This is an optimization exercise on Yosys and OpenROAD, whose aim is a short achievable clock period and few clock cycles, not a production implementation. Function was checked by simulation only, so behaviour that the tests miss may differ from the original. Some runs may be left out. An edit can pass the tests and still lose a function that they never use.

[flow/run.sh]
#!/bin/bash
# synth_recipe.tcl (not shown) runs the flow's synth.tcl, then flattens the netlist and writes it again
# the make line also repeats each setting of config.mk as NAME=value (left out here)
make -C /OpenROAD-flow-scripts/flow DESIGN_CONFIG=/design/flow/config.mk WORK_HOME=/design/flow/orfs CLKGATE_MAP_FILE= SYNTH_SCRIPT=/design/flow/synth_recipe.tcl finish
[flow/config.mk]
export PLATFORM = sky130hd
export DESIGN_NAME = ARM
export DESIGN_NICKNAME = ARM
export VERILOG_FILES = /design/flow/design.v
export SDC_FILE = /design/flow/constraint.sdc
export NUM_CORES = 8
export LEC_CHECK = 0
export CAP_MARGIN = 20
export CORE_MARGIN = 2
export CORE_UTILIZATION = 40
export SETUP_SLACK_MARGIN = 0.4
export SLEW_MARGIN = 20
[flow/constraint.sdc]
create_clock -name core_clock -period 18.0 [get_ports {clk}]
set_input_delay 3.6000 -clock core_clock [delete_from_list [all_inputs] [get_ports {clk}]]
set_output_delay 3.6000 -clock core_clock [all_outputs]
set_load 0.01 [all_outputs]
[flow/design.v]
module ALU (
	input [3:0] exe_cmd,
	input c_in,
	input signed [31:0] val1 , val2,
	output reg [32:0] result_alu,
  output n, z, c, v
	);
	always @(*) begin
    case (exe_cmd)  
      4'b0001   : result_alu = val2;
      4'b1001   : result_alu = ~val2;
      4'b0010   : result_alu = val1 + val2;
      4'b0101   : result_alu = val1 - val2 - 1;
      4'b0110   : result_alu = val1 & val2;
      4'b0111   : result_alu = val1 | val2;
      4'b0011   : result_alu = val1 + val2 + c_in;
      4'b0100   : result_alu = val1 - val2;
      4'b1000   : result_alu = val1 ^ val2;
      default: 
        result_alu = 33'd0;
    endcase
		end
  assign n = result_alu[31];
	assign z = (result_alu == 33'd0);
	assign c = result_alu[32];
	assign v = result_alu[31] ^ c ;
endmodule
module Val2Generator (
  input [31:0]val_rm,
  input [11:0]shift_operand,
  input imm,
  input or_out,
  output reg[31:0] val2
);
  reg[63:0] temp_data;
  reg[63:0] shift_temp;
  wire[4:0] rotate_imm_mul2;
  assign rotate_imm_mul2 = (shift_operand[11:8] << 1);
  always @(*) begin
    temp_data = 64'd0;
    shift_temp = 64'd0;
    val2 = 32'd0;
    if(or_out == 1) begin
      val2 = {{20{shift_operand[11]}},shift_operand};
    end
    else if(imm == 1) begin
      val2 = {{24{1'b0}},shift_operand[7:0]};
      temp_data[63:32] = val2;
      shift_temp = temp_data >> rotate_imm_mul2;
      val2 = (shift_temp[63:32] | shift_temp[31:0]);
    end
    else if(imm == 0 && shift_operand[4] == 0) begin
      case(shift_operand[6:5])
        2'b00: val2 = val_rm << (shift_operand[11:7]);
        2'b01: val2 = val_rm >> (shift_operand[11:7]);
        2'b10: val2 = val_rm >>> (shift_operand[11:7]);
        2'b11: begin
          temp_data[63:32] = val_rm;
          shift_temp = temp_data >> shift_operand[11:7];
          val2 = (shift_temp[63:32] | shift_temp[31:0]);
        end
      endcase
    end
  end
endmodule 
module StatusRegister (
	input wr_en ,n, z, c, v, clk, rst,
  output[3:0] sr
);
	reg[31:0] status_reg;
	assign sr = status_reg[31:28];
	always @(negedge clk) begin
		if(rst == 1)
			status_reg <= 0;
		else if(wr_en == 1) begin
			status_reg[31  ] <= n;
			status_reg[30  ] <= z;
			status_reg[29  ] <= c;
			status_reg[28  ] <= v;
		end
	end
endmodule
module RegisterFile (
	input clk, rst, 
  input [3:0] src1, src2, dest_wb,
	input[31:0] result_wb,
  input write_back_en,
	output [31:0] reg1, reg2
);
  integer counter;
  reg[31:0] reg_file[0:14];
  assign reg1 = reg_file[src1];
  assign reg2 = reg_file[src2];
  always @(negedge clk, posedge rst) begin
    if (rst) begin
      for(counter=0; counter<15; counter=counter+1)
        reg_file[counter] <= counter;
    end
    else if (write_back_en) reg_file[dest_wb] <= result_wb;
	end
endmodule
module ConditionCheck (
	input[3:0] sr,
	input[3:0] condition,
	output reg cond_check
);
	always @(*) begin
		cond_check = 1'b1;
		case(condition) 
			4'd0   : begin
				if(sr[2 ] == 1'b1)
					cond_check = 1'b0;
			end
			4'd1   : begin
				if(sr[2 ] == 1'b0)
					cond_check = 1'b0;
			end
			4'd2  : begin
				if(sr[1 ] == 1'b1)
					cond_check = 1'b0;
			end
			4'd3   : begin
				if(sr[1 ] == 1'b0)
					cond_check = 1'b0;
			end
			4'd4   : begin
				if(sr[3 ] == 1'b1)
					cond_check = 1'b0;
			end
			4'd5   : begin
				if(sr[3 ] == 1'b0)
					cond_check = 1'b0;
			end
			4'd6   : begin
				if(sr[0 ] == 1'b1)
					cond_check = 1'b0;
			end
			4'd7   : begin
				if(sr[0 ] == 1'b0)
					cond_check = 1'b0;
			end
			4'd8   : begin
				if((sr[1 ] == 1'b1) && (sr[2 ] == 1'b0))
					cond_check = 1'b0;
			end
			4'd9   : begin
				if((sr[1 ] == 1'b0) || (sr[2 ] == 1'b1))
					cond_check = 1'b0;
			end
			4'd10   : begin
				if(sr[3 ] == sr[0 ])
					cond_check = 1'b0;
			end
			4'd11   : begin
				if(sr[3 ] != sr[0 ])
					cond_check = 1'b0;
			end
			4'd12   : begin
				if((sr[2 ] == 1'b0) && (sr[3 ] == sr[0 ]))
					cond_check = 1'b0;
			end
			4'd13   : begin
				if((sr[2 ] == 1'b1) || (sr[3 ] != sr[0 ]))
					cond_check = 1'b0;
			end
			4'd14   : begin
				cond_check = 1'b0;
			end
			default : 
				cond_check = 1'b1;
		endcase
	end
endmodule
module ControlUnitCore (
	input [1:0] mode,
	input [3:0] opcode,
	input s_in,
	output reg [3:0] cmd_exe,
	output reg mem_r_en,
	output reg mem_w_en,
	output reg wb_en,
	output reg b_out,
	output reg s_out
);
	always @(*) begin
		{wb_en,b_out,s_out,cmd_exe,mem_r_en,mem_w_en} = 0;
		case (mode)
			2'b00  	: begin 
				case (opcode)
					4'b1101	: begin 
						cmd_exe = 1 ;
						s_out = s_in ;
						wb_en = 1;
					end
					4'b0100	: begin 
						cmd_exe = 2 ;
						s_out = s_in ;
						wb_en = 1;
					end
					4'b0101	: begin 
						cmd_exe = 3 ;
						s_out = s_in ;
						wb_en = 1;
					end
					4'b0010	: begin 
						cmd_exe = 4 ;
						s_out = s_in ;
						wb_en = 1;
					end
					4'b1111	: begin 
						cmd_exe = 9 ;
						s_out = s_in ;
						wb_en = 1;
					end
					4'b0110	: begin 
						cmd_exe = 5 ;
						s_out = s_in ;
						wb_en = 1;
					end
					4'b0000	: begin 
						cmd_exe = 6 ;
						s_out = s_in ;
						wb_en = 1;
					end
					4'b1100	: begin 
						cmd_exe = 7 ;
						s_out = s_in ;
						wb_en = 1;
					end
					4'b0001	: begin 
						cmd_exe = 8 ;
						s_out = s_in ;
						wb_en = 1;
					end
					4'b1010	: begin 
						if (s_in) begin 
							cmd_exe = 4 ;
							s_out = 1 ;
							wb_en = 0;
						end
					end
					4'b1000	: begin 
						if (s_in) begin 
							cmd_exe = 6 ;
							s_out = 1 ;
							wb_en = 0;
						end
					end
					default : begin
						cmd_exe = 1 ;
						s_out = 1'b0 ;
						wb_en = 0;
					end
				endcase
			end
			2'b01	: begin 
				if (s_in) begin 
					cmd_exe = 2 ;
					s_out = 1'b1 ;
					mem_r_en = 1'b1 ;
					wb_en = 1'b1 ;
				end
				else if(~s_in) begin 
					cmd_exe = 2 ;
					s_out = 0;
					mem_w_en = 1;
				end	
			end
			2'b10	: begin 
				if (opcode[3] == 0) begin 
					b_out = 1;
				end
			end
		endcase
	end
endmodule
module ControlUnit (
	input sel_mux,
	input [1:0] mode,
	input [3:0] opcode,
	input s_in,
	output [3:0] cmd_exe,
	output memory_r_en,
	output memory_w_en,
	output wb_en,
	output b_out,
	output s_out
);
	wire [3:0] exe_cmd_temp ;
	ControlUnitCore Core (
		.mode(mode),
		.opcode(opcode),
		.s_in(s_in),
		.cmd_exe(exe_cmd_temp),
		.mem_r_en(mem_r_en_temp),
		.mem_w_en(mem_w_en_temp),
		.wb_en(wb_en_temp),
		.b_out(b_out_temp),
		.s_out(s_out_temp)
	);
	assign wb_en = sel_mux == 1 ? 0 : wb_en_temp ;
	assign b_out = sel_mux == 1 ? 0 : b_out_temp ;
	assign s_out = sel_mux == 1 ? 0 : s_out_temp ;
	assign cmd_exe = sel_mux == 1 ? 0 : exe_cmd_temp ;
	assign memory_r_en = sel_mux == 1 ? 0 : mem_r_en_temp ;
	assign memory_w_en = sel_mux == 1 ? 0 : mem_w_en_temp ;
endmodule
module HazardDetectionUnit(
	input[3:0] rn_ID, 
  input[3:0] src2_ID,
  input[3:0] dst_exe, 
  input[3:0] dst_memmory,
	input two_src_ID,
	input memory_read_en_exe,
	input wb_en_memory,
	input wb_en_exe,
	input forwarding_en,
	output reg freeze
);
	always @(*) begin
		freeze = 1'b0;
		if (memory_read_en_exe == 1'b1)begin
			if (dst_exe == rn_ID)
				freeze = 1'b1;
			else if (two_src_ID == 1'b1 && dst_exe==src2_ID) begin
				freeze = 1'b1;
			end
		end
		else if(forwarding_en == 1'b0) begin
			if(wb_en_exe == 1'b1) begin
				if(rn_ID == dst_exe)
					freeze = 1'b1;
			end
			if(wb_en_memory == 1'b1) begin
				if(rn_ID == dst_memmory)
					freeze = 1'b1;
			end
			if(two_src_ID == 1'b1) begin
				if(wb_en_exe == 1'b1) begin
					if(src2_ID == dst_exe)
						freeze = 1'b1;
				end
			end
			if(wb_en_memory == 1'b1) begin
					if(src2_ID == dst_memmory)
						freeze = 1'b1;
			end
	    end
	end
endmodule
module ForwardingUnit (
	input[3:0] dst_memmory, 
	input[3:0] dst_wb,
	input[3:0] src1,
	input[3:0] src2,
	input wb_en_memory, 
	input wb_en_wback, 
	output reg[1:0] select_src_1,
	output reg[1:0] select_src_2
);
	always @(*) begin
		select_src_1 = 2'd0;
		select_src_2 = 2'd0;
		case({wb_en_memory, wb_en_wback})
			2'b00 : begin
				select_src_1 = 2'd0;
				select_src_2 = 2'd0;
			end
			2'b01 : begin
				if(dst_wb == src1)
					select_src_1 = 2'd2;
				if(dst_wb == src2)
					select_src_2 = 2'd2;
			end
			2'b10 : begin
				if(dst_memmory == src1)
					select_src_1 = 2'd1;
				if(dst_memmory == src2)
					select_src_2 = 2'd1;
			end
			2'b11 : begin
				if(dst_memmory == src1)
					select_src_1 = 2'd1;
				else if(dst_wb == src1)
					select_src_1 = 2'd2;
				if(dst_memmory == src2)
					select_src_2 = 2'd1;
				else if(dst_wb == src2)
					select_src_2 = 2'd2;
			end
			default : begin
				select_src_1 = 2'd0;
				select_src_2 = 2'd0;
			end
		endcase
	end
endmodule
module IF_stage (
  input clk,
  input rst,
  input freeze,
  input branch_taken,
  input [31:0] branch_addr,
  input mem_freeze,
  input [31:0] imem_rdata,
  output [31:0] imem_addr,
  output [31:0] PC,
  output [31:0] instruction
);
  wire [31:0] mux_out;
  reg [31:0] pc_reg_out;
  assign mux_out = branch_taken ? branch_addr : PC;
  always @(posedge clk, posedge rst) begin
		if (rst)
			pc_reg_out <= 32'd0;
    else if(mem_freeze)
      pc_reg_out <= pc_reg_out;
		else if(~freeze)
			pc_reg_out <= mux_out;
	end
  assign PC = pc_reg_out + 32'd1;
  assign imem_addr = pc_reg_out;
  assign instruction = imem_rdata;
endmodule
module IF_ID_reg (
  input clk,
	input rst,
	input freeze,
	input flush,
  input [31:0] PC_in,
	input [31:0] instruction_in,
	input mem_freeze,
  output reg [31:0] PC,
	output reg [31:0] instruction
);
  always @(posedge clk, posedge rst) begin
		if(rst)
			PC <= 32'd0;
		else if(mem_freeze)
			PC <= PC;
    else if(flush)
    	PC <= 32'd0;
		else if(~freeze)
			PC <= PC_in;
	end
  always @(posedge clk, posedge rst) begin
		if (rst)
			instruction <= 32'hE0000000;
		else if (mem_freeze)
			instruction <= instruction;
    else if(flush)
    	instruction <= 32'hE0000000;
		else if(~freeze)
			instruction <= instruction_in;
	end
endmodule
module ID_stage (
  input clk, rst,
  input [31:0] pc_in,
  input [31:0] instruction,
  input [31:0] result_wb,
  input wb_en_in,
  input [3:0] dest_wb,
  input hazard,
  input [3:0] sr,
	output wb_en_out,
	output mem_write_en_out,
	output mem_read_en_out,
	output s_out,
	output b_out,
	output [3:0] exe_cmd_out,
	output [31:0] val_rn_out, val_rm_out,
	output imm_out,
	output [23:0] signed_imm_24_out,
	output [11:0] shift_operand_out,
  output [3:0] dst_out,
  output [3:0]	src1, src2,
	output two_src,
  output c_out,
  output [31:0] pc_out
);
	wire sel_mux;
	wire wb_en_temp;
	wire cond_check;
	wire s;
	wire b;
	wire mem_write_en;
	wire mem_read_en;
	wire[3:0] cmd_exe;
	wire[3:0] src2_regfile_addr;
	wire[31:0] val_rn;
	wire[31:0] val_rm;
	wire is_store = (instruction[27:26] == 2'b01) & ~instruction[20];
	assign src2_regfile_addr = (is_store == 1'b0) ? instruction[3:0] : instruction[15:12];
	assign two_src = (is_store | (~instruction[25]));
  RegisterFile register_file (
		.reg1(val_rn), 
		.reg2(val_rm),
		.src1(instruction[19:16]), 
		.src2(src2_regfile_addr),
		.result_wb(result_wb), 
		.dest_wb(dest_wb),
		.write_back_en(wb_en_in), 
		.clk(clk), 
		.rst(rst) 
	);
	ConditionCheck condition_check (
		.cond_check(cond_check),
		.sr(sr),
		.condition(instruction[31:28]) 
	);
	ControlUnit contorl_unit (
		.sel_mux(sel_mux),
		.mode(instruction[27:26]),
		.opcode(instruction[24:21]),
		.s_in(instruction[20]),
		.cmd_exe(cmd_exe),
		.memory_r_en(mem_read_en),
		.memory_w_en(mem_write_en),
		.wb_en(wb_en_temp),
		.b_out(b),
		.s_out(s)
	);
	assign sel_mux = cond_check | hazard;
	assign imm_out = instruction[25];
	assign  c_out = sr[1]; 
	assign src1 = instruction[19:16];
	assign src2 = src2_regfile_addr;
	assign pc_out = pc_in;
	assign val_rn_out = val_rn ;
	assign val_rm_out = val_rm ;
	assign signed_imm_24_out = instruction[23:0];
	assign shift_operand_out = instruction[11:0];
	assign exe_cmd_out = cmd_exe;
	assign dst_out = instruction[15:12]; 
	assign wb_en_out = wb_en_temp;
	assign mem_write_en_out = mem_write_en;
	assign mem_read_en_out = mem_read_en;
	assign s_out = s;
	assign b_out = b;
endmodule
module ID_EXE_reg (
  input clk, rst, flush,
  input wb_en, memory_r_en, memory_w_en,
  input b, s,
  input [3:0] cmd_exe,
  input [31:0] PC_in,
  input [31:0] val_rn, val_rm,
  input imm,
  input [11:0] shift_operand,
  input [23:0] signed_imm_24,
  input [3:0] dest,
  input c_in,
  input[3:0] src_1_i,
  input[3:0] src_2_i,
  input freeze_in,
  output reg[3:0] src_1_o,
  output reg[3:0] src_2_o,
  output reg c_out,
  output reg wb_en_out,
  output reg mem_r_en_out,
  output reg mem_w_en_out,
  output reg b_out,
  output reg s_out,
  output reg [3:0] exe_cmd_out,
  output reg [31:0] PC,
  output reg [31:0] val_rn_out,
  output reg [31:0] val_rm_out,
  output reg imm_out,
  output reg [11:0] shift_operand_out,
  output reg [23:0] signed_imm_24_out,
  output reg [3:0] dest_out
);
always @(posedge clk) begin
  if(rst) begin
    exe_cmd_out <= 0;
    b_out <= 0;
    s_out <= 0;
    PC <= 0;
    val_rn_out <= 0;
    val_rm_out <= 0;
    shift_operand_out <= 0;
    imm_out <= 0;
    signed_imm_24_out <= 0;
    dest_out <= 0;
    c_out <= 0;
    src_1_o <= 0;
    src_2_o <= 0;
    wb_en_out<=0;
    mem_r_en_out <= 0;
    mem_w_en_out <= 0;
  end
  else if(flush & ~freeze_in) begin
    exe_cmd_out <= 0;
    b_out <= 0;
    s_out <= 0;
    PC <= 0;
    val_rn_out <= 0;
    val_rm_out <= 0;
    shift_operand_out <= 0;
    imm_out <= 0;
    signed_imm_24_out <= 0;
    dest_out <= 0;
    c_out <= 0;
    src_1_o <= 0;
    src_2_o <= 0;
    wb_en_out<=0;
    mem_r_en_out <= 0;
    mem_w_en_out <= 0;
  end
  else if(~freeze_in) begin
    src_2_o <= src_2_i;
    src_1_o <= src_1_i;
    wb_en_out<= wb_en;
    mem_r_en_out <= memory_r_en;
    mem_w_en_out <= memory_w_en;
    exe_cmd_out <= cmd_exe;
    b_out <= b;
    s_out <= s;
    PC <= PC_in;
    val_rn_out <= val_rn;
    val_rm_out <= val_rm;
    shift_operand_out <= shift_operand;
    imm_out <= imm;
    signed_imm_24_out <= signed_imm_24;
    dest_out <= dest;
    c_out <= c_in;
  end
end
endmodule
module EXE_stage (
	input clk, rst,
  input[3:0] exe_cmd_ID_EXE,
	input mem_read_en_ID_EXE,
	input mem_write_en_ID_EXE,
  input[31:0] pc_ID_EXE,
  input[31:0] val_rn_ID_EXE,
	input[31:0] val_rm_ID_EXE,
  input imm_ID_EXE,
	input[11:0] shift_operand_ID_EXE,
	input[23:0] signed_imm_24_ID_EXE,
  input c_in,
	input wb_en_ID_EXE,
	input b_ID_EXE,
	input s_ID_EXE,
	input[31:0] alu_result_mem,
	input[31:0] data_wb_wb,
	input[1:0] select_src_1,
	input[1:0] select_src_2,
	input[3:0] dst_ID_EXE,
	input forwarding_en,
	output wb_en_EXE_MEM,
	output mem_read_en_EXE_MEM,
	output mem_write_en_EXE_MEM,
	output [31:0] alu_result_EXE_MEM,
	output [31:0] EXE_MEM_val_rm,
	output [31:0] EXE_IF_branch_addr,
	output [3:0] EXE_MEM_dst,
	output[3:0] exe_IF_sr
);
	wire or_out;
	wire signed [31:0] val1, val2;
	wire [31:0] imm_signed_extend;
	reg[31:0] src1_mux_out;
	reg[31:0] src2_mux_out;
	wire [32:0] result_alu;
	wire n, z, c, v;
	assign val1 = src1_mux_out;	
	always @(*) begin  
		if(forwarding_en == 0)
			src1_mux_out = val_rn_ID_EXE;
		else begin
			if (select_src_1 == 0)
				src1_mux_out = val_rn_ID_EXE;
			else if (select_src_1 == 1)
				src1_mux_out = alu_result_mem;
			else if (select_src_1 == 2)
				src1_mux_out = data_wb_wb;
			else
				src1_mux_out = val_rn_ID_EXE;
		end
	end
	always @(*) begin  
		if(forwarding_en == 0)
			src2_mux_out = val_rm_ID_EXE;
		else begin
			if (select_src_2 == 0)
				src2_mux_out = val_rm_ID_EXE;
			else if (select_src_2 == 1)
				src2_mux_out = alu_result_mem;
			else if (select_src_2 == 2)
				src2_mux_out = data_wb_wb;
			else
				src2_mux_out = val_rm_ID_EXE;
		end
	end
  assign imm_signed_extend = {{8{signed_imm_24_ID_EXE[23]}}, signed_imm_24_ID_EXE};
	assign EXE_IF_branch_addr = pc_ID_EXE + imm_signed_extend;
  assign or_out = mem_read_en_ID_EXE | mem_write_en_ID_EXE;
	Val2Generator val2_generator (
	  .val_rm(src2_mux_out),
    .shift_operand(shift_operand_ID_EXE),
    .imm(imm_ID_EXE),
    .or_out(or_out),
    .val2(val2)
	);
	ALU alu (
		.exe_cmd(exe_cmd_ID_EXE),
    .n(n), .z(z), .c(c), .v(v),
		.val1(val1),
		.val2(val2),
		.result_alu(result_alu),
		.c_in(c_in)
	);
	StatusRegister status_register (
		.sr(exe_IF_sr),
		.wr_en(s_ID_EXE),
		.n(n), 
		.z(z), 
		.c(c), 
		.v(v), 
		.clk(clk), 
		.rst(rst)
	);
  assign wb_en_EXE_MEM = wb_en_ID_EXE;
	assign mem_read_en_EXE_MEM = mem_read_en_ID_EXE;
	assign mem_write_en_EXE_MEM = mem_write_en_ID_EXE;
	assign alu_result_EXE_MEM = result_alu[31:0];
	assign EXE_MEM_val_rm = src2_mux_out;
	assign EXE_MEM_dst = dst_ID_EXE;
endmodule
module EXE_MEM_reg (
	input clk, rst,
	input wb_en_EXE_MEM_input,
	input mem_read_en_EXE_MEM_input,
	input mem_write_en_EXE_MEM_input,
	input[31:0] alu_result_EXE_MEM_input,
	input[31:0] val_rm_EXE_MEM_input,
	input[3:0] dst_EXE_MEM_input,
	input freeze_in,
	output reg wb_en_EXE_MEM_output,
	output reg mem_read_en_EXE_MEM_output,
	output reg mem_write_en_EXE_MEM_output,
	output reg [31:0] alu_result_EXE_MEM_output,
	output reg [31:0] val_rm_EXE_MEM_output,
	output reg [3:0] dst_EXE_MEM_ouput
);
	always @(posedge clk, posedge rst) begin
		if (rst == 1) begin
			wb_en_EXE_MEM_output <= 0;
			mem_write_en_EXE_MEM_output <= 0;
			mem_read_en_EXE_MEM_output <= 0;
		end
		else if(~freeze_in) begin
			{wb_en_EXE_MEM_output,mem_read_en_EXE_MEM_output,mem_write_en_EXE_MEM_output,alu_result_EXE_MEM_output,val_rm_EXE_MEM_output,dst_EXE_MEM_ouput} <= {wb_en_EXE_MEM_input,mem_read_en_EXE_MEM_input,mem_write_en_EXE_MEM_input,alu_result_EXE_MEM_input,val_rm_EXE_MEM_input,dst_EXE_MEM_input};
		end
	end
endmodule
module MEM_stage (
	input clk,
	input rst,
	input mem_w_en_input,
	input mem_r_en_input,
	input wb_en_input,
	input [31:0] val_rm_i,
	input [3:0] dest_input,
	input [31:0] alu_res_input,
	output wb_en_output,
	output mem_r_en_output,
	output [3:0] dest_output,
	output [31:0] alu_res_output,
	output [31:0] data_mem_output,
	output mem_freeze,
	output [31:0] dmem_addr,
	output [31:0] dmem_wdata,
	output dmem_rd_en,
	output dmem_wr_en,
	input [31:0] dmem_rdata,
	input dmem_ready
);
	wire [31:0] data_mem_w_in;
	wire ready;
	assign dmem_addr = alu_res_input;
	assign dmem_wdata = val_rm_i;
	assign dmem_rd_en = mem_r_en_input;
	assign dmem_wr_en = mem_w_en_input;
	assign data_mem_w_in = dmem_rdata;
	assign ready = dmem_ready | ~(mem_r_en_input | mem_w_en_input);
	assign wb_en_output = mem_freeze ? 1'b0 : wb_en_input;
	assign mem_r_en_output = mem_r_en_input;
	assign dest_output = dest_input;
	assign alu_res_output = alu_res_input;
	assign data_mem_output = data_mem_w_in;
	assign mem_freeze = ~ready;
endmodule 
module MEM_WB_reg(
  input clk,
	input rst,
	input [31:0] alu_res_input,
	input [31:0] data_mem_input,
	input [3:0] dst_input,
	input mem_read_en_input,
	input wb_en_input,
	input freeze_in,
	output reg wb_en_output,
	output reg mem_read_en_output,
	output reg [31:0] alu_res_output,
	output reg [31:0] data_mem_output,
	output reg [3:0] dst_output
);
	always @ (posedge clk, posedge rst)begin
		if (rst)
			{wb_en_output,mem_read_en_output,alu_res_output,data_mem_output,dst_output} <= 0;
		else if(~freeze_in)
			{wb_en_output, mem_read_en_output, alu_res_output, data_mem_output, dst_output} <= 
        {wb_en_input, mem_read_en_input, alu_res_input, data_mem_input, dst_input};
	end
endmodule
module WB_stage (
	input clk,
	input rst,
	input wb_en_input,
	input mem_r_en_input,
	input [3:0] dest_input,
	input [31:0] alu_res_input,
	input [31:0] data_mem_i,
	output wb_en_output,
	output [3:0] wb_dest_o,
	output [31:0] wb_val_o
);
  assign wb_val_o = mem_r_en_input ? data_mem_i : alu_res_input;
	assign wb_dest_o = dest_input;
	assign wb_en_output = wb_en_input;
endmodule
module ARM (
	input clk,
	input rst,
	output [31:0] imem_addr,
	input  [31:0] imem_rdata,
	output [31:0] dmem_addr,
	output [31:0] dmem_wdata,
	output dmem_rd_en,
	output dmem_wr_en,
	input  [31:0] dmem_rdata,
	input  dmem_ready
);
wire forwarding_en = 1'b1;
wire[31:0] pc_IF_ID;
wire[31:0] instruction_IF_ID;
wire freeze, mem_freeze;
wire final_freeze = freeze | mem_freeze;
wire c_ID_EXE;
wire wb_en_ID_EXE;
wire mem_write_en_ID_EXE;
wire mem_read_en_ID_EXE;
wire s_ID_EXE;
wire b_ID_EXE;
wire imm_ID_EXE;
wire two_src_ID;
wire[3:0] exe_cmd_ID_EXE;
wire[3:0] dst_ID_EXE;
wire[3:0] src2_ID;
wire[11:0] shift_operand_ID_EXE;
wire[23:0] signed_imm_24_ID_EXE;
wire[31:0] pc_ID_EXE;
wire[31:0] val_rn_ID_EXE;
wire[31:0] val_rm_ID_EXE;
wire[1:0] select_src_1;
wire[1:0] select_src_2;
wire[3:0] src_1_ID_forwarding;
wire[3:0] src_2_ID_forwarding;
wire[31:0] EXE_IF_branch_addr;
wire wb_en_EXE_MEM;
wire mem_read_en_EXE_MEM;
wire mem_write_en_EXE_MEM;
wire[3:0] EXE_MEM_dst;
wire[31:0] EXE_MEM_val_rm;
wire wb_en_MEM_WB;
wire mem_read_en_MEM_WB;
wire[3:0] dst_MEM_WB;
wire[31:0] result_MEM_WB;
wire[31:0] data_mem_MEM_WB;
wire wb_en_WB_ID;
wire[3:0] dst_WB_ID;
wire[31:0] result_WB_ID;
wire[3:0] sr_status_ID;
wire[31:0] alu_result_EXE_MEM;
wire[31:0] pc_IF_ID_to_reg;
wire[31:0] instruction_IF_ID_to_reg;
IF_stage IF_stage_instance (
	.clk(clk),
	.rst(rst),
	.freeze(freeze), 
	.branch_taken(b_ID_EXE),
	.branch_addr(EXE_IF_branch_addr),
	.mem_freeze(mem_freeze),
	.imem_rdata(imem_rdata),
	.imem_addr(imem_addr),
	.PC(pc_IF_ID_to_reg),
	.instruction(instruction_IF_ID_to_reg)
);
IF_ID_reg IF_ID_reg_instance (
	.clk(clk),
	.rst(rst),
	.freeze(freeze),
	.flush(b_ID_EXE),
	.PC_in(pc_IF_ID_to_reg),
	.instruction_in(instruction_IF_ID_to_reg),
	.mem_freeze(mem_freeze),
	.PC(pc_IF_ID),
	.instruction(instruction_IF_ID)
);
wire [31:0] pc_out_to_reg;
wire [31:0] val_rn_out_to_reg;
wire [31:0] val_rm_out_to_reg;
wire[23:0] signed_imm_24_out_to_reg;
wire [11:0] shift_operand_out_to_reg;
wire [3:0] exe_cmd_out_to_reg;
wire [3:0] dst_out_to_reg;
wire [3:0] src_1_to_reg;
wire [3:0] src_2_to_reg;
wire wb_en_out_to_reg;
wire mem_write_en_out_to_reg;
wire mem_read_en_out_to_reg;
wire s_out_to_reg;
wire b_out_to_reg;
wire imm_out_to_reg;
wire two_src_to_reg;
wire c_out_to_reg;
ID_stage ID_stage_instance (
	.clk(clk), 
	.rst(rst),
	.pc_in(pc_IF_ID),
	.instruction(instruction_IF_ID),
	.result_wb(result_WB_ID),
	.wb_en_in(wb_en_WB_ID), 
	.dest_wb(dst_WB_ID),
	.hazard(freeze), 
	.sr(sr_status_ID),
	.wb_en_out(wb_en_out_to_reg),
	.mem_write_en_out(mem_write_en_out_to_reg),
	.mem_read_en_out(mem_read_en_out_to_reg),
	.s_out(s_out_to_reg),
	.b_out(b_out_to_reg),
	.exe_cmd_out(exe_cmd_out_to_reg),
	.val_rn_out(val_rn_out_to_reg), 
	.val_rm_out(val_rm_out_to_reg),
	.imm_out(imm_out_to_reg),
	.signed_imm_24_out(signed_imm_24_out_to_reg),
	.shift_operand_out(shift_operand_out_to_reg),
	.dst_out(dst_out_to_reg), 
	.src1(src_1_to_reg),
	.src2(src_2_to_reg),
	.two_src(two_src_ID),
	.c_out(c_out_to_reg),
	.pc_out(pc_out_to_reg)
);
assign src2_ID = src_2_to_reg;
ID_EXE_reg ID_EXE_reg_instance ( 
	.clk(clk),
	.rst(rst),
	.flush(b_ID_EXE),
	.wb_en(wb_en_out_to_reg),
	.memory_r_en(mem_read_en_out_to_reg),
	.memory_w_en(mem_write_en_out_to_reg),
	.b(b_out_to_reg),
	.s(s_out_to_reg),
	.cmd_exe(exe_cmd_out_to_reg),
	.PC_in(pc_out_to_reg),
	.val_rn(val_rn_out_to_reg),
	.val_rm(val_rm_out_to_reg),
	.imm(imm_out_to_reg),
	.shift_operand(shift_operand_out_to_reg),
	.signed_imm_24(signed_imm_24_out_to_reg),
	.dest(dst_out_to_reg),
	.c_in(c_out_to_reg),
	.src_1_i(src_1_to_reg),
	.src_2_i(src_2_to_reg),
	.freeze_in(mem_freeze),
	.src_1_o(src_1_ID_forwarding),
	.src_2_o(src_2_ID_forwarding),
	.c_out(c_ID_EXE),
	.wb_en_out(wb_en_ID_EXE),
	.mem_r_en_out(mem_read_en_ID_EXE),
	.mem_w_en_out(mem_write_en_ID_EXE),
	.b_out(b_ID_EXE),
	.s_out(s_ID_EXE),
	.exe_cmd_out(exe_cmd_ID_EXE),
	.PC(pc_ID_EXE),
	.val_rn_out(val_rn_ID_EXE),
	.val_rm_out(val_rm_ID_EXE),
	.imm_out(imm_ID_EXE),
	.shift_operand_out(shift_operand_ID_EXE),
	.signed_imm_24_out(signed_imm_24_ID_EXE),
	.dest_out(dst_ID_EXE)
);
wire wb_en_EXE_MEM_to_reg;
wire mem_read_en_EXE_MEM_to_reg;
wire mem_write_en_EXE_MEM_to_reg;
wire [31:0] alu_result_EXE_MEM_to_reg;
wire [31:0] val_rm_EXE_MEM_to_reg;
wire [3:0] dst_EXE_MEM_to_reg;
EXE_stage EXE_stage_instance (
	.clk(clk),
	.rst(rst),
	.exe_cmd_ID_EXE(exe_cmd_ID_EXE),
	.mem_read_en_ID_EXE(mem_read_en_ID_EXE),
	.mem_write_en_ID_EXE(mem_write_en_ID_EXE),
	.pc_ID_EXE(pc_ID_EXE),
	.val_rn_ID_EXE(val_rn_ID_EXE),
	.val_rm_ID_EXE(val_rm_ID_EXE),
	.imm_ID_EXE(imm_ID_EXE), 
	.shift_operand_ID_EXE(shift_operand_ID_EXE),
	.signed_imm_24_ID_EXE(signed_imm_24_ID_EXE),
	.c_in(c_ID_EXE),
	.wb_en_ID_EXE(wb_en_ID_EXE),
	.b_ID_EXE(b_ID_EXE),
	.s_ID_EXE(s_ID_EXE),
	.alu_result_mem(alu_result_EXE_MEM),
	.data_wb_wb(result_WB_ID), 
	.select_src_1(select_src_1),
	.select_src_2(select_src_2),
	.dst_ID_EXE(dst_ID_EXE),
	.forwarding_en(forwarding_en),
	.wb_en_EXE_MEM(wb_en_EXE_MEM_to_reg),
	.mem_read_en_EXE_MEM(mem_read_en_EXE_MEM_to_reg),
	.mem_write_en_EXE_MEM(mem_write_en_EXE_MEM_to_reg),
	.alu_result_EXE_MEM(alu_result_EXE_MEM_to_reg),
	.EXE_MEM_val_rm(val_rm_EXE_MEM_to_reg),
	.EXE_IF_branch_addr(EXE_IF_branch_addr),
	.EXE_MEM_dst(dst_EXE_MEM_to_reg),
	.exe_IF_sr(sr_status_ID)
);
EXE_MEM_reg EXE_MEM_reg_instance (
	.clk(clk), 
	.rst(rst),
	.wb_en_EXE_MEM_input(wb_en_EXE_MEM_to_reg),
	.mem_read_en_EXE_MEM_input(mem_read_en_EXE_MEM_to_reg),
	.mem_write_en_EXE_MEM_input(mem_write_en_EXE_MEM_to_reg),
	.alu_result_EXE_MEM_input(alu_result_EXE_MEM_to_reg),
	.val_rm_EXE_MEM_input(val_rm_EXE_MEM_to_reg),
	.dst_EXE_MEM_input(dst_EXE_MEM_to_reg),
	.freeze_in(mem_freeze),
	.wb_en_EXE_MEM_output(wb_en_EXE_MEM),
	.mem_read_en_EXE_MEM_output(mem_read_en_EXE_MEM),
	.mem_write_en_EXE_MEM_output(mem_write_en_EXE_MEM),
	.alu_result_EXE_MEM_output(alu_result_EXE_MEM),
	.val_rm_EXE_MEM_output(EXE_MEM_val_rm),
	.dst_EXE_MEM_ouput(EXE_MEM_dst)
);
wire wb_en_MEM_WB_to_reg;
wire mem_read_en_MEM_WB_to_reg;
wire [31:0] result_MEM_WB_to_reg;
wire [31:0] data_mem_MEM_WB_to_reg;
wire [3:0] dst_MEM_WB_to_reg;
MEM_stage MEM_stage_instance (
	.clk(clk),
	.rst(rst),
	.mem_w_en_input(mem_write_en_EXE_MEM),
	.mem_r_en_input(mem_read_en_EXE_MEM),
	.wb_en_input(wb_en_EXE_MEM),
	.val_rm_i(EXE_MEM_val_rm),
	.dest_input(EXE_MEM_dst),
	.alu_res_input(alu_result_EXE_MEM),
	.wb_en_output(wb_en_MEM_WB_to_reg),
	.mem_r_en_output(mem_read_en_MEM_WB_to_reg),
	.dest_output(dst_MEM_WB_to_reg),
	.alu_res_output(result_MEM_WB_to_reg),
	.data_mem_output(data_mem_MEM_WB_to_reg),
	.mem_freeze(mem_freeze),
	.dmem_addr(dmem_addr),
	.dmem_wdata(dmem_wdata),
	.dmem_rd_en(dmem_rd_en),
	.dmem_wr_en(dmem_wr_en),
	.dmem_rdata(dmem_rdata),
	.dmem_ready(dmem_ready)
);
 MEM_WB_reg MEM_WB_reg_instance (
	.clk(clk),
	.rst(rst),
	.alu_res_input(result_MEM_WB_to_reg),
	.data_mem_input(data_mem_MEM_WB_to_reg),
	.dst_input(dst_MEM_WB_to_reg),
	.mem_read_en_input(mem_read_en_MEM_WB_to_reg),
	.wb_en_input(wb_en_MEM_WB_to_reg),
	.freeze_in(mem_freeze),
	.wb_en_output(wb_en_MEM_WB),
	.mem_read_en_output(mem_read_en_MEM_WB),
	.alu_res_output(result_MEM_WB),
	.data_mem_output(data_mem_MEM_WB),
	.dst_output(dst_MEM_WB)
);
WB_stage WB_stage_instance (
	.clk(clk),
	.rst(rst),
	.wb_en_input(wb_en_MEM_WB),
	.mem_r_en_input(mem_read_en_MEM_WB),
	.dest_input(dst_MEM_WB),
	.alu_res_input(result_MEM_WB),
	.data_mem_i(data_mem_MEM_WB),
	.wb_en_output(wb_en_WB_ID),
	.wb_dest_o(dst_WB_ID),
	.wb_val_o(result_WB_ID)
);
HazardDetectionUnit HazardDetectionUnit_instance (
	.rn_ID(instruction_IF_ID[19:16]), 
	.src2_ID(src2_ID),
	.dst_exe(dst_ID_EXE), 
	.dst_memmory(EXE_MEM_dst),
	.two_src_ID(two_src_ID), 
	.memory_read_en_exe(mem_read_en_ID_EXE),
	.wb_en_memory(wb_en_EXE_MEM), 
	.wb_en_exe(wb_en_ID_EXE),
	.forwarding_en(forwarding_en),
	.freeze(freeze)
);
ForwardingUnit ForwardingUnit_instance
(
	.dst_memmory(EXE_MEM_dst), 
	.dst_wb(dst_MEM_WB),
	.src1(src_1_ID_forwarding),
	.src2(src_2_ID_forwarding),
	.wb_en_memory(wb_en_EXE_MEM), 
	.wb_en_wback(wb_en_MEM_WB),
	.select_src_1(select_src_1),
	.select_src_2(select_src_2)
);
endmodule
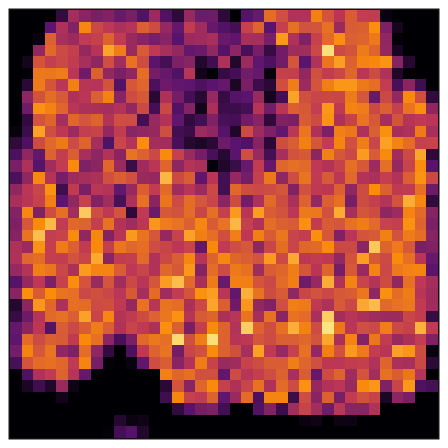
**Above:** run 1 (cell density map).
37 x 37 tiles, from black (low) to pale yellow (high), 0 to 100% covered.
12% of the tiles are nearly empty. The emptiest ninth of the die: bottom left. 5.8% of the tiles are over 75% full. The fullest tile reaches 94%.

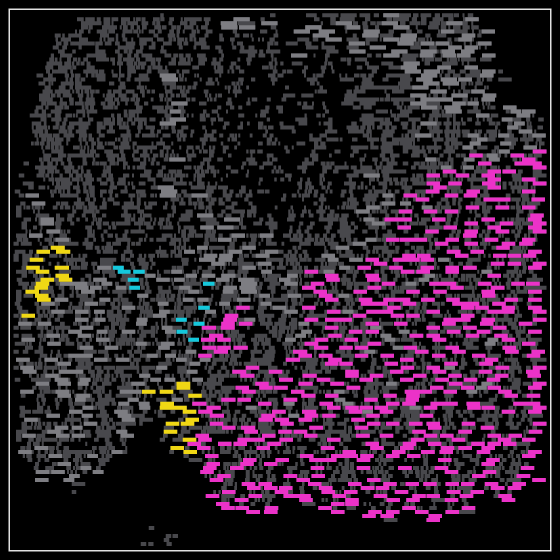
**Above:** run 1 (sequential cells colored by netlist name).
`IF_ID_reg_instance.instruction`: shown in yellow, flops 32. `ID_EXE_reg_instance.shift_operand_out`: shown in cyan, flops 11. `ID_stage_instance.register_file.reg_file`: shown in magenta, flops 480.
final core utilization: 47.2%
sequential portion of the cell area: 34.2%
register area: 21100 um2

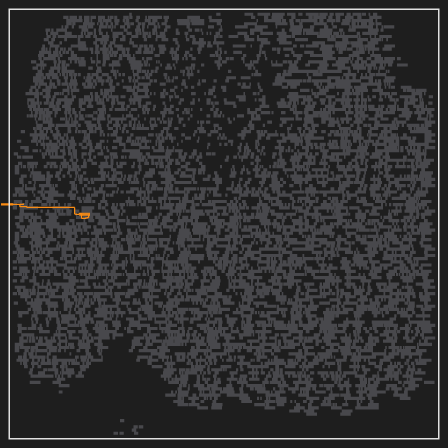
**Above:** run 1 (nets reached from selected ports).
`dmem_wr_en`: shown in orange, bits 1, direction output, end cells 1, buffers 1, wire 87.6 um.

==> impl_metrics.env, run 1 <==
export IMPL_antenna_found_initial=18
export IMPL_gp_congestion=1.05
export IMPL_placed_cells=7948
export IMPL_whs_path_depth=2
export IMPL_synth_top_area_cell="dfrtn_1"
export IMPL_antenna_left=0
export IMPL_outcome="timing/DRC/antenna clean"
export IMPL_r2r_cells=34
export IMPL_vias=53800
export IMPL_critical_path_slowest_cell="a2111oi_1"
export IMPL_path_common_cell="buf_4"
export IMPL_routedWlPerCell_um=30.4
export IMPL_die_height_um=367
export IMPL_gr_total_overflow=0
export IMPL_grtUsageTotal_pct=35.7
export IMPL_root_buffer="clkbuf_16"
export IMPL_clock_sinks=856
export IMPL_required_ns=9.64
export IMPL_start_util_pct=40.2
export IMPL_synth_edf_count=68
export IMPL_rsz0062_at_grt="false"
export IMPL_grt_max_degree=185
export IMPL_clk_pin_slew_ns=0.06
export IMPL_layout_common_cells="877 x nand2_1, 675 x a21oi_1, 575 x nor2_1"
export IMPL_startpoint="MEM_WB_reg_instance.dst_output[0]"
export IMPL_syn_avg_cell_area_um2=8.47
export IMPL_hpwl_um=169000
export IMPL_cap_viol_max_count=0
export IMPL_nFillCells=12800
export IMPL_cp_start_kind="register"
export IMPL_synth_area_um2=52600
export IMPL_syn2layout_area_growth_pct=17.4
export IMPL_hold_viol_final=0
export IMPL_cts_hold_buf=0
export IMPL_drtPass1Iterations=8
export IMPL_finalNonFillerCells=8198
export IMPL_synthDistinctLibCells=97
export IMPL_layout_drive_gt1_share_pct=13.1
export IMPL_synth_seq_area_share_pct=40.1
export IMPL_timing_rr_start="MEM_WB_reg_instance.dst_output[0]"
export IMPL_die_x_um=367
export IMPL_cp_end_kind="register"
export IMPL_synth_cells=6211
export IMPL_synth_seq_cells=856
export IMPL_hp_start="ID_EXE_reg_instance.wb_en_out"
export IMPL_fin_setup_tns_ns=0
export IMPL_cts_tree="built"
export IMPL_path_max_fanout=19
export IMPL_synthFlopType="dfrtn_1"
export IMPL_core_area_um2=131000
export IMPL_cp_arrival_ns=9.06
export IMPL_multi_input_area_um2=29800
export IMPL_synth_top_area_share_pct=21.5
export IMPL_drt_iter0_drc=7727
export IMPL_hp_class="reg2reg"
export IMPL_top_register="ID_stage_instance.register_file.reg_file"
export IMPL_slew_violations=0
Testbench counts for the RTL of run 1, summed over its fixed seeds: cycles 56,359.
==> run 1: stage by stage <==
stage          hold WS, ns  setup WS [ns]  util [%]
2_1_floorplan        0.418          -4.55         -
3_3_place_gp         0.423          0.188      43.9
3_5_place_dp         0.429          0.216      43.9
4_1_cts              0.437          0.408      46.7
5_1_grt              0.469          0.376      47.2
6_report             0.437          0.587      47.2
==> run 1: cell families after synthesis <==
| kind of cell | synth area share, % |
|---|---|
| AOI/OAI and AO/OA | 26.0 |
| xor gates and xnor gates | 2.14 |
| adders and majority gates | 3.28 |
| buffers and inverters | 4.95 |
| DFF | 40.1 |
| muxes | 5.82 |
| and+or+nand+nor | 17.7 |
==> run 1: cells in the mapped netlist (all sizes together), types with 74 or more instances <==
master	n
a22oi	277
a21oi	679
dfxtp	139
dfrtp	166
xnor2	76
o21ai	359
nand2	881
clkbuf	437
inv	158
o221ai	88
ha	129
buf	74
nor2	609
nor3	105
nand4	87
mux2i	133
nand3	187
dfrtn	452
==> run 1: worst max-delay path, delay by kind of cell, from the launching register on <==
| kind | cells | cell delay [ns] |
|---|---|---|
| muxes | 1 | 0.18 |
| buffers and inverters | 9 | 1.74 |
| AOI/OAI and AO/OA | 14 | 3.68 |
| adders and majority gates | 1 | 0.24 |
| DFF | 1 | 0.36 |
| and+or+nand+nor | 9 | 2.09 |
==> run 1: area by class of cell <==
type | instances | share of cell area [%]
clock inverter | 90 | 1.31
timing repair buffer | 523 | 7.37
tap | 1755 | 3.55
sequential | 856 | 34.2
multi-input combinational | 4685 | 48.2
inverter | 159 | 0.978
antenna | 6 | 0.0243
clock buffer | 124 | 4.39
==> run 1: what timing repair did <==
| item | in CTS | in global routing |
|---|---|---|
| pin swaps | 2 | 24 |
| resized for setup | 13 | 90 |
| gates cloned | 1 | 1 |
| endpoints found under the setup margin | 2 | 3 |
| setup buffers | 7 | 20 |
==> run 1: routing by layer <==
layer  vias to the layer above  share of wire (%)  global-route usage, %  routed length (um)
met4                        10                5.8                   17.8               14500
met5                         -              0.026                      0                  65
met1                     26400                 41                   48.6              101000
met2                      3486                 42                   52.0              105000
met3                       748                 12                   9.78               29100
li1                      23200                  -                      -                   -
==> run 1: worst paths after layout <==
path	slack, ns	endpoint
setup / recovery	0.59	register
hold / removal	0.44	EXE_MEM_reg_instance.wb_en_EXE_MEM_output
setup reg to reg	0.59	register
hold reg to reg	0.44	EXE_MEM_reg_instance.wb_en_EXE_MEM_output
max in group asynchronous	3.36	ID_stage_instance.register_file.reg_file[9][4]
min in group asynchronous	3.76	MEM_WB_reg_instance.alu_res_output[7]
**Run 1: the clock network**

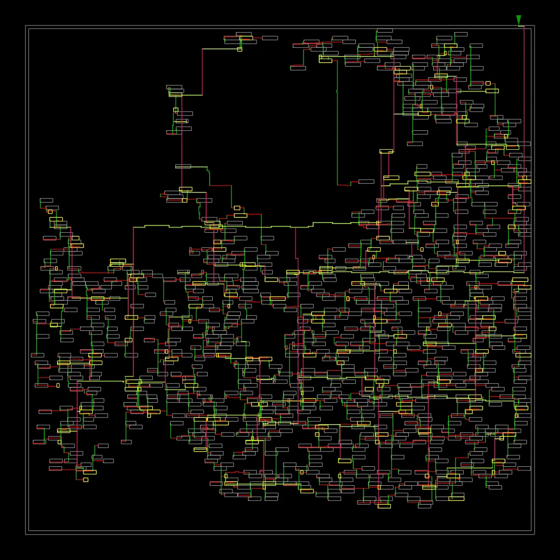

==> run 2: a larger rewrite; changed files in full <==
removed: flow/run.sh
==> flow/design.v <==
module ARM (
	input clk,
	input rst,
	output [31:0] imem_addr,
	input  [31:0] imem_rdata,
	output [31:0] dmem_addr,
	output [31:0] dmem_wdata,
	output dmem_rd_en,
	output dmem_wr_en,
	input  [31:0] dmem_rdata,
	input  dmem_ready
);
	reg  [9:0]  pc;
	reg         fd_v;
	reg  [31:0] fd_ins;
	reg  [14:0] fd_oha, fd_ohb;    
	reg         fd_pred;           
	reg         fd_zoff;           
	reg  [9:0]  fd_alt;            
	reg         de_v;
	reg  [3:0]  de_cond;
	reg         de_wr;             
	reg         de_ld, de_st, de_br, de_setf;
	reg  [3:0]  de_rd, de_ra, de_rm;
	reg         de_pred, de_zoff;
	reg  [9:0]  de_alt;
	reg         de_arith, de_invb, de_cin1, de_cinc, de_zext, de_linv;
	reg  [1:0]  de_lsel;
	reg  [31:0] de_a, de_b, de_sd;
	reg         de_fa, de_fb, de_fs;    
	reg         de_pa, de_pb, de_ps;    
	reg         de_pbs;                 
	reg  [6:0]  de_shf;                 
	reg         de_lch;                 
	reg         x_wr;
	reg  [3:0]  x_dst;
	reg  [31:0] x_val;
	reg  [3:0]  flg;
	reg  [31:0] rf [0:14];
	reg  [14:0] virgin;        
	reg  [14:0] pend;          
	reg  [3:0]  ptag [0:14];   
	reg  [3:0]  l_seq;         
	reg         o_rd, o_wr;
	reg  [31:0] o_addr, o_wdata;
	reg  [3:0]  o_dst, o_tag;
	reg         q_wr   [0:7];
	reg  [31:0] q_addr [0:7];
	reg  [31:0] q_data [0:7];
	reg  [3:0]  q_dst  [0:7];
	reg  [3:0]  q_tag  [0:7];
	reg  [2:0]  q_rp, q_wp;
	reg  [3:0]  q_cnt;
	reg         ld_v;              
	reg         ld_live;           
	reg  [3:0]  ld_dst;
	reg  [31:0] ld_q;
	reg  [31:0] ld_qs;             
	wire fN = flg[3], fZ = flg[2], fC = flg[1], fV = flg[0];
	wire [15:0] ctab = {
		1'b0,                       
		1'b1,                       
		fZ | (fN != fV),            
		~fZ & (fN == fV),           
		fN != fV,                   
		fN == fV,                   
		~fC | fZ,                   
		fC & ~fZ,                   
		~fV, fV, ~fN, fN, ~fC, fC, ~fZ, fZ };
	wire        ld_wr = ld_v & ld_live;
	wire        e_cond = ctab[de_cond];
	wire        e_go   = de_v & e_cond;           
	wire        ma = ld_wr & (ld_dst == de_ra);
	wire        mb = ld_wr & (ld_dst == de_rm);
	wire        ms = ld_wr & (ld_dst == de_rd);
	wire        e_hold = e_go & ((de_pa & ~ma) | (de_pb & ~mb) | (de_ps & ~ms));
	wire        e_ok   = e_go & ~e_hold;
	wire [31:0] ea = de_fa ? x_val : de_pa ? ld_q : de_a;
	wire [31:0] eb = de_fb ? x_val : de_pb ? (de_pbs ? ld_qs : ld_q) : de_b;
	wire [31:0] es = de_fs ? x_val : de_ps ? ld_q : de_sd;
	wire [32:0] A33 = {~de_zext & ea[31], ea};
	wire [32:0] Bs  = {~de_zext & eb[31], eb};
	wire [32:0] B33 = de_invb ? ~Bs : Bs;
	wire        cin = de_cin1 | (de_cinc & fC);
	wire [32:0] sum = A33 + B33 + {32'd0, cin};
	wire [32:0] zc  = {A33[31:0] | B33[31:0], cin};
	wire        zsum = &(~(A33 ^ B33 ^ zc));
	reg  [31:0] lres;
	always @(*) begin
		case (de_lsel)
			2'd0: lres = ea & eb;
			2'd1: lres = ea | eb;
			2'd2: lres = ea ^ eb;
			default: lres = eb;
		endcase
		if (de_linv) lres = ~lres;
	end
	wire [31:0] res  = de_arith ? sum[31:0] : lres;
	wire        nN   = res[31];
	wire        nC   = de_arith ? sum[32] : lres[31];
	wire        nZ   = de_arith ? zsum : ~|lres;
	wire        nV   = de_arith ? (sum[31] ^ sum[32]) : 1'b0;
	wire        e_qmem = e_go & (de_ld | de_st) & ~de_lch;    
	wire        e_mem  = e_qmem & ~e_hold;
	wire        e_ldw  = e_mem & de_ld;
	wire        e_aluw = e_ok & de_wr;
	wire        e_sets = e_go & de_setf;
	wire        mispredict = de_v & de_br & ~de_zoff & (e_cond != de_pred);
	wire [31:0] di   = fd_ins;
	wire [1:0]  dmode = di[27:26];
	wire        dI   = di[25];
	wire [3:0]  dop  = di[24:21];
	wire        dS   = di[20];
	wire [3:0]  drn  = di[19:16];
	wire [3:0]  drd  = di[15:12];
	wire [3:0]  drm  = di[3:0];
	wire d_dp    = dmode == 2'b00;
	wire d_mov   = dop == 4'b1101;
	wire d_mvn   = dop == 4'b1111;
	wire d_add   = dop == 4'b0100;
	wire d_adc   = dop == 4'b0101;
	wire d_sub   = dop == 4'b0010;
	wire d_sbc   = dop == 4'b0110;
	wire d_and   = dop == 4'b0000;
	wire d_orr   = dop == 4'b1100;
	wire d_eor   = dop == 4'b0001;
	wire d_cmp   = dop == 4'b1010;
	wire d_tst   = dop == 4'b1000;
	wire d_wrop  = d_mov | d_mvn | d_add | d_adc | d_sub | d_sbc | d_and | d_orr | d_eor;
	wire d_alu_w = d_dp & d_wrop;
	wire d_cmpt  = d_dp & dS & (d_cmp | d_tst);
	wire d_alu   = d_alu_w | d_cmpt;
	wire d_ld    = (dmode == 2'b01) & dS;
	wire d_st    = (dmode == 2'b01) & ~dS;
	wire d_mem   = dmode == 2'b01;
	wire d_br    = (dmode == 2'b10) & ~di[24];
	wire d_setf  = (d_alu_w & dS) | d_cmpt | d_ld;
	wire d_use_a = (d_alu & ~d_mov & ~d_mvn) | d_mem;
	wire d_use_b = d_alu & ~dI & ~di[4];
	wire d_shift = d_use_b & (di[11:7] != 5'd0);
	wire [3:0] d_rbsel = d_st ? drd : drm;
	reg  [31:0] rfv [0:14];
	integer i;
	always @(*)
		for (i = 0; i < 15; i = i + 1)
			rfv[i] = virgin[i] ? i : rf[i];
	function [31:0] rdreg(input [3:0] r, input [14:0] oh);
		integer j;
		begin
			if (x_wr && x_dst == r)
				rdreg = x_val;
			else if (ld_wr && ld_dst == r)
				rdreg = ld_q;
			else begin
				rdreg = 32'd0;
				for (j = 0; j < 15; j = j + 1)
					rdreg = rdreg | (rfv[j] & {32{oh[j]}});
			end
		end
	endfunction
	wire [31:0] d_va = rdreg(drn, fd_oha);
	wire [31:0] d_vb = rdreg(d_rbsel, fd_ohb);
	wire [4:0]  d_sh  = di[11:7];
	wire [1:0]  d_sty = di[6:5];
	wire [63:0] d_ror = {d_vb, d_vb} >> d_sh;
	wire [4:0]  d_rot = {di[11:8], 1'b0};
	wire [63:0] d_iror = {24'd0, di[7:0], 24'd0, di[7:0]} >> d_rot;
	reg  [31:0] d_op2;
	always @(*) begin
		if (d_mem)
			d_op2 = {{20{di[11]}}, di[11:0]};
		else if (dI)
			d_op2 = d_iror[31:0];
		else if (di[4])
			d_op2 = 32'd0;
		else case (d_sty)
			2'b00: d_op2 = d_vb << d_sh;
			2'b11: d_op2 = d_ror[31:0];
			default: d_op2 = d_vb >> d_sh;
		endcase
	end
	function fwd(input [3:0] r);
		fwd = e_go & de_wr & (de_rd == r);
	endfunction
	function pl(input [3:0] r, input [14:0] oh);
		pl = (|(pend & oh) & ~(ld_wr & (ld_dst == r)) & ~fwd(r)) |
		     (e_qmem & de_ld & (de_rd == r) & (r != 4'd15));
	endfunction
	wire d_pla = pl(drn, fd_oha);
	wire d_plb = pl(d_rbsel, fd_ohb);
	wire d_fwa = fwd(drn);
	wire d_fwb = fwd(d_rbsel);
	wire d_fa = d_use_a & d_fwa;
	wire d_fb = d_use_b & ~d_shift & d_fwb;
	wire d_fs = d_st & d_fwb;
	wire d_pa = d_use_a & d_pla;
	wire d_pb = d_use_b & d_plb;
	wire d_ps = d_st & d_plb;
	wire head_busy = o_rd | o_wr;
	wire served    = head_busy & dmem_ready;
	wire head_free = ~head_busy | served;
	wire q_nonempty = q_cnt != 4'd0;
	wire [4:0] q_tot = {1'b0, q_cnt} + {4'd0, head_busy} + {4'd0, e_qmem};
	wire stall = fd_v & (
		(d_shift & d_fwb) |
		(d_mem & (q_tot >= 5'd9)));
	wire [31:0] d_addr = d_va + {{20{di[11]}}, di[11:0]};
	wire d_ctrue = (di[31:28] == 4'd14) | (~e_sets & ctab[di[31:28]]);
	wire d_lok = fd_v & d_mem & d_ctrue & ~stall & ~mispredict &
	             ~d_pla & ~d_fwa & (d_ld | (~d_plb & ~d_fwb)) &
	             ~q_nonempty & ~e_qmem;
	wire launch = d_lok & ~e_hold & head_free;
	wire        ls_e = e_hold & de_pb & de_pbs & ~mb;
	wire [4:0]  ls_sh = ls_e ? de_shf[6:2] : di[11:7];
	wire [1:0]  ls_ty = ls_e ? de_shf[1:0] : di[6:5];
	wire [31:0] ls_in = dmem_rdata;
	wire [63:0] ls_ror = {ls_in, ls_in} >> ls_sh;
	reg  [31:0] ls_out;
	always @(*) begin
		case (ls_ty)
			2'b00: ls_out = ls_in << ls_sh;
			2'b11: ls_out = ls_ror[31:0];
			default: ls_out = ls_in >> ls_sh;
		endcase
	end
	wire launch_ld = launch & d_ld;
	wire [3:0] dcnd = di[31:28];
	wire zf = e_sets ? nZ : fZ;
	wire d_zcond = (dcnd == 4'd0) | (dcnd == 4'd1);
	wire d_known = ~e_sets | d_zcond;
	wire d_taken = d_zcond ? (zf ^ dcnd[0]) : ctab[dcnd];
	wire d_fix = fd_v & d_br & ~fd_zoff & d_known & (d_taken != fd_pred);
	wire [31:0] fi = imem_rdata;
	wire        f_br = (fi[27:26] == 2'b10) & ~fi[24];
	wire        d_sets = fd_v & d_setf;
	wire        stable = ~d_sets & ~e_sets;
	wire [3:0]  fc = fi[31:28];
	wire        f_guess = (fc == 4'd14) | ((fc != 4'd15) & fi[23]);
	wire        f_zcond = (fc == 4'd0) | (fc == 4'd1);
	wire        f_pred = f_br & ((f_zcond & ~d_sets) ? (zf ^ fc[0]) :
	                             stable ? ctab[fc] : f_guess);
	wire [9:0]  pc1 = pc + 10'd1;
	wire [9:0]  f_tgt = pc1 + fi[9:0];
	wire [9:0]  f_next = f_pred ? f_tgt : pc1;
	wire [9:0]  f_alt  = f_pred ? pc1 : f_tgt;
	wire        f_st = (fi[27:26] == 2'b01) & ~fi[20];
	wire [3:0]  f_rb = f_st ? fi[15:12] : fi[3:0];
	wire [15:0] f_oha = 16'd1 << fi[19:16];
	wire [15:0] f_ohb = 16'd1 << f_rb;
	assign imem_addr = {22'd0, pc};
	assign dmem_addr  = o_addr;
	assign dmem_wdata = o_wdata;
	assign dmem_rd_en = o_rd;
	assign dmem_wr_en = o_wr;
	wire bypass_q  = head_free & ~q_nonempty & e_mem;    
	wire q_push    = e_mem & ~bypass_q;
	wire q_pop     = head_free & q_nonempty;
	wire [15:0] o_oh = 16'd1 << o_dst;
	wire head_latest = |(pend & o_oh[14:0]) & (ptag[o_dst] == o_tag);
	wire head_kill = ((e_aluw | e_ldw) & (de_rd == o_dst)) | (launch_ld & (drd == o_dst));
	wire advance = ~e_hold;           
	wire f_hold  = e_hold | stall;
	always @(posedge clk or posedge rst) begin
		if (rst) begin
			pc <= 10'd0;
			fd_v <= 1'b0;
			de_v <= 1'b0;
			x_wr <= 1'b0;
			flg <= 4'd0;
			virgin <= 15'h7fff;
			pend <= 15'd0;
			l_seq <= 4'd0;
			o_rd <= 1'b0; o_wr <= 1'b0;
			q_rp <= 3'd0; q_wp <= 3'd0; q_cnt <= 4'd0;
			ld_v <= 1'b0;
		end else begin
			if (mispredict) begin
				pc <= de_alt;
				fd_v <= 1'b0;
			end else if (f_hold) begin
			end else if (d_fix) begin
				pc <= fd_alt;
				fd_v <= 1'b0;
			end else begin
				pc <= f_next;
				fd_v <= 1'b1;
			end
			if (advance)
				de_v <= fd_v & ~stall & ~mispredict;
			if (advance)
				x_wr <= e_aluw;
			if (e_ok & de_setf)
				flg <= {nN, nZ, nC, nV};
			if (x_wr && x_dst != 4'd15) virgin[x_dst] <= 1'b0;
			if (ld_wr) virgin[ld_dst] <= 1'b0;
			if (ld_wr) pend[ld_dst] <= 1'b0;
			if (e_aluw && de_rd != 4'd15) pend[de_rd] <= 1'b0;
			if (e_ldw && de_rd != 4'd15) pend[de_rd] <= 1'b1;
			if (launch_ld && drd != 4'd15) pend[drd] <= 1'b1;
			if (e_ldw | launch_ld) l_seq <= l_seq + 4'd1;
			if (head_free) begin
				if (q_nonempty) begin
					o_rd <= ~q_wr[q_rp];
					o_wr <= q_wr[q_rp];
				end else if (e_mem) begin
					o_rd <= de_ld;
					o_wr <= de_st;
				end else begin
					o_rd <= launch & d_ld;
					o_wr <= launch & d_st;
				end
			end
			if (q_push) q_wp <= q_wp + 3'd1;
			if (q_pop)  q_rp <= q_rp + 3'd1;
			q_cnt <= q_cnt + {3'd0, q_push} - {3'd0, q_pop};
			ld_v <= o_rd & dmem_ready;
		end
	end
	always @(posedge clk) begin
		if (~(f_hold | mispredict)) begin
			fd_ins  <= fi;
			fd_oha  <= f_oha[14:0];
			fd_ohb  <= f_ohb[14:0];
			fd_pred <= f_pred;
			fd_zoff <= fi[23:0] == 24'd0;
			fd_alt  <= f_alt;
		end
		if (advance) begin
			de_cond  <= di[31:28];
			de_wr    <= d_alu_w;
			de_ld    <= d_ld;
			de_st    <= d_st;
			de_br    <= d_br;
			de_setf  <= d_setf;
			de_rd    <= drd;
			de_ra    <= drn;
			de_rm    <= drm;
			de_pred  <= d_br & (fd_pred ^ d_fix);
			de_alt   <= fd_alt;
			de_zoff  <= fd_zoff;
			de_arith <= d_mem | (d_dp & (d_add | d_adc | d_sub | d_sbc | d_cmp));
			de_invb  <= d_dp & (d_sub | d_sbc | d_cmp);
			de_cin1  <= d_dp & (d_sub | d_cmp);
			de_cinc  <= d_dp & d_adc;
			de_zext  <= d_dp & d_adc;
			de_lsel  <= (d_and | d_tst) ? 2'd0 : d_orr ? 2'd1 : d_eor ? 2'd2 : 2'd3;
			de_linv  <= d_mvn;
			de_a     <= d_va;
			de_b     <= d_op2;
			de_sd    <= d_vb;
			de_fa    <= d_fa;
			de_fb    <= d_fb;
			de_fs    <= d_fs;
			de_pa    <= d_pa;
			de_pb    <= d_pb;
			de_ps    <= d_ps;
			de_pbs   <= d_shift;
			de_shf   <= di[11:5];
			de_lch   <= launch;
			x_dst    <= de_rd;
			x_val    <= res;
		end else begin
			if (de_pa & ma) begin de_a  <= ld_q; de_pa <= 1'b0; end
			if (de_pb & mb) begin de_b  <= de_pbs ? ld_qs : ld_q; de_pb <= 1'b0; end
			if (de_ps & ms) begin de_sd <= ld_q; de_ps <= 1'b0; end
		end
		if (x_wr) rf[x_dst] <= x_val;
		if (ld_wr) rf[ld_dst] <= ld_q;
		if (e_ldw) ptag[de_rd] <= l_seq;
		if (launch_ld) ptag[drd] <= l_seq;
		if (e_mem) begin
			q_wr[q_wp]   <= de_st;
			q_addr[q_wp] <= sum[31:0];
			q_data[q_wp] <= es;
			q_dst[q_wp]  <= de_rd;
			q_tag[q_wp]  <= l_seq;
		end
		if (head_free) begin
			o_addr  <= q_nonempty ? q_addr[q_rp] : e_mem ? sum[31:0] : d_addr;
			o_wdata <= q_nonempty ? q_data[q_rp] : e_mem ? es : d_vb;
			o_dst   <= q_nonempty ? q_dst[q_rp]  : e_mem ? de_rd : drd;
			o_tag   <= q_nonempty ? q_tag[q_rp]  : l_seq;
		end
		ld_dst  <= o_dst;
		ld_live <= head_latest & ~head_kill;
		ld_q    <= dmem_rdata;
		ld_qs   <= ls_out;
	end
endmodule
==> flow/flow/run.sh <==
#!/bin/bash
# Layout flow: the standard ORFS flow (standard.sh, unchanged synthesis),
# with repair_timing asked for a setup margin so that it optimises the layout
# for a shorter period than the constraint's 18 ns. The clock period, the SDC
# and every other setting stay the design's and config.mk's.
set -euo pipefail
cd "$(dirname "${BASH_SOURCE[0]}")/.."
bash standard.sh SETUP_SLACK_MARGIN=13.2 finish > flow_make.log 2>&1
==> flow/standard.sh <==
#!/bin/bash
# synth_recipe.tcl (not shown) runs the flow's synth.tcl, then flattens the netlist and writes it again
# the make line also repeats each setting of config.mk as NAME=value (left out here)
make -C /OpenROAD-flow-scripts/flow DESIGN_CONFIG=/design/flow/config.mk WORK_HOME=/design/flow/orfs CLKGATE_MAP_FILE= SYNTH_SCRIPT=/design/flow/synth_recipe.tcl "${@:-finish}"
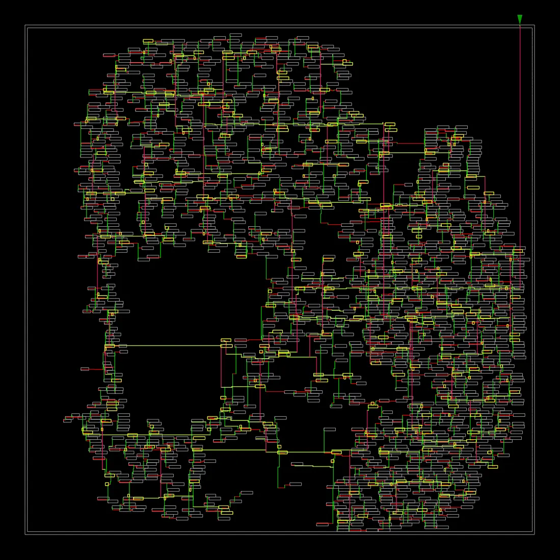
**Above:** run 2 (the clock network).
Clock Buffer Count: 205
# clock sinks: 1594
Setup Skew: 0.0760 ns

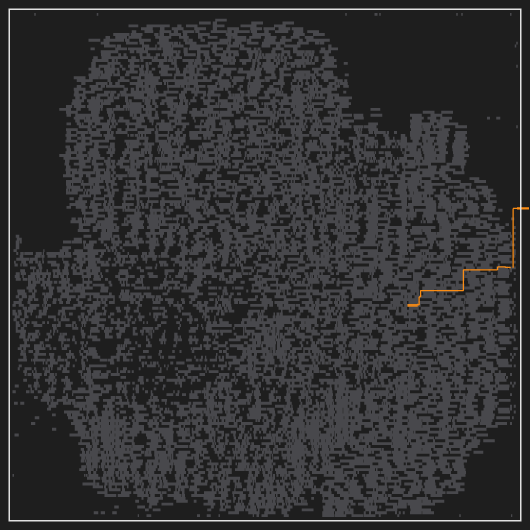
**Above:** run 2 (nets reached from selected ports).
`dmem_wr_en`: shown in orange, bits 1, direction output, end cells 1, buffers 1, wire 187 um.

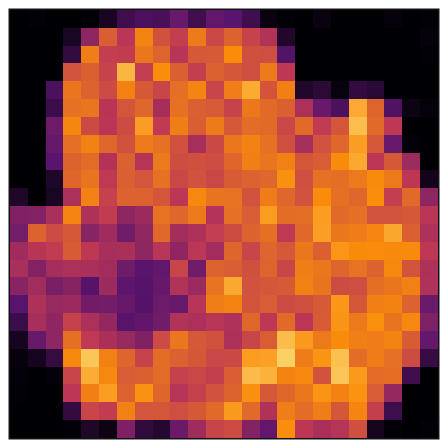
**Above:** run 2 (cell density map).
24 x 24 tiles, from black (low) to pale yellow (high), 0 to 100% covered.
The mean over all tiles is 46%. The fullest tile reaches 90%. 6.8% of the tiles are over 75% full. The emptiest ninth of the die: top right. 16% of the tiles are nearly empty.

==> run 2 against run 1 <==
  * Non-clock buffer count increased by 282
  * Sequential share of layout area is 8.4 points higher
  * Critical path depth is 4 lower
==> impl_metrics.env, run 2 <==
export IMPL_critical_path_slowest_cell="dfrtp_2"
export IMPL_required_ns=18.72
export IMPL_synth_cells=7774
export IMPL_synth_top_area_cell="edfxtp_1"
export IMPL_outcome="timing/DRC/antenna clean"
export IMPL_antenna_left=0
export IMPL_synth_top_area_share_pct=48.0
export IMPL_layout_common_cells="1457 x edfxtp_1, 699 x nand2_1, 491 x buf_4"
export IMPL_synth_most_common_cell="edfxtp_1"
export IMPL_fin_setup_tns_ns=0
export IMPL_gp_congestion=1.04
export IMPL_finalNonFillerCells=11300
export IMPL_core_area_um2=227000
export IMPL_drtPass1Iterations=13
export IMPL_path_common_cell="buf_4"
export IMPL_cp_arrival_ns=6.13
export IMPL_seq_area_um2=46900
export IMPL_start_util_pct=40.2
export IMPL_layout_drive_gt1_share_pct=28.4
export IMPL_cp_end_kind="register"
export IMPL_synth_common_cells="1457 x edfxtp_1, 712 x nand2_1, 508 x o21ai_0"
export IMPL_routedWlPerCell_um=36.3
export IMPL_gr_total_overflow=0
export IMPL_placed_cells=10500
export IMPL_cts_hold_buf=0
export IMPL_die_height_um=481
export IMPL_synth_seq_cells=1594
export IMPL_ioPinCount=165
export IMPL_root_buffer="clkbuf_16"
export IMPL_clk_pin_slew_ns=0.06
export IMPL_cts_tree="built"
export IMPL_slew_violations=0
export IMPL_synthFlopType="edfxtp_1"
export IMPL_syn_avg_cell_area_um2=11.7
export IMPL_first_global_vias=70500
export IMPL_drt_iter0_drc=13900
export IMPL_hpwl_um=259000
export IMPL_antenna_found_initial=37
export IMPL_synth_seq_area_share_pct=51.4
export IMPL_hold_viol_final=0
export IMPL_synth_area_um2=91200
export IMPL_path_max_fanout=8
export IMPL_rrSetupSlack_ns=12.59
export IMPL_multi_input_area_um2=45300
export IMPL_vias=76600
export IMPL_pre_cts_ws_ns=11.12
export IMPL_cp_start_kind="register"
export IMPL_cap_viol_max_count=0
export IMPL_grtUsageTotal_pct=33.8
Testbench counts for the RTL of run 2, summed over its fixed seeds: cycles 39,559.
-- run 2: changes by cell type after synthesis, moves of 153 or more --
| cell | delta |
|---|---|
| mux4_2 | +183 |
| nor2_1 | -197 |
| a21oi_1 | -391 |
| mux2i_1 | +230 |
| dfrtn_1 | -452 |
| o21ai_0 | +153 |
| nand2_1 | -169 |
| edfxtp_1 | +1389 |
| mux2_2 | +361 |
-- run 2: per-layer routing --
metal / GRT usage (%) / vias up / share of wire, %
met5: 0 / - / 0.059
met4: 20.7 / 36 / 7.8
met3: 11.7 / 1586 / 15
met2: 47.7 / 6500 / 41
met1: 44.3 / 37800 / 37
li1: - / 30700 / -
-- run 2: final cells by class --
cell class                 instances  share of cell area [%]
antenna                           21                  0.0477
clock buffer                     205                    4.07
clock inverter                   113                    1.06
inverter                         194                   0.706
multi-input combinational       5317                    41.1
sequential                      1594                    42.6
tap                             3009                    3.42
timing repair buffer             805                    6.98
timing repair inverter             2                  0.0136
-- run 2: timing repair --
action | in CTS | in global routing
setup buffers | 171 | 177
pin swaps | 117 | 164
resized for setup | 834 | 452
setup endpoints to repair | 1228 | 640
cloned | 19 | 15
-- run 2: kinds of logic (layout without fill, tap and decap cells) --
group / Yosys count / count (layout) / share of synthesized area (%)
compound gates: 2042 / 2043 / 15.3
simple gates: 1794 / 1796 / 9.09
flops: 1594 / 1594 / 51.4
mux: 1010 / 1010 / 15.1
buf+inv: 887 / 1319 / 3.94
xor+xnor: 240 / 240 / 2.31
fa+ha+maj: 206 / 206 / 2.87
other cells: 1 / 43 / 0.00411
-- run 2: final timing paths --
check,end,cells past startpoint,start
worst max-delay path,l_seq[1],30,flg[3]
worst min-delay path,de_alt[1],0,fd_alt[1]
worst max register to register,l_seq[1],30,flg[3]
worst min register to register,de_alt[1],0,fd_alt[1]
max in group asynchronous,q_rp[2],3,rst
min in group asynchronous,pend[0],2,rst
-- run 2: worst max-delay path, delay by kind of cell, from the launching register on --
kind,cells,cell delay (ns)
buffers and inverters,19,2.26
AND/OR/NAND/NOR,7,1.35
AO/OA/AOI/OAI,3,0.82
flip-flops,1,0.44
multiplexers,1,0.31
**Run 2: placement by cell class**

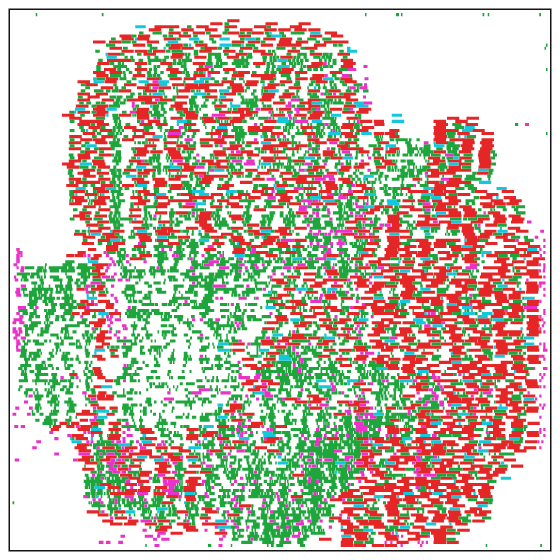

--- run 3 (changed files replaced; the others as in run 2) ---
==> flow/design.v <==
module ARM (
	input clk,
	input rst,
	output [31:0] imem_addr,
	input  [31:0] imem_rdata,
	output [31:0] dmem_addr,
	output [31:0] dmem_wdata,
	output dmem_rd_en,
	output dmem_wr_en,
	input  [31:0] dmem_rdata,
	input  dmem_ready
);
	reg  [9:0]  pc;
	reg         fd_v;
	reg  [31:0] fd_ins;
	reg  [14:0] fd_oha, fd_ohb;    
	reg         fd_xa, fd_xb;      
	reg         fd_la, fd_lb;      
	reg         fd_pred;           
	reg         fd_zoff;           
	reg  [9:0]  fd_alt;            
	reg         de_v;
	reg  [3:0]  de_cond;
	reg         de_wr;             
	reg         de_ld, de_st, de_br, de_setf;
	reg  [3:0]  de_rd, de_ra, de_rm;
	reg         de_pred, de_zoff;
	reg  [9:0]  de_alt;
	reg         de_arith, de_invb, de_cin1, de_cinc, de_zext, de_linv;
	reg  [1:0]  de_lsel;
	reg  [32:0] de_a;              
	reg  [32:0] de_b;              
	reg  [31:0] de_sd;             
	reg         de_pa, de_pb, de_ps;    
	reg         de_pbs;                 
	reg  [6:0]  de_shf;                 
	reg         de_lch;                 
	reg         x_wr;
	reg  [3:0]  x_dst;
	reg  [31:0] x_val;
	reg         ld_v;
	reg  [3:0]  ld_dst;
	reg  [31:0] ld_q;
	reg  [31:0] ld_qs;             
	reg  [3:0]  flg;
	reg  [31:0] rf [0:14];
	reg  [14:0] virgin;        
	reg  [14:0] pend;          
	reg  [3:0]  ptag [0:14];   
	reg  [3:0]  l_seq;         
	reg         o_rd, o_wr;
	reg  [31:0] o_addr, o_wdata;
	reg  [3:0]  o_dst, o_tag;
	reg         q_wr   [0:3];
	reg  [31:0] q_addr [0:3];
	reg  [31:0] q_data [0:3];
	reg  [3:0]  q_dst  [0:3];
	reg  [3:0]  q_tag  [0:3];
	reg  [1:0]  q_rp, q_wp;
	reg  [2:0]  q_cnt;
	wire fN = flg[3], fZ = flg[2], fC = flg[1], fV = flg[0];
	wire [15:0] ctab = {
		1'b0,                       
		1'b1,                       
		fZ | (fN != fV),            
		~fZ & (fN == fV),           
		fN != fV,                   
		fN == fV,                   
		~fC | fZ,                   
		fC & ~fZ,                   
		~fV, fV, ~fN, fN, ~fC, fC, ~fZ, fZ };
	wire        e_cond = ctab[de_cond];
	wire        e_go   = de_v & e_cond;           
	wire        e_hold = e_go & (de_pa | de_pb | de_ps);
	wire        e_ok   = e_go & ~e_hold;
	wire        cin = de_cin1 | (de_cinc & fC);
	wire [33:0] sum34 = {de_a, 1'b1} + {de_b, cin};
	wire [32:0] sum = sum34[33:1];
	wire [32:0] zc  = {de_a[31:0] | de_b[31:0], cin};
	wire        zsum = &(~(de_a ^ de_b ^ zc));
	reg  [31:0] lres;
	always @(*) begin
		case (de_lsel)
			2'd0: lres = de_a[31:0] & de_b[31:0];
			2'd1: lres = de_a[31:0] | de_b[31:0];
			2'd2: lres = de_a[31:0] ^ de_b[31:0];
			default: lres = de_b[31:0];
		endcase
		if (de_linv) lres = ~lres;
	end
	wire [31:0] res  = de_arith ? sum[31:0] : lres;
	wire        nN   = res[31];
	wire        nC   = de_arith ? sum[32] : lres[31];
	wire        nZ   = de_arith ? zsum : ~|lres;
	wire        nV   = de_arith ? (sum[31] ^ sum[32]) : 1'b0;
	wire        e_qmem = e_go & (de_ld | de_st) & ~de_lch;    
	wire        e_mem  = e_qmem & ~e_hold;
	wire        e_ldw  = e_mem & de_ld;
	wire        e_aluw = e_ok & de_wr;
	wire        e_sets = e_go & de_setf;
	wire        mispredict = de_v & de_br & ~de_zoff & (e_cond != de_pred);
	wire [31:0] di   = fd_ins;
	wire [1:0]  dmode = di[27:26];
	wire        dI   = di[25];
	wire [3:0]  dop  = di[24:21];
	wire        dS   = di[20];
	wire [3:0]  drn  = di[19:16];
	wire [3:0]  drd  = di[15:12];
	wire [3:0]  drm  = di[3:0];
	wire d_dp    = dmode == 2'b00;
	wire d_mov   = dop == 4'b1101;
	wire d_mvn   = dop == 4'b1111;
	wire d_add   = dop == 4'b0100;
	wire d_adc   = dop == 4'b0101;
	wire d_sub   = dop == 4'b0010;
	wire d_sbc   = dop == 4'b0110;
	wire d_and   = dop == 4'b0000;
	wire d_orr   = dop == 4'b1100;
	wire d_eor   = dop == 4'b0001;
	wire d_cmp   = dop == 4'b1010;
	wire d_tst   = dop == 4'b1000;
	wire d_wrop  = d_mov | d_mvn | d_add | d_adc | d_sub | d_sbc | d_and | d_orr | d_eor;
	wire d_alu_w = d_dp & d_wrop;
	wire d_cmpt  = d_dp & dS & (d_cmp | d_tst);
	wire d_alu   = d_alu_w | d_cmpt;
	wire d_ld    = (dmode == 2'b01) & dS;
	wire d_st    = (dmode == 2'b01) & ~dS;
	wire d_mem   = dmode == 2'b01;
	wire d_br    = (dmode == 2'b10) & ~di[24];
	wire d_setf  = (d_alu_w & dS) | d_cmpt | d_ld;
	wire d_invb  = d_dp & (d_sub | d_sbc | d_cmp);
	wire d_zext  = d_dp & d_adc;
	wire d_use_a = (d_alu & ~d_mov & ~d_mvn) | d_mem;
	wire d_use_b = d_alu & ~dI & ~di[4];
	wire d_shift = d_use_b & (di[11:7] != 5'd0);
	wire [3:0] d_rbsel = d_st ? drd : drm;
	reg  [31:0] rfv [0:14];
	integer i;
	always @(*)
		for (i = 0; i < 15; i = i + 1)
			rfv[i] = virgin[i] ? i : rf[i];
	function [31:0] rdreg(input [14:0] oh);
		integer j;
		begin
			rdreg = 32'd0;
			for (j = 0; j < 15; j = j + 1)
				rdreg = rdreg | (rfv[j] & {32{oh[j]}});
		end
	endfunction
	wire [31:0] d_va = fd_xa ? x_val : fd_la ? ld_q : rdreg(fd_oha);
	wire [31:0] d_vb = fd_xb ? x_val : fd_lb ? ld_q : rdreg(fd_ohb);
	wire [4:0]  d_sh  = di[11:7];
	wire [1:0]  d_sty = di[6:5];
	wire [63:0] d_ror = {d_vb, d_vb} >> d_sh;
	wire [4:0]  d_rot = {di[11:8], 1'b0};
	wire [63:0] d_iror = {24'd0, di[7:0], 24'd0, di[7:0]} >> d_rot;
	reg  [31:0] d_op2;
	always @(*) begin
		if (d_mem)
			d_op2 = {{20{di[11]}}, di[11:0]};
		else if (dI)
			d_op2 = d_iror[31:0];
		else if (di[4])
			d_op2 = 32'd0;
		else case (d_sty)
			2'b00: d_op2 = d_vb << d_sh;
			2'b11: d_op2 = d_ror[31:0];
			default: d_op2 = d_vb >> d_sh;
		endcase
	end
	function fwd(input [3:0] r);
		fwd = e_go & de_wr & (de_rd == r);
	endfunction
	function pl(input [3:0] r, input [14:0] oh);
		pl = (|(pend & oh) & ~fwd(r)) |
		     (e_qmem & de_ld & (de_rd == r) & (r != 4'd15));
	endfunction
	wire d_pla = pl(drn, fd_oha);
	wire d_plb = pl(d_rbsel, fd_ohb);
	wire d_fwa = fwd(drn);
	wire d_fwb = fwd(d_rbsel);
	wire d_fa = d_use_a & d_fwa;
	wire d_fb = d_use_b & ~d_shift & d_fwb;
	wire d_fs = d_st & d_fwb;
	wire d_pa = d_use_a & d_pla;
	wire d_pb = d_use_b & d_plb;
	wire d_ps = d_st & d_plb;
	wire head_busy = o_rd | o_wr;
	wire served    = head_busy & dmem_ready;
	wire head_free = ~head_busy | served;
	wire q_nonempty = q_cnt != 3'd0;
	wire [3:0] q_tot = {1'b0, q_cnt} + {3'd0, head_busy} + {3'd0, e_qmem};
	wire stall = fd_v & (
		(d_shift & d_fwb) |
		(d_mem & (q_tot >= 4'd5)));
	wire [31:0] d_addr = d_va + {{20{di[11]}}, di[11:0]};
	wire [3:0] dcnd = di[31:28];
	wire d_ctrue = (dcnd == 4'd14) | (~e_sets & ctab[dcnd]);
	wire d_lok = fd_v & d_mem & d_ctrue & ~stall & ~mispredict &
	             ~d_pla & ~d_fwa & (d_ld | (~d_plb & ~d_fwb)) &
	             ~q_nonempty & ~e_qmem;
	wire launch = d_lok & ~e_hold & head_free;
	wire launch_ld = launch & d_ld;
	wire zf = e_sets ? nZ : fZ;
	wire d_zcond = (dcnd == 4'd0) | (dcnd == 4'd1);
	wire d_known = ~e_sets | d_zcond;
	wire d_taken = d_zcond ? (zf ^ dcnd[0]) : ctab[dcnd];
	wire d_fix = fd_v & d_br & ~fd_zoff & d_known & (d_taken != fd_pred);
	wire [31:0] fi = imem_rdata;
	wire        f_br = (fi[27:26] == 2'b10) & ~fi[24];
	wire        d_sets = fd_v & d_setf;
	wire        stable = ~d_sets & ~e_sets;
	wire [3:0]  fc = fi[31:28];
	wire        f_guess = (fc == 4'd14) | ((fc != 4'd15) & fi[23]);
	wire        f_zcond = (fc == 4'd0) | (fc == 4'd1);
	wire        f_pred = f_br & ((f_zcond & ~d_sets) ? (zf ^ fc[0]) :
	                             stable ? ctab[fc] : f_guess);
	wire [9:0]  pc1 = pc + 10'd1;
	wire [9:0]  f_tgt = pc1 + fi[9:0];
	wire [9:0]  f_next = f_pred ? f_tgt : pc1;
	wire [9:0]  f_alt  = f_pred ? pc1 : f_tgt;
	wire        f_st = (fi[27:26] == 2'b01) & ~fi[20];
	wire [3:0]  f_rb = f_st ? fi[15:12] : fi[3:0];
	wire [15:0] f_oha = 16'd1 << fi[19:16];
	wire [3:0]  n_ra = f_hold ? drn : fi[19:16];
	wire [3:0]  n_rb = f_hold ? d_rbsel : f_rb;
	wire [15:0] f_ohb = 16'd1 << f_rb;
	assign imem_addr = {22'd0, pc};
	assign dmem_addr  = o_addr;
	assign dmem_wdata = o_wdata;
	assign dmem_rd_en = o_rd;
	assign dmem_wr_en = o_wr;
	wire bypass_q  = head_free & ~q_nonempty & e_mem;    
	wire q_push    = e_mem & ~bypass_q;
	wire q_pop     = head_free & q_nonempty;
	wire [15:0] o_oh = 16'd1 << o_dst;
	wire head_latest = |(pend & o_oh[14:0]) & (ptag[o_dst] == o_tag);
	wire launch_ldn = d_lok & ~e_hold & d_ld;
	wire head_kill = ((e_aluw | e_ldw) & (de_rd == o_dst)) | (launch_ldn & (drd == o_dst));
	wire head_wr = o_rd & head_latest & ~head_kill;    
	wire ld_wr = dmem_ready & head_wr;                  
	wire cap_da = dmem_ready & (head_wr & (o_dst == drn));
	wire cap_db = dmem_ready & (head_wr & (o_dst == d_rbsel));
	wire cap_ea = dmem_ready & (head_wr & (o_dst == de_ra));
	wire cap_eb = dmem_ready & (head_wr & (o_dst == de_rm));
	wire cap_es = dmem_ready & (head_wr & (o_dst == de_rd));
	wire        ls_e = e_hold & de_pb & de_pbs;
	wire [4:0]  ls_sh = ls_e ? de_shf[6:2] : di[11:7];
	wire [1:0]  ls_ty = ls_e ? de_shf[1:0] : di[6:5];
	wire [31:0] ls_in = dmem_rdata;
	wire [63:0] ls_ror = {ls_in, ls_in} >> ls_sh;
	reg  [31:0] ls_out;
	always @(*) begin
		case (ls_ty)
			2'b00: ls_out = ls_in << ls_sh;
			2'b11: ls_out = ls_ror[31:0];
			default: ls_out = ls_in >> ls_sh;
		endcase
	end
	function [32:0] xa(input [31:0] v, input zext);
		xa = {~zext & v[31], v};
	endfunction
	function [32:0] xb(input [31:0] v, input zext, input invb);
		xb = {33{invb}} ^ {~zext & v[31], v};
	endfunction
	wire        n_rd   = q_nonempty ? ~q_wr[q_rp] : e_mem ? de_ld : launch & d_ld;
	wire        n_wr   = q_nonempty ?  q_wr[q_rp] : e_mem ? de_st : launch & d_st;
	wire [31:0] n_addr = q_nonempty ? q_addr[q_rp] : e_mem ? sum[31:0] : d_addr;
	wire [31:0] n_data = q_nonempty ? q_data[q_rp] : e_mem ? de_sd : d_vb;
	wire        pc_upd = mispredict | ~f_hold;
	wire [9:0]  pc_n   = mispredict ? de_alt : d_fix ? fd_alt : f_next;
	wire advance = ~e_hold;           
	wire f_hold  = e_hold | stall;
	always @(posedge clk) begin
		pc      <= rst ? 10'd0 : pc ^ ({10{pc_upd}} & (pc_n ^ pc));
		o_rd    <= ~rst & (o_rd ^ (head_free & (n_rd ^ o_rd)));
		o_wr    <= ~rst & (o_wr ^ (head_free & (n_wr ^ o_wr)));
		o_addr  <= o_addr  ^ ({32{head_free}} & (n_addr ^ o_addr));
		o_wdata <= o_wdata ^ ({32{head_free}} & (n_data ^ o_wdata));
	end
	always @(posedge clk or posedge rst) begin
		if (rst) begin
			fd_v <= 1'b0;
			de_v <= 1'b0;
			flg <= 4'd0;
			virgin <= 15'h7fff;
			x_wr <= 1'b0;
			ld_v <= 1'b0;
			pend <= 15'd0;
			l_seq <= 4'd0;
			q_rp <= 2'd0; q_wp <= 2'd0; q_cnt <= 3'd0;
		end else begin
			if (mispredict)
				fd_v <= 1'b0;
			else if (!f_hold)
				fd_v <= ~d_fix;
			if (advance)
				de_v <= fd_v & ~stall & ~mispredict;
			if (e_ok & de_setf)
				flg <= {nN, nZ, nC, nV};
			if (x_wr && x_dst != 4'd15) virgin[x_dst] <= 1'b0;
			if (ld_v && ld_dst != 4'd15) virgin[ld_dst] <= 1'b0;
			x_wr <= e_aluw;
			ld_v <= ld_wr;
			if (ld_wr && o_dst != 4'd15) pend[o_dst] <= 1'b0;
			if (e_aluw && de_rd != 4'd15) pend[de_rd] <= 1'b0;
			if (e_ldw && de_rd != 4'd15) pend[de_rd] <= 1'b1;
			if (launch_ld && drd != 4'd15) pend[drd] <= 1'b1;
			if (e_ldw | launch_ld) l_seq <= l_seq + 4'd1;
			if (q_push) q_wp <= q_wp + 2'd1;
			if (q_pop)  q_rp <= q_rp + 2'd1;
			q_cnt <= q_cnt + {2'd0, q_push} - {2'd0, q_pop};
		end
	end
	always @(posedge clk) begin
		fd_xa <= e_aluw & (de_rd == n_ra);
		fd_xb <= e_aluw & (de_rd == n_rb);
		fd_la <= ld_wr & (o_dst == n_ra);
		fd_lb <= ld_wr & (o_dst == n_rb);
		if (~(f_hold | mispredict)) begin
			fd_ins  <= fi;
			fd_oha  <= f_oha[14:0];
			fd_ohb  <= f_ohb[14:0];
			fd_pred <= f_pred;
			fd_zoff <= fi[23:0] == 24'd0;
			fd_alt  <= f_alt;
		end
		if (advance) begin
			de_cond  <= di[31:28];
			de_wr    <= d_alu_w;
			de_ld    <= d_ld;
			de_st    <= d_st;
			de_br    <= d_br;
			de_setf  <= d_setf;
			de_rd    <= drd;
			de_ra    <= drn;
			de_rm    <= drm;
			de_pred  <= d_br & (fd_pred ^ d_fix);
			de_zoff  <= fd_zoff;
			de_alt   <= fd_alt;
			de_arith <= d_mem | (d_dp & (d_add | d_adc | d_sub | d_sbc | d_cmp));
			de_invb  <= d_invb;
			de_cin1  <= d_dp & (d_sub | d_cmp);
			de_cinc  <= d_dp & d_adc;
			de_zext  <= d_zext;
			de_lsel  <= (d_and | d_tst) ? 2'd0 : d_orr ? 2'd1 : d_eor ? 2'd2 : 2'd3;
			de_linv  <= d_mvn;
			de_a     <= d_fa ? xa(res, d_zext) :
			            (d_pa & cap_da) ? xa(dmem_rdata, d_zext) : xa(d_va, d_zext);
			de_b     <= d_fb ? xb(res, d_zext, d_invb) :
			            (d_pb & ~d_shift & cap_db) ? xb(dmem_rdata, d_zext, d_invb) : xb(d_op2, d_zext, d_invb);
			de_sd    <= d_fs ? res : (d_ps & cap_db) ? dmem_rdata : d_vb;
			de_pa    <= d_pa & ~cap_da;
			de_pb    <= d_pb & ~(cap_db & ~d_shift);
			de_ps    <= d_ps & ~cap_db;
			de_pbs   <= d_shift;
			de_shf   <= di[11:5];
			de_lch   <= launch;
		end else begin
			if (de_pa & cap_ea) begin de_a  <= xa(dmem_rdata, de_zext); de_pa <= 1'b0; end
			if (de_pb & ~de_pbs & cap_eb) begin de_b  <= xb(dmem_rdata, de_zext, de_invb); de_pb <= 1'b0; end
			if (de_pb & de_pbs & ld_v & (ld_dst == de_rm)) begin de_b <= xb(ld_qs, de_zext, de_invb); de_pb <= 1'b0; end
			if (de_ps & cap_es) begin de_sd <= dmem_rdata; de_ps <= 1'b0; end
		end
		if (x_wr) rf[x_dst] <= x_val;
		if (ld_v) rf[ld_dst] <= ld_q;
		x_dst  <= de_rd;
		x_val  <= res;
		ld_dst <= o_dst;
		ld_q   <= dmem_rdata;
		ld_qs  <= ls_out;
		if (e_ldw) ptag[de_rd] <= l_seq;
		if (launch_ld) ptag[drd] <= l_seq;
		if (e_mem) begin
			q_wr[q_wp]   <= de_st;
			q_addr[q_wp] <= sum[31:0];
			q_data[q_wp] <= de_sd;
			q_dst[q_wp]  <= de_rd;
			q_tag[q_wp]  <= l_seq;
		end
		if (head_free) begin
			o_dst   <= q_nonempty ? q_dst[q_rp]  : e_mem ? de_rd : drd;
			o_tag   <= q_nonempty ? q_tag[q_rp]  : l_seq;
		end
	end
endmodule
==> flow/flow/run.sh <==
#!/bin/bash
# Layout flow: the standard ORFS flow (standard.sh, unchanged synthesis),
# with repair_timing asked for a setup margin so that it optimises the layout
# for a shorter period than the constraint's 18 ns, and the port buffers made
# with a regular buffer cell. The clock period and the SDC stay the design's.
set -euo pipefail
cd "$(dirname "${BASH_SOURCE[0]}")/.."
bash standard.sh SETUP_SLACK_MARGIN=13.5 \
  "BUFFER_PORTS_ARGS=-buffer_cell sky130_fd_sc_hd__buf_4" \
  finish > flow_make.log 2>&1
==> flow/config.mk <==
export PLATFORM = sky130hd
export DESIGN_NAME = ARM
export DESIGN_NICKNAME = ARM
export VERILOG_FILES = /design/flow/design.v
export SDC_FILE = /design/flow/constraint.sdc
export NUM_CORES = 8
export LEC_CHECK = 0
export CAP_MARGIN = 20
export CORE_MARGIN = 2
export CORE_UTILIZATION = 40
export CTS_CLUSTER_DIAMETER = 150
export CTS_CLUSTER_SIZE = 20
export SETUP_SLACK_MARGIN = 0.4
export SLEW_MARGIN = 20
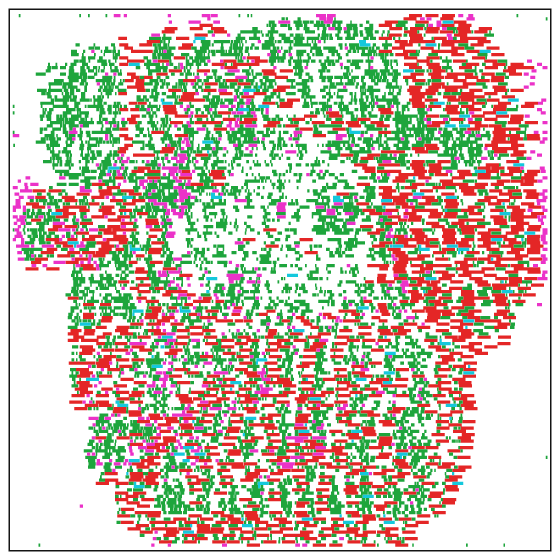
**Above:** run 3 (placement by cell class).
flip-flops: shown in red, cells 1301. clock drivers and dummy loads: shown in cyan, cells 133. all other logic: shown in green, cells 5770. other buffers and delay cells: shown in magenta, cells 694.
Core ar.: 200000 um2
sequential portion of the cell area: 39.6%
final core utilization: 47.7%
fin area: 95200 um2
Rows: 164

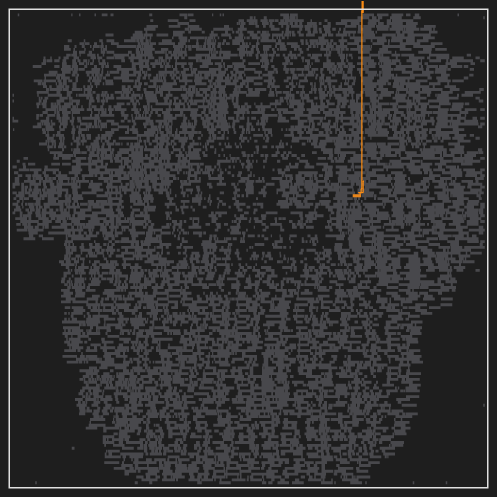
**Above:** run 3 (nets reached from selected ports).
`dmem_wr_en`: shown in orange, bits 1, direction output, end cells 1, buffers 1, wire 192 um.
port bufs: 142
# IOs: 165

==> run 3 against run 2 <==
  * Still clean
  * Wire length fell by 0.12%
  * Largest cell class is now multi-input gates
  * Final cell count fell by 6.0%
  * Flip-flop and latch count fell by 293
  * Die area fell by 12%
  * Worst hold slack got worse by 0.0020 ns
  * Critical path type unchanged
==> impl_metrics.env, run 3 <==
export IMPL_tightestPinTransition_ns=1.41
export IMPL_root_buffer="clkbuf_16"
export IMPL_synthFlopType="edfxtp_1"
export IMPL_cts_buffers=76
export IMPL_synth_top_family_by_area="compound AO/OA/AOI/OAI gates"
export IMPL_rrSetupSlack_ns=12.76
export IMPL_fin_crit_sh_pct=29.1
export IMPL_synth_seq_area_share_pct=46.8
export IMPL_finalClockSkew_ns=0.0792
export IMPL_die_x_um=452
export IMPL_grtUsageTotal_pct=38.2
export IMPL_hp_class="reg2reg"
export IMPL_hpwl_um=261000
export IMPL_ys_warn_count=2
export IMPL_start_util_pct=40.2
export IMPL_top_register="rf"
export IMPL_synthXorXnorAreaFrac_pct=2.78
export IMPL_gp_congestion=1.11
export IMPL_path_max_fanout=11
export IMPL_die_height_um=452
export IMPL_synth_most_common_cell="edfxtp_1"
export IMPL_grt_max_degree=100
export IMPL_slew_headroom_pct=6.10
export IMPL_drt_iter0_drc=15000
export IMPL_clock_sinks=1301
export IMPL_outcome="timing/DRC/antenna clean"
export IMPL_timing_rr_start="virgin[1]"
export IMPL_synthDistinctLibCells=113
export IMPL_syn2layout_area_growth_pct=18.5
export IMPL_synth_area_um2=80300
export IMPL_ys_top_cells_by_area="edfxtp_1 42%, mux4_2 5.3%, o21ai_0 4.3%"
export IMPL_htree_levels=3
export IMPL_layout_drive_gt1_share_pct=23.8
export IMPL_gr_total_overflow=0
export IMPL_hp_start="fd_alt[4]"
export IMPL_synthAdderAreaFrac_pct=2.37
export IMPL_synth_cells=7740
export IMPL_grt_pass1_wl_um=551000
export IMPL_fin_nets=8059
export IMPL_startpoint="virgin[1]"
export IMPL_cp_arrival_ns=5.72
export IMPL_clock_path_buffers=3
export IMPL_pre_cts_ws_ns=11.44
export IMPL_cp_end_kind="register"
export IMPL_synth_top_area_cell="edfxtp_1"
export IMPL_synth_mux_area_share_pct=10.6
export IMPL_hold_viol_final=0
export IMPL_largest_register_ffs=480
export IMPL_layout_commonest_cell="edfxtp_1"
export IMPL_drcViolationCount=0
export IMPL_first_global_vias=68700
export IMPL_grt_busiest_layer="met2"
export IMPL_fin_crit_ns=5.24
export IMPL_design_die_area_um2=204000
export IMPL_slew_violations=0
export IMPL_via_per_inst=7.11
export IMPL_required_ns=18.48
export IMPL_synth_seq_cells=1301
export IMPL_setup_ws_ns=12.76
export IMPL_rsz0062_at_grt="true"
export IMPL_synth_compound_area_share_pct=17.8
export IMPL_synth_common_cells="1128 x edfxtp_1, 831 x nand2_1, 686 x o21ai_0"
export IMPL_use_met2_pct=51.5
export IMPL_clk_pin_slew_ns=0.09
export IMPL_cts_hold_buf=0
export IMPL_cts_tree="built"
export IMPL_fmax_mhz=191
export IMPL_setup_viol=0
export IMPL_routedWlPerCell_um=38.6
export IMPL_antenna_left=0
export IMPL_synth_top_area_share_pct=42.2
export IMPL_fin_setup_tns_ns=0
export IMPL_vias=75300
export IMPL_antenna_found_initial=51
export IMPL_clk_insertion_delay_late_ns=0.82
export IMPL_synth_edf_count=1128
export IMPL_syn_avg_cell_area_um2=10.4
export IMPL_grt_use_met1_pct=50.1
export IMPL_critical_path_class="reg2reg"
export IMPL_cap_viol_max_count=0
export IMPL_synth_simple_area_share_pct=14.9
export IMPL_drtPass1Iterations=14
export IMPL_gr_usage_met3_pct=15.6
export IMPL_layout_common_cells="1128 x edfxtp_1, 818 x nand2_1, 583 x o21ai_0"
export IMPL_wirelength_um=409000
export IMPL_top_regs="rf (480), q_addr (128), q_data (128)"
export IMPL_async_flop_share_pct=3.77
export IMPL_cp_start_kind="register"
Testbench counts for the RTL of run 3, summed over its fixed seeds: cycles 39,840.
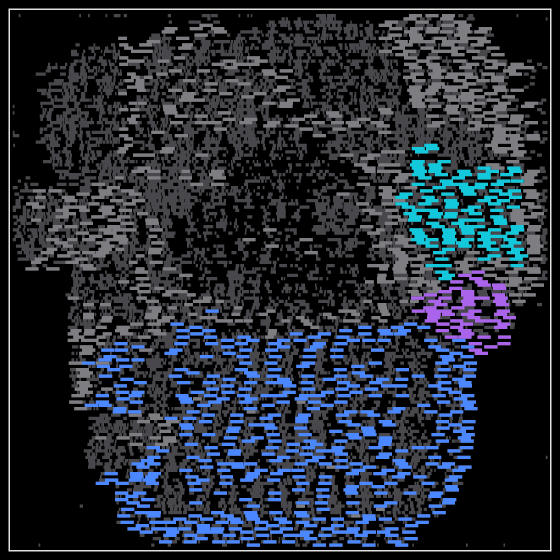
**Above:** run 3 (sequential cells colored by netlist name).
`q_data`: shown in cyan, flops 128. `rf`: shown in blue, flops 480. `ptag`: shown in purple, flops 60, where right middle.

-- run 3: worst paths after layout --
kind                        endpoint  cells after the start
min                        de_alt[4]                      0
min reg2reg                de_alt[4]                      0
max in group asynchronous    q_rp[0]                      3
max                         register                     23
max reg2reg                 register                     23
min in group asynchronous       fd_v                      3
-- run 3: through the flow --
step | instances | hold WS, ns | area (um2)
2_1_floorplan | 7761 | 0.346 | 81800
3_3_place_gp | 10100 | 0.427 | 84900
3_5_place_dp | 10100 | 0.435 | 84900
4_1_cts | 10400 | 0.457 | 91700
5_1_grt | 10600 | 0.467 | 95100
6_report | 10600 | 0.455 | 95200
-- run 3: kinds of logic (layout without fill, tap and decap cells) --
kind of cell    after synthesis  count (layout)
simple gates               2317            2325
compound gates             2204            2207
flops                      1301            1301
buf+inv                     924            1050
mux                         591             591
xor+xnor                    253             253
fa+ha+maj                   149             149
other cells                   1              58
-- run 3: cell type report --
cell class | count | area, um2
Fill cell | 18100 | 104000
Timing Repair Buffer | 694 | 7420
Multi-Input combinational cell | 5547 | 43500
Clock inverter | 10 | 153
Sequential cell | 1301 | 37700
Antenna cell | 36 | 90.1
Clock buffer | 123 | 2100
Inverter | 223 | 885
Tap cell | 2656 | 3320
-- run 3: repair_timing --
action / 4_1_cts / 5_1_grt
setup buffers: 184 / 115
endpoints found under the setup margin: 810 / 706
gates resized for setup: 501 / 486
gates cloned: 25 / 6
pin swaps: 150 / 202
-- run 3: critical path, stage by stage, from the launching register on --
cell and delay [ns]:
dfstp_4 0.51, buf_4 0.18, buf_6 0.19, o21ai_1 0.18, nand4_1 0.22, o32ai_4 0.35, o21ai_4 0.15, ha_4 0.22
fa_2 0.38, a21o_4 0.26, a21oi_4 0.18, o21ai_4 0.10, a2111oi_4 0.46, nor2_2 0.08, o32a_1 0.38, a41oi_2 0.21
a21oi_2 0.09, buf_4 0.15, buf_6 0.11, buf_6 0.10, xnor2_2 0.14, nor2_1 0.05, a21oi_1 0.14, o21ai_1 0.07
-- run 3: metal layers --
layer	vias to the layer above	wire, um
met5	-	570
met4	42	33300
met3	1694	65500
met2	7021	159000
met1	36900	150000
li1	29700	-
**Run 3: the clock network**

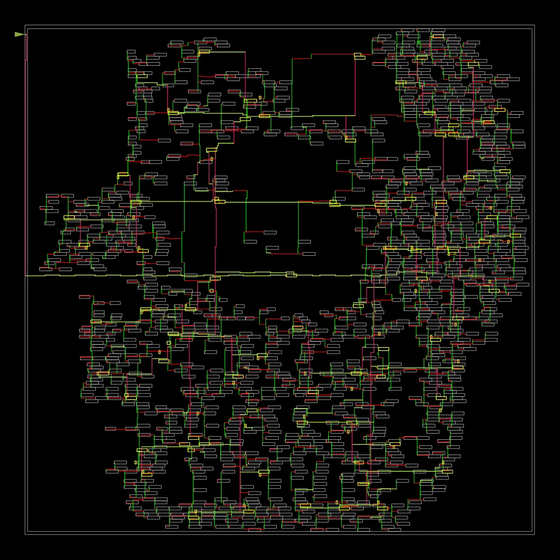

==> inputs of run 4 (changes only) <==
--- a/flow/design.v
+++ b/flow/design.v
@@ -45,5 +45,4 @@
 	reg  [3:0]  flg;
 	reg  [31:0] rf [0:14];
-	reg  [14:0] virgin;        
 	reg  [14:0] pend;          
 	reg  [3:0]  ptag [0:14];   
@@ -139,5 +138,5 @@
 	always @(*)
 		for (i = 0; i < 15; i = i + 1)
-			rfv[i] = virgin[i] ? i : rf[i];
+			rfv[i] = rf[i];
 	function [31:0] rdreg(input [14:0] oh);
 		integer j;
@@ -212,8 +211,20 @@
 	wire        stable = ~d_sets & ~e_sets;
 	wire [3:0]  fc = fi[31:28];
-	wire        f_guess = (fc == 4'd14) | ((fc != 4'd15) & fi[23]);
-	wire        f_zcond = (fc == 4'd0) | (fc == 4'd1);
-	wire        f_pred = f_br & ((f_zcond & ~d_sets) ? (zf ^ fc[0]) :
-	                             stable ? ctab[fc] : f_guess);
+	reg  [15:0] pk_b, pk_f;
+	integer c;
+	always @(*) begin
+		for (c = 0; c < 14; c = c + 1) begin
+			if (c < 2) begin
+				pk_b[c] = d_sets | (zf ^ c[0]);
+				pk_f[c] = ~d_sets & (zf ^ c[0]);
+			end else begin
+				pk_b[c] = ~stable | ctab[c];
+				pk_f[c] = stable & ctab[c];
+			end
+		end
+		pk_b[14] = 1'b1; pk_f[14] = 1'b1;
+		pk_b[15] = 1'b0; pk_f[15] = 1'b0;
+	end
+	wire        f_pred = f_br & (fi[23] ? pk_b[fc] : pk_f[fc]);
 	wire [9:0]  pc1 = pc + 10'd1;
 	wire [9:0]  f_tgt = pc1 + fi[9:0];
@@ -268,10 +279,10 @@
 	wire [31:0] n_addr = q_nonempty ? q_addr[q_rp] : e_mem ? sum[31:0] : d_addr;
 	wire [31:0] n_data = q_nonempty ? q_data[q_rp] : e_mem ? de_sd : d_vb;
-	wire        pc_upd = mispredict | ~f_hold;
-	wire [9:0]  pc_n   = mispredict ? de_alt : d_fix ? fd_alt : f_next;
+	wire        f_take = f_pred & ~mispredict & ~f_hold & ~d_fix;
+	wire [9:0]  pc_alt = mispredict ? de_alt : f_hold ? pc : d_fix ? fd_alt : pc1;
 	wire advance = ~e_hold;           
 	wire f_hold  = e_hold | stall;
 	always @(posedge clk) begin
-		pc      <= rst ? 10'd0 : pc ^ ({10{pc_upd}} & (pc_n ^ pc));
+		pc      <= rst ? 10'd0 : f_take ? f_tgt : pc_alt;
 		o_rd    <= ~rst & (o_rd ^ (head_free & (n_rd ^ o_rd)));
 		o_wr    <= ~rst & (o_wr ^ (head_free & (n_wr ^ o_wr)));
@@ -279,4 +290,5 @@
 		o_wdata <= o_wdata ^ ({32{head_free}} & (n_data ^ o_wdata));
 	end
+	integer k;
 	always @(posedge clk or posedge rst) begin
 		if (rst) begin
@@ -284,5 +296,6 @@
 			de_v <= 1'b0;
 			flg <= 4'd0;
-			virgin <= 15'h7fff;
+			for (k = 0; k < 15; k = k + 1)
+				rf[k] <= k;
 			x_wr <= 1'b0;
 			ld_v <= 1'b0;
@@ -299,6 +312,6 @@
 			if (e_ok & de_setf)
 				flg <= {nN, nZ, nC, nV};
-			if (x_wr && x_dst != 4'd15) virgin[x_dst] <= 1'b0;
-			if (ld_v && ld_dst != 4'd15) virgin[ld_dst] <= 1'b0;
+			if (x_wr && x_dst != 4'd15) rf[x_dst] <= x_val;
+			if (ld_v && ld_dst != 4'd15) rf[ld_dst] <= ld_q;
 			x_wr <= e_aluw;
 			ld_v <= ld_wr;
@@ -363,6 +376,4 @@
 			if (de_ps & cap_es) begin de_sd <= dmem_rdata; de_ps <= 1'b0; end
 		end
-		if (x_wr) rf[x_dst] <= x_val;
-		if (ld_v) rf[ld_dst] <= ld_q;
 		x_dst  <= de_rd;
 		x_val  <= res;
--- a/flow/config.mk
+++ b/flow/config.mk
@@ -8,7 +8,6 @@
 export CAP_MARGIN = 20
 export CORE_MARGIN = 2
-export CORE_UTILIZATION = 40
-export CTS_CLUSTER_DIAMETER = 150
-export CTS_CLUSTER_SIZE = 20
+export CORE_UTILIZATION = 55
+export PLACE_DENSITY = 0.68
 export SETUP_SLACK_MARGIN = 0.4
 export SLEW_MARGIN = 20
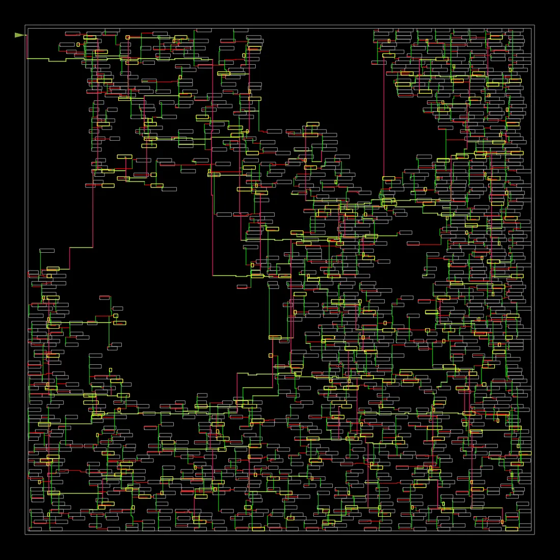
**Above:** run 4 (the clock network).
Clock Latency Late Sink: 0.83 ns
Setup Skew: 0.0803 ns

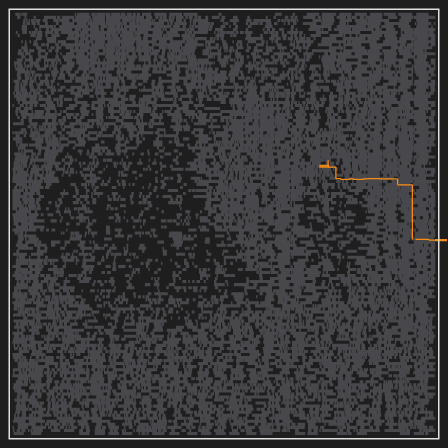
**Above:** run 4 (nets reached from selected ports).
`dmem_wr_en`: shown in orange, bits 1, direction output, end cells 1, buffers 1, wire 168 um.

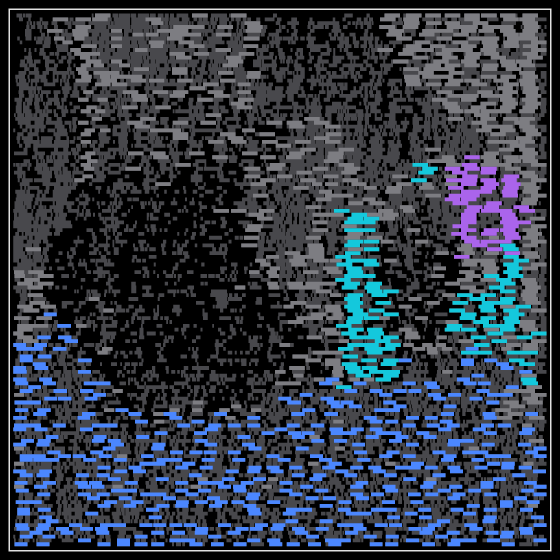
**Above:** run 4 (sequential cells colored by netlist name).
`q_data`: shown in cyan, flops 128. `ptag`: shown in purple, flops 60. `rf`: shown in blue, flops 480.
Another 618 sequential cells are not colored.
final core utilization: 65.4%

==> run 4 against run 3 <==
  * Non-clock buffer count fell by 53
  * Critical path depth fell by 9
  * Wire length fell by 4.4%
  * Register-to-register slack got worse by 0.13 ns
  * Global-route usage rose by 13 points
  * Still clean on timing, DRC and antenna
==> impl_metrics.env, run 4 <==
export IMPL_grt_max_degree=93
export IMPL_required_ns=18.49
export IMPL_clock_sinks=1286
export IMPL_grt_pass1_wl_um=533000
export IMPL_async_flop_share_pct=40.0
export IMPL_synth_area_um2=79100
export IMPL_fin_setup_tns_ns=0
export IMPL_syn_avg_cell_area_um2=9.67
export IMPL_synth_common_cells="776 x nor2_1, 760 x nand2_1, 719 x mux2i_1"
export IMPL_drcViolationCount=0
export IMPL_rrSetupSlack_ns=12.63
export IMPL_fin_crit_sh_pct=29.8
export IMPL_cp_start_kind="register"
export IMPL_core_area_um2=143000
export IMPL_fin_crit_ns=5.37
export IMPL_layout_drive_gt1_share_pct=19.4
export IMPL_synth_most_common_cell="nor2_1"
export IMPL_die_x_um=383
export IMPL_die_height_um=383
export IMPL_fin_nets=8425
export IMPL_routedWlPerCell_um=38.0
export IMPL_synth_top_area_share_pct=24.6
export IMPL_nFillCells=11100
export IMPL_clock_path_buffers=3
export IMPL_cap_viol_max_count=0
export IMPL_top_regs="rf (480), q_addr (128), q_data (128)"
export IMPL_layout_commonest_cell="nand2_1"
export IMPL_fmax_mhz=186
export IMPL_grtUsageTotal_pct=51.0
export IMPL_synthDistinctLibCells=104
export IMPL_synth_seq_cells=1286
export IMPL_synth_cells=8187
export IMPL_hp_start="fd_alt[0]"
export IMPL_slew_headroom_pct=5.44
export IMPL_top_register="rf"
export IMPL_r2r_cells=14
export IMPL_path_max_fanout=19
export IMPL_layout_common_cells="740 x nand2_1, 725 x nor2_1, 680 x mux2i_1"
export IMPL_syn2layout_area_growth_pct=18.3
export IMPL_critical_path_class="reg2reg"
export IMPL_min_to="de_alt[0]"
export IMPL_numPortBuffers=142
export IMPL_antenna_found_initial=37
export IMPL_synthFlopType="edfxtp_1"
export IMPL_cts_buffers=143
export IMPL_largest_register_ffs=480
export IMPL_cts_tree="built"
export IMPL_synth_edf_count=648
export IMPL_antenna_left=0
export IMPL_first_global_vias=70800
export IMPL_clk_pin_slew_ns=0.06
export IMPL_wirelength_um=390000
export IMPL_timing_rr_start="fd_lb"
export IMPL_htree_levels=4
export IMPL_setup_viol=0
export IMPL_rsz0062_at_grt="true"
export IMPL_root_buffer="clkbuf_16"
export IMPL_hp_class="reg2reg"
export IMPL_num_rows=139
export IMPL_ys_warn_count=3
export IMPL_ioPinCount=165
export IMPL_drt_iter0_drc=14900
export IMPL_gp_congestion=1.04
export IMPL_vias=77500
export IMPL_crit_reg2reg_capture="de_b[25]"
export IMPL_design_die_area_um2=147000
export IMPL_hold_viol_final=0
export IMPL_synth_seq_area_share_pct=44.0
export IMPL_cp_end_kind="register"
export IMPL_cp_arrival_ns=5.86
export IMPL_slew_violations=0
export IMPL_hpwl_um=248000
export IMPL_outcome="timing/DRC/antenna clean"
export IMPL_via_per_inst=7.54
export IMPL_ys_top_cells_by_area="edfxtp_1 25%, dfrtp_1 15%, mux2i_1 9.1%"
Testbench counts for the RTL of run 4, summed over its fixed seeds: cycles 39,840.
[run 4: cell count changes after synthesis, sizes merged, moves of 278 or more]
cell and change:
a21oi +328, and3b -285, dfrtp +452, edfxtp -480, mux2i +514, nor2 +318, o21ai -278
[run 4: worst max-delay path by stage]
stage | startpoint | to | slack, ns | cells past startpoint
final | fd_lb | de_b[25] | 12.63 | 14
after global routing | de_rd[1] | de_b[25] | 12.58 | 14
after CTS | dmem_ready | de_b[27] | 12.77 | 12
after detailed placement | rst | rf[0][8] | 10.74 | 6
after global placement | rst | rf[0][8] | 10.80 | 6
after floorplan | rst | de_v | 7.27 | 2
[run 4: cells by family after synthesis]
| family | after synthesis | share of synthesized area (%) |
|---|---|---|
| other | 1 | 0.00474 |
| adders and majority gates | 137 | 2.20 |
| AOI/OAI and AO/OA | 2426 | 19.7 |
| buffers and inverters | 973 | 4.87 |
| DFF | 1286 | 44.0 |
| and+or+nand+nor | 2195 | 12.3 |
| muxes | 919 | 14.1 |
| xor gates and xnor gates | 250 | 2.78 |
[run 4: final cells by class]
cell class              count  area, um2  area share (%)
diodes                     39       97.6           0.104
inverters                 188        734           0.785
repair buffers            641       6980            7.46
multi-input cells        5961      43800            46.8
clock inverters            75        863           0.922
clock buffers             187       3870            4.14
flip-flops and latches   1286      34900            37.3
well taps                1903       2380            2.54
[run 4: what timing repair did]
| action | in CTS | in global routing |
|---|---|---|
| hold buffers | 0 | 0 |
| gates cloned | 27 | 18 |
| resized for setup | 561 | 401 |
| setup buffers | 130 | 114 |
| endpoints found under the setup margin | 1215 | 937 |
| pin swaps | 127 | 158 |
[run 4: through the flow]
step | hold WS, ns | util, % | std cells | cell area, um2 | setup WS [ns]
final | 0.456 | 65.4 | 10300 | 93600 | 12.63
after global routing | 0.469 | 65.3 | 10300 | 93500 | 12.58
after CTS | 0.456 | 63.1 | 10100 | 90300 | 12.77
after detailed placement | 0.441 | 57.0 | 9689 | 81600 | 10.74
after global placement | 0.430 | 57.0 | 9687 | 81600 | 10.80
after floorplan | 0.346 | - | 8208 | 79200 | 7.27
[run 4: critical path: stages (launching register included)]
cell,delay [ns]
dfxtp_2,0.35
clkinvlp_4,0.60
buf_4,0.54
o21a_1,0.23
o31ai_1,0.08
buf_4,0.24
nand2_1,0.43
o21ai_0,0.58
a221oi_1,0.35
a221oi_1,0.79
o211ai_1,0.15
o21ai_0,0.26
o221ai_1,0.21
xnor2_1,0.17
a21oi_1,0.08
[run 4: per-layer routing]
metal | track usage (%) | up-vias | routed length (um)
met2 | 69.3 | 7517 | 155000
met5 | 2.18 | - | 807
met4 | 33.0 | 39 | 33300
met1 | 65.1 | 37300 | 136000
li1 | - | 30600 | -
met3 | 22.9 | 2056 | 65700
**Run 4: placement by cell class**

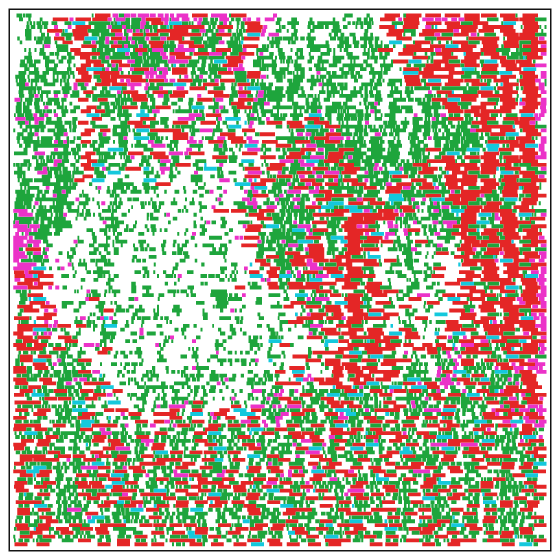

==> inputs of run 5 (changes only) <==
--- a/flow/design.v
+++ b/flow/design.v
@@ -40,4 +40,5 @@
 	reg  [31:0] x_val;
 	reg         ld_v;
+	reg         ld_vk;             
 	reg  [3:0]  ld_dst;
 	reg  [31:0] ld_q;
@@ -247,10 +248,11 @@
 	wire [15:0] o_oh = 16'd1 << o_dst;
 	wire head_latest = |(pend & o_oh[14:0]) & (ptag[o_dst] == o_tag);
-	wire launch_ldn = d_lok & ~e_hold & d_ld;
-	wire head_kill = ((e_aluw | e_ldw) & (de_rd == o_dst)) | (launch_ldn & (drd == o_dst));
-	wire head_wr = o_rd & head_latest & ~head_kill;    
+	wire head_wr = o_rd & head_latest;                  
 	wire ld_wr = dmem_ready & head_wr;                  
-	wire cap_da = dmem_ready & (head_wr & (o_dst == drn));
-	wire cap_db = dmem_ready & (head_wr & (o_dst == d_rbsel));
+	wire e_ld_to = e_qmem & de_ld;                      
+	wire launch_ldn = d_lok & ~e_hold & d_ld;
+	wire ld_keep = ~(((e_aluw | e_ldw) & (de_rd == o_dst)) | (launch_ldn & (drd == o_dst)));
+	wire cap_da = dmem_ready & (head_wr & (o_dst == drn) & ~(e_ld_to & (de_rd == drn)));
+	wire cap_db = dmem_ready & (head_wr & (o_dst == d_rbsel) & ~(e_ld_to & (de_rd == d_rbsel)));
 	wire cap_ea = dmem_ready & (head_wr & (o_dst == de_ra));
 	wire cap_eb = dmem_ready & (head_wr & (o_dst == de_rm));
@@ -300,4 +302,5 @@
 			x_wr <= 1'b0;
 			ld_v <= 1'b0;
+			ld_vk <= 1'b0;
 			pend <= 15'd0;
 			l_seq <= 4'd0;
@@ -312,8 +315,9 @@
 			if (e_ok & de_setf)
 				flg <= {nN, nZ, nC, nV};
-			if (x_wr && x_dst != 4'd15) rf[x_dst] <= x_val;
 			if (ld_v && ld_dst != 4'd15) rf[ld_dst] <= ld_q;
+			if (x_wr && x_dst != 4'd15) rf[x_dst] <= x_val;    
 			x_wr <= e_aluw;
 			ld_v <= ld_wr;
+			ld_vk <= ld_wr & ld_keep;
 			if (ld_wr && o_dst != 4'd15) pend[o_dst] <= 1'b0;
 			if (e_aluw && de_rd != 4'd15) pend[de_rd] <= 1'b0;
@@ -327,53 +331,96 @@
 	end
 	always @(posedge clk) begin
-		fd_xa <= e_aluw & (de_rd == n_ra);
-		fd_xb <= e_aluw & (de_rd == n_rb);
-		fd_la <= ld_wr & (o_dst == n_ra);
-		fd_lb <= ld_wr & (o_dst == n_rb);
-		if (~(f_hold | mispredict)) begin
-			fd_ins  <= fi;
-			fd_oha  <= f_oha[14:0];
-			fd_ohb  <= f_ohb[14:0];
-			fd_pred <= f_pred;
-			fd_zoff <= fi[23:0] == 24'd0;
-			fd_alt  <= f_alt;
-		end
-		if (advance) begin
-			de_cond  <= di[31:28];
-			de_wr    <= d_alu_w;
-			de_ld    <= d_ld;
-			de_st    <= d_st;
-			de_br    <= d_br;
-			de_setf  <= d_setf;
-			de_rd    <= drd;
-			de_ra    <= drn;
-			de_rm    <= drm;
-			de_pred  <= d_br & (fd_pred ^ d_fix);
-			de_zoff  <= fd_zoff;
-			de_alt   <= fd_alt;
-			de_arith <= d_mem | (d_dp & (d_add | d_adc | d_sub | d_sbc | d_cmp));
-			de_invb  <= d_invb;
-			de_cin1  <= d_dp & (d_sub | d_cmp);
-			de_cinc  <= d_dp & d_adc;
-			de_zext  <= d_zext;
-			de_lsel  <= (d_and | d_tst) ? 2'd0 : d_orr ? 2'd1 : d_eor ? 2'd2 : 2'd3;
-			de_linv  <= d_mvn;
-			de_a     <= d_fa ? xa(res, d_zext) :
-			            (d_pa & cap_da) ? xa(dmem_rdata, d_zext) : xa(d_va, d_zext);
-			de_b     <= d_fb ? xb(res, d_zext, d_invb) :
-			            (d_pb & ~d_shift & cap_db) ? xb(dmem_rdata, d_zext, d_invb) : xb(d_op2, d_zext, d_invb);
-			de_sd    <= d_fs ? res : (d_ps & cap_db) ? dmem_rdata : d_vb;
-			de_pa    <= d_pa & ~cap_da;
-			de_pb    <= d_pb & ~(cap_db & ~d_shift);
-			de_ps    <= d_ps & ~cap_db;
-			de_pbs   <= d_shift;
-			de_shf   <= di[11:5];
-			de_lch   <= launch;
+		if (rst) begin
+			de_a <= 0;
+			de_alt <= 0;
+			de_arith <= 0;
+			de_b <= 0;
+			de_br <= 0;
+			de_cin1 <= 0;
+			de_cinc <= 0;
+			de_cond <= 0;
+			de_invb <= 0;
+			de_lch <= 0;
+			de_ld <= 0;
+			de_linv <= 0;
+			de_lsel <= 0;
+			de_pa <= 0;
+			de_pb <= 0;
+			de_pbs <= 0;
+			de_pred <= 0;
+			de_ps <= 0;
+			de_ra <= 0;
+			de_rd <= 0;
+			de_rm <= 0;
+			de_sd <= 0;
+			de_setf <= 0;
+			de_shf <= 0;
+			de_st <= 0;
+			de_wr <= 0;
+			de_zext <= 0;
+			de_zoff <= 0;
+			fd_alt <= 0;
+			fd_ins <= 0;
+			fd_la <= 0;
+			fd_lb <= 0;
+			fd_oha <= 0;
+			fd_ohb <= 0;
+			fd_pred <= 0;
+			fd_xa <= 0;
+			fd_xb <= 0;
+			fd_zoff <= 0;
 		end else begin
-			if (de_pa & cap_ea) begin de_a  <= xa(dmem_rdata, de_zext); de_pa <= 1'b0; end
-			if (de_pb & ~de_pbs & cap_eb) begin de_b  <= xb(dmem_rdata, de_zext, de_invb); de_pb <= 1'b0; end
-			if (de_pb & de_pbs & ld_v & (ld_dst == de_rm)) begin de_b <= xb(ld_qs, de_zext, de_invb); de_pb <= 1'b0; end
-			if (de_ps & cap_es) begin de_sd <= dmem_rdata; de_ps <= 1'b0; end
+			fd_xa <= e_aluw & (de_rd == n_ra);
+			fd_xb <= e_aluw & (de_rd == n_rb);
+			fd_la <= ld_wr & (o_dst == n_ra);
+			fd_lb <= ld_wr & (o_dst == n_rb);
+			if (~(f_hold | mispredict)) begin
+				fd_ins  <= fi;
+				fd_oha  <= f_oha[14:0];
+				fd_ohb  <= f_ohb[14:0];
+				fd_pred <= f_pred;
+				fd_zoff <= fi[23:0] == 24'd0;
+				fd_alt  <= f_alt;
+			end
+			if (advance) begin
+				de_cond  <= di[31:28];
+				de_wr    <= d_alu_w;
+				de_ld    <= d_ld;
+				de_st    <= d_st;
+				de_br    <= d_br;
+				de_setf  <= d_setf;
+				de_rd    <= drd;
+				de_ra    <= drn;
+				de_rm    <= drm;
+				de_pred  <= d_br & (fd_pred ^ d_fix);
+				de_zoff  <= fd_zoff;
+				de_alt   <= fd_alt;
+				de_arith <= d_mem | (d_dp & (d_add | d_adc | d_sub | d_sbc | d_cmp));
+				de_invb  <= d_invb;
+				de_cin1  <= d_dp & (d_sub | d_cmp);
+				de_cinc  <= d_dp & d_adc;
+				de_zext  <= d_zext;
+				de_lsel  <= (d_and | d_tst) ? 2'd0 : d_orr ? 2'd1 : d_eor ? 2'd2 : 2'd3;
+				de_linv  <= d_mvn;
+				de_a     <= d_fa ? xa(res, d_zext) :
+				            (d_pa & cap_da) ? xa(dmem_rdata, d_zext) : xa(d_va, d_zext);
+				de_b     <= d_fb ? xb(res, d_zext, d_invb) :
+				            (d_pb & ~d_shift & cap_db) ? xb(dmem_rdata, d_zext, d_invb) : xb(d_op2, d_zext, d_invb);
+				de_sd    <= d_fs ? res : (d_ps & cap_db) ? dmem_rdata : d_vb;
+				de_pa    <= d_pa & ~cap_da;
+				de_pb    <= d_pb & ~(cap_db & ~d_shift);
+				de_ps    <= d_ps & ~cap_db;
+				de_pbs   <= d_shift;
+				de_shf   <= di[11:5];
+				de_lch   <= launch;
+			end else begin
+				if (de_pa & cap_ea) begin de_a  <= xa(dmem_rdata, de_zext); de_pa <= 1'b0; end
+				if (de_pb & ~de_pbs & cap_eb) begin de_b  <= xb(dmem_rdata, de_zext, de_invb); de_pb <= 1'b0; end
+				if (de_pb & de_pbs & ld_vk & (ld_dst == de_rm)) begin de_b <= xb(ld_qs, de_zext, de_invb); de_pb <= 1'b0; end
+				if (de_ps & cap_es) begin de_sd <= dmem_rdata; de_ps <= 1'b0; end
+			end
 		end
+	end
+	always @(posedge clk) begin
 		x_dst  <= de_rd;
 		x_val  <= res;
--- a/flow/config.mk
+++ b/flow/config.mk
@@ -8,6 +8,5 @@
 export CAP_MARGIN = 20
 export CORE_MARGIN = 2
-export CORE_UTILIZATION = 55
-export PLACE_DENSITY = 0.68
+export CORE_UTILIZATION = 40
 export SETUP_SLACK_MARGIN = 0.4
 export SLEW_MARGIN = 20
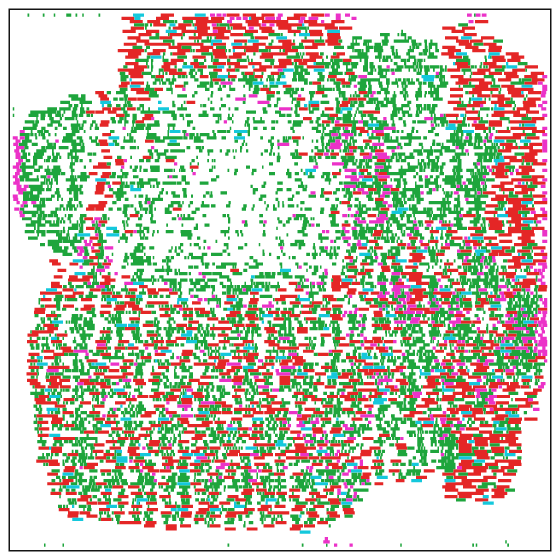
**Above:** run 5 (placement by cell class).
flip-flops: shown in red, cells 1287. other buffers and delay cells: shown in magenta, cells 626. clock drivers and dummy loads: shown in cyan, cells 275. all other logic: shown in green, cells 6831.
fin area: 95900 um2
sequential portion of the cell area: 34.2%
final core utilization: 47.5%
Core ar.: 202000 um2
Rows: 165

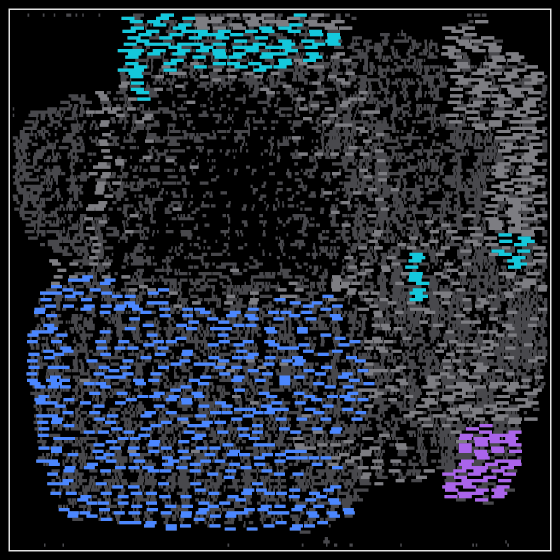
**Above:** run 5 (sequential cells colored by netlist name).
`rf`: shown in blue, flops 480. `ptag`: shown in purple, flops 60, where bottom right. `q_data`: shown in cyan, flops 128.
Another 619 sequential cells are not colored.
register area: 32800 um2

==> run 5 against run 4 <==
  * Non-clock buffer count decreased by 15
  * Final cell count increased by 14%
  * Cell area grew 2.5%
  * Core utilization is 18 points lower
  * Flip-flop and latch count up 1
  * Worst hold slack got worse by 0.0059 ns
  * Synthesized cell count up 9.5%
  * Largest cell class unchanged
  * Highest routed layer unchanged
==> impl_metrics.env, run 5 <==
export IMPL_cts_tree="built"
export IMPL_placed_area_um2=84500
export IMPL_syn2layout_area_growth_pct=18.1
export IMPL_root_buffer="clkbuf_16"
export IMPL_cts_buffers=149
export IMPL_finalClockSkew_ns=0.0432
export IMPL_synthAdderAreaFrac_pct=2.15
export IMPL_hpwl_um=261000
export IMPL_die_x_um=455
export IMPL_top_register="rf"
export IMPL_first_global_vias=73600
export IMPL_synth_top_family_by_area="compound AO/OA/AOI/OAI gates"
export IMPL_numPortBuffers=142
export IMPL_cap_viol_max_count=0
export IMPL_largest_register_ffs=480
export IMPL_fin_crit_sh_pct=29.9
export IMPL_path_max_fanout=18
export IMPL_htree_levels=4
export IMPL_vias=79000
export IMPL_ioPinCount=165
export IMPL_synth_most_common_cell="a21oi_1"
export IMPL_slew_violations=0
export IMPL_design_die_area_um2=207000
export IMPL_layout_common_cells="930 x a21oi_1, 930 x nand2_1, 898 x nor2_1"
export IMPL_syn_avg_cell_area_um2=9.05
export IMPL_synthXorXnorAreaFrac_pct=2.58
export IMPL_setup_viol=0
export IMPL_hp_class="reg2reg"
export IMPL_synth_cells=8967
export IMPL_cts_hold_buf=0
export IMPL_grtUsageTotal_pct=38.1
export IMPL_grt_pass1_wl_um=566000
export IMPL_fmax_mhz=186
export IMPL_synth_seq_cells=1287
export IMPL_slew_headroom_pct=16.9
export IMPL_synth_common_cells="982 x a21oi_1, 956 x nand2_1, 940 x nor2_1"
export IMPL_ys_top_cells_by_area="edfxtp_1 16%, dfrtp_1 15%, dfxtp_1 8.6%"
export IMPL_async_flop_share_pct=40.0
export IMPL_critical_path_class="reg2reg"
export IMPL_outcome="timing/DRC/antenna clean"
export IMPL_cp_arrival_ns=6.10
export IMPL_top_regs="rf (480), q_addr (128), q_data (128)"
export IMPL_hold_viol_final=0
export IMPL_antenna_found_initial=32
export IMPL_ys_warn_count=3
export IMPL_clk_insertion_delay_late_ns=0.86
export IMPL_cp_start_kind="register"
Testbench counts for the RTL of run 5, summed over its fixed seeds: cycles 39,840.
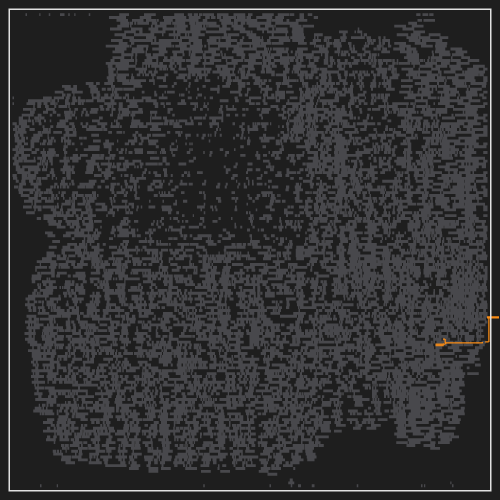
**Above:** run 5 (nets reached from selected ports).
`dmem_wr_en`: shown in orange, bits 1, direction output, end cells 1, buffers 1, wire 72.2 um.

[run 5: area by class of cell]
type                    instances  share of cell area (%)
multi-input cells            6606                    49.0
flip-flops and latches       1287                    34.2
repair buffers                626                    7.25
clock buffers                 221                    4.50
well taps                    2672                    3.49
inverters                     223                   0.946
clock inverters                54                   0.587
diodes                         19                  0.0496
repair inverters                2                  0.0235
[run 5: critical path, cell delays in order, from the launching register on]
cell      delay (ns)
dfxtp_2         0.80
buf_4           0.53
a22oi_1         0.20
nand4_1         0.20
nor3_1          0.14
nor4_2          0.69
nor2_1          0.37
o211ai_1        0.51
o21ai_0         0.36
a31oi_1         0.39
o21ai_0         0.32
o21ai_1         0.30
a21oi_1         0.11
a311o_1         0.34
[run 5: worst paths after layout]
| kind | slack [ns] | startpoint | end | depth (start not counted) |
|---|---|---|---|---|
| min reg2reg | 0.45 | de_alt[3] | de_alt[3] | 2 |
| min | 0.45 | de_alt[3] | de_alt[3] | 2 |
| min in group asynchronous | 2.94 | rst | rf[5][27] | 2 |
| max | 12.61 | fd_ohb[12] | de_b[23] | 13 |
| max reg2reg | 12.61 | fd_ohb[12] | de_b[23] | 13 |
| max in group asynchronous | 13.64 | rst | rf[0][10] | 5 |
[run 5: routing by layer]
metal	share of wire, %	wire length, um	track usage, %	vias to the layer above
met1	39	159000	50.7	38800
met2	41	165000	53.6	5854
met4	7.1	29000	21.7	22
li1	-	-	-	32900
met3	13	54700	13.2	1526
met5	0.10	421	0.0700	-
[run 5: what timing repair did]
item | CTS | global route
buffers inserted | 159 | 54
resized for setup | 526 | 287
cloned | 39 | 8
setup endpoints to repair | 924 | 713
pin swaps | 173 | 155
[run 5: logic make-up (layout without fill, tap and decap cells)]
logic type                 after synthesis  count (layout)
muxes                                  930             930
DFF                                   1287            1287
and+or+nand+nor                       2519            2525
xor gates and xnor gates               237             237
AOI/OAI and AO/OA                     2753            2755
other                                    1              41
buffers and inverters                 1103            1126
adders and majority gates              137             137
[run 5: metrics by stage]
stage / hold WS (ns) / cells / worst slack (ns)
6_report: 0.450 / 11700 / 12.61
3_3_place_gp: 0.439 / 11200 / 11.00
3_5_place_dp: 0.447 / 11200 / 10.97
2_1_floorplan: 0.346 / 8988 / 12.42
4_1_cts: 0.455 / 11600 / 12.82
5_1_grt: 0.479 / 11700 / 12.71
**Run 5: cell density map**

23 x 23 tiles, from black (low) to pale yellow (high), 0 to 100% covered.
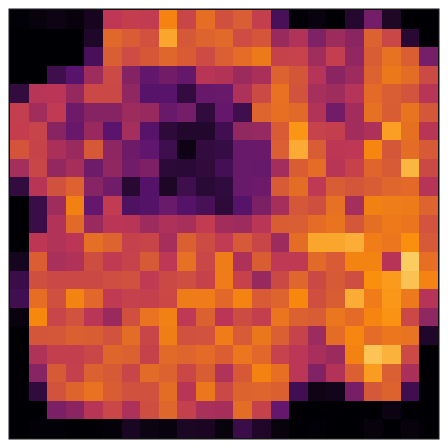

==> inputs of run 6 (changes only) <==
--- a/flow/design.v
+++ b/flow/design.v
@@ -34,11 +34,12 @@
 	reg         de_pa, de_pb, de_ps;    
 	reg         de_pbs;                 
+	reg         use_a, use_b, use_s;    
 	reg  [6:0]  de_shf;                 
 	reg         de_lch;                 
+	reg  [3:0]  de_tag;                 
 	reg         x_wr;
 	reg  [3:0]  x_dst;
 	reg  [31:0] x_val;
 	reg         ld_v;
-	reg         ld_vk;             
 	reg  [3:0]  ld_dst;
 	reg  [31:0] ld_q;
@@ -75,15 +76,18 @@
 	wire        e_ok   = e_go & ~e_hold;
 	wire        cin = de_cin1 | (de_cinc & fC);
-	wire [33:0] sum34 = {de_a, 1'b1} + {de_b, cin};
+	wire [32:0] ea = use_a ? xa(ld_q, de_zext) : de_a;
+	wire [32:0] eb = use_b ? xb(de_pbs ? ld_qs : ld_q, de_zext, de_invb) : de_b;
+	wire [31:0] es = use_s ? ld_q : de_sd;
+	wire [33:0] sum34 = {ea, 1'b1} + {eb, cin};
 	wire [32:0] sum = sum34[33:1];
-	wire [32:0] zc  = {de_a[31:0] | de_b[31:0], cin};
-	wire        zsum = &(~(de_a ^ de_b ^ zc));
+	wire [32:0] zc  = {ea[31:0] | eb[31:0], cin};
+	wire        zsum = &(~(ea ^ eb ^ zc));
 	reg  [31:0] lres;
 	always @(*) begin
 		case (de_lsel)
-			2'd0: lres = de_a[31:0] & de_b[31:0];
-			2'd1: lres = de_a[31:0] | de_b[31:0];
-			2'd2: lres = de_a[31:0] ^ de_b[31:0];
-			default: lres = de_b[31:0];
+			2'd0: lres = ea[31:0] & eb[31:0];
+			2'd1: lres = ea[31:0] | eb[31:0];
+			2'd2: lres = ea[31:0] ^ eb[31:0];
+			default: lres = eb[31:0];
 		endcase
 		if (de_linv) lres = ~lres;
@@ -174,5 +178,5 @@
 	function pl(input [3:0] r, input [14:0] oh);
 		pl = (|(pend & oh) & ~fwd(r)) |
-		     (e_qmem & de_ld & (de_rd == r) & (r != 4'd15));
+		     (e_go & de_ld & (de_rd == r) & (r != 4'd15));
 	endfunction
 	wire d_pla = pl(drn, fd_oha);
@@ -247,10 +251,10 @@
 	wire q_pop     = head_free & q_nonempty;
 	wire [15:0] o_oh = 16'd1 << o_dst;
-	wire head_latest = |(pend & o_oh[14:0]) & (ptag[o_dst] == o_tag);
+	wire e_lld = e_go & de_lch & de_ld;
+	wire head_latest = (|(pend & o_oh[14:0]) & (ptag[o_dst] == o_tag)) |
+	                   (e_lld & (de_tag == o_tag));
 	wire head_wr = o_rd & head_latest;                  
 	wire ld_wr = dmem_ready & head_wr;                  
 	wire e_ld_to = e_qmem & de_ld;                      
-	wire launch_ldn = d_lok & ~e_hold & d_ld;
-	wire ld_keep = ~(((e_aluw | e_ldw) & (de_rd == o_dst)) | (launch_ldn & (drd == o_dst)));
 	wire cap_da = dmem_ready & (head_wr & (o_dst == drn) & ~(e_ld_to & (de_rd == drn)));
 	wire cap_db = dmem_ready & (head_wr & (o_dst == d_rbsel) & ~(e_ld_to & (de_rd == d_rbsel)));
@@ -258,5 +262,5 @@
 	wire cap_eb = dmem_ready & (head_wr & (o_dst == de_rm));
 	wire cap_es = dmem_ready & (head_wr & (o_dst == de_rd));
-	wire        ls_e = e_hold & de_pb & de_pbs;
+	wire        ls_e = e_hold & de_pb;
 	wire [4:0]  ls_sh = ls_e ? de_shf[6:2] : di[11:7];
 	wire [1:0]  ls_ty = ls_e ? de_shf[1:0] : di[6:5];
@@ -280,5 +284,5 @@
 	wire        n_wr   = q_nonempty ?  q_wr[q_rp] : e_mem ? de_st : launch & d_st;
 	wire [31:0] n_addr = q_nonempty ? q_addr[q_rp] : e_mem ? sum[31:0] : d_addr;
-	wire [31:0] n_data = q_nonempty ? q_data[q_rp] : e_mem ? de_sd : d_vb;
+	wire [31:0] n_data = q_nonempty ? q_data[q_rp] : e_mem ? es : d_vb;
 	wire        f_take = f_pred & ~mispredict & ~f_hold & ~d_fix;
 	wire [9:0]  pc_alt = mispredict ? de_alt : f_hold ? pc : d_fix ? fd_alt : pc1;
@@ -286,9 +290,20 @@
 	wire f_hold  = e_hold | stall;
 	always @(posedge clk) begin
-		pc      <= rst ? 10'd0 : f_take ? f_tgt : pc_alt;
-		o_rd    <= ~rst & (o_rd ^ (head_free & (n_rd ^ o_rd)));
-		o_wr    <= ~rst & (o_wr ^ (head_free & (n_wr ^ o_wr)));
-		o_addr  <= o_addr  ^ ({32{head_free}} & (n_addr ^ o_addr));
-		o_wdata <= o_wdata ^ ({32{head_free}} & (n_data ^ o_wdata));
+		if (rst) begin
+			pc <= 10'd0;
+			o_rd <= 1'b0; o_wr <= 1'b0;
+			o_addr <= 32'd0; o_wdata <= 32'd0;
+			o_dst <= 4'd0; o_tag <= 4'd0;
+		end else begin
+			pc <= f_take ? f_tgt : pc_alt;
+			if (head_free) begin
+				o_rd    <= n_rd;
+				o_wr    <= n_wr;
+				o_addr  <= n_addr;
+				o_wdata <= n_data;
+				o_dst   <= q_nonempty ? q_dst[q_rp]  : e_mem ? de_rd : drd;
+				o_tag   <= q_nonempty ? q_tag[q_rp]  : l_seq;
+			end
+		end
 	end
 	integer k;
@@ -302,5 +317,4 @@
 			x_wr <= 1'b0;
 			ld_v <= 1'b0;
-			ld_vk <= 1'b0;
 			pend <= 15'd0;
 			l_seq <= 4'd0;
@@ -319,9 +333,8 @@
 			x_wr <= e_aluw;
 			ld_v <= ld_wr;
-			ld_vk <= ld_wr & ld_keep;
 			if (ld_wr && o_dst != 4'd15) pend[o_dst] <= 1'b0;
 			if (e_aluw && de_rd != 4'd15) pend[de_rd] <= 1'b0;
 			if (e_ldw && de_rd != 4'd15) pend[de_rd] <= 1'b1;
-			if (launch_ld && drd != 4'd15) pend[drd] <= 1'b1;
+			if (e_lld && !dmem_ready && de_rd != 4'd15) pend[de_rd] <= 1'b1;
 			if (e_ldw | launch_ld) l_seq <= l_seq + 4'd1;
 			if (q_push) q_wp <= q_wp + 2'd1;
@@ -342,8 +355,12 @@
 			de_invb <= 0;
 			de_lch <= 0;
+			de_tag <= 0;
 			de_ld <= 0;
 			de_linv <= 0;
 			de_lsel <= 0;
 			de_pa <= 0;
+			use_a <= 0;
+			use_b <= 0;
+			use_s <= 0;
 			de_pb <= 0;
 			de_pbs <= 0;
@@ -403,20 +420,28 @@
 				de_lsel  <= (d_and | d_tst) ? 2'd0 : d_orr ? 2'd1 : d_eor ? 2'd2 : 2'd3;
 				de_linv  <= d_mvn;
-				de_a     <= d_fa ? xa(res, d_zext) :
-				            (d_pa & cap_da) ? xa(dmem_rdata, d_zext) : xa(d_va, d_zext);
+				de_a     <= d_fa ? xa(res, d_zext) : xa(d_va, d_zext);
 				de_b     <= d_fb ? xb(res, d_zext, d_invb) :
-				            (d_pb & ~d_shift & cap_db) ? xb(dmem_rdata, d_zext, d_invb) : xb(d_op2, d_zext, d_invb);
-				de_sd    <= d_fs ? res : (d_ps & cap_db) ? dmem_rdata : d_vb;
+				            xb(d_op2, d_zext, d_invb);
+				de_sd    <= d_fs ? res : d_vb;
 				de_pa    <= d_pa & ~cap_da;
-				de_pb    <= d_pb & ~(cap_db & ~d_shift);
+				de_pb    <= d_pb & ~cap_db;
 				de_ps    <= d_ps & ~cap_db;
+				use_a    <= d_pa & cap_da;
+				use_b    <= d_pb & cap_db;
+				use_s    <= d_ps & cap_db;
 				de_pbs   <= d_shift;
 				de_shf   <= di[11:5];
 				de_lch   <= launch;
+				de_tag   <= l_seq;
 			end else begin
-				if (de_pa & cap_ea) begin de_a  <= xa(dmem_rdata, de_zext); de_pa <= 1'b0; end
-				if (de_pb & ~de_pbs & cap_eb) begin de_b  <= xb(dmem_rdata, de_zext, de_invb); de_pb <= 1'b0; end
-				if (de_pb & de_pbs & ld_vk & (ld_dst == de_rm)) begin de_b <= xb(ld_qs, de_zext, de_invb); de_pb <= 1'b0; end
-				if (de_ps & cap_es) begin de_sd <= dmem_rdata; de_ps <= 1'b0; end
+				if (use_a) de_a  <= ea;
+				if (use_b) de_b  <= eb;
+				if (use_s) de_sd <= es;
+				use_a <= de_pa & cap_ea;
+				use_b <= de_pb & cap_eb;
+				use_s <= de_ps & cap_es;
+				if (de_pa & cap_ea) de_pa <= 1'b0;
+				if (de_pb & cap_eb) de_pb <= 1'b0;
+				if (de_ps & cap_es) de_ps <= 1'b0;
 			end
 		end
@@ -429,16 +454,12 @@
 		ld_qs  <= ls_out;
 		if (e_ldw) ptag[de_rd] <= l_seq;
-		if (launch_ld) ptag[drd] <= l_seq;
+		if (e_lld) ptag[de_rd] <= de_tag;
 		if (e_mem) begin
 			q_wr[q_wp]   <= de_st;
 			q_addr[q_wp] <= sum[31:0];
-			q_data[q_wp] <= de_sd;
+			q_data[q_wp] <= es;
 			q_dst[q_wp]  <= de_rd;
 			q_tag[q_wp]  <= l_seq;
 		end
-		if (head_free) begin
-			o_dst   <= q_nonempty ? q_dst[q_rp]  : e_mem ? de_rd : drd;
-			o_tag   <= q_nonempty ? q_tag[q_rp]  : l_seq;
-		end
 	end
 endmodule
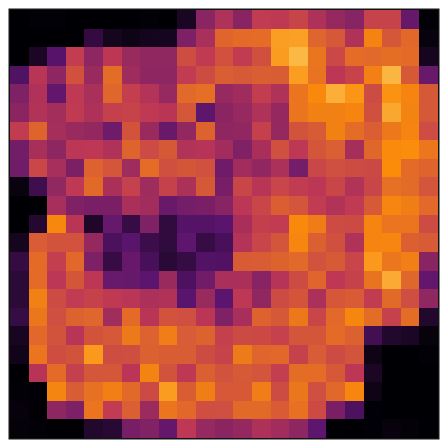
**Above:** run 6 (cell density map).
23 x 23 tiles, from black (low) to pale yellow (high), 0 to 100% covered.
2.8% of the tiles are over 75% full. The fullest tile reaches 85%. The mean over all tiles is 46%. 8.7% of the tiles are nearly empty.

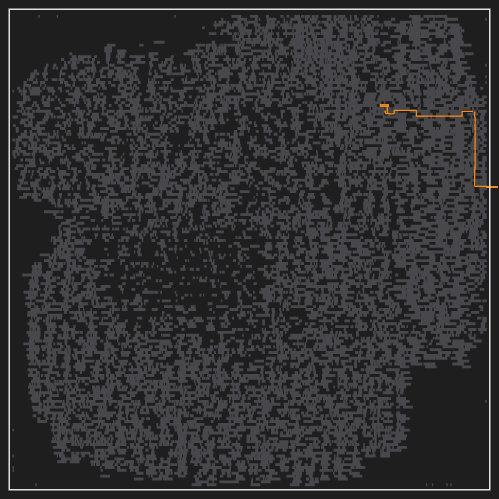
**Above:** run 6 (nets reached from selected ports).
`dmem_wr_en`: shown in orange, bits 1, direction output, end cells 1, buffers 1, wire 191 um.

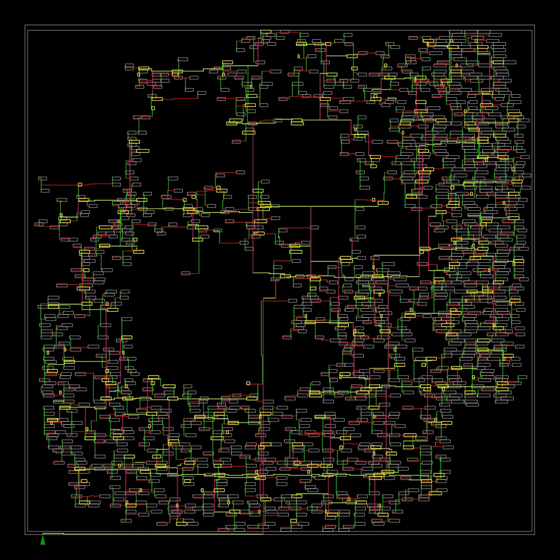
**Above:** run 6 (the clock network).
Setup Skew: 0.0637 ns
total CTS buffers: 152
# clock sinks: 1293
Clock Buffer Count: 196

==> run 6 against run 5 <==
  * Still clean
  * Clock-buffer cell count shrank 25
  * First-iteration DRC count grew 3.3%
  * Cell area grew 1.4%
  * Die area shrank 0.44%
  * Worst setup slack gained 0.43 ns
  * Clock skew grew 0.021 ns
  * Synthesized area shrank 0.44%
  * Final cell count shrank 0.44%
  * Register-to-register slack gained 0.59 ns
==> impl_metrics.env, run 6 <==
export IMPL_fmax_mhz=202
export IMPL_layout_common_cells="884 x nand2_1, 788 x a21oi_1, 676 x nor2_1"
export IMPL_cp_arrival_ns=1.36
export IMPL_met2_length_um=169000
export IMPL_first_global_vias=73100
export IMPL_crit_reg2reg_capture="pc[9]"
export IMPL_outcome="timing/DRC/antenna clean"
export IMPL_top_layer="met5"
export IMPL_antenna_found_initial=39
export IMPL_ys_warn_count=3
export IMPL_die_x_um=454
export IMPL_slew_headroom_pct=23.6
export IMPL_final_area_um2=97200
export IMPL_core_area_um2=200000
export IMPL_async_flop_share_pct=39.8
export IMPL_timing_rr_start="de_pbs"
export IMPL_largest_register_ffs=480
export IMPL_critical_path_class="reg2out"
export IMPL_num_rows=164
export IMPL_cp_num_cells=1
export IMPL_root_buffer="clkbuf_16"
export IMPL_cts_hold_buf=0
export IMPL_synth_cells=8875
export IMPL_syn_avg_cell_area_um2=9.11
export IMPL_vias=79500
export IMPL_setup_viol=0
export IMPL_r2r_cells=21
export IMPL_design_die_area_um2=206000
export IMPL_m1WireLength_um=162000
export IMPL_path_max_fanout=3
export IMPL_clock_path_buffers=3
export IMPL_htree_levels=4
export IMPL_ioPinCount=165
export IMPL_crit_chain="buf_6"
export IMPL_grt_pass1_wl_um=570000
export IMPL_worst_path_buf_inv=1
export IMPL_cap_viol_max_count=0
export IMPL_hpwl_um=278000
export IMPL_fin_setup_tns_ns=0
export IMPL_critical_path_slowest_cell="dfxtp_4"
export IMPL_fin_crit_sh_pct=27.5
export IMPL_synth_most_common_cell="nand2_1"
export IMPL_hold_viol_final=0
export IMPL_synth_seq_cells=1293
export IMPL_critPathMaxStageDelay_ns=0.39
export IMPL_rrSetupSlack_ns=13.20
export IMPL_numPortBuffers=142
export IMPL_cp_start_kind="register"
export IMPL_slew_violations=0
export IMPL_die_height_um=454
export IMPL_wl_met3_um=56000
export IMPL_clk_insertion_delay_late_ns=0.86
export IMPL_seq_area_um2=32300
export IMPL_top_register="rf"
export IMPL_grtUsageTotal_pct=38.8
export IMPL_ys_top_cells_by_area="dfrtp_1 15%, edfxtp_1 13%, dfxtp_1 11%"
export IMPL_crit_end="dmem_wr_en"
Testbench counts for the RTL of run 6, summed over its fixed seeds: cycles 39,596.
==> run 6: cell families after synthesis <==
kind of cell	Yosys count	synth area share [%]
fa+ha+maj	133	2.10
buf+inv	1067	5.34
xor+xnor	232	2.53
mux	946	14.1
simple gates	2406	13.4
compound gates	2797	22.9
other cells	1	0.00464
flops	1293	39.6
==> run 6: repair_timing <==
item | CTS | global route
pin swaps | 76 | 133
cloned | 11 | 11
endpoints found under the hold margin | 0 | 0
gates resized for setup | 616 | 334
buffers inserted | 130 | 98
endpoints found under the setup margin | 840 | 395
==> run 6: cell type report <==
type | instances | share of cell area (%)
Antenna cell | 28 | 0.0721
Clock buffer | 196 | 4.27
Clock inverter | 90 | 1.36
Inverter | 173 | 0.708
Multi-Input combinational cell | 6539 | 49.9
Sequential cell | 1293 | 33.2
Tap cell | 2656 | 3.42
Timing Repair Buffer | 684 | 7.03
==> run 6: how the worst min path moves through the flow <==
stage	startpoint	endpoint	depth (start not counted)
after detailed placement	de_alt[7]	de_alt[7]	2
after global placement	de_alt[4]	de_alt[4]	2
after CTS	de_br	de_br	2
final	de_br	de_br	2
after floorplan	o_dst[3]	ld_dst[3]	0
after global routing	de_alt[6]	de_alt[6]	2
==> run 6: stage by stage <==
stage	hold WS [ns]	utilization [%]	setup WS, ns	cells
global placement	0.440	42.4	10.82	11100
detailed placement	0.446	42.5	10.77	11100
finish	0.451	48.6	13.04	11700
floorplan	0.329	-	12.20	8896
global route	0.474	48.5	13.03	11600
CTS	0.453	47.1	12.99	11500
==> run 6: metal layers <==
metal,vias up,track usage [%]
li1,33000,-
met2,6015,54.4
met5,-,0
met3,1547,13.4
met4,28,23.1
met1,38900,51.4
**Run 6: sequential cells colored by netlist name**

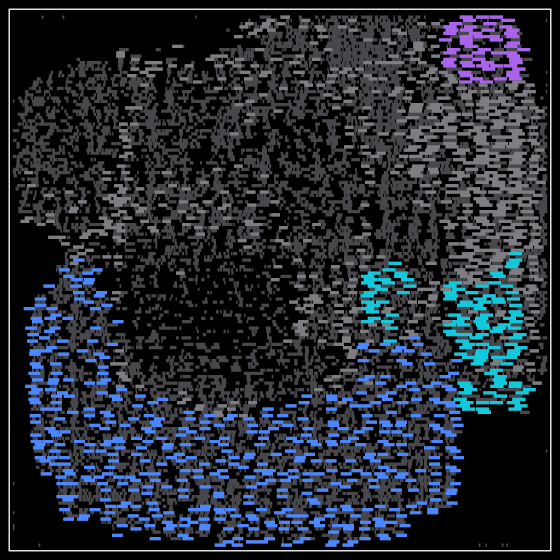

==> inputs of run 7 (changes only) <==
--- a/flow/design.v
+++ b/flow/design.v
@@ -233,5 +233,8 @@
 	wire        f_pred = f_br & (fi[23] ? pk_b[fc] : pk_f[fc]);
 	wire [9:0]  pc1 = pc + 10'd1;
-	wire [9:0]  f_tgt = pc1 + fi[9:0];
+	wire [5:0]  ft_lo  = {1'b0, pc1[4:0]} + {1'b0, fi[4:0]};
+	wire [4:0]  ft_hi0 = pc1[9:5] + fi[9:5];
+	wire [4:0]  ft_hi1 = pc1[9:5] + fi[9:5] + 5'd1;
+	wire [9:0]  f_tgt = {ft_lo[5] ? ft_hi1 : ft_hi0, ft_lo[4:0]};
 	wire [9:0]  f_next = f_pred ? f_tgt : pc1;
 	wire [9:0]  f_alt  = f_pred ? pc1 : f_tgt;
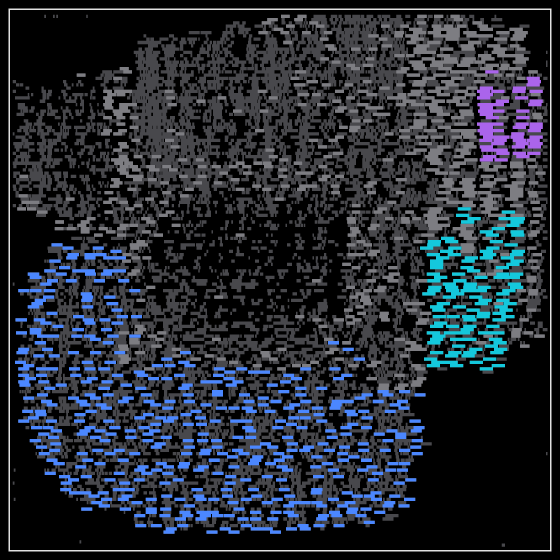
**Above:** run 7 (sequential cells colored by netlist name).
`ptag`: shown in purple, flops 60, where top right. `q_data`: shown in cyan, flops 128, where right middle. `rf`: shown in blue, flops 480.

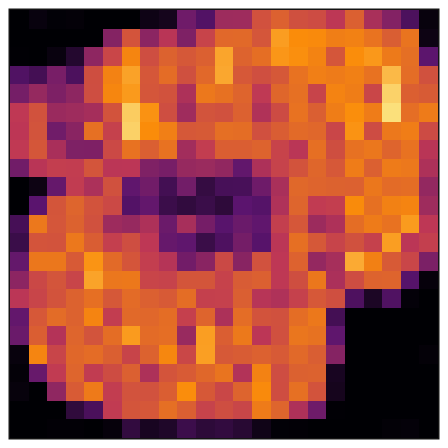
**Above:** run 7 (cell density map).
23 x 23 tiles, from black (low) to pale yellow (high), 0 to 100% covered.
The fullest tile reaches 93%. 4.9% of the tiles are over 75% full. The mean over all tiles is 46%. The densest ninth of the die: top right. 13% of the tiles are nearly empty. The emptiest ninth of the die: bottom right.

==> run 7 against run 6 <==
  * Register-to-register slack worse by 0.21 ns
  * Critical path depth increased by 18
  * Core utilization is 0.20 points higher
  * Still clean
==> impl_metrics.env, run 7 <==
export IMPL_hold_viol_final=0
export IMPL_synth_top_family_by_area="compound AO/OA/AOI/OAI gates"
export IMPL_gr_total_overflow=0
export IMPL_clock_sinks=1293
export IMPL_async_flop_share_pct=39.8
export IMPL_fmax_mhz=200
export IMPL_cts_buffers=147
export IMPL_fin_crit_sh_pct=27.8
export IMPL_numPortBuffers=142
export IMPL_fin_setup_tns_ns=0
export IMPL_synth_seq_cells=1293
export IMPL_core_area_um2=198000
export IMPL_critical_path_class="reg2reg"
export IMPL_die_height_um=450
export IMPL_slew_violations=0
export IMPL_root_buffer="clkbuf_16"
export IMPL_num_rows=163
export IMPL_grt_pass1_wl_um=543000
export IMPL_cp_start_kind="register"
export IMPL_top_register="rf"
export IMPL_grt_busiest_layer="met2"
export IMPL_clk_insertion_delay_late_ns=0.86
export IMPL_path_max_fanout=8
export IMPL_setup_viol=0
export IMPL_cp_arrival_ns=5.76
export IMPL_slew_headroom_pct=9.14
export IMPL_layout_common_cells="994 x nand2_1, 753 x nor2_1, 719 x mux2i_1"
export IMPL_clock_path_buffers=3
export IMPL_cap_viol_max_count=0
export IMPL_hpwl_um=253000
export IMPL_vias=77700
export IMPL_die_x_um=450
export IMPL_synth_simple_area_share_pct=13.1
export IMPL_largest_register_ffs=480
export IMPL_first_global_vias=71600
export IMPL_synth_mux_area_share_pct=16.7
export IMPL_hp_class="reg2reg"
export IMPL_finalClockSkew_ns=0.0356
export IMPL_grt_use_met1_pct=49.0
export IMPL_antenna_found_initial=37
export IMPL_clk_pin_slew_ns=0.06
export IMPL_fin_hold_ws_ns=0.454
export IMPL_ioPinCount=165
export IMPL_r2r_cells=19
export IMPL_synth_compound_area_share_pct=20.1
export IMPL_final_util_pct=48.8
export IMPL_syn_avg_cell_area_um2=9.15
export IMPL_synthAdderAreaFrac_pct=2.17
export IMPL_outcome="timing/DRC/antenna clean"
export IMPL_ys_warn_count=3
Testbench counts for the RTL of run 7, summed over its fixed seeds: cycles 39,596.
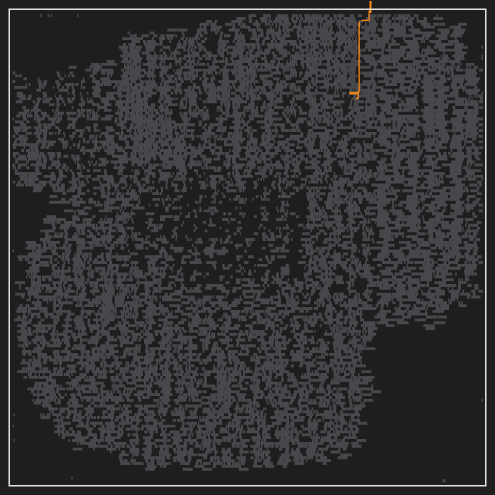
**Above:** run 7 (nets reached from selected ports).
`dmem_wr_en`: shown in orange, bits 1, direction output, end cells 1, buffers 1, wire 94.7 um.

-- run 7: cell count changes after synthesis, sizes merged, moves of 38 or more --
cell   previous run  this run
nand2           904      1013
a21oi           825       722
o31ai            59        21
buf             221       179
mux2i           699       788
nor2            713       785
mux4            142       186
and2             70        27
a22oi           523       473
nand3           180       104
-- run 7: timing repair --
item / CTS / global route
setup endpoints to repair: 1006 / 455
buffers inserted: 185 / 108
pin swaps: 126 / 120
cloned: 16 / 8
gates resized for setup: 756 / 290
hold buffers: 0 / 0
-- run 7: final timing paths --
| kind | startpoint | endpoint | slack [ns] |
|---|---|---|---|
| max | de_pbs | pc[5] | 12.99 |
| min | de_alt[8] | de_alt[8] | 0.45 |
| max reg2reg | de_pbs | pc[5] | 12.99 |
| min reg2reg | de_alt[8] | de_alt[8] | 0.45 |
| max in group asynchronous | rst | rf[4][18] | 13.61 |
| min in group asynchronous | rst | q_wp[0] | 3.08 |
-- run 7: kinds of logic (layout without fill, tap and decap cells) --
family | count (synthesis) | after routing
adder cells (fa/ha/maj) | 135 | 135
multiplexers | 1079 | 1079
flip-flops | 1293 | 1293
AND/OR/NAND/NOR | 2407 | 2410
AO/OA/AOI/OAI | 2484 | 2486
XOR/XNOR | 230 | 230
other | 1 | 55
buffers and inverters | 1064 | 1195
-- run 7: area by class of cell --
cell class	count	area, um2
repair buffers	716	7170
inverters	204	791
clock inverters	73	1030
multi-input cells	6362	47500
well taps	2640	3300
repair inverters	1	5.00
fillers	18000	101000
flip-flops and latches	1293	32300
diodes	33	82.6
clock buffers	201	4130
-- run 7: metal layers --
layer	wire [um]	up-vias
met3	53500	1501
met5	353	-
met2	159000	6249
met1	150000	37900
li1	-	32000
met4	30700	24
-- run 7: per-stage QoR --
stage / instances / cell area (um2) / worst slack, ns
after floorplan: 8714 / 80100 / 12.36
after global placement: 10900 / 83400 / 10.96
after detailed placement: 10900 / 83400 / 10.88
after CTS: 11400 / 93700 / 13.02
after global routing: 11500 / 96300 / 12.91
final: 11500 / 96300 / 12.99
-- run 7: critical path: stages (launching register included) --
cell and delay [ns]:
dfxtp_4 0.42, buf_12 0.13, buf_16 0.15, buf_4 0.12
mux2i_1 0.29, xnor2_1 0.13, mux2_2 0.34, inv_1 0.11
ha_1 0.29, xnor2_1 0.15, nor4_1 0.29, nand4_1 0.27
or4_4 0.51, a21oi_4 0.18, a21o_1 0.16, nor2_4 0.06
a2111o_1 0.38, and3_4 0.23, a311o_4 0.40, o32ai_2 0.28
**Run 7: the clock network**

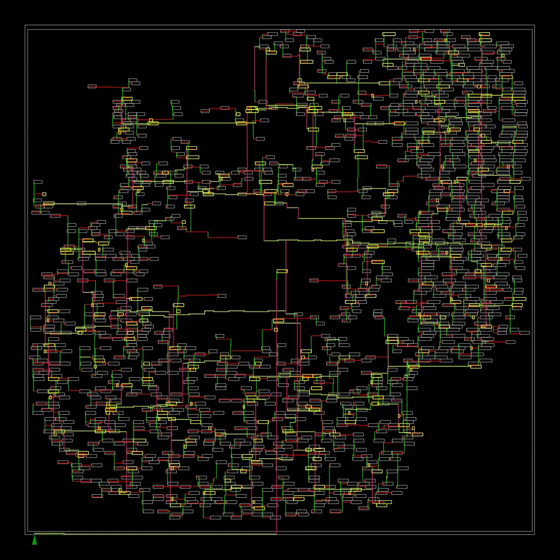

==> inputs of run 8 (changes only) <==
--- a/flow/config.mk
+++ b/flow/config.mk
@@ -8,5 +8,8 @@
 export CAP_MARGIN = 20
 export CORE_MARGIN = 2
-export CORE_UTILIZATION = 40
+export CORE_UTILIZATION = 55
+export CTS_CLUSTER_DIAMETER = 120
+export CTS_CLUSTER_SIZE = 18
+export PLACE_DENSITY = 0.68
 export SETUP_SLACK_MARGIN = 0.4
 export SLEW_MARGIN = 20
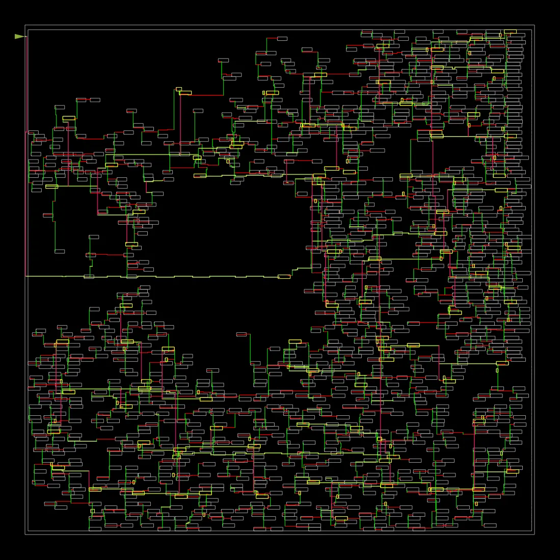
**Above:** run 8 (the clock network).
total CTS buffers: 82
Seq Cell Count: 1293

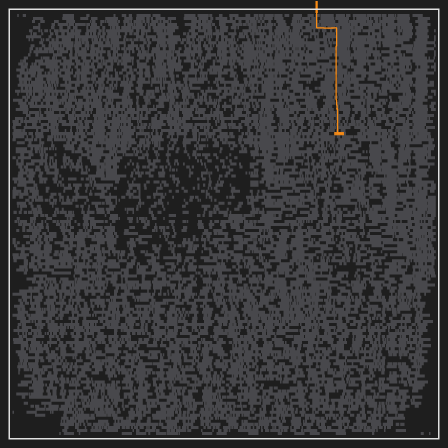
**Above:** run 8 (nets reached from selected ports).
`dmem_wr_en`: shown in orange, bits 1, direction output, end cells 1, buffers 1, wire 138 um.

==> run 8 against run 7 <==
  * Still clean on timing, DRC and antenna
  * First-iteration DRC count rose by 9.6%
  * Register-to-register slack got worse by 0.07 ns
  * Non-clock buffer count fell by 33
  * Highest routed layer unchanged
==> impl_metrics.env, run 8 <==
export IMPL_clock_sinks=1293
export IMPL_drcViolationCount=0
export IMPL_synthAdderAreaFrac_pct=2.17
export IMPL_synth_seq_area_share_pct=40.2
export IMPL_ys_warn_count=3
export IMPL_setup_ws_ns=12.92
export IMPL_antenna_found_initial=35
export IMPL_num_rows=139
export IMPL_ys_top_cells_by_area="dfrtp_1 15%, edfxtp_1 13%, dfxtp_1 11%"
export IMPL_fin_crit_sh_pct=28.2
export IMPL_fmax_mhz=197
export IMPL_die_height_um=384
export IMPL_hp_class="reg2reg"
export IMPL_design_die_area_um2=148000
export IMPL_synth_area_um2=79600
export IMPL_cp_end_kind="register"
export IMPL_hpwl_um=240000
export IMPL_gr_total_overflow=0
export IMPL_synthDistinctLibCells=99
export IMPL_placed_cells=10200
export IMPL_grt_max_degree=90
export IMPL_wirelength_um=376000
export IMPL_synthFlopType="dfrtp_1"
export IMPL_hp_start="de_alt[7]"
export IMPL_synth_simple_area_share_pct=13.1
export IMPL_cp_start_kind="register"
export IMPL_slew_headroom_pct=13.9
export IMPL_syn2layout_area_growth_pct=16.4
export IMPL_clock_path_buffers=3
export IMPL_layout_commonest_cell="nand2_1"
export IMPL_ioPinCount=165
export IMPL_critical_path_class="reg2reg"
export IMPL_synth_top_area_cell="dfrtp_1"
export IMPL_via_per_inst=7.36
export IMPL_fin_setup_tns_ns=0
export IMPL_largest_register_ffs=480
export IMPL_synth_cells=8693
export IMPL_cts_hold_buf=0
export IMPL_layout_common_cells="988 x nand2_1, 755 x nor2_1, 703 x mux2i_1"
export IMPL_fin_nets=8827
export IMPL_startpoint="ld_q[24]"
export IMPL_die_x_um=384
export IMPL_required_ns=18.65
export IMPL_clk_insertion_delay_late_ns=0.77
export IMPL_antenna_left=0
export IMPL_synth_edf_count=352
export IMPL_final_util_pct=64.5
export IMPL_gp_congestion=1.09
export IMPL_pre_cts_ws_ns=10.85
export IMPL_cts_tree="built"
export IMPL_synth_mux_area_share_pct=16.7
export IMPL_slew_violations=0
export IMPL_layout_drive_gt1_share_pct=20.8
export IMPL_grt_pass1_wl_um=520000
export IMPL_drt_iter0_drc=14200
export IMPL_crit_reg2reg_capture="pc[5]"
export IMPL_r2r_cells=18
export IMPL_synth_compound_area_share_pct=20.1
export IMPL_rrSetupSlack_ns=12.92
export IMPL_routedWlPerCell_um=35.3
export IMPL_synth_most_common_cell="nand2_1"
export IMPL_synthXorXnorAreaFrac_pct=2.53
export IMPL_synth_top_area_share_pct=15.3
export IMPL_async_flop_share_pct=39.8
export IMPL_synth_seq_cells=1293
export IMPL_htree_levels=3
export IMPL_cp_arrival_ns=5.73
export IMPL_top_regs="rf (480), q_addr (128), q_data (128)"
export IMPL_top_register="rf"
export IMPL_hold_viol_final=0
export IMPL_syn_avg_cell_area_um2=9.15
export IMPL_finalClockSkew_ns=0.0609
export IMPL_tightestPinTransition_ns=1.26
export IMPL_synth_common_cells="1013 x nand2_1, 788 x mux2i_1, 785 x nor2_1"
export IMPL_finalNonFillerCells=10600
export IMPL_first_global_vias=71000
export IMPL_drtPass1Iterations=29
export IMPL_crit_end="pc[5]"
export IMPL_grtUsageTotal_pct=48.7
export IMPL_path_max_fanout=20
export IMPL_fin_crit_ns=5.08
export IMPL_timing_rr_start="ld_q[24]"
export IMPL_cap_viol_max_count=0
export IMPL_numPortBuffers=142
export IMPL_vias=78200
export IMPL_start_util_pct=55.4
export IMPL_root_buffer="clkbuf_16"
export IMPL_outcome="timing/DRC/antenna clean"
export IMPL_clk_pin_slew_ns=0.09
export IMPL_setup_viol=0
export IMPL_rsz0062_at_grt="true"
export IMPL_synth_top_family_by_area="compound AO/OA/AOI/OAI gates"
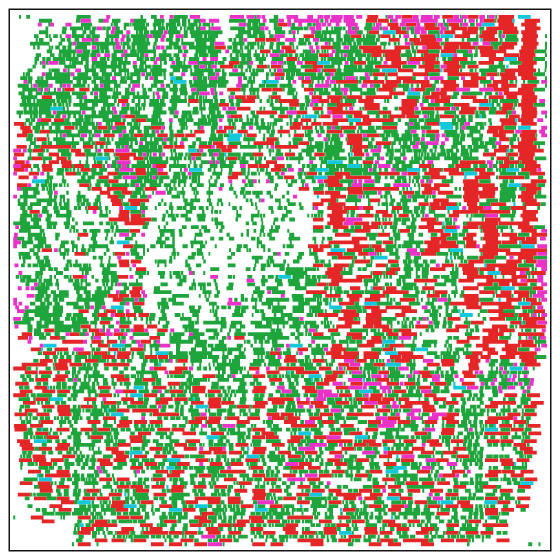
**Above:** run 8 (placement by cell class).
flip-flops: shown in red, cells 1293. other buffers and delay cells: shown in magenta, cells 683. clock drivers and dummy loads: shown in cyan, cells 149. all other logic: shown in green, cells 6565.
Core ar.: 144000 um2
fin area: 92700 um2

[run 8: how the worst min path moves through the flow]
stage | end | slack [ns] | cells after the start
floorplan | ld_dst[2] | 0.35 | 0
global placement | de_alt[1] | 0.44 | 2
detailed placement | de_alt[7] | 0.45 | 2
CTS | de_alt[2] | 0.46 | 2
global route | de_alt[6] | 0.48 | 2
finish | de_alt[7] | 0.46 | 2
[run 8: cells by family (layout without fill, tap and decap cells)]
logic type,count (synthesis),in the layout
compound gates,2484,2486
xor+xnor,230,230
fa+ha+maj,135,135
buf+inv,1064,1036
flops,1293,1293
mux,1079,1079
other cells,1,60
simple gates,2407,2409
[run 8: worst max-delay path: stages, from the launching register on]
cell and delay (ns):
dfxtp_1 0.31, buf_4 0.36, mux2i_2 0.17, xnor2_1 0.41, mux2_4 0.28, inv_1 0.09
ha_1 0.30, xnor2_1 0.22, nor4_2 0.33, nand4_1 0.28, or4_4 0.56, a21oi_2 0.18
a21o_1 0.17, nor2_4 0.06, a2111o_1 0.32, buf_6 0.14, nand3_4 0.15, mux2_2 0.37
o32ai_2 0.25
[run 8: final cells by class]
cell class / count / area [um2]
multi-input cells: 6361 / 47700
well taps: 1903 / 2380
inverters: 204 / 781
clock inverters: 10 / 150
flip-flops and latches: 1293 / 32300
repair buffers: 683 / 7040
fillers: 11700 / 51000
diodes: 38 / 95.1
clock buffers: 139 / 2290
[run 8: through the flow]
stage / hold slack, ns / area, um2
6_report: 0.458 / 92700
5_1_grt: 0.479 / 92600
4_1_cts: 0.457 / 89600
3_5_place_dp: 0.447 / 82400
3_3_place_gp: 0.436 / 82400
2_1_floorplan: 0.354 / 80100
[run 8: repair_timing]
item,in CTS,in global routing
hold endpoints to repair,0,0
gates cloned,14,10
pin swaps,131,146
gates resized for setup,727,336
setup buffers,149,115
setup endpoints to repair,956,503
[run 8: metal layers]
layer	vias up	GRT usage, %	routed length [um]
li1	31800	-	-
met1	37500	62.7	132000
met2	6965	66.9	150000
met3	1864	20.8	61400
met4	50	30.6	31300
met5	-	0	680
**Run 8: cell density map**

38 x 38 tiles, from black (low) to pale yellow (high), 0 to 100% covered.
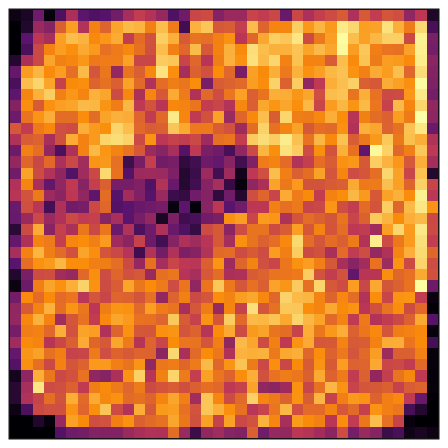

==> inputs of run 9 (changes only) <==
--- a/flow/design.v
+++ b/flow/design.v
@@ -35,4 +35,5 @@
 	reg         de_pbs;                 
 	reg         use_a, use_b, use_s;    
+	reg  [3:0]  de_stag;                
 	reg  [6:0]  de_shf;                 
 	reg         de_lch;                 
@@ -42,4 +43,6 @@
 	reg  [31:0] x_val;
 	reg         ld_v;
+	reg         ld_any;            
+	reg  [3:0]  ld_tag;
 	reg  [3:0]  ld_dst;
 	reg  [31:0] ld_q;
@@ -57,5 +60,6 @@
 	reg  [31:0] q_data [0:3];
 	reg  [3:0]  q_dst  [0:3];
-	reg  [3:0]  q_tag  [0:3];
+	reg  [3:0]  q_tag  [0:3];      
+	reg         q_pd   [0:3];      
 	reg  [1:0]  q_rp, q_wp;
 	reg  [2:0]  q_cnt;
@@ -73,5 +77,5 @@
 	wire        e_cond = ctab[de_cond];
 	wire        e_go   = de_v & e_cond;           
-	wire        e_hold = e_go & (de_pa | de_pb | de_ps);
+	wire        e_hold = e_go & (de_pa | de_pb);
 	wire        e_ok   = e_go & ~e_hold;
 	wire        cin = de_cin1 | (de_cinc & fC);
@@ -98,4 +102,17 @@
 	wire        nZ   = de_arith ? zsum : ~|lres;
 	wire        nV   = de_arith ? (sum[31] ^ sum[32]) : 1'b0;
+	wire [32:0] zcf  = {de_a[31:0] | de_b[31:0], cin};
+	wire        zsf  = &(~(de_a ^ de_b ^ zcf));
+	reg  [31:0] lrf;
+	always @(*) begin
+		case (de_lsel)
+			2'd0: lrf = de_a[31:0] & de_b[31:0];
+			2'd1: lrf = de_a[31:0] | de_b[31:0];
+			2'd2: lrf = de_a[31:0] ^ de_b[31:0];
+			default: lrf = de_b[31:0];
+		endcase
+	end
+	wire        nZf2 = de_arith ? zsf : (de_linv ? &lrf : ~|lrf);    
+	wire        zk   = ~(use_a | use_b);
 	wire        e_qmem = e_go & (de_ld | de_st) & ~de_lch;    
 	wire        e_mem  = e_qmem & ~e_hold;
@@ -190,4 +207,11 @@
 	wire d_pb = d_use_b & d_plb;
 	wire d_ps = d_st & d_plb;
+	reg  [3:0]  d_stag;
+	always @(*) begin
+		if (e_go & de_ld & (de_rd == drd))
+			d_stag = de_lch ? de_tag : l_seq;
+		else
+			d_stag = ptag[drd];
+	end
 	wire head_busy = o_rd | o_wr;
 	wire served    = head_busy & dmem_ready;
@@ -206,7 +230,8 @@
 	wire launch = d_lok & ~e_hold & head_free;
 	wire launch_ld = launch & d_ld;
-	wire zf = e_sets ? nZ : fZ;
+	wire zf = e_sets ? nZf2 : fZ;
+	wire zfk = ~e_sets | zk;           
 	wire d_zcond = (dcnd == 4'd0) | (dcnd == 4'd1);
-	wire d_known = ~e_sets | d_zcond;
+	wire d_known = ~e_sets | (d_zcond & zk);
 	wire d_taken = d_zcond ? (zf ^ dcnd[0]) : ctab[dcnd];
 	wire d_fix = fd_v & d_br & ~fd_zoff & d_known & (d_taken != fd_pred);
@@ -221,6 +246,6 @@
 		for (c = 0; c < 14; c = c + 1) begin
 			if (c < 2) begin
-				pk_b[c] = d_sets | (zf ^ c[0]);
-				pk_f[c] = ~d_sets & (zf ^ c[0]);
+				pk_b[c] = 1'b1;
+				pk_f[c] = 1'b0;
 			end else begin
 				pk_b[c] = ~stable | ctab[c];
@@ -231,5 +256,6 @@
 		pk_b[15] = 1'b0; pk_f[15] = 1'b0;
 	end
-	wire        f_pred = f_br & (fi[23] ? pk_b[fc] : pk_f[fc]);
+	wire        f_zc   = f_br & ~d_sets & zfk & (fc[3:1] == 3'd0);
+	wire        f_pred = f_zc ? (zf ^ fc[0]) : f_br & (fi[23] ? pk_b[fc] : pk_f[fc]);
 	wire [9:0]  pc1 = pc + 10'd1;
 	wire [5:0]  ft_lo  = {1'b0, pc1[4:0]} + {1'b0, fi[4:0]};
@@ -287,7 +313,12 @@
 	wire        n_wr   = q_nonempty ?  q_wr[q_rp] : e_mem ? de_st : launch & d_st;
 	wire [31:0] n_addr = q_nonempty ? q_addr[q_rp] : e_mem ? sum[31:0] : d_addr;
-	wire [31:0] n_data = q_nonempty ? q_data[q_rp] : e_mem ? es : d_vb;
-	wire        f_take = f_pred & ~mispredict & ~f_hold & ~d_fix;
-	wire [9:0]  pc_alt = mispredict ? de_alt : f_hold ? pc : d_fix ? fd_alt : pc1;
+	wire        n_pd   = q_nonempty ? q_pd[q_rp] : e_mem & de_st & de_ps;
+	wire [3:0]  n_ptg  = q_nonempty ? q_tag[q_rp] : de_stag;
+	wire [31:0] n_pdat = (o_rd & (o_tag == n_ptg)) ? dmem_rdata : ld_q;
+	wire [31:0] n_data = n_pd ? n_pdat : q_nonempty ? q_data[q_rp] : e_mem ? es : d_vb;
+	wire        d_fix_e = d_fix & ~mispredict & ~f_hold;
+	wire        f_take = f_pred & ~mispredict & ~f_hold;
+	wire [9:0]  pc_alt = mispredict ? de_alt : f_hold ? pc : pc1;
+	wire [9:0]  pc_o   = f_take ? f_tgt : pc_alt;
 	wire advance = ~e_hold;           
 	wire f_hold  = e_hold | stall;
@@ -299,5 +330,5 @@
 			o_dst <= 4'd0; o_tag <= 4'd0;
 		end else begin
-			pc <= f_take ? f_tgt : pc_alt;
+			pc <= d_fix_e ? fd_alt : pc_o;
 			if (head_free) begin
 				o_rd    <= n_rd;
@@ -320,4 +351,5 @@
 			x_wr <= 1'b0;
 			ld_v <= 1'b0;
+			ld_any <= 1'b0;
 			pend <= 15'd0;
 			l_seq <= 4'd0;
@@ -336,4 +368,5 @@
 			x_wr <= e_aluw;
 			ld_v <= ld_wr;
+			ld_any <= o_rd & dmem_ready;
 			if (ld_wr && o_dst != 4'd15) pend[o_dst] <= 1'b0;
 			if (e_aluw && de_rd != 4'd15) pend[de_rd] <= 1'b0;
@@ -366,4 +399,5 @@
 			use_b <= 0;
 			use_s <= 0;
+			de_stag <= 0;
 			de_pb <= 0;
 			de_pbs <= 0;
@@ -433,4 +467,5 @@
 				use_b    <= d_pb & cap_db;
 				use_s    <= d_ps & cap_db;
+				de_stag  <= d_stag;
 				de_pbs   <= d_shift;
 				de_shf   <= di[11:5];
@@ -455,7 +490,13 @@
 		ld_dst <= o_dst;
 		ld_q   <= dmem_rdata;
+		ld_tag <= o_tag;
 		ld_qs  <= ls_out;
 		if (e_ldw) ptag[de_rd] <= l_seq;
 		if (e_lld) ptag[de_rd] <= de_tag;
+		for (k = 0; k < 4; k = k + 1)
+			if (q_pd[k] && ld_any && q_tag[k] == ld_tag) begin
+				q_data[k] <= ld_q;
+				q_pd[k]   <= 1'b0;
+			end
 		if (e_mem) begin
 			q_wr[q_wp]   <= de_st;
@@ -463,5 +504,6 @@
 			q_data[q_wp] <= es;
 			q_dst[q_wp]  <= de_rd;
-			q_tag[q_wp]  <= l_seq;
+			q_tag[q_wp]  <= de_st ? de_stag : l_seq;
+			q_pd[q_wp]   <= de_st & de_ps;
 		end
 	end
--- a/flow/config.mk
+++ b/flow/config.mk
@@ -8,8 +8,5 @@
 export CAP_MARGIN = 20
 export CORE_MARGIN = 2
-export CORE_UTILIZATION = 55
-export CTS_CLUSTER_DIAMETER = 120
-export CTS_CLUSTER_SIZE = 18
-export PLACE_DENSITY = 0.68
+export CORE_UTILIZATION = 40
 export SETUP_SLACK_MARGIN = 0.4
 export SLEW_MARGIN = 20
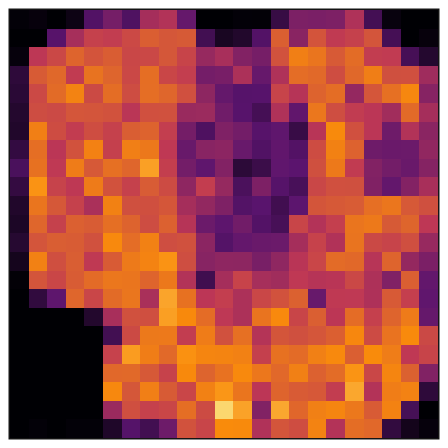
**Above:** run 9 (cell density map).
23 x 23 tiles, from black (low) to pale yellow (high), 0 to 100% covered.
2.5% of the tiles are over 75% full. 9.8% of the tiles are nearly empty. The fullest tile reaches 91%.
final core utilization: 48.2%
Initial Util: 40.1%
Core ar.: 211000 um2

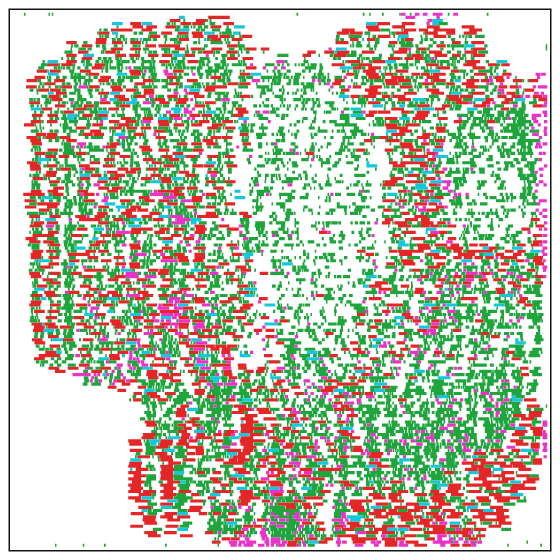
**Above:** run 9 (placement by cell class).
other buffers and delay cells: shown in magenta, cells 779. all other logic: shown in green, cells 7631. clock drivers and dummy loads: shown in cyan, cells 286. flip-flops: shown in red, cells 1310.
Rows: 169
fin area: 102000 um2
sequential portion of the cell area: 32.1%

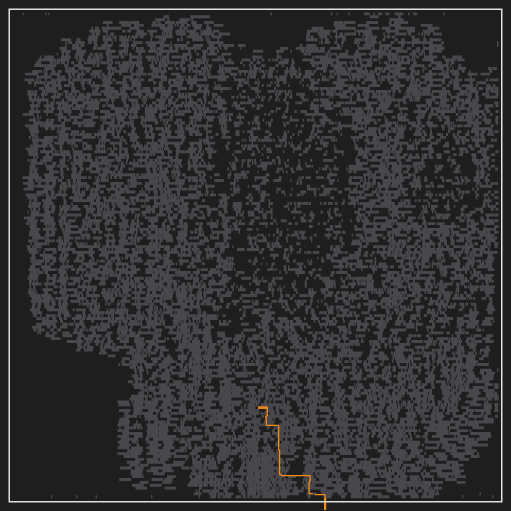
**Above:** run 9 (nets reached from selected ports).
`dmem_wr_en`: shown in orange, bits 1, direction output, end cells 1, buffers 1, wire 145 um.

==> run 9 against run 8 <==
  * Via count increased by 11%
  * Synthesized area increased by 6.7%
  * Final cell count increased by 21%
  * First-iteration DRC count decreased by 2.1%
  * Clock skew increased by 0.020 ns
  * Global-route usage decreased by 9.4 points
  * Cell area increased by 10%
  * Synthesized cell count increased by 14%
  * Clock-buffer cell count increased by 93
  * Largest cell class unchanged
  * Highest routed layer unchanged
==> impl_metrics.env, run 9 <==
export IMPL_outcome="timing/DRC/antenna clean"
export IMPL_layout_drive_gt1_share_pct=20.3
export IMPL_ys_warn_count=3
export IMPL_first_global_vias=80500
export IMPL_slew_violations=0
export IMPL_design_die_area_um2=216000
export IMPL_finalClockSkew_ns=0.0809
export IMPL_synth_seq_area_share_pct=38.2
export IMPL_synth_area_um2=84900
export IMPL_top_regs="rf (480), q_addr (128), q_data (128)"
export IMPL_die_height_um=465
export IMPL_htree_levels=4
export IMPL_slew_headroom_pct=21.1
export IMPL_grtUsageTotal_pct=39.3
export IMPL_grt_max_degree=84
export IMPL_die_x_um=465
export IMPL_drtPass1Iterations=11
export IMPL_clk_pin_slew_ns=0.06
export IMPL_vias=86600
export IMPL_numPortBuffers=142
export IMPL_cp_arrival_ns=5.76
export IMPL_setup_viol=0
export IMPL_ioPinCount=165
export IMPL_rsz0062_at_grt="true"
export IMPL_fmax_mhz=201
export IMPL_clock_sinks=1310
export IMPL_largest_register_ffs=480
export IMPL_antenna_left=0
export IMPL_clock_path_buffers=3
export IMPL_clk_insertion_delay_late_ns=0.89
export IMPL_cp_end_kind="register"
export IMPL_wirelength_um=442000
export IMPL_gr_total_overflow=0
export IMPL_fin_crit_sh_pct=27.6
export IMPL_drt_iter0_drc=14000
export IMPL_critical_path_class="in2reg"
export IMPL_synthDistinctLibCells=115
export IMPL_fin_setup_tns_ns=0
export IMPL_fin_crit_ns=4.97
export IMPL_fin_hold_ws_ns=0.452
export IMPL_setup_ws_ns=13.03
export IMPL_syn_avg_cell_area_um2=8.60
export IMPL_gp_congestion=1.05
export IMPL_cts_buffers=153
export IMPL_antenna_found_initial=39
export IMPL_required_ns=18.79
export IMPL_synth_top_area_cell="dfrtp_1"
export IMPL_tightestPinTransition_ns=1.18
export IMPL_synth_seq_cells=1310
export IMPL_cts_hold_buf=0
export IMPL_pre_cts_ws_ns=11.01
export IMPL_path_max_fanout=5
export IMPL_ys_top_cells_by_area="dfrtp_1 14%, edfxtp_1 13%, dfxtp_1 10%"
export IMPL_cts_tree="built"
export IMPL_layout_commonest_cell="nor2_1"
export IMPL_cap_viol_max_count=0
export IMPL_via_per_inst=6.73
export IMPL_top_register="rf"
export IMPL_synth_most_common_cell="nor2_1"
export IMPL_synthFlopType="dfrtp_1"
export IMPL_hp_class="reg2reg"
export IMPL_layout_common_cells="1189 x nor2_1, 1160 x a21oi_1, 919 x nand2_1"
export IMPL_hpwl_um=289000
export IMPL_synth_common_cells="1213 x nor2_1, 1208 x a21oi_1, 965 x nand2_1"
export IMPL_fin_nets=10100
export IMPL_drcViolationCount=0
export IMPL_synth_top_area_share_pct=14.4
export IMPL_cp_start_kind="input pin"
Testbench counts for the RTL of run 9, summed over its fixed seeds: cycles 39,140.
[run 9: cell types whose count changed in the layout (fill, tap and decap cells not counted), moves of 36 or more]
cell,delta
a211oi_1,+98
a21oi_1,+474
buf_4,+88
clkbuf_16,+65
ha_1,+64
inv_1,+89
mux2i_1,-177
nand2_1,-69
nor2_1,+434
o211ai_1,-45
o21ai_0,+36
xnor2_1,+86
[run 9: kinds of logic after synthesis]
group,Yosys count,synth area share [%]
AOI/OAI and AO/OA,3146,23.2
xor gates and xnor gates,306,3.17
adders and majority gates,199,2.98
buffers and inverters,1248,5.80
DFF,1310,38.2
muxes,826,12.4
other,1,0.00442
and+or+nand+nor,2832,14.3
[run 9: what timing repair did]
action / in CTS / in global routing
endpoints found under the setup margin: 840 / 327
gates resized for setup: 724 / 261
setup buffers: 212 / 86
gates cloned: 23 / 4
pin swaps: 128 / 139
[run 9: per-stage QoR]
stage	area (um2)	std cells	utilization, %
6_report	102000	12900	48.2
3_3_place_gp	89200	12200	42.2
2_1_floorplan	85800	9889	-
3_5_place_dp	89200	12200	42.2
5_1_grt	102000	12800	48.2
4_1_cts	99900	12700	47.2
[run 9: cell type report]
type | count | area [um2]
Fill cell | 19800 | 109000
Multi-Input combinational cell | 7341 | 51600
Sequential cell | 1310 | 32700
Timing Repair Buffer | 779 | 7690
Clock buffer | 232 | 4510
Tap cell | 2821 | 3530
Inverter | 289 | 1120
Clock inverter | 54 | 796
Antenna cell | 24 | 60.1
Timing Repair inverter | 1 | 8.76
[run 9: metal layers]
metal	wire, um	track usage (%)	share of wire, %	vias to the layer above
li1	-	-	-	36100
met1	160000	48.7	36	41900
met2	186000	57.0	42	6684
met3	58400	13.4	13	1833
met4	37700	27.8	8.5	30
met5	414	0	0.094	-
[run 9: worst paths after layout]
path                                startpoint         end  slack, ns  cells after the start
worst max-delay path            imem_rdata[26]       pc[9]      13.03                     12
worst min-delay path                  o_tag[2]   ld_tag[2]       0.45                      0
worst max register to register      de_lsel[0]       pc[9]      13.20                     13
worst min register to register        o_tag[2]   ld_tag[2]       0.45                      0
max in group asynchronous                  rst  rf[14][11]      13.61                      5
min in group asynchronous                  rst     pend[2]       2.96                      2
[run 9: critical path: stages]
cell and delay [ns]:
buf_8 0.10, nor3b_4 0.25, nor2b_4 0.20, buf_6 0.10, buf_6 0.09, buf_4 0.11
o2111ai_4 0.10, and3_4 0.24, o2bb2ai_4 0.16, or2_4 0.35, mux2_4 0.33, o21ai_2 0.11
**Run 9: sequential cells colored by netlist name**

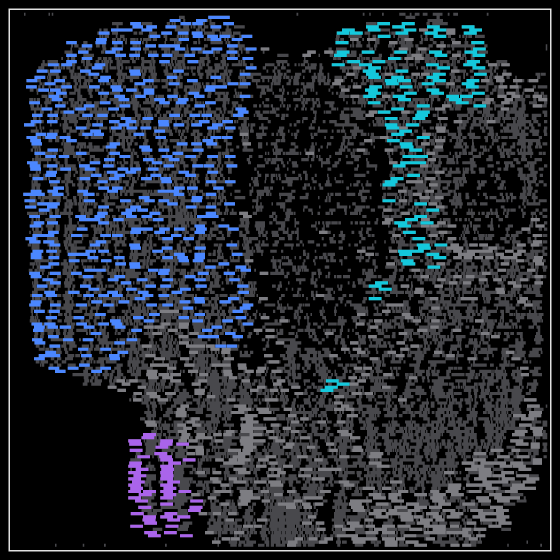

==> inputs of run 10 (changes only) <==
--- a/flow/flow/run.sh
+++ b/flow/flow/run.sh
@@ -6,5 +6,5 @@
 set -euo pipefail
 cd "$(dirname "${BASH_SOURCE[0]}")/.."
-bash standard.sh SETUP_SLACK_MARGIN=13.5 \
+bash standard.sh SETUP_SLACK_MARGIN=13.2 \
   "BUFFER_PORTS_ARGS=-buffer_cell sky130_fd_sc_hd__buf_4" \
   finish > flow_make.log 2>&1
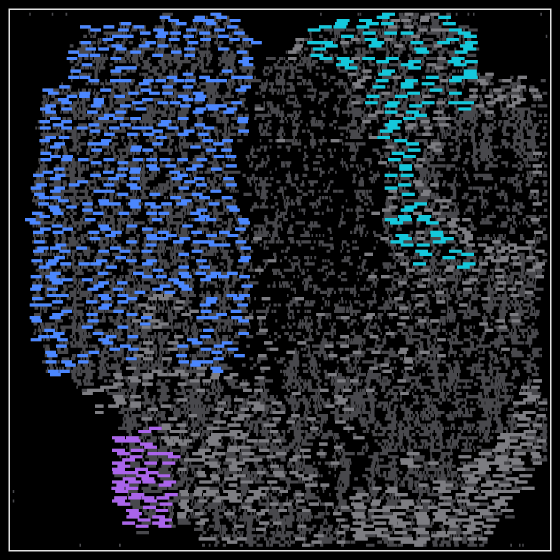
**Above:** run 10 (sequential cells colored by netlist name).
`rf`: shown in blue, flops 480. `q_data`: shown in cyan, flops 128, where top right. `ptag`: shown in purple, flops 60, where bottom left.
final core utilization: 46.3%
sequential portion of the cell area: 33.4%

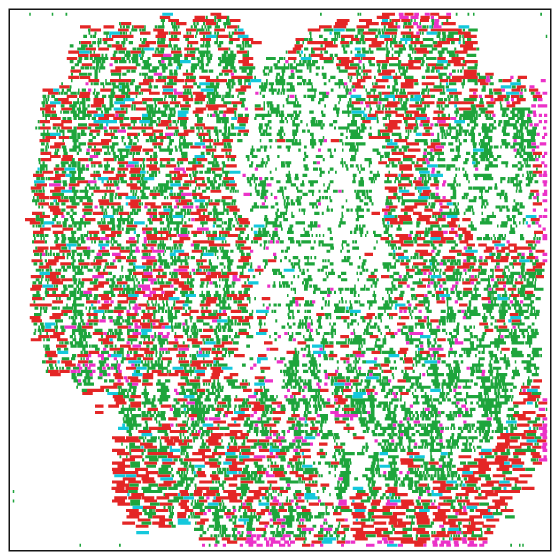
**Above:** run 10 (placement by cell class).
all other logic: shown in green, cells 7624. clock drivers and dummy loads: shown in cyan, cells 282. flip-flops: shown in red, cells 1310. other buffers and delay cells: shown in magenta, cells 590.

==> run 10 against run 9 <==
  * Via count shrank 2.3%
  * Clock-buffer cell count fell by 20
  * Maximum frequency shrank 3.4%
  * Register-to-register slack worse by 0.35 ns
  * Clock skew shrank 0.013 ns
  * Cell area is 4.0% lower
  * Worst setup slack worse by 0.17 ns
  * Still clean
  * Wire length shrank 2.2%
  * Global-route usage decreased by 0.99 points
  * Final cell count down 1.7%
==> impl_metrics.env, run 10 <==
export IMPL_top_regs="rf (480), q_addr (128), q_data (128)"
export IMPL_die_height_um=465
export IMPL_final_area_um2=97900
export IMPL_cts_buffers=153
export IMPL_syn_avg_cell_area_um2=8.60
export IMPL_antenna_found_initial=33
export IMPL_synth_top_area_cell="dfrtp_1"
export IMPL_synth_area_um2=84900
export IMPL_synth_most_common_cell="nor2_1"
export IMPL_required_ns=18.73
export IMPL_synthFlopType="dfrtp_1"
export IMPL_synth_seq_area_share_pct=38.2
export IMPL_grt_busiest_layer="met2"
export IMPL_drt_iter0_drc=13300
export IMPL_cap_viol_max_count=0
export IMPL_fin_crit_sh_pct=28.6
export IMPL_core_area_um2=211000
export IMPL_cp_start_kind="register"
export IMPL_critical_path_class="reg2reg"
export IMPL_first_global_vias=78700
export IMPL_num_rows=169
export IMPL_critical_path_slowest_cell="nor3_1"
export IMPL_drcViolationCount=0
export IMPL_start_util_pct=40.1
export IMPL_ys_top_cells_by_area="dfrtp_1 14%, edfxtp_1 13%, dfxtp_1 10%"
export IMPL_r2r_cells=14
export IMPL_synth_seq_cells=1310
export IMPL_top_register="rf"
export IMPL_slew_headroom_pct=11.2
export IMPL_hpwl_um=288000
export IMPL_gp_congestion=1.04
export IMPL_critPathMaxStageDelay_ns=0.99
export IMPL_numPortBuffers=142
export IMPL_cp_end_kind="register"
export IMPL_timing_rr_start="fd_ohb[4]"
export IMPL_grt_max_degree=167
export IMPL_synth_common_cells="1213 x nor2_1, 1208 x a21oi_1, 965 x nand2_1"
export IMPL_rsz0062_at_grt="true"
export IMPL_outcome="timing/DRC/antenna clean"
export IMPL_whs_path_depth=2
export IMPL_largest_register_ffs=480
export IMPL_fin_nets=9945
export IMPL_path_max_fanout=18
export IMPL_grtUsageTotal_pct=38.3
export IMPL_tightestPinTransition_ns=1.32
export IMPL_via_per_inst=6.69
export IMPL_antenna_left=0
export IMPL_slew_violations=0
export IMPL_drtPass1Iterations=10
export IMPL_synth_top_area_share_pct=14.4
export IMPL_cts_tree="built"
export IMPL_placed_area_um2=88600
export IMPL_layout_commonest_cell="nor2_1"
export IMPL_die_x_um=465
export IMPL_vias=84500
export IMPL_clock_path_buffers=3
export IMPL_clk_insertion_delay_late_ns=0.90
export IMPL_hp_start="de_alt[0]"
export IMPL_min_to="de_alt[0]"
export IMPL_ys_warn_count=3
export IMPL_ioPinCount=165
export IMPL_hp_class="reg2reg"
export IMPL_wirelength_um=433000
export IMPL_synthDistinctLibCells=115
export IMPL_rrSetupSlack_ns=12.85
export IMPL_layout_drive_gt1_share_pct=16.5
export IMPL_cts_hold_buf=0
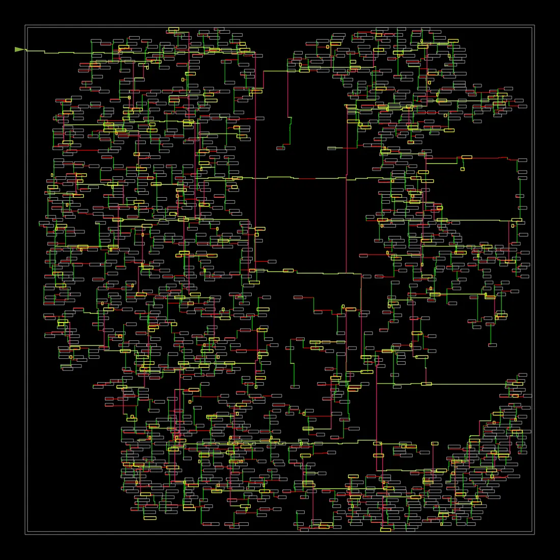
**Above:** run 10 (the clock network).
# clock sinks: 1310
Setup Skew: 0.0675 ns

## run 10: critical path, delay by kind of cell (launching register included)
family | cells | cell delay, ns
and+or+nand+nor | 2 | 1.08
AOI/OAI and AO/OA | 8 | 1.90
DFF | 1 | 0.81
xor gates and xnor gates | 1 | 0.21
muxes | 1 | 0.25
buffers and inverters | 2 | 0.72
## run 10: per-stage QoR
step / hold WS, ns / instances / setup slack [ns]
floorplan: 0.354 / 9889 / 12.21
global placement: 0.438 / 12200 / 10.32
detailed placement: 0.445 / 12200 / 10.26
CTS: 0.455 / 12500 / 13.00
global route: 0.476 / 12600 / 12.91
finish: 0.455 / 12600 / 12.85
## run 10: how the worst max path moves through the flow
stage	endpoint	slack, ns	from	cells past startpoint
global route	pc[9]	12.91	imem_rdata[26]	13
finish	de_b[12]	12.85	fd_ohb[4]	14
CTS	dmem_rd_en	13.00	o_rd	1
global placement	rf[4][14]	10.32	rst	6
detailed placement	rf[6][14]	10.26	rst	6
floorplan	de_b[12]	12.21	rst	6
## run 10: timing repair
item / CTS / global route
resized for setup: 453 / 175
endpoints found under the setup margin: 821 / 450
pin swaps: 24 / 49
setup buffers: 68 / 81
cloned: 4 / 9
## run 10: layout make-up
type | count | area, um2 | share of cell area [%]
diodes | 11 | 27.5 | 0.0281
flip-flops and latches | 1310 | 32700 | 33.4
inverters | 289 | 1100 | 1.13
clock buffers | 212 | 4250 | 4.34
multi-input cells | 7335 | 49700 | 50.8
clock inverters | 70 | 917 | 0.936
well taps | 2821 | 3530 | 3.60
repair buffers | 590 | 5700 | 5.82
## run 10: logic make-up after synthesis
| group | after synthesis | synth area share [%] |
|---|---|---|
| xor+xnor | 306 | 3.17 |
| other cells | 1 | 0.00442 |
| mux | 826 | 12.4 |
| fa+ha+maj | 199 | 2.98 |
| buf+inv | 1248 | 5.80 |
| simple gates | 2832 | 14.3 |
| flops | 1310 | 38.2 |
| compound gates | 3146 | 23.2 |
## run 10: layer usage
layer / part of all wire, % / vias up
met5: 0.054 / -
met4: 8.4 / 34
met3: 12 / 1750
met2: 42 / 6108
met1: 37 / 41000
li1: - / 35600
**Run 10: cell density map**

23 x 23 tiles, from black (low) to pale yellow (high), 0 to 100% covered.
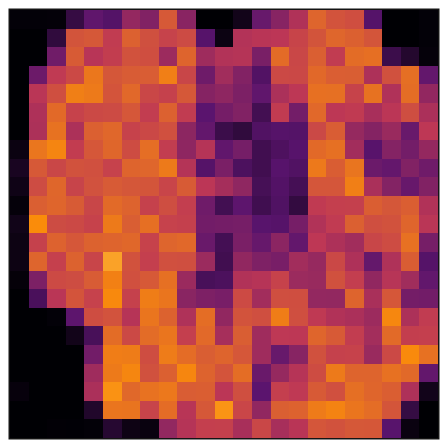

==> inputs of run 11 (changes only) <==
--- a/flow/design.v
+++ b/flow/design.v
@@ -247,8 +247,8 @@
 			if (c < 2) begin
 				pk_b[c] = 1'b1;
-				pk_f[c] = 1'b0;
+				pk_f[c] = c[0];
 			end else begin
 				pk_b[c] = ~stable | ctab[c];
-				pk_f[c] = stable & ctab[c];
+				pk_f[c] = stable ? ctab[c] : ((c < 10) ? c[0] : ~c[0]);
 			end
 		end
--- a/flow/flow/run.sh
+++ b/flow/flow/run.sh
@@ -6,5 +6,5 @@
 set -euo pipefail
 cd "$(dirname "${BASH_SOURCE[0]}")/.."
-bash standard.sh SETUP_SLACK_MARGIN=13.2 \
+bash standard.sh SETUP_SLACK_MARGIN=13.5 \
   "BUFFER_PORTS_ARGS=-buffer_cell sky130_fd_sc_hd__buf_4" \
   finish > flow_make.log 2>&1
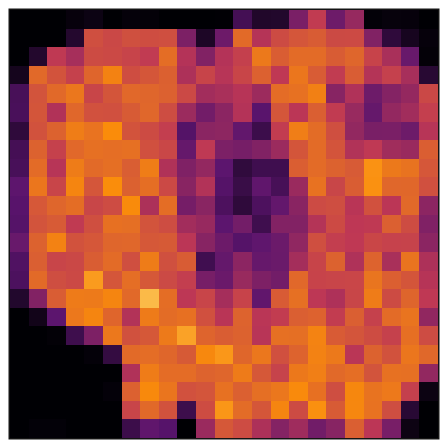
**Above:** run 11 (cell density map).
23 x 23 tiles, from black (low) to pale yellow (high), 0 to 100% covered.
The emptiest ninth of the die: bottom left. The fullest tile reaches 85%. 11% of the tiles are nearly empty. 1.7% of the tiles are over 75% full. The mean over all tiles is 46%.
Core ar.: 212000 um2
Initial Util: 40.2%

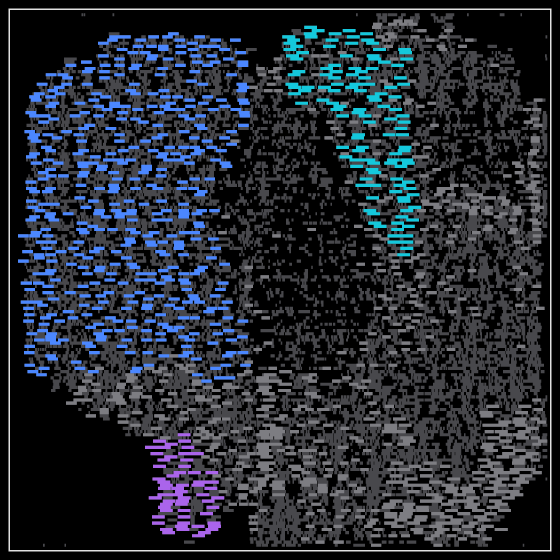
**Above:** run 11 (sequential cells colored by netlist name).
`rf`: shown in blue, flops 480. `ptag`: shown in purple, flops 60. `q_data`: shown in cyan, flops 128.
Another 642 sequential cells are not colored.
register area: 32700 um2
sequential portion of the cell area: 31.8%
final core utilization: 48.5%

==> run 11 against run 10 <==
  * Worst setup slack better by 0.23 ns
  * Final cell count is 1.7% higher
  * Register-to-register slack better by 0.35 ns
  * Global-route usage is 0.48 points higher
  * Critical endpoint is now imem_addr[7]
  * Flip-flop and latch count stayed put
==> impl_metrics.env, run 11 <==
export IMPL_synthFlopType="dfrtp_1"
export IMPL_die_x_um=465
export IMPL_synth_top_area_share_pct=14.3
export IMPL_ys_warn_count=3
export IMPL_synth_area_um2=85100
export IMPL_ys_top_cells_by_area="dfrtp_1 14%, edfxtp_1 13%, dfxtp_1 10%"
export IMPL_synth_most_common_cell="nor2_1"
export IMPL_fin_crit_sh_pct=27.3
export IMPL_layout_drive_gt1_share_pct=20.7
export IMPL_top_regs="rf (480), q_addr (128), q_data (128)"
export IMPL_gp_congestion=1.06
export IMPL_die_height_um=465
export IMPL_cap_viol_max_count=0
export IMPL_ioPinCount=165
export IMPL_numPortBuffers=142
export IMPL_clock_path_buffers=3
export IMPL_hp_start="o_dst[3]"
export IMPL_cts_tree="built"
export IMPL_critPathMaxStageDelay_ns=0.36
export IMPL_rrSetupSlack_ns=13.20
export IMPL_cts_buffers=153
export IMPL_hpwl_um=285000
export IMPL_startpoint="pc[7]"
export IMPL_design_die_area_um2=216000
export IMPL_num_rows=169
export IMPL_outcome="timing/DRC/antenna clean"
export IMPL_synth_seq_cells=1310
export IMPL_synth_seq_area_share_pct=38.1
export IMPL_timing_rr_start="de_b[4]"
export IMPL_fin_nets=10200
export IMPL_path_max_fanout=2
export IMPL_synth_common_cells="1216 x nor2_1, 1209 x a21oi_1, 955 x nand2_1"
export IMPL_drt_iter0_drc=13200
export IMPL_hp_class="reg2reg"
export IMPL_crit_family="flip-flops"
export IMPL_vias=86300
export IMPL_finalClockSkew_ns=0.0636
export IMPL_crit_end="imem_addr[7]"
export IMPL_antenna_left=0
export IMPL_drcViolationCount=0
export IMPL_syn_avg_cell_area_um2=8.59
export IMPL_syn2layout_area_growth_pct=20.6
export IMPL_worst_path_buf_inv=1
export IMPL_synth_top_area_cell="dfrtp_1"
export IMPL_grtUsageTotal_pct=38.8
export IMPL_fin_hold_ws_ns=0.443
export IMPL_rsz0062_at_grt="true"
export IMPL_antenna_found_initial=23
export IMPL_clk_insertion_delay_late_ns=0.87
export IMPL_finalNonFillerCells=12900
export IMPL_top_register="rf"
export IMPL_tightestPinTransition_ns=1.24
export IMPL_largest_register_ffs=480
export IMPL_cp_start_kind="register"
export IMPL_r2r_cells=15
export IMPL_grt_max_degree=84
export IMPL_critical_path_class="reg2out"
export IMPL_placed_cells=12200
export IMPL_first_global_vias=80200
export IMPL_hold_viol_final=0
export IMPL_cp_num_cells=1
export IMPL_required_ns=14.40
export IMPL_wirelength_um=440000
export IMPL_whs_path_depth=0
export IMPL_layout_commonest_cell="nor2_1"
export IMPL_synthDistinctLibCells=109
export IMPL_cp_end_kind="primary output"
export IMPL_clock_sinks=1310
export IMPL_slew_violations=0
export IMPL_slew_headroom_pct=17.3
export IMPL_via_per_inst=6.71
Testbench counts for the RTL of run 11, summed over its fixed seeds: cycles 38,991.
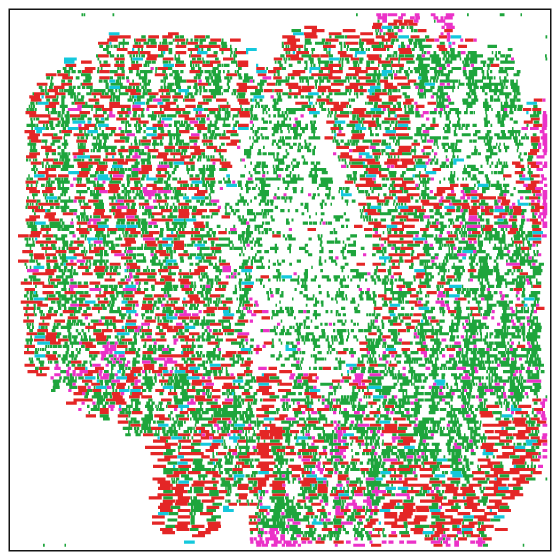
**Above:** run 11 (placement by cell class).
other buffers and delay cells: shown in magenta, cells 765. all other logic: shown in green, cells 7662. flip-flops: shown in red, cells 1310. clock drivers and dummy loads: shown in cyan, cells 285.
fin area: 103000 um2

## run 11: final cells by class
type	count	area, um2
inverters	297	1180
fillers	19800	109000
flip-flops and latches	1310	32700
clock inverters	68	761
repair buffers	765	7750
diodes	10	25.0
well taps	2821	3530
multi-input cells	7365	52400
clock buffers	217	4310
## run 11: worst reg2reg max path, delay by kind of cell, from the launching register on
family	cells	cell delay [ns]
AOI/OAI and AO/OA	4	0.91
xor gates and xnor gates	1	0.34
adders and majority gates	1	0.33
buffers and inverters	2	0.27
DFF	1	0.53
muxes	1	0.31
and+or+nand+nor	6	2.02
## run 11: what timing repair did
item,CTS,global route
hold buffers,0,0
setup endpoints to repair,1125,769
cloned,23,4
buffers inserted,148,142
resized for setup,701,510
pin swaps,124,208
## run 11: stage by stage
stage / worst slack (ns) / utilization, % / cell area (um2)
5_1_grt: 13.02 / 48.5 / 103000
4_1_cts: 13.05 / 46.7 / 98800
3_3_place_gp: 11.13 / 42.1 / 89000
2_1_floorplan: 12.36 / - / 85500
3_5_place_dp: 11.08 / 42.1 / 89000
6_report: 13.08 / 48.5 / 103000
## run 11: per-layer routing
metal / vias to the layer above / routed length (um)
li1: 36100 / -
met1: 41700 / 159000
met2: 6533 / 184000
met3: 1871 / 59400
met4: 24 / 37500
met5: - / 177
## run 11: kinds of logic after synthesis
kind of cell             after synthesis  share of synthesized area [%]
AND/OR/NAND/NOR                     2845                           14.3
XOR/XNOR                             309                           3.20
adder cells (fa/ha/maj)              199                           2.97
flip-flops                          1310                           38.1
other                                  1                        0.00441
multiplexers                         836                           12.5
buffers and inverters               1254                           5.77
AO/OA/AOI/OAI                       3144                           23.2
## run 11: worst min path at each step
stage / to / slack [ns]
finish: ld_dst[3] / 0.44
global placement: de_invb / 0.44
floorplan: ld_dst[3] / 0.33
global route: ld_dst[3] / 0.45
CTS: ld_dst[3] / 0.43
detailed placement: ld_dst[3] / 0.42
**Run 11: nets reached from selected ports**

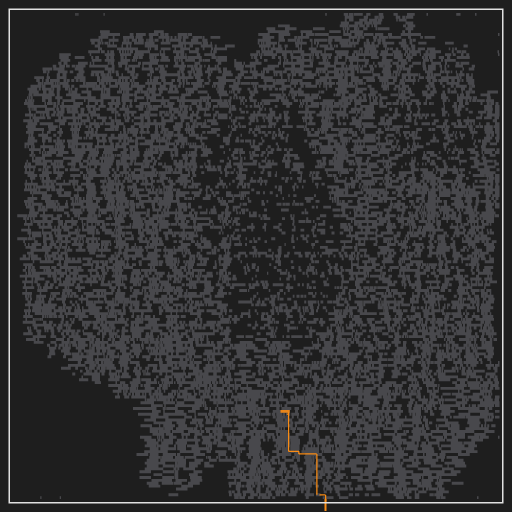

==> inputs of run 12 (changes only) <==
--- a/flow/flow/run.sh
+++ b/flow/flow/run.sh
@@ -6,5 +6,5 @@
 set -euo pipefail
 cd "$(dirname "${BASH_SOURCE[0]}")/.."
-bash standard.sh SETUP_SLACK_MARGIN=13.5 \
+bash standard.sh SETUP_SLACK_MARGIN=14 \
   "BUFFER_PORTS_ARGS=-buffer_cell sky130_fd_sc_hd__buf_4" \
   finish > flow_make.log 2>&1
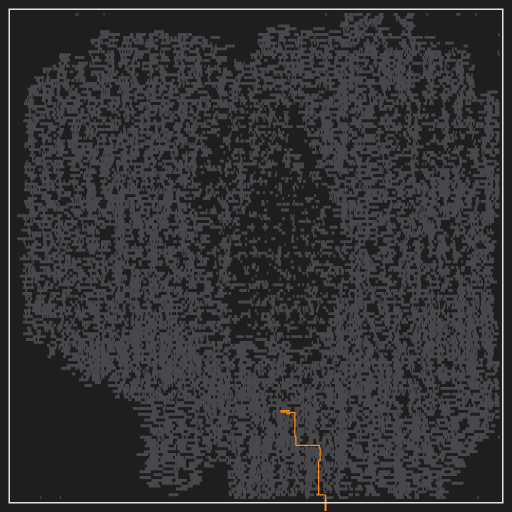
**Above:** run 12 (nets reached from selected ports).
`dmem_wr_en`: shown in orange, bits 1, direction output, end cells 1, buffers 1, wire 126 um.

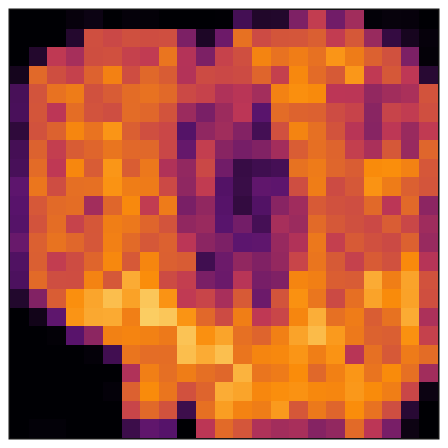
**Above:** run 12 (cell density map).
23 x 23 tiles, from black (low) to pale yellow (high), 0 to 100% covered.
The fullest tile reaches 89%. 11% of the tiles are nearly empty. The emptiest ninth of the die: bottom left. The mean over all tiles is 49%. 9.6% of the tiles are over 75% full.
final core utilization: 52.2%

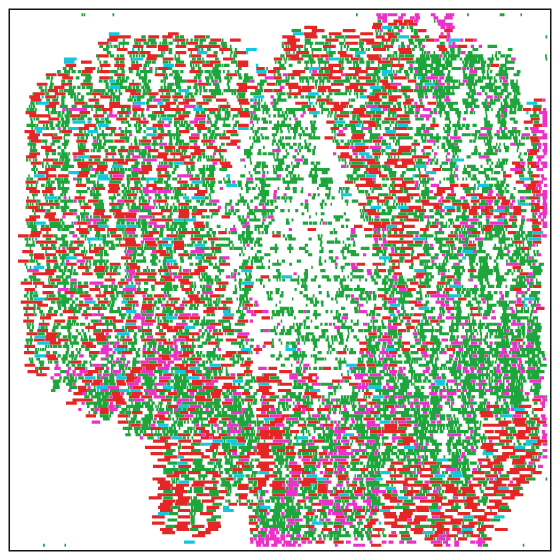
**Above:** run 12 (placement by cell class).
flip-flops: shown in red, cells 1310. clock drivers and dummy loads: shown in cyan, cells 285. all other logic: shown in green, cells 7669. other buffers and delay cells: shown in magenta, cells 1107.

==> run 12 against run 11 <==
  * Worst hold slack gained 0.011 ns
  * Largest cell class unchanged
  * Core utilization grew 3.7 points
  * Still clean on timing, DRC and antenna
  * Worst setup slack lost 0.018 ns
  * Die area is the same
  * Critical endpoint is now pc[5]
  * Wire length grew 5.0%
  * Synthesized cell count is the same
==> impl_metrics.env, run 12 <==
export IMPL_syn_avg_cell_area_um2=8.59
export IMPL_fin_crit_ns=4.93
export IMPL_htree_levels=4
export IMPL_via_per_inst=6.77
export IMPL_synth_edf_count=356
export IMPL_synthFlopType="dfrtp_1"
export IMPL_path_max_fanout=6
export IMPL_cts_tree="built"
export IMPL_largest_register_ffs=480
export IMPL_cts_buffers=153
export IMPL_clk_insertion_delay_late_ns=0.87
export IMPL_synth_seq_cells=1310
export IMPL_ys_top_cells_by_area="dfrtp_1 14%, edfxtp_1 13%, dfxtp_1 10%"
export IMPL_clk_pin_slew_ns=0.06
export IMPL_top_regs="rf (480), q_addr (128), q_data (128)"
export IMPL_layout_drive_gt1_share_pct=27.6
export IMPL_async_flop_share_pct=39.3
export IMPL_layout_common_cells="1165 x nor2_1, 1041 x a21oi_1, 811 x nand2_1"
export IMPL_gr_total_overflow=0
export IMPL_hp_start="o_dst[3]"
export IMPL_clock_path_buffers=3
export IMPL_finalNonFillerCells=13200
export IMPL_crit_reg2reg_capture="pc[5]"
export IMPL_min_to="ld_dst[3]"
export IMPL_synth_most_common_cell="nor2_1"
export IMPL_clock_sinks=1310
export IMPL_hp_class="reg2reg"
export IMPL_design_die_area_um2=216000
export IMPL_first_global_vias=83200
export IMPL_ys_warn_count=3
export IMPL_synth_top_area_share_pct=14.3
export IMPL_r2r_cells=15
export IMPL_fin_setup_tns_ns=0
export IMPL_routedWlPerCell_um=35.0
export IMPL_drt_iter0_drc=14500
export IMPL_setup_viol=0
export IMPL_fin_nets=10500
export IMPL_slew_violations=0
export IMPL_grtUsageTotal_pct=40.2
export IMPL_cap_viol_max_count=0
export IMPL_timing_rr_start="de_b[4]"
export IMPL_required_ns=18.72
export IMPL_antenna_left=0
export IMPL_outcome="timing/DRC/antenna clean"
export IMPL_hold_viol_final=0
export IMPL_drtPass1Iterations=9
export IMPL_gp_congestion=1.06
export IMPL_synth_common_cells="1216 x nor2_1, 1209 x a21oi_1, 955 x nand2_1"
export IMPL_root_buffer="clkbuf_16"
export IMPL_slew_headroom_pct=12.3
export IMPL_fmax_mhz=203
export IMPL_whs_path_depth=0
export IMPL_synth_top_area_cell="dfrtp_1"
export IMPL_start_util_pct=40.2
export IMPL_rrSetupSlack_ns=13.07
export IMPL_critical_path_class="reg2reg"
export IMPL_synthDistinctLibCells=109
export IMPL_placed_cells=12200
export IMPL_tightestPinTransition_ns=1.31
export IMPL_fin_crit_sh_pct=27.4
export IMPL_top_register="rf"
export IMPL_grt_pass1_wl_um=629000
export IMPL_vias=89400
export IMPL_fin_hold_ws_ns=0.454
export IMPL_synth_area_um2=85100
export IMPL_die_height_um=465
export IMPL_core_area_um2=212000
export IMPL_wirelength_um=462000
export IMPL_ioPinCount=165
export IMPL_layout_commonest_cell="nor2_1"
export IMPL_die_x_um=465
export IMPL_antenna_found_initial=25
export IMPL_finalClockSkew_ns=0.0631
export IMPL_cp_end_kind="register"
export IMPL_rsz0062_at_grt="true"
export IMPL_hpwl_um=285000
export IMPL_grt_max_degree=84
export IMPL_cp_start_kind="register"
export IMPL_nFillCells=18900
export IMPL_num_rows=169
export IMPL_synth_cells=9898
export IMPL_cp_arrival_ns=5.66
export IMPL_numPortBuffers=142
export IMPL_cts_hold_buf=0
export IMPL_synth_seq_area_share_pct=38.1
export IMPL_syn2layout_area_growth_pct=29.9
export IMPL_drcViolationCount=0
[run 12: changes by cell type in the layout (fill, tap and decap cells not counted), moves of 39 or more]
cell and change:
nand2_1 -85, a21oi_2 +96, buf_16 +39, a211oi_2 +50, nand2_2 +44, buf_4 +82, buf_12 +46, a21oi_1 -118
a211oi_1 -70, buf_6 +143
[run 12: worst max-delay path by stage]
| stage | from | endpoint | slack [ns] | cells after the start |
|---|---|---|---|---|
| floorplan | rst | de_b[21] | 12.36 | 5 |
| detailed placement | rst | rf[12][20] | 11.08 | 5 |
| finish | de_b[4] | pc[5] | 13.07 | 15 |
| global route | imem_rdata[0] | pc[5] | 12.99 | 14 |
| CTS | o_addr[23] | dmem_addr[23] | 13.05 | 1 |
| global placement | rst | rf[0][20] | 11.13 | 5 |
[run 12: logic make-up after synthesis]
kind of cell | after synthesis | share of synthesized area [%]
xor+xnor | 309 | 3.20
compound gates | 3144 | 23.2
fa+ha+maj | 199 | 2.97
simple gates | 2845 | 14.3
mux | 836 | 12.5
flops | 1310 | 38.1
buf+inv | 1254 | 5.77
other cells | 1 | 0.00441
[run 12: timing repair]
action | CTS | global route
pin swaps | 383 | 391
gates resized for setup | 1575 | 615
buffers inserted | 396 | 193
endpoints found under the setup margin | 1378 | 968
gates cloned | 57 | 20
[run 12: worst max-delay path: stages, from the launching register on]
cell and delay (ns):
dfxtp_1 0.51, inv_1 0.09, ha_1 0.32, xor2_1 0.36, nand4_1 0.15, or4_1 0.51
nor3_1 0.52, nand4_1 0.52, nand2_1 0.26, o221ai_1 0.13, a211o_1 0.37, a21oi_4 0.28
buf_12 0.17, mux2i_1 0.22, a211oi_1 0.09, a221o_1 0.27
[run 12: layer usage]
metal	vias up	routed length [um]	global-route usage, %
li1	36900	-	-
met1	43500	164000	49.5
met2	7047	192000	58.4
met3	1967	64500	13.6
met4	20	41300	29.5
met5	-	176	0
[run 12: final cells by class]
cell class / instances / area, um2 / share of cell area (%)
clock inverters: 68 / 761 / 0.688
flip-flops and latches: 1310 / 32700 / 29.6
clock buffers: 217 / 4310 / 3.90
well taps: 2821 / 3530 / 3.19
multi-input cells: 7371 / 55300 / 50.1
diodes: 15 / 37.5 / 0.0340
repair inverters: 1 / 16.3 / 0.0147
repair buffers: 1107 / 12700 / 11.4
inverters: 297 / 1210 / 1.10
[run 12: stage by stage]
| step | setup WS, ns | area, um2 |
|---|---|---|
| detailed placement | 11.08 | 89000 |
| finish | 13.07 | 111000 |
| floorplan | 12.36 | 85500 |
| global route | 12.99 | 111000 |
| global placement | 11.13 | 89000 |
| CTS | 13.05 | 106000 |
**Run 12: the clock network**

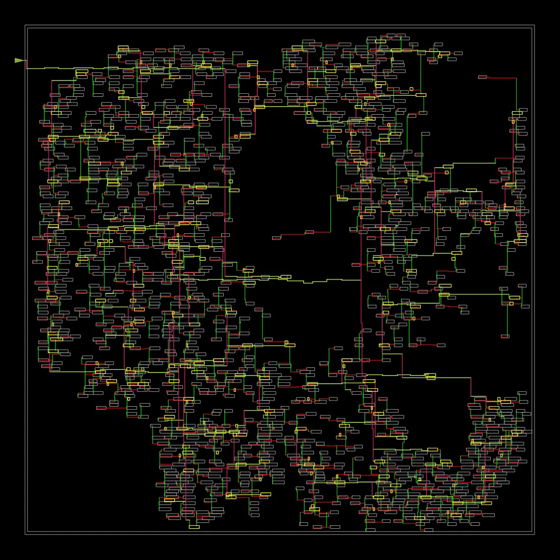

==> inputs of run 13 (changes only) <==
==> flow/flow/run.sh (replaced) <==
#!/bin/bash
# Layout flow: the standard ORFS flow (standard.sh, unchanged synthesis),
# with repair_timing asked for a setup margin so that it optimises the layout
# for a shorter period than the constraint's 18 ns, the port buffers made
# with a regular buffer cell, and clock tree synthesis with smaller sink
# clusters and no dummy loads (a shorter clock tree). The clock period and the
# SDC stay the design's.
set -euo pipefail
cd "$(dirname "${BASH_SOURCE[0]}")/.."
bash standard.sh SETUP_SLACK_MARGIN=13.5 \
  "BUFFER_PORTS_ARGS=-buffer_cell sky130_fd_sc_hd__buf_4" \
  "CTS_ARGS=-sink_clustering_enable -repair_clock_nets -dont_use_dummy_load -sink_clustering_size 18 -sink_clustering_max_diameter 100" \
  finish > flow_make.log 2>&1
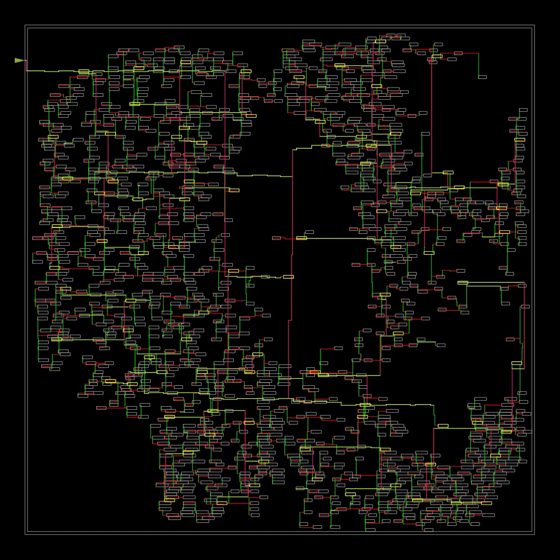
**Above:** run 13 (the clock network).
Seq Cell Count: 1310
total CTS buffers: 89

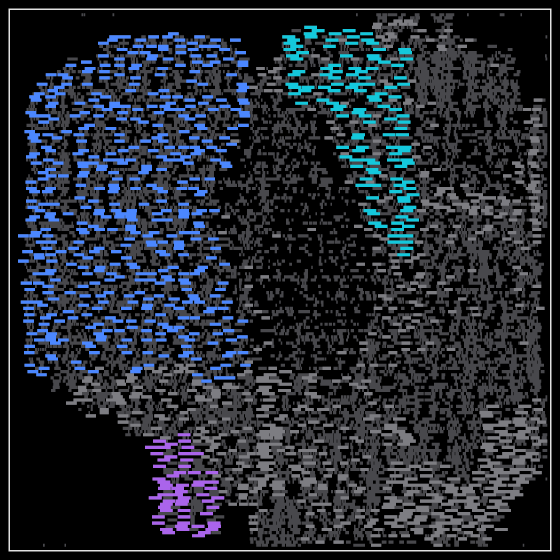
**Above:** run 13 (sequential cells colored by netlist name).
`ptag`: shown in purple, flops 60. `q_data`: shown in cyan, flops 128. `rf`: shown in blue, flops 480.
Another 642 sequential cells are not colored.
sequential portion of the cell area: 32.8%
final core utilization: 47.0%
register area: 32700 um2

==> run 13 against run 12 <==
  * First-iteration DRC count down 10%
  * Critical endpoint is now pc[8]
  * Register-to-register slack worse by 0.02 ns
  * Synthesized area stayed put
  * Via count shrank 4.6%
  * Sequential share of layout area up 3.3 points
  * Non-clock buffer count down 340
  * Largest cell class unchanged
  * Highest routed layer unchanged
==> impl_metrics.env, run 13 <==
export IMPL_outcome="timing/DRC/antenna clean"
export IMPL_required_ns=18.66
export IMPL_slew_headroom_pct=15.8
export IMPL_synth_area_um2=85100
export IMPL_start_util_pct=40.2
export IMPL_setup_viol=0
export IMPL_cts_tree="built"
export IMPL_antenna_found_initial=20
export IMPL_syn2layout_area_growth_pct=17.0
export IMPL_wirelength_um=437000
export IMPL_cp_arrival_ns=5.63
export IMPL_crit_chain="buf_12 -> ha_4 -> a21o_1 -> a21oi_2 -> o21bai_1 -> a21oi_2 -> buf_4 -> nor4b_4 -> xnor2_1 -> buf_4 -> nand2_2 -> mux2i_1 -> nor3_1 -> a221o_1"
export IMPL_layout_drive_gt1_share_pct=19.6
export IMPL_clock_path_buffers=3
export IMPL_fin_hold_ws_ns=0.456
export IMPL_startpoint="imem_rdata[1]"
export IMPL_ys_top_cells_by_area="dfrtp_1 14%, edfxtp_1 13%, dfxtp_1 10%"
export IMPL_critical_path_slowest_cell="a221o_1"
export IMPL_synth_seq_cells=1310
export IMPL_fin_crit_sh_pct=27.6
export IMPL_drtPass1Iterations=7
export IMPL_hp_class="reg2reg"
export IMPL_synth_seq_area_share_pct=38.1
export IMPL_tightestPinTransition_ns=1.26
export IMPL_drcViolationCount=0
export IMPL_gp_congestion=1.06
export IMPL_timing_rr_start="fd_ins[8]"
export IMPL_core_area_um2=212000
export IMPL_hold_viol_final=0
export IMPL_num_rows=169
export IMPL_nFillCells=20100
export IMPL_design_die_area_um2=216000
export IMPL_syn_avg_cell_area_um2=8.59
export IMPL_root_buffer="clkbuf_16"
export IMPL_ioPinCount=165
export IMPL_ys_warn_count=3
export IMPL_vias=85200
export IMPL_largest_register_ffs=480
export IMPL_fin_setup_tns_ns=0
export IMPL_synth_edf_count=356
export IMPL_cts_hold_buf=0
export IMPL_fin_nets=10100
export IMPL_synthFlopType="dfrtp_1"
export IMPL_synth_top_area_cell="dfrtp_1"
export IMPL_fin_crit_ns=4.97
export IMPL_die_height_um=465
export IMPL_cp_num_cells=14
export IMPL_grt_pass1_wl_um=602000
export IMPL_critPathMaxStageDelay_ns=0.27
export IMPL_crit_reg2reg_capture="de_b[14]"
export IMPL_rsz0062_at_grt="true"
export IMPL_gr_total_overflow=0
export IMPL_synth_most_common_cell="nor2_1"
export IMPL_cp_end_kind="register"
export IMPL_synth_common_cells="1216 x nor2_1, 1209 x a21oi_1, 955 x nand2_1"
export IMPL_async_flop_share_pct=39.3
export IMPL_top_register="rf"
export IMPL_htree_levels=3
export IMPL_first_global_vias=79700
export IMPL_crit_end="pc[8]"
export IMPL_slew_violations=0
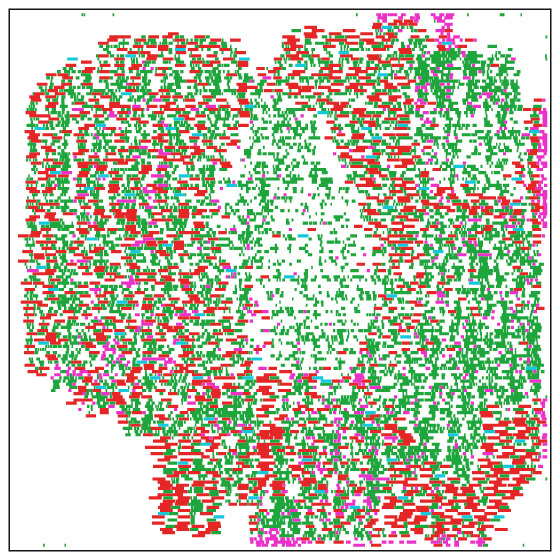
**Above:** run 13 (placement by cell class).
all other logic: shown in green, cells 7662. other buffers and delay cells: shown in magenta, cells 767. flip-flops: shown in red, cells 1310. cells driving clock nets: shown in cyan, cells 89.

-- run 13: what timing repair did --
item | in CTS | in global routing
setup buffers | 162 | 129
pin swaps | 136 | 175
endpoints found under the setup margin | 1124 | 633
gates cloned | 17 | 11
gates resized for setup | 788 | 416
-- run 13: tightest hold or removal path, cell delays in order, from the launching register on --
cell	delay [ns]
dfxtp_1	0.32
nand2_1	0.05
a21oi_1	0.05
-- run 13: how the worst min path moves through the flow --
stage,end,start,cells past startpoint,slack (ns)
global route,de_alt[3],de_alt[3],2,0.47
CTS,de_alt[4],de_alt[4],2,0.46
global placement,de_invb,de_invb,2,0.44
floorplan,ld_dst[3],o_dst[3],0,0.33
detailed placement,ld_dst[3],o_dst[3],0,0.42
finish,de_alt[4],de_alt[4],2,0.46
-- run 13: metrics by stage --
stage	cells	cell area (um2)	utilization, %	worst slack, ns
finish	12700	99500	47.0	13.03
floorplan	9919	85500	-	12.36
global route	12700	99500	47.0	12.91
CTS	12500	96400	45.5	13.08
global placement	12200	89000	42.1	11.13
detailed placement	12200	89000	42.1	11.08
-- run 13: final cells by class --
class / count / share of cell area, %
Antenna cell: 13 / 0.0327
Clock buffer: 89 / 2.24
Inverter: 297 / 1.20
Multi-Input combinational cell: 7365 / 52.4
Sequential cell: 1310 / 32.8
Tap cell: 2821 / 3.55
Timing Repair Buffer: 767 / 7.78
-- run 13: layer usage --
metal	global-route usage [%]	vias up	routed length, um	share of wire [%]
li1	-	35900	-	-
met3	12.7	1751	57300	13
met5	0.0439	-	424	0.097
met4	26.3	22	37500	8.6
met2	56.4	6255	182000	42
met1	47.8	41400	160000	37
-- run 13: logic make-up (layout without fill, tap and decap cells) --
family / Yosys count / in the layout / synth area share [%]
muxes: 836 / 836 / 12.5
other: 1 / 35 / 0.00441
and+or+nand+nor: 2845 / 2853 / 14.3
xor gates and xnor gates: 309 / 309 / 3.20
DFF: 1310 / 1310 / 38.1
buffers and inverters: 1254 / 1153 / 5.77
adders and majority gates: 199 / 199 / 2.97
AOI/OAI and AO/OA: 3144 / 3146 / 23.2
**Run 13: cell density map**

23 x 23 tiles, from black (low) to pale yellow (high), 0 to 100% covered.
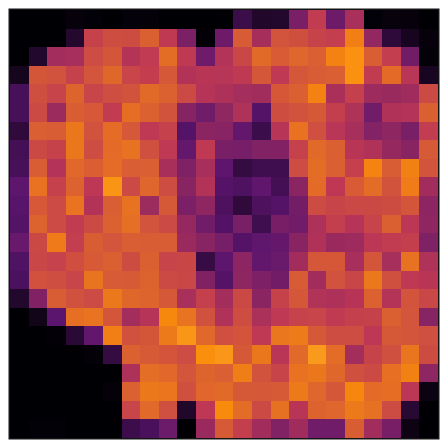

==> inputs of run 14 (changes only) <==
--- a/flow/design.v
+++ b/flow/design.v
@@ -259,7 +259,17 @@
 	wire        f_pred = f_zc ? (zf ^ fc[0]) : f_br & (fi[23] ? pk_b[fc] : pk_f[fc]);
 	wire [9:0]  pc1 = pc + 10'd1;
-	wire [5:0]  ft_lo  = {1'b0, pc1[4:0]} + {1'b0, fi[4:0]};
-	wire [4:0]  ft_hi0 = pc1[9:5] + fi[9:5];
-	wire [4:0]  ft_hi1 = pc1[9:5] + fi[9:5] + 5'd1;
+	reg  [5:0]  ft_lo_t  [0:31];
+	reg  [4:0]  ft_hi0_t [0:31];
+	reg  [4:0]  ft_hi1_t [0:31];
+	integer t;
+	always @(*)
+		for (t = 0; t < 32; t = t + 1) begin
+			ft_lo_t[t]  = {1'b0, pc1[4:0]} + t;
+			ft_hi0_t[t] = pc1[9:5] + t;
+			ft_hi1_t[t] = pc1[9:5] + t + 1;
+		end
+	wire [5:0]  ft_lo  = ft_lo_t[fi[4:0]];
+	wire [4:0]  ft_hi0 = ft_hi0_t[fi[9:5]];
+	wire [4:0]  ft_hi1 = ft_hi1_t[fi[9:5]];
 	wire [9:0]  f_tgt = {ft_lo[5] ? ft_hi1 : ft_hi0, ft_lo[4:0]};
 	wire [9:0]  f_next = f_pred ? f_tgt : pc1;
@@ -318,7 +328,6 @@
 	wire [31:0] n_data = n_pd ? n_pdat : q_nonempty ? q_data[q_rp] : e_mem ? es : d_vb;
 	wire        d_fix_e = d_fix & ~mispredict & ~f_hold;
-	wire        f_take = f_pred & ~mispredict & ~f_hold;
-	wire [9:0]  pc_alt = mispredict ? de_alt : f_hold ? pc : pc1;
-	wire [9:0]  pc_o   = f_take ? f_tgt : pc_alt;
+	wire        f_take = f_pred & ~mispredict & ~f_hold & ~d_fix;
+	wire [9:0]  pc_alt = mispredict ? de_alt : f_hold ? pc : d_fix ? fd_alt : pc1;
 	wire advance = ~e_hold;           
 	wire f_hold  = e_hold | stall;
@@ -330,5 +339,5 @@
 			o_dst <= 4'd0; o_tag <= 4'd0;
 		end else begin
-			pc <= d_fix_e ? fd_alt : pc_o;
+			pc <= f_take ? f_tgt : pc_alt;
 			if (head_free) begin
 				o_rd    <= n_rd;
==> flow/flow/run.sh (replaced) <==
#!/bin/bash
# Layout flow: the standard ORFS flow (standard.sh, unchanged synthesis),
# with repair_timing asked for a setup margin so that it optimises the layout
# for a shorter period than the constraint's 18 ns, and the port buffers made
# with a regular buffer cell. The clock period and the SDC stay the design's.
set -euo pipefail
cd "$(dirname "${BASH_SOURCE[0]}")/.."
bash standard.sh SETUP_SLACK_MARGIN=13.5 \
  "BUFFER_PORTS_ARGS=-buffer_cell sky130_fd_sc_hd__buf_4" \
  finish > flow_make.log 2>&1
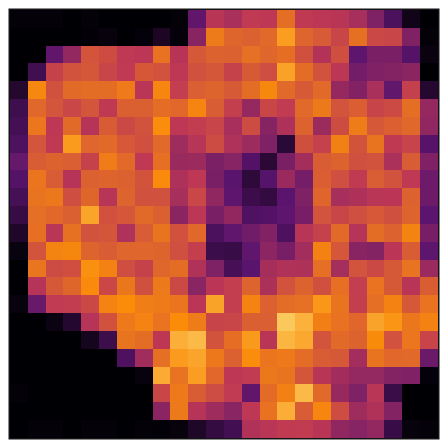
**Above:** run 14 (cell density map).
24 x 24 tiles, from black (low) to pale yellow (high), 0 to 100% covered.
The fullest tile reaches 88%. The mean over all tiles is 45%. 14% of the tiles are nearly empty. The emptiest ninth of the die: bottom left.

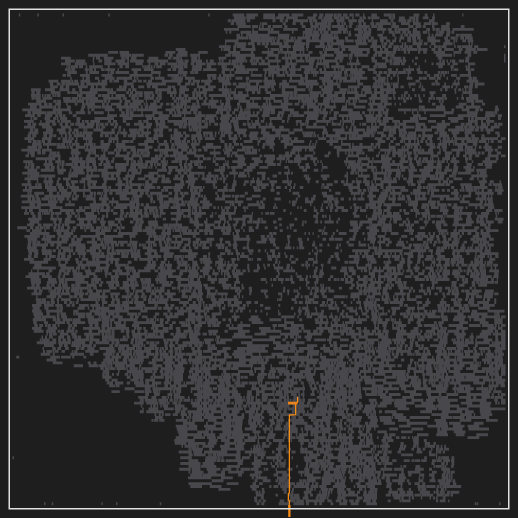
**Above:** run 14 (nets reached from selected ports).
`dmem_wr_en`: shown in orange, bits 1, direction output, end cells 1, buffers 1, wire 111 um.

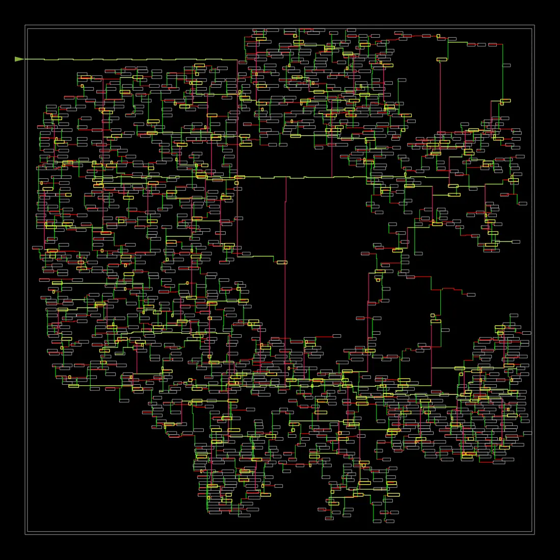
**Above:** run 14 (the clock network).
Clock Latency Late Sink: 0.85 ns
Setup Skew: 0.0321 ns
total CTS buffers: 153

==> run 14 against run 13 <==
  * Still clean
  * Critical path depth rose by 1
  * Worst setup slack worse by 0.44 ns
  * Register-to-register slack worse by 0.07 ns
==> impl_metrics.env, run 14 <==
export IMPL_critical_path_class="in2reg"
export IMPL_slew_violations=0
export IMPL_grt_pass1_wl_um=594000
export IMPL_hp_start="o_addr[12]"
export IMPL_synth_top_area_cell="dfrtp_1"
export IMPL_placed_area_um2=90800
export IMPL_required_ns=18.73
export IMPL_min_to="o_addr[12]"
export IMPL_clock_path_buffers=3
export IMPL_crit_reg2reg_capture="fd_alt[8]"
export IMPL_rrSetupSlack_ns=12.98
export IMPL_synth_edf_count=356
export IMPL_synthFlopType="dfrtp_1"
export IMPL_wirelength_um=429000
export IMPL_pre_cts_ws_ns=11.19
export IMPL_setup_viol=0
export IMPL_htree_levels=4
export IMPL_ioPinCount=165
export IMPL_antenna_found_initial=26
export IMPL_syn2layout_area_growth_pct=19.4
export IMPL_syn_avg_cell_area_um2=8.88
export IMPL_slew_headroom_pct=7.77
export IMPL_top_register="rf"
export IMPL_nFillCells=20300
export IMPL_ys_top_cells_by_area="dfrtp_1 14%, edfxtp_1 12%, dfxtp_1 10%"
export IMPL_fin_crit_ns=5.41
export IMPL_gr_total_overflow=0
export IMPL_hp_class="reg2reg"
export IMPL_cp_arrival_ns=6.14
export IMPL_cp_end_kind="register"
export IMPL_critical_path_slowest_cell="fa_2"
export IMPL_synth_area_um2=87300
export IMPL_timing_rr_start="pc[4]"
export IMPL_vias=85800
export IMPL_layout_common_cells="989 x nor2_1, 936 x nand2_1, 902 x a21oi_1"
export IMPL_rsz0062_at_grt="true"
export IMPL_tightestPinTransition_ns=1.37
export IMPL_seq_area_um2=32700
export IMPL_root_buffer="clkbuf_16"
export IMPL_whs_path_depth=2
export IMPL_fin_nets=10100
export IMPL_cts_hold_buf=0
export IMPL_start_util_pct=40.2
export IMPL_die_height_um=471
export IMPL_fin_crit_sh_pct=30.1
export IMPL_largest_register_ffs=480
export IMPL_layout_drive_gt1_share_pct=20.6
export IMPL_async_flop_share_pct=39.3
export IMPL_synth_most_common_cell="nor2_1"
export IMPL_crit_chain="buf_4 -> nand4b_1 -> fa_2 -> inv_2 -> a21oi_2 -> a221o_1 -> a32oi_4 -> buf_12 -> inv_8 -> o31ai_4 -> xnor2_1 -> nand2_1 -> o221a_4 -> o21ai_2 -> o221a_2"
export IMPL_core_area_um2=217000
export IMPL_synth_seq_cells=1310
export IMPL_drtPass1Iterations=9
export IMPL_synth_common_cells="1024 x nor2_1, 966 x nand2_1, 960 x a21oi_1"
export IMPL_final_area_um2=104000
export IMPL_fin_setup_tns_ns=0
export IMPL_gp_congestion=1.04
export IMPL_setup_ws_ns=12.59
export IMPL_first_global_vias=79300
export IMPL_drcViolationCount=0
export IMPL_synth_seq_area_share_pct=37.1
export IMPL_hold_viol_final=0
export IMPL_design_die_area_um2=222000
export IMPL_antenna_left=0
export IMPL_path_max_fanout=13
export IMPL_ys_warn_count=6
export IMPL_num_rows=171
export IMPL_critPathMaxStageDelay_ns=0.35
export IMPL_outcome="timing/DRC/antenna clean"
Testbench counts for the RTL of run 14, summed over its fixed seeds: cycles 38,991.
[run 14: cell count changes in the layout (fill, tap and decap cells not counted), sizes merged, moves of 32 or more]
| cell | change |
|---|---|
| clkinv | +34 |
| o22ai | -44 |
| nand3 | -47 |
| xnor2 | +60 |
| mux4 | +32 |
| nor2 | -190 |
| a21oi | -253 |
| clkbuf | +128 |
| mux2i | +246 |
[run 14: per-layer routing]
layer	vias to the layer above	track usage, %	share of wire [%]
met5	-	0.130	0.032
met4	20	22.7	7.5
met3	1682	12.0	13
met2	6530	53.6	42
met1	41700	46.5	37
li1	35900	-	-
[run 14: what timing repair did]
item / in CTS / in global routing
gates resized for setup: 690 / 459
setup endpoints to repair: 969 / 701
buffers inserted: 144 / 139
cloned: 19 / 18
pin swaps: 102 / 185
[run 14: cells by family (layout without fill, tap and decap cells)]
logic type	count (synthesis)	after routing	share of synthesized area, %
AO/OA/AOI/OAI	2870	2870	20.9
XOR/XNOR	346	346	3.54
adder cells (fa/ha/maj)	209	209	3.05
buffers and inverters	1254	1309	5.75
flip-flops	1310	1310	37.1
multiplexers	1126	1126	16.0
other	1	41	0.00430
AND/OR/NAND/NOR	2714	2722	13.6
[run 14: final cells by class]
| class | count | share of cell area, % |
|---|---|---|
| Inverter | 265 | 1.03 |
| Timing Repair inverter | 1 | 0.0108 |
| Multi-Input combinational cell | 7295 | 51.7 |
| Timing Repair Buffer | 760 | 7.51 |
| Tap cell | 2854 | 3.43 |
| Sequential cell | 1310 | 31.4 |
| Clock inverter | 65 | 0.759 |
| Clock buffer | 218 | 4.17 |
| Antenna cell | 19 | 0.0456 |
[run 14: worst max path at each step]
stage,start,end,depth (start not counted)
floorplan,imem_rdata[0],pc[8],16
global placement,rst,rf[0][19],5
detailed placement,rst,rf[0][19],5
CTS,imem_rdata[0],pc[8],16
global route,imem_rdata[0],pc[8],16
finish,imem_rdata[2],pc[8],15
[run 14: through the flow]
| step | std cells | util, % | hold WS (ns) |
|---|---|---|---|
| 6_report | 12800 | 48.0 | 0.457 |
| 5_1_grt | 12800 | 48.0 | 0.472 |
| 4_1_cts | 12600 | 46.3 | 0.455 |
| 3_5_place_dp | 12200 | 41.9 | 0.445 |
| 3_3_place_gp | 12200 | 41.8 | 0.442 |
| 2_1_floorplan | 9851 | - | 0.329 |
[run 14: worst min-delay path, stage by stage (launching register included)]
cell and delay, ns:
dfxtp_2 0.32, nand2_1 0.05, a21oi_1 0.05
**Run 14: sequential cells colored by netlist name**

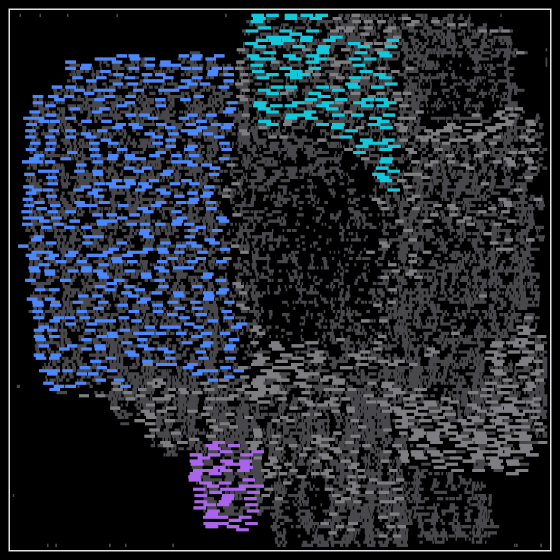

==> inputs of run 15 (changes only) <==
--- a/flow/design.v
+++ b/flow/design.v
@@ -56,12 +56,12 @@
 	reg  [31:0] o_addr, o_wdata;
 	reg  [3:0]  o_dst, o_tag;
-	reg         q_wr   [0:3];
-	reg  [31:0] q_addr [0:3];
-	reg  [31:0] q_data [0:3];
-	reg  [3:0]  q_dst  [0:3];
-	reg  [3:0]  q_tag  [0:3];      
-	reg         q_pd   [0:3];      
-	reg  [1:0]  q_rp, q_wp;
-	reg  [2:0]  q_cnt;
+	reg         q_wr   [0:7];
+	reg  [31:0] q_addr [0:7];
+	reg  [31:0] q_data [0:7];
+	reg  [3:0]  q_dst  [0:7];
+	reg  [3:0]  q_tag  [0:7];      
+	reg         q_pd   [0:7];      
+	reg  [2:0]  q_rp, q_wp;
+	reg  [3:0]  q_cnt;
 	wire fN = flg[3], fZ = flg[2], fC = flg[1], fV = flg[0];
 	wire [15:0] ctab = {
@@ -217,9 +217,9 @@
 	wire served    = head_busy & dmem_ready;
 	wire head_free = ~head_busy | served;
-	wire q_nonempty = q_cnt != 3'd0;
-	wire [3:0] q_tot = {1'b0, q_cnt} + {3'd0, head_busy} + {3'd0, e_qmem};
+	wire q_nonempty = q_cnt != 4'd0;
+	wire [4:0] q_tot = {1'b0, q_cnt} + {4'd0, head_busy} + {4'd0, e_qmem};
 	wire stall = fd_v & (
 		(d_shift & d_fwb) |
-		(d_mem & (q_tot >= 4'd5)));
+		(d_mem & (q_tot >= 5'd9)));
 	wire [31:0] d_addr = d_va + {{20{di[11]}}, di[11:0]};
 	wire [3:0] dcnd = di[31:28];
@@ -259,17 +259,7 @@
 	wire        f_pred = f_zc ? (zf ^ fc[0]) : f_br & (fi[23] ? pk_b[fc] : pk_f[fc]);
 	wire [9:0]  pc1 = pc + 10'd1;
-	reg  [5:0]  ft_lo_t  [0:31];
-	reg  [4:0]  ft_hi0_t [0:31];
-	reg  [4:0]  ft_hi1_t [0:31];
-	integer t;
-	always @(*)
-		for (t = 0; t < 32; t = t + 1) begin
-			ft_lo_t[t]  = {1'b0, pc1[4:0]} + t;
-			ft_hi0_t[t] = pc1[9:5] + t;
-			ft_hi1_t[t] = pc1[9:5] + t + 1;
-		end
-	wire [5:0]  ft_lo  = ft_lo_t[fi[4:0]];
-	wire [4:0]  ft_hi0 = ft_hi0_t[fi[9:5]];
-	wire [4:0]  ft_hi1 = ft_hi1_t[fi[9:5]];
+	wire [5:0]  ft_lo  = {1'b0, pc1[4:0]} + {1'b0, fi[4:0]};
+	wire [4:0]  ft_hi0 = pc1[9:5] + fi[9:5];
+	wire [4:0]  ft_hi1 = pc1[9:5] + fi[9:5] + 5'd1;
 	wire [9:0]  f_tgt = {ft_lo[5] ? ft_hi1 : ft_hi0, ft_lo[4:0]};
 	wire [9:0]  f_next = f_pred ? f_tgt : pc1;
@@ -328,6 +318,7 @@
 	wire [31:0] n_data = n_pd ? n_pdat : q_nonempty ? q_data[q_rp] : e_mem ? es : d_vb;
 	wire        d_fix_e = d_fix & ~mispredict & ~f_hold;
-	wire        f_take = f_pred & ~mispredict & ~f_hold & ~d_fix;
-	wire [9:0]  pc_alt = mispredict ? de_alt : f_hold ? pc : d_fix ? fd_alt : pc1;
+	wire        f_take = f_pred & ~mispredict & ~f_hold;
+	wire [9:0]  pc_alt = mispredict ? de_alt : f_hold ? pc : pc1;
+	wire [9:0]  pc_o   = f_take ? f_tgt : pc_alt;
 	wire advance = ~e_hold;           
 	wire f_hold  = e_hold | stall;
@@ -339,5 +330,5 @@
 			o_dst <= 4'd0; o_tag <= 4'd0;
 		end else begin
-			pc <= f_take ? f_tgt : pc_alt;
+			pc <= d_fix_e ? fd_alt : pc_o;
 			if (head_free) begin
 				o_rd    <= n_rd;
@@ -363,5 +354,5 @@
 			pend <= 15'd0;
 			l_seq <= 4'd0;
-			q_rp <= 2'd0; q_wp <= 2'd0; q_cnt <= 3'd0;
+			q_rp <= 3'd0; q_wp <= 3'd0; q_cnt <= 4'd0;
 		end else begin
 			if (mispredict)
@@ -383,7 +374,7 @@
 			if (e_lld && !dmem_ready && de_rd != 4'd15) pend[de_rd] <= 1'b1;
 			if (e_ldw | launch_ld) l_seq <= l_seq + 4'd1;
-			if (q_push) q_wp <= q_wp + 2'd1;
-			if (q_pop)  q_rp <= q_rp + 2'd1;
-			q_cnt <= q_cnt + {2'd0, q_push} - {2'd0, q_pop};
+			if (q_push) q_wp <= q_wp + 3'd1;
+			if (q_pop)  q_rp <= q_rp + 3'd1;
+			q_cnt <= q_cnt + {3'd0, q_push} - {3'd0, q_pop};
 		end
 	end
@@ -503,5 +494,5 @@
 		if (e_ldw) ptag[de_rd] <= l_seq;
 		if (e_lld) ptag[de_rd] <= de_tag;
-		for (k = 0; k < 4; k = k + 1)
+		for (k = 0; k < 8; k = k + 1)
 			if (q_pd[k] && ld_any && q_tag[k] == ld_tag) begin
 				q_data[k] <= ld_q;
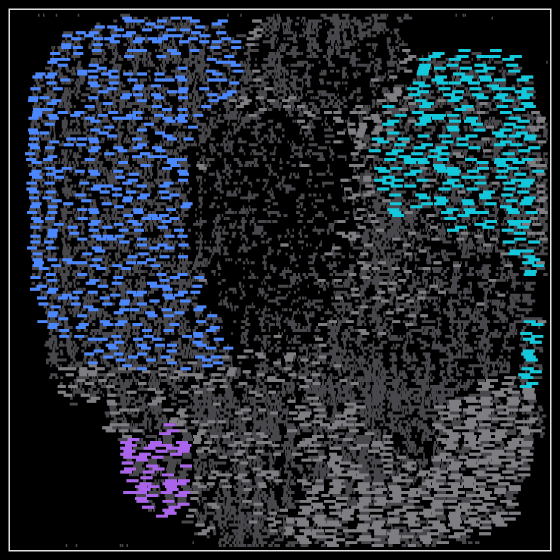
**Above:** run 15 (sequential cells colored by netlist name).
`q_data`: shown in cyan, flops 256. `ptag`: shown in purple, flops 60, where bottom left. `rf`: shown in blue, flops 480.
Another 813 sequential cells are not colored.
sequential portion of the cell area: 35.9%
final core utilization: 47.8%
register area: 41700 um2

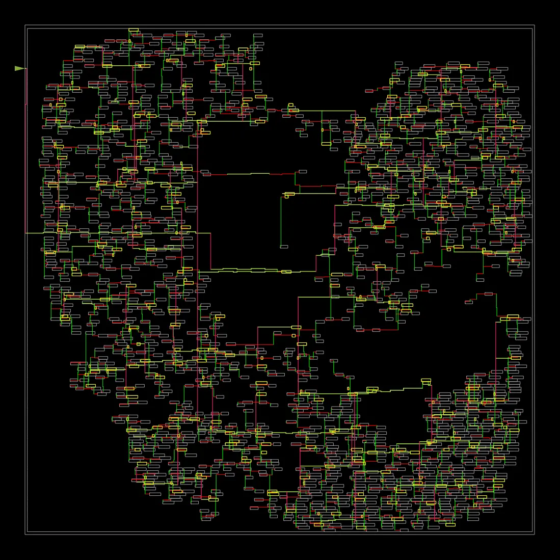
**Above:** run 15 (the clock network).
# clock sinks: 1609
Clock Buffer Count: 261

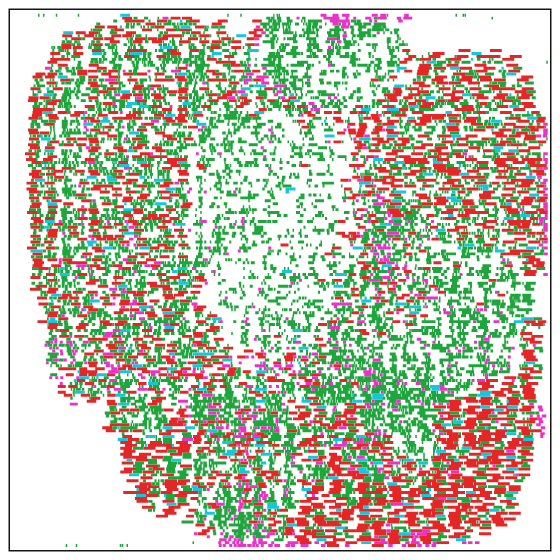
**Above:** run 15 (placement by cell class).
clock drivers and dummy loads: shown in cyan, cells 339. all other logic: shown in green, cells 8081. other buffers and delay cells: shown in magenta, cells 756. flip-flops: shown in red, cells 1609.

==> run 15 against run 14 <==
  * Non-clock buffer count fell by 4
  * Cell area rose by 12%
  * Maximum frequency rose by 8.5%
  * Still clean on timing, DRC and antenna
  * Die area rose by 12%
  * Core utilization fell by 0.25 points
  * Sequential share of layout area rose by 4.5 points
  * Global-route usage rose by 2.0 points
  * Clock-buffer cell count rose by 43
  * Largest cell class unchanged
  * Synthesized area rose by 12%
==> impl_metrics.env, run 15 <==
export IMPL_nFillCells=22600
export IMPL_drcViolationCount=0
export IMPL_gp_congestion=1.06
export IMPL_synth_area_um2=97800
export IMPL_finalClockSkew_ns=0.0657
export IMPL_hp_start="fd_alt[2]"
export IMPL_fin_crit_sh_pct=27.7
export IMPL_hold_viol_final=0
export IMPL_antenna_left=0
export IMPL_async_flop_share_pct=32.2
export IMPL_crit_reg2reg_capture="pc[1]"
export IMPL_drtPass1Iterations=9
export IMPL_ys_top_cells_by_area="edfxtp_1 20%, dfrtp_1 13%, dfxtp_1 9.0%"
export IMPL_synth_top_area_cell="edfxtp_1"
export IMPL_finalNonFillerCells=14000
export IMPL_num_rows=181
export IMPL_cp_end_kind="primary output"
export IMPL_synth_common_cells="1192 x a21oi_1, 1177 x nand2_1, 1151 x nor2_1"
export IMPL_start_util_pct=40.2
export IMPL_layout_common_cells="1140 x a21oi_1, 1132 x nand2_1, 1116 x nor2_1"
export IMPL_synth_seq_area_share_pct=42.3
export IMPL_die_height_um=498
export IMPL_placed_cells=13400
export IMPL_fin_setup_tns_ns=0
export IMPL_fin_crit_ns=4.99
export IMPL_path_max_fanout=2
export IMPL_syn2layout_area_growth_pct=18.8
export IMPL_clock_path_buffers=3
export IMPL_rsz0062_at_grt="true"
export IMPL_root_buffer="clkbuf_16"
export IMPL_fin_nets=10900
export IMPL_ys_warn_count=3
export IMPL_critical_path_class="reg2out"
export IMPL_largest_register_ffs=480
export IMPL_htree_levels=4
export IMPL_synthFlopType="edfxtp_1"
export IMPL_outcome="timing/DRC/antenna clean"
export IMPL_layout_drive_gt1_share_pct=19.7
export IMPL_synth_edf_count=652
export IMPL_slew_headroom_pct=15.9
export IMPL_required_ns=14.40
export IMPL_timing_rr_start="de_b[27]"
export IMPL_slew_violations=0
Testbench counts for the RTL of run 15, summed over its fixed seeds: cycles 38,892.
-- run 15: cell type report --
type                       instances  share of cell area [%]
antenna                           17                  0.0366
clock buffer                     261                    4.38
clock inverter                    78                   0.855
inverter                         283                   0.964
multi-input combinational       7797                    47.9
sequential                      1609                    35.9
tap                             3202                    3.45
timing repair buffer             756                    6.57
timing repair inverter             1                  0.0140
-- run 15: routing by layer --
metal / routed length (um) / share of wire (%) / track usage (%) / vias up
met5: 233 / 0.047 / 0.0579 / -
met2: 209000 / 42 / 55.7 / 7248
met1: 185000 / 37 / 49.5 / 46200
met4: 36500 / 7.3 / 23.8 / 30
li1: - / - / - / 39100
met3: 70400 / 14 / 13.4 / 1838
-- run 15: logic make-up after synthesis --
kind of cell             after synthesis  share of synthesized area (%)
multiplexers                         995                           13.4
adder cells (fa/ha/maj)              201                           2.62
AND/OR/NAND/NOR                     3024                           13.2
AO/OA/AOI/OAI                       3238                           20.5
buffers and inverters               1294                           5.15
flip-flops                          1609                           42.3
other                                  1                        0.00383
XOR/XNOR                             309                           2.79
-- run 15: what timing repair did --
| action | in CTS | in global routing |
|---|---|---|
| pin swaps | 105 | 108 |
| gates cloned | 12 | 10 |
| hold buffers | 0 | 0 |
| hold endpoints to repair | 0 | 0 |
| endpoints found under the setup margin | 1511 | 784 |
| resized for setup | 739 | 340 |
| setup buffers | 153 | 100 |
-- run 15: worst max-delay path by stage --
| stage | startpoint | end | cells past startpoint |
|---|---|---|---|
| 2_1_floorplan | imem_rdata[29] | pc[1] | 13 |
| 6_report | o_addr[27] | dmem_addr[27] | 1 |
| 3_3_place_gp | flg[2] | pc[4] | 17 |
| 5_1_grt | o_addr[17] | dmem_addr[17] | 1 |
| 3_5_place_dp | flg[2] | pc[4] | 17 |
| 4_1_cts | o_wdata[22] | dmem_wdata[22] | 1 |
-- run 15: stage by stage --
| stage | worst slack, ns | area [um2] |
|---|---|---|
| floorplan | 12.21 | 98500 |
| global placement | 11.34 | 103000 |
| detailed placement | 11.42 | 103000 |
| CTS | 12.98 | 114000 |
| global route | 12.99 | 116000 |
| finish | 13.01 | 116000 |

==> layout pictures side by side <==
The clock network.
picture 1
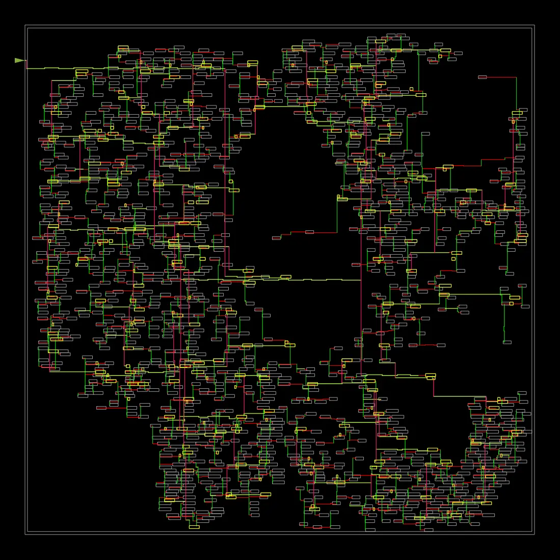
picture 2
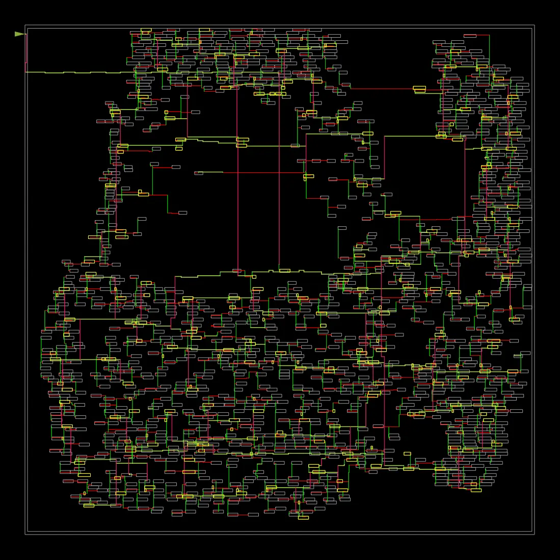
picture 1: run 11
picture 2: run 5


==> gallery <==
Nets reached from selected ports.
shot_01.png
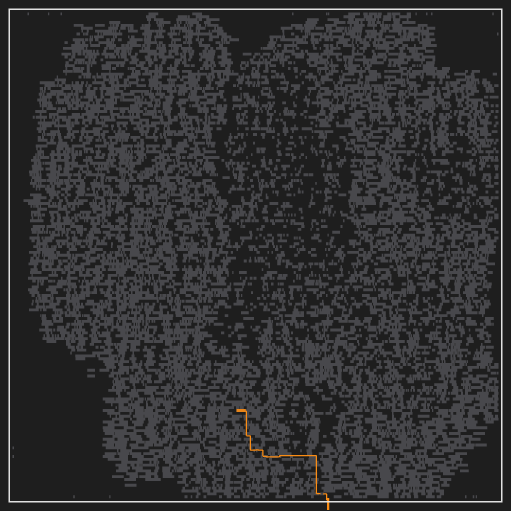
shot_02.png
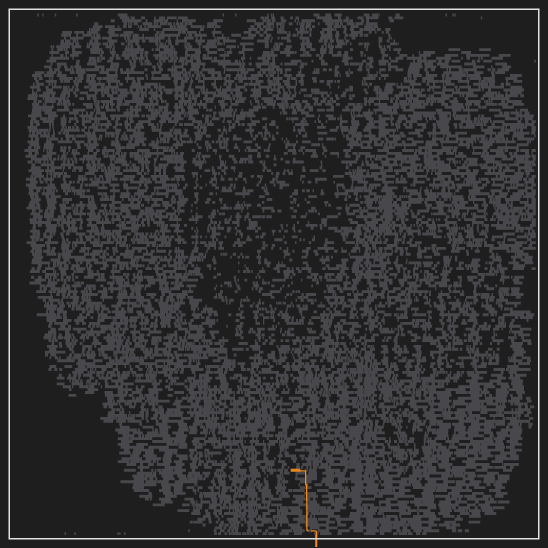
run 10: shot_01.png
run 15: shot_02.png

Key to shot_02.png:
`dmem_wr_en`: shown in orange, bits 1, direction output, end cells 1, buffers 1, wire 75.6 um.

## afterwards: timing with drivers on the ports
The flow's constraints put no driver on any port. The routed layouts listed below were extracted and timed again, unchanged, in two steps.
Step 1, drivers: a clkbuf_16 drives clk and a buf_2 each remaining input, both assumed.
Step 2 moves the port delays by t, midway between the first and last clock arrival at a register: inputs arrive t later, outputs are due t later. That takes back most of the time a late clock gives input paths.
a / b / c = ideal / step 1 / step 2; a / b = the first two.
run	shift t [ns]	slack for setup (ns)	latest minus earliest clock arrival (ns)	worst register clock-pin slew, ns	cell pins on the clock port's net
run 2	0.938	12.593 / 12.593 / 12.063	0.082 / 0.082	0.08 / 0.08	1
run 3	0.867	12.763 / 12.763 / 11.928	0.081 / 0.080	0.12 / 0.12	1
run 4	0.887	12.634 / 12.542 / 11.656	0.080 / 0.081	0.07 / 0.07	1
run 5	0.932	12.612 / 12.612 / 11.924	0.045 / 0.045	0.08 / 0.08	1
run 6	0.912	13.044 / 12.958 / 12.237	0.064 / 0.064	0.07 / 0.07	1
run 7	0.931	12.989 / 12.962 / 12.292	0.037 / 0.037	0.07 / 0.07	1
run 8	0.825	12.917 / 12.917 / 12.241	0.061 / 0.061	0.10 / 0.10	1
run 9	0.949	13.028 / 12.933 / 12.138	0.081 / 0.080	0.07 / 0.07	1
run 10	0.972	12.855 / 12.855 / 12.042	0.068 / 0.067	0.07 / 0.07	1
run 11	0.939	13.085 / 12.983 / 12.249	0.063 / 0.063	0.08 / 0.08	1
run 12	0.945	13.067 / 12.968 / 12.187	0.063 / 0.063	0.07 / 0.07	1
run 13	0.866	13.033 / 13.020 / 12.224	0.083 / 0.082	0.09 / 0.09	1
run 14	0.925	12.588 / 12.610 / 11.684	0.037 / 0.037	0.07 / 0.07	1
run 15	0.960	13.011 / 12.918 / 12.154	0.065 / 0.066	0.08 / 0.08	1
After both steps setup and hold are still met in every run listed. The setup slack of run 4, which loses most, moves by -0.092 ns with the drivers and by -0.978 ns with both steps.
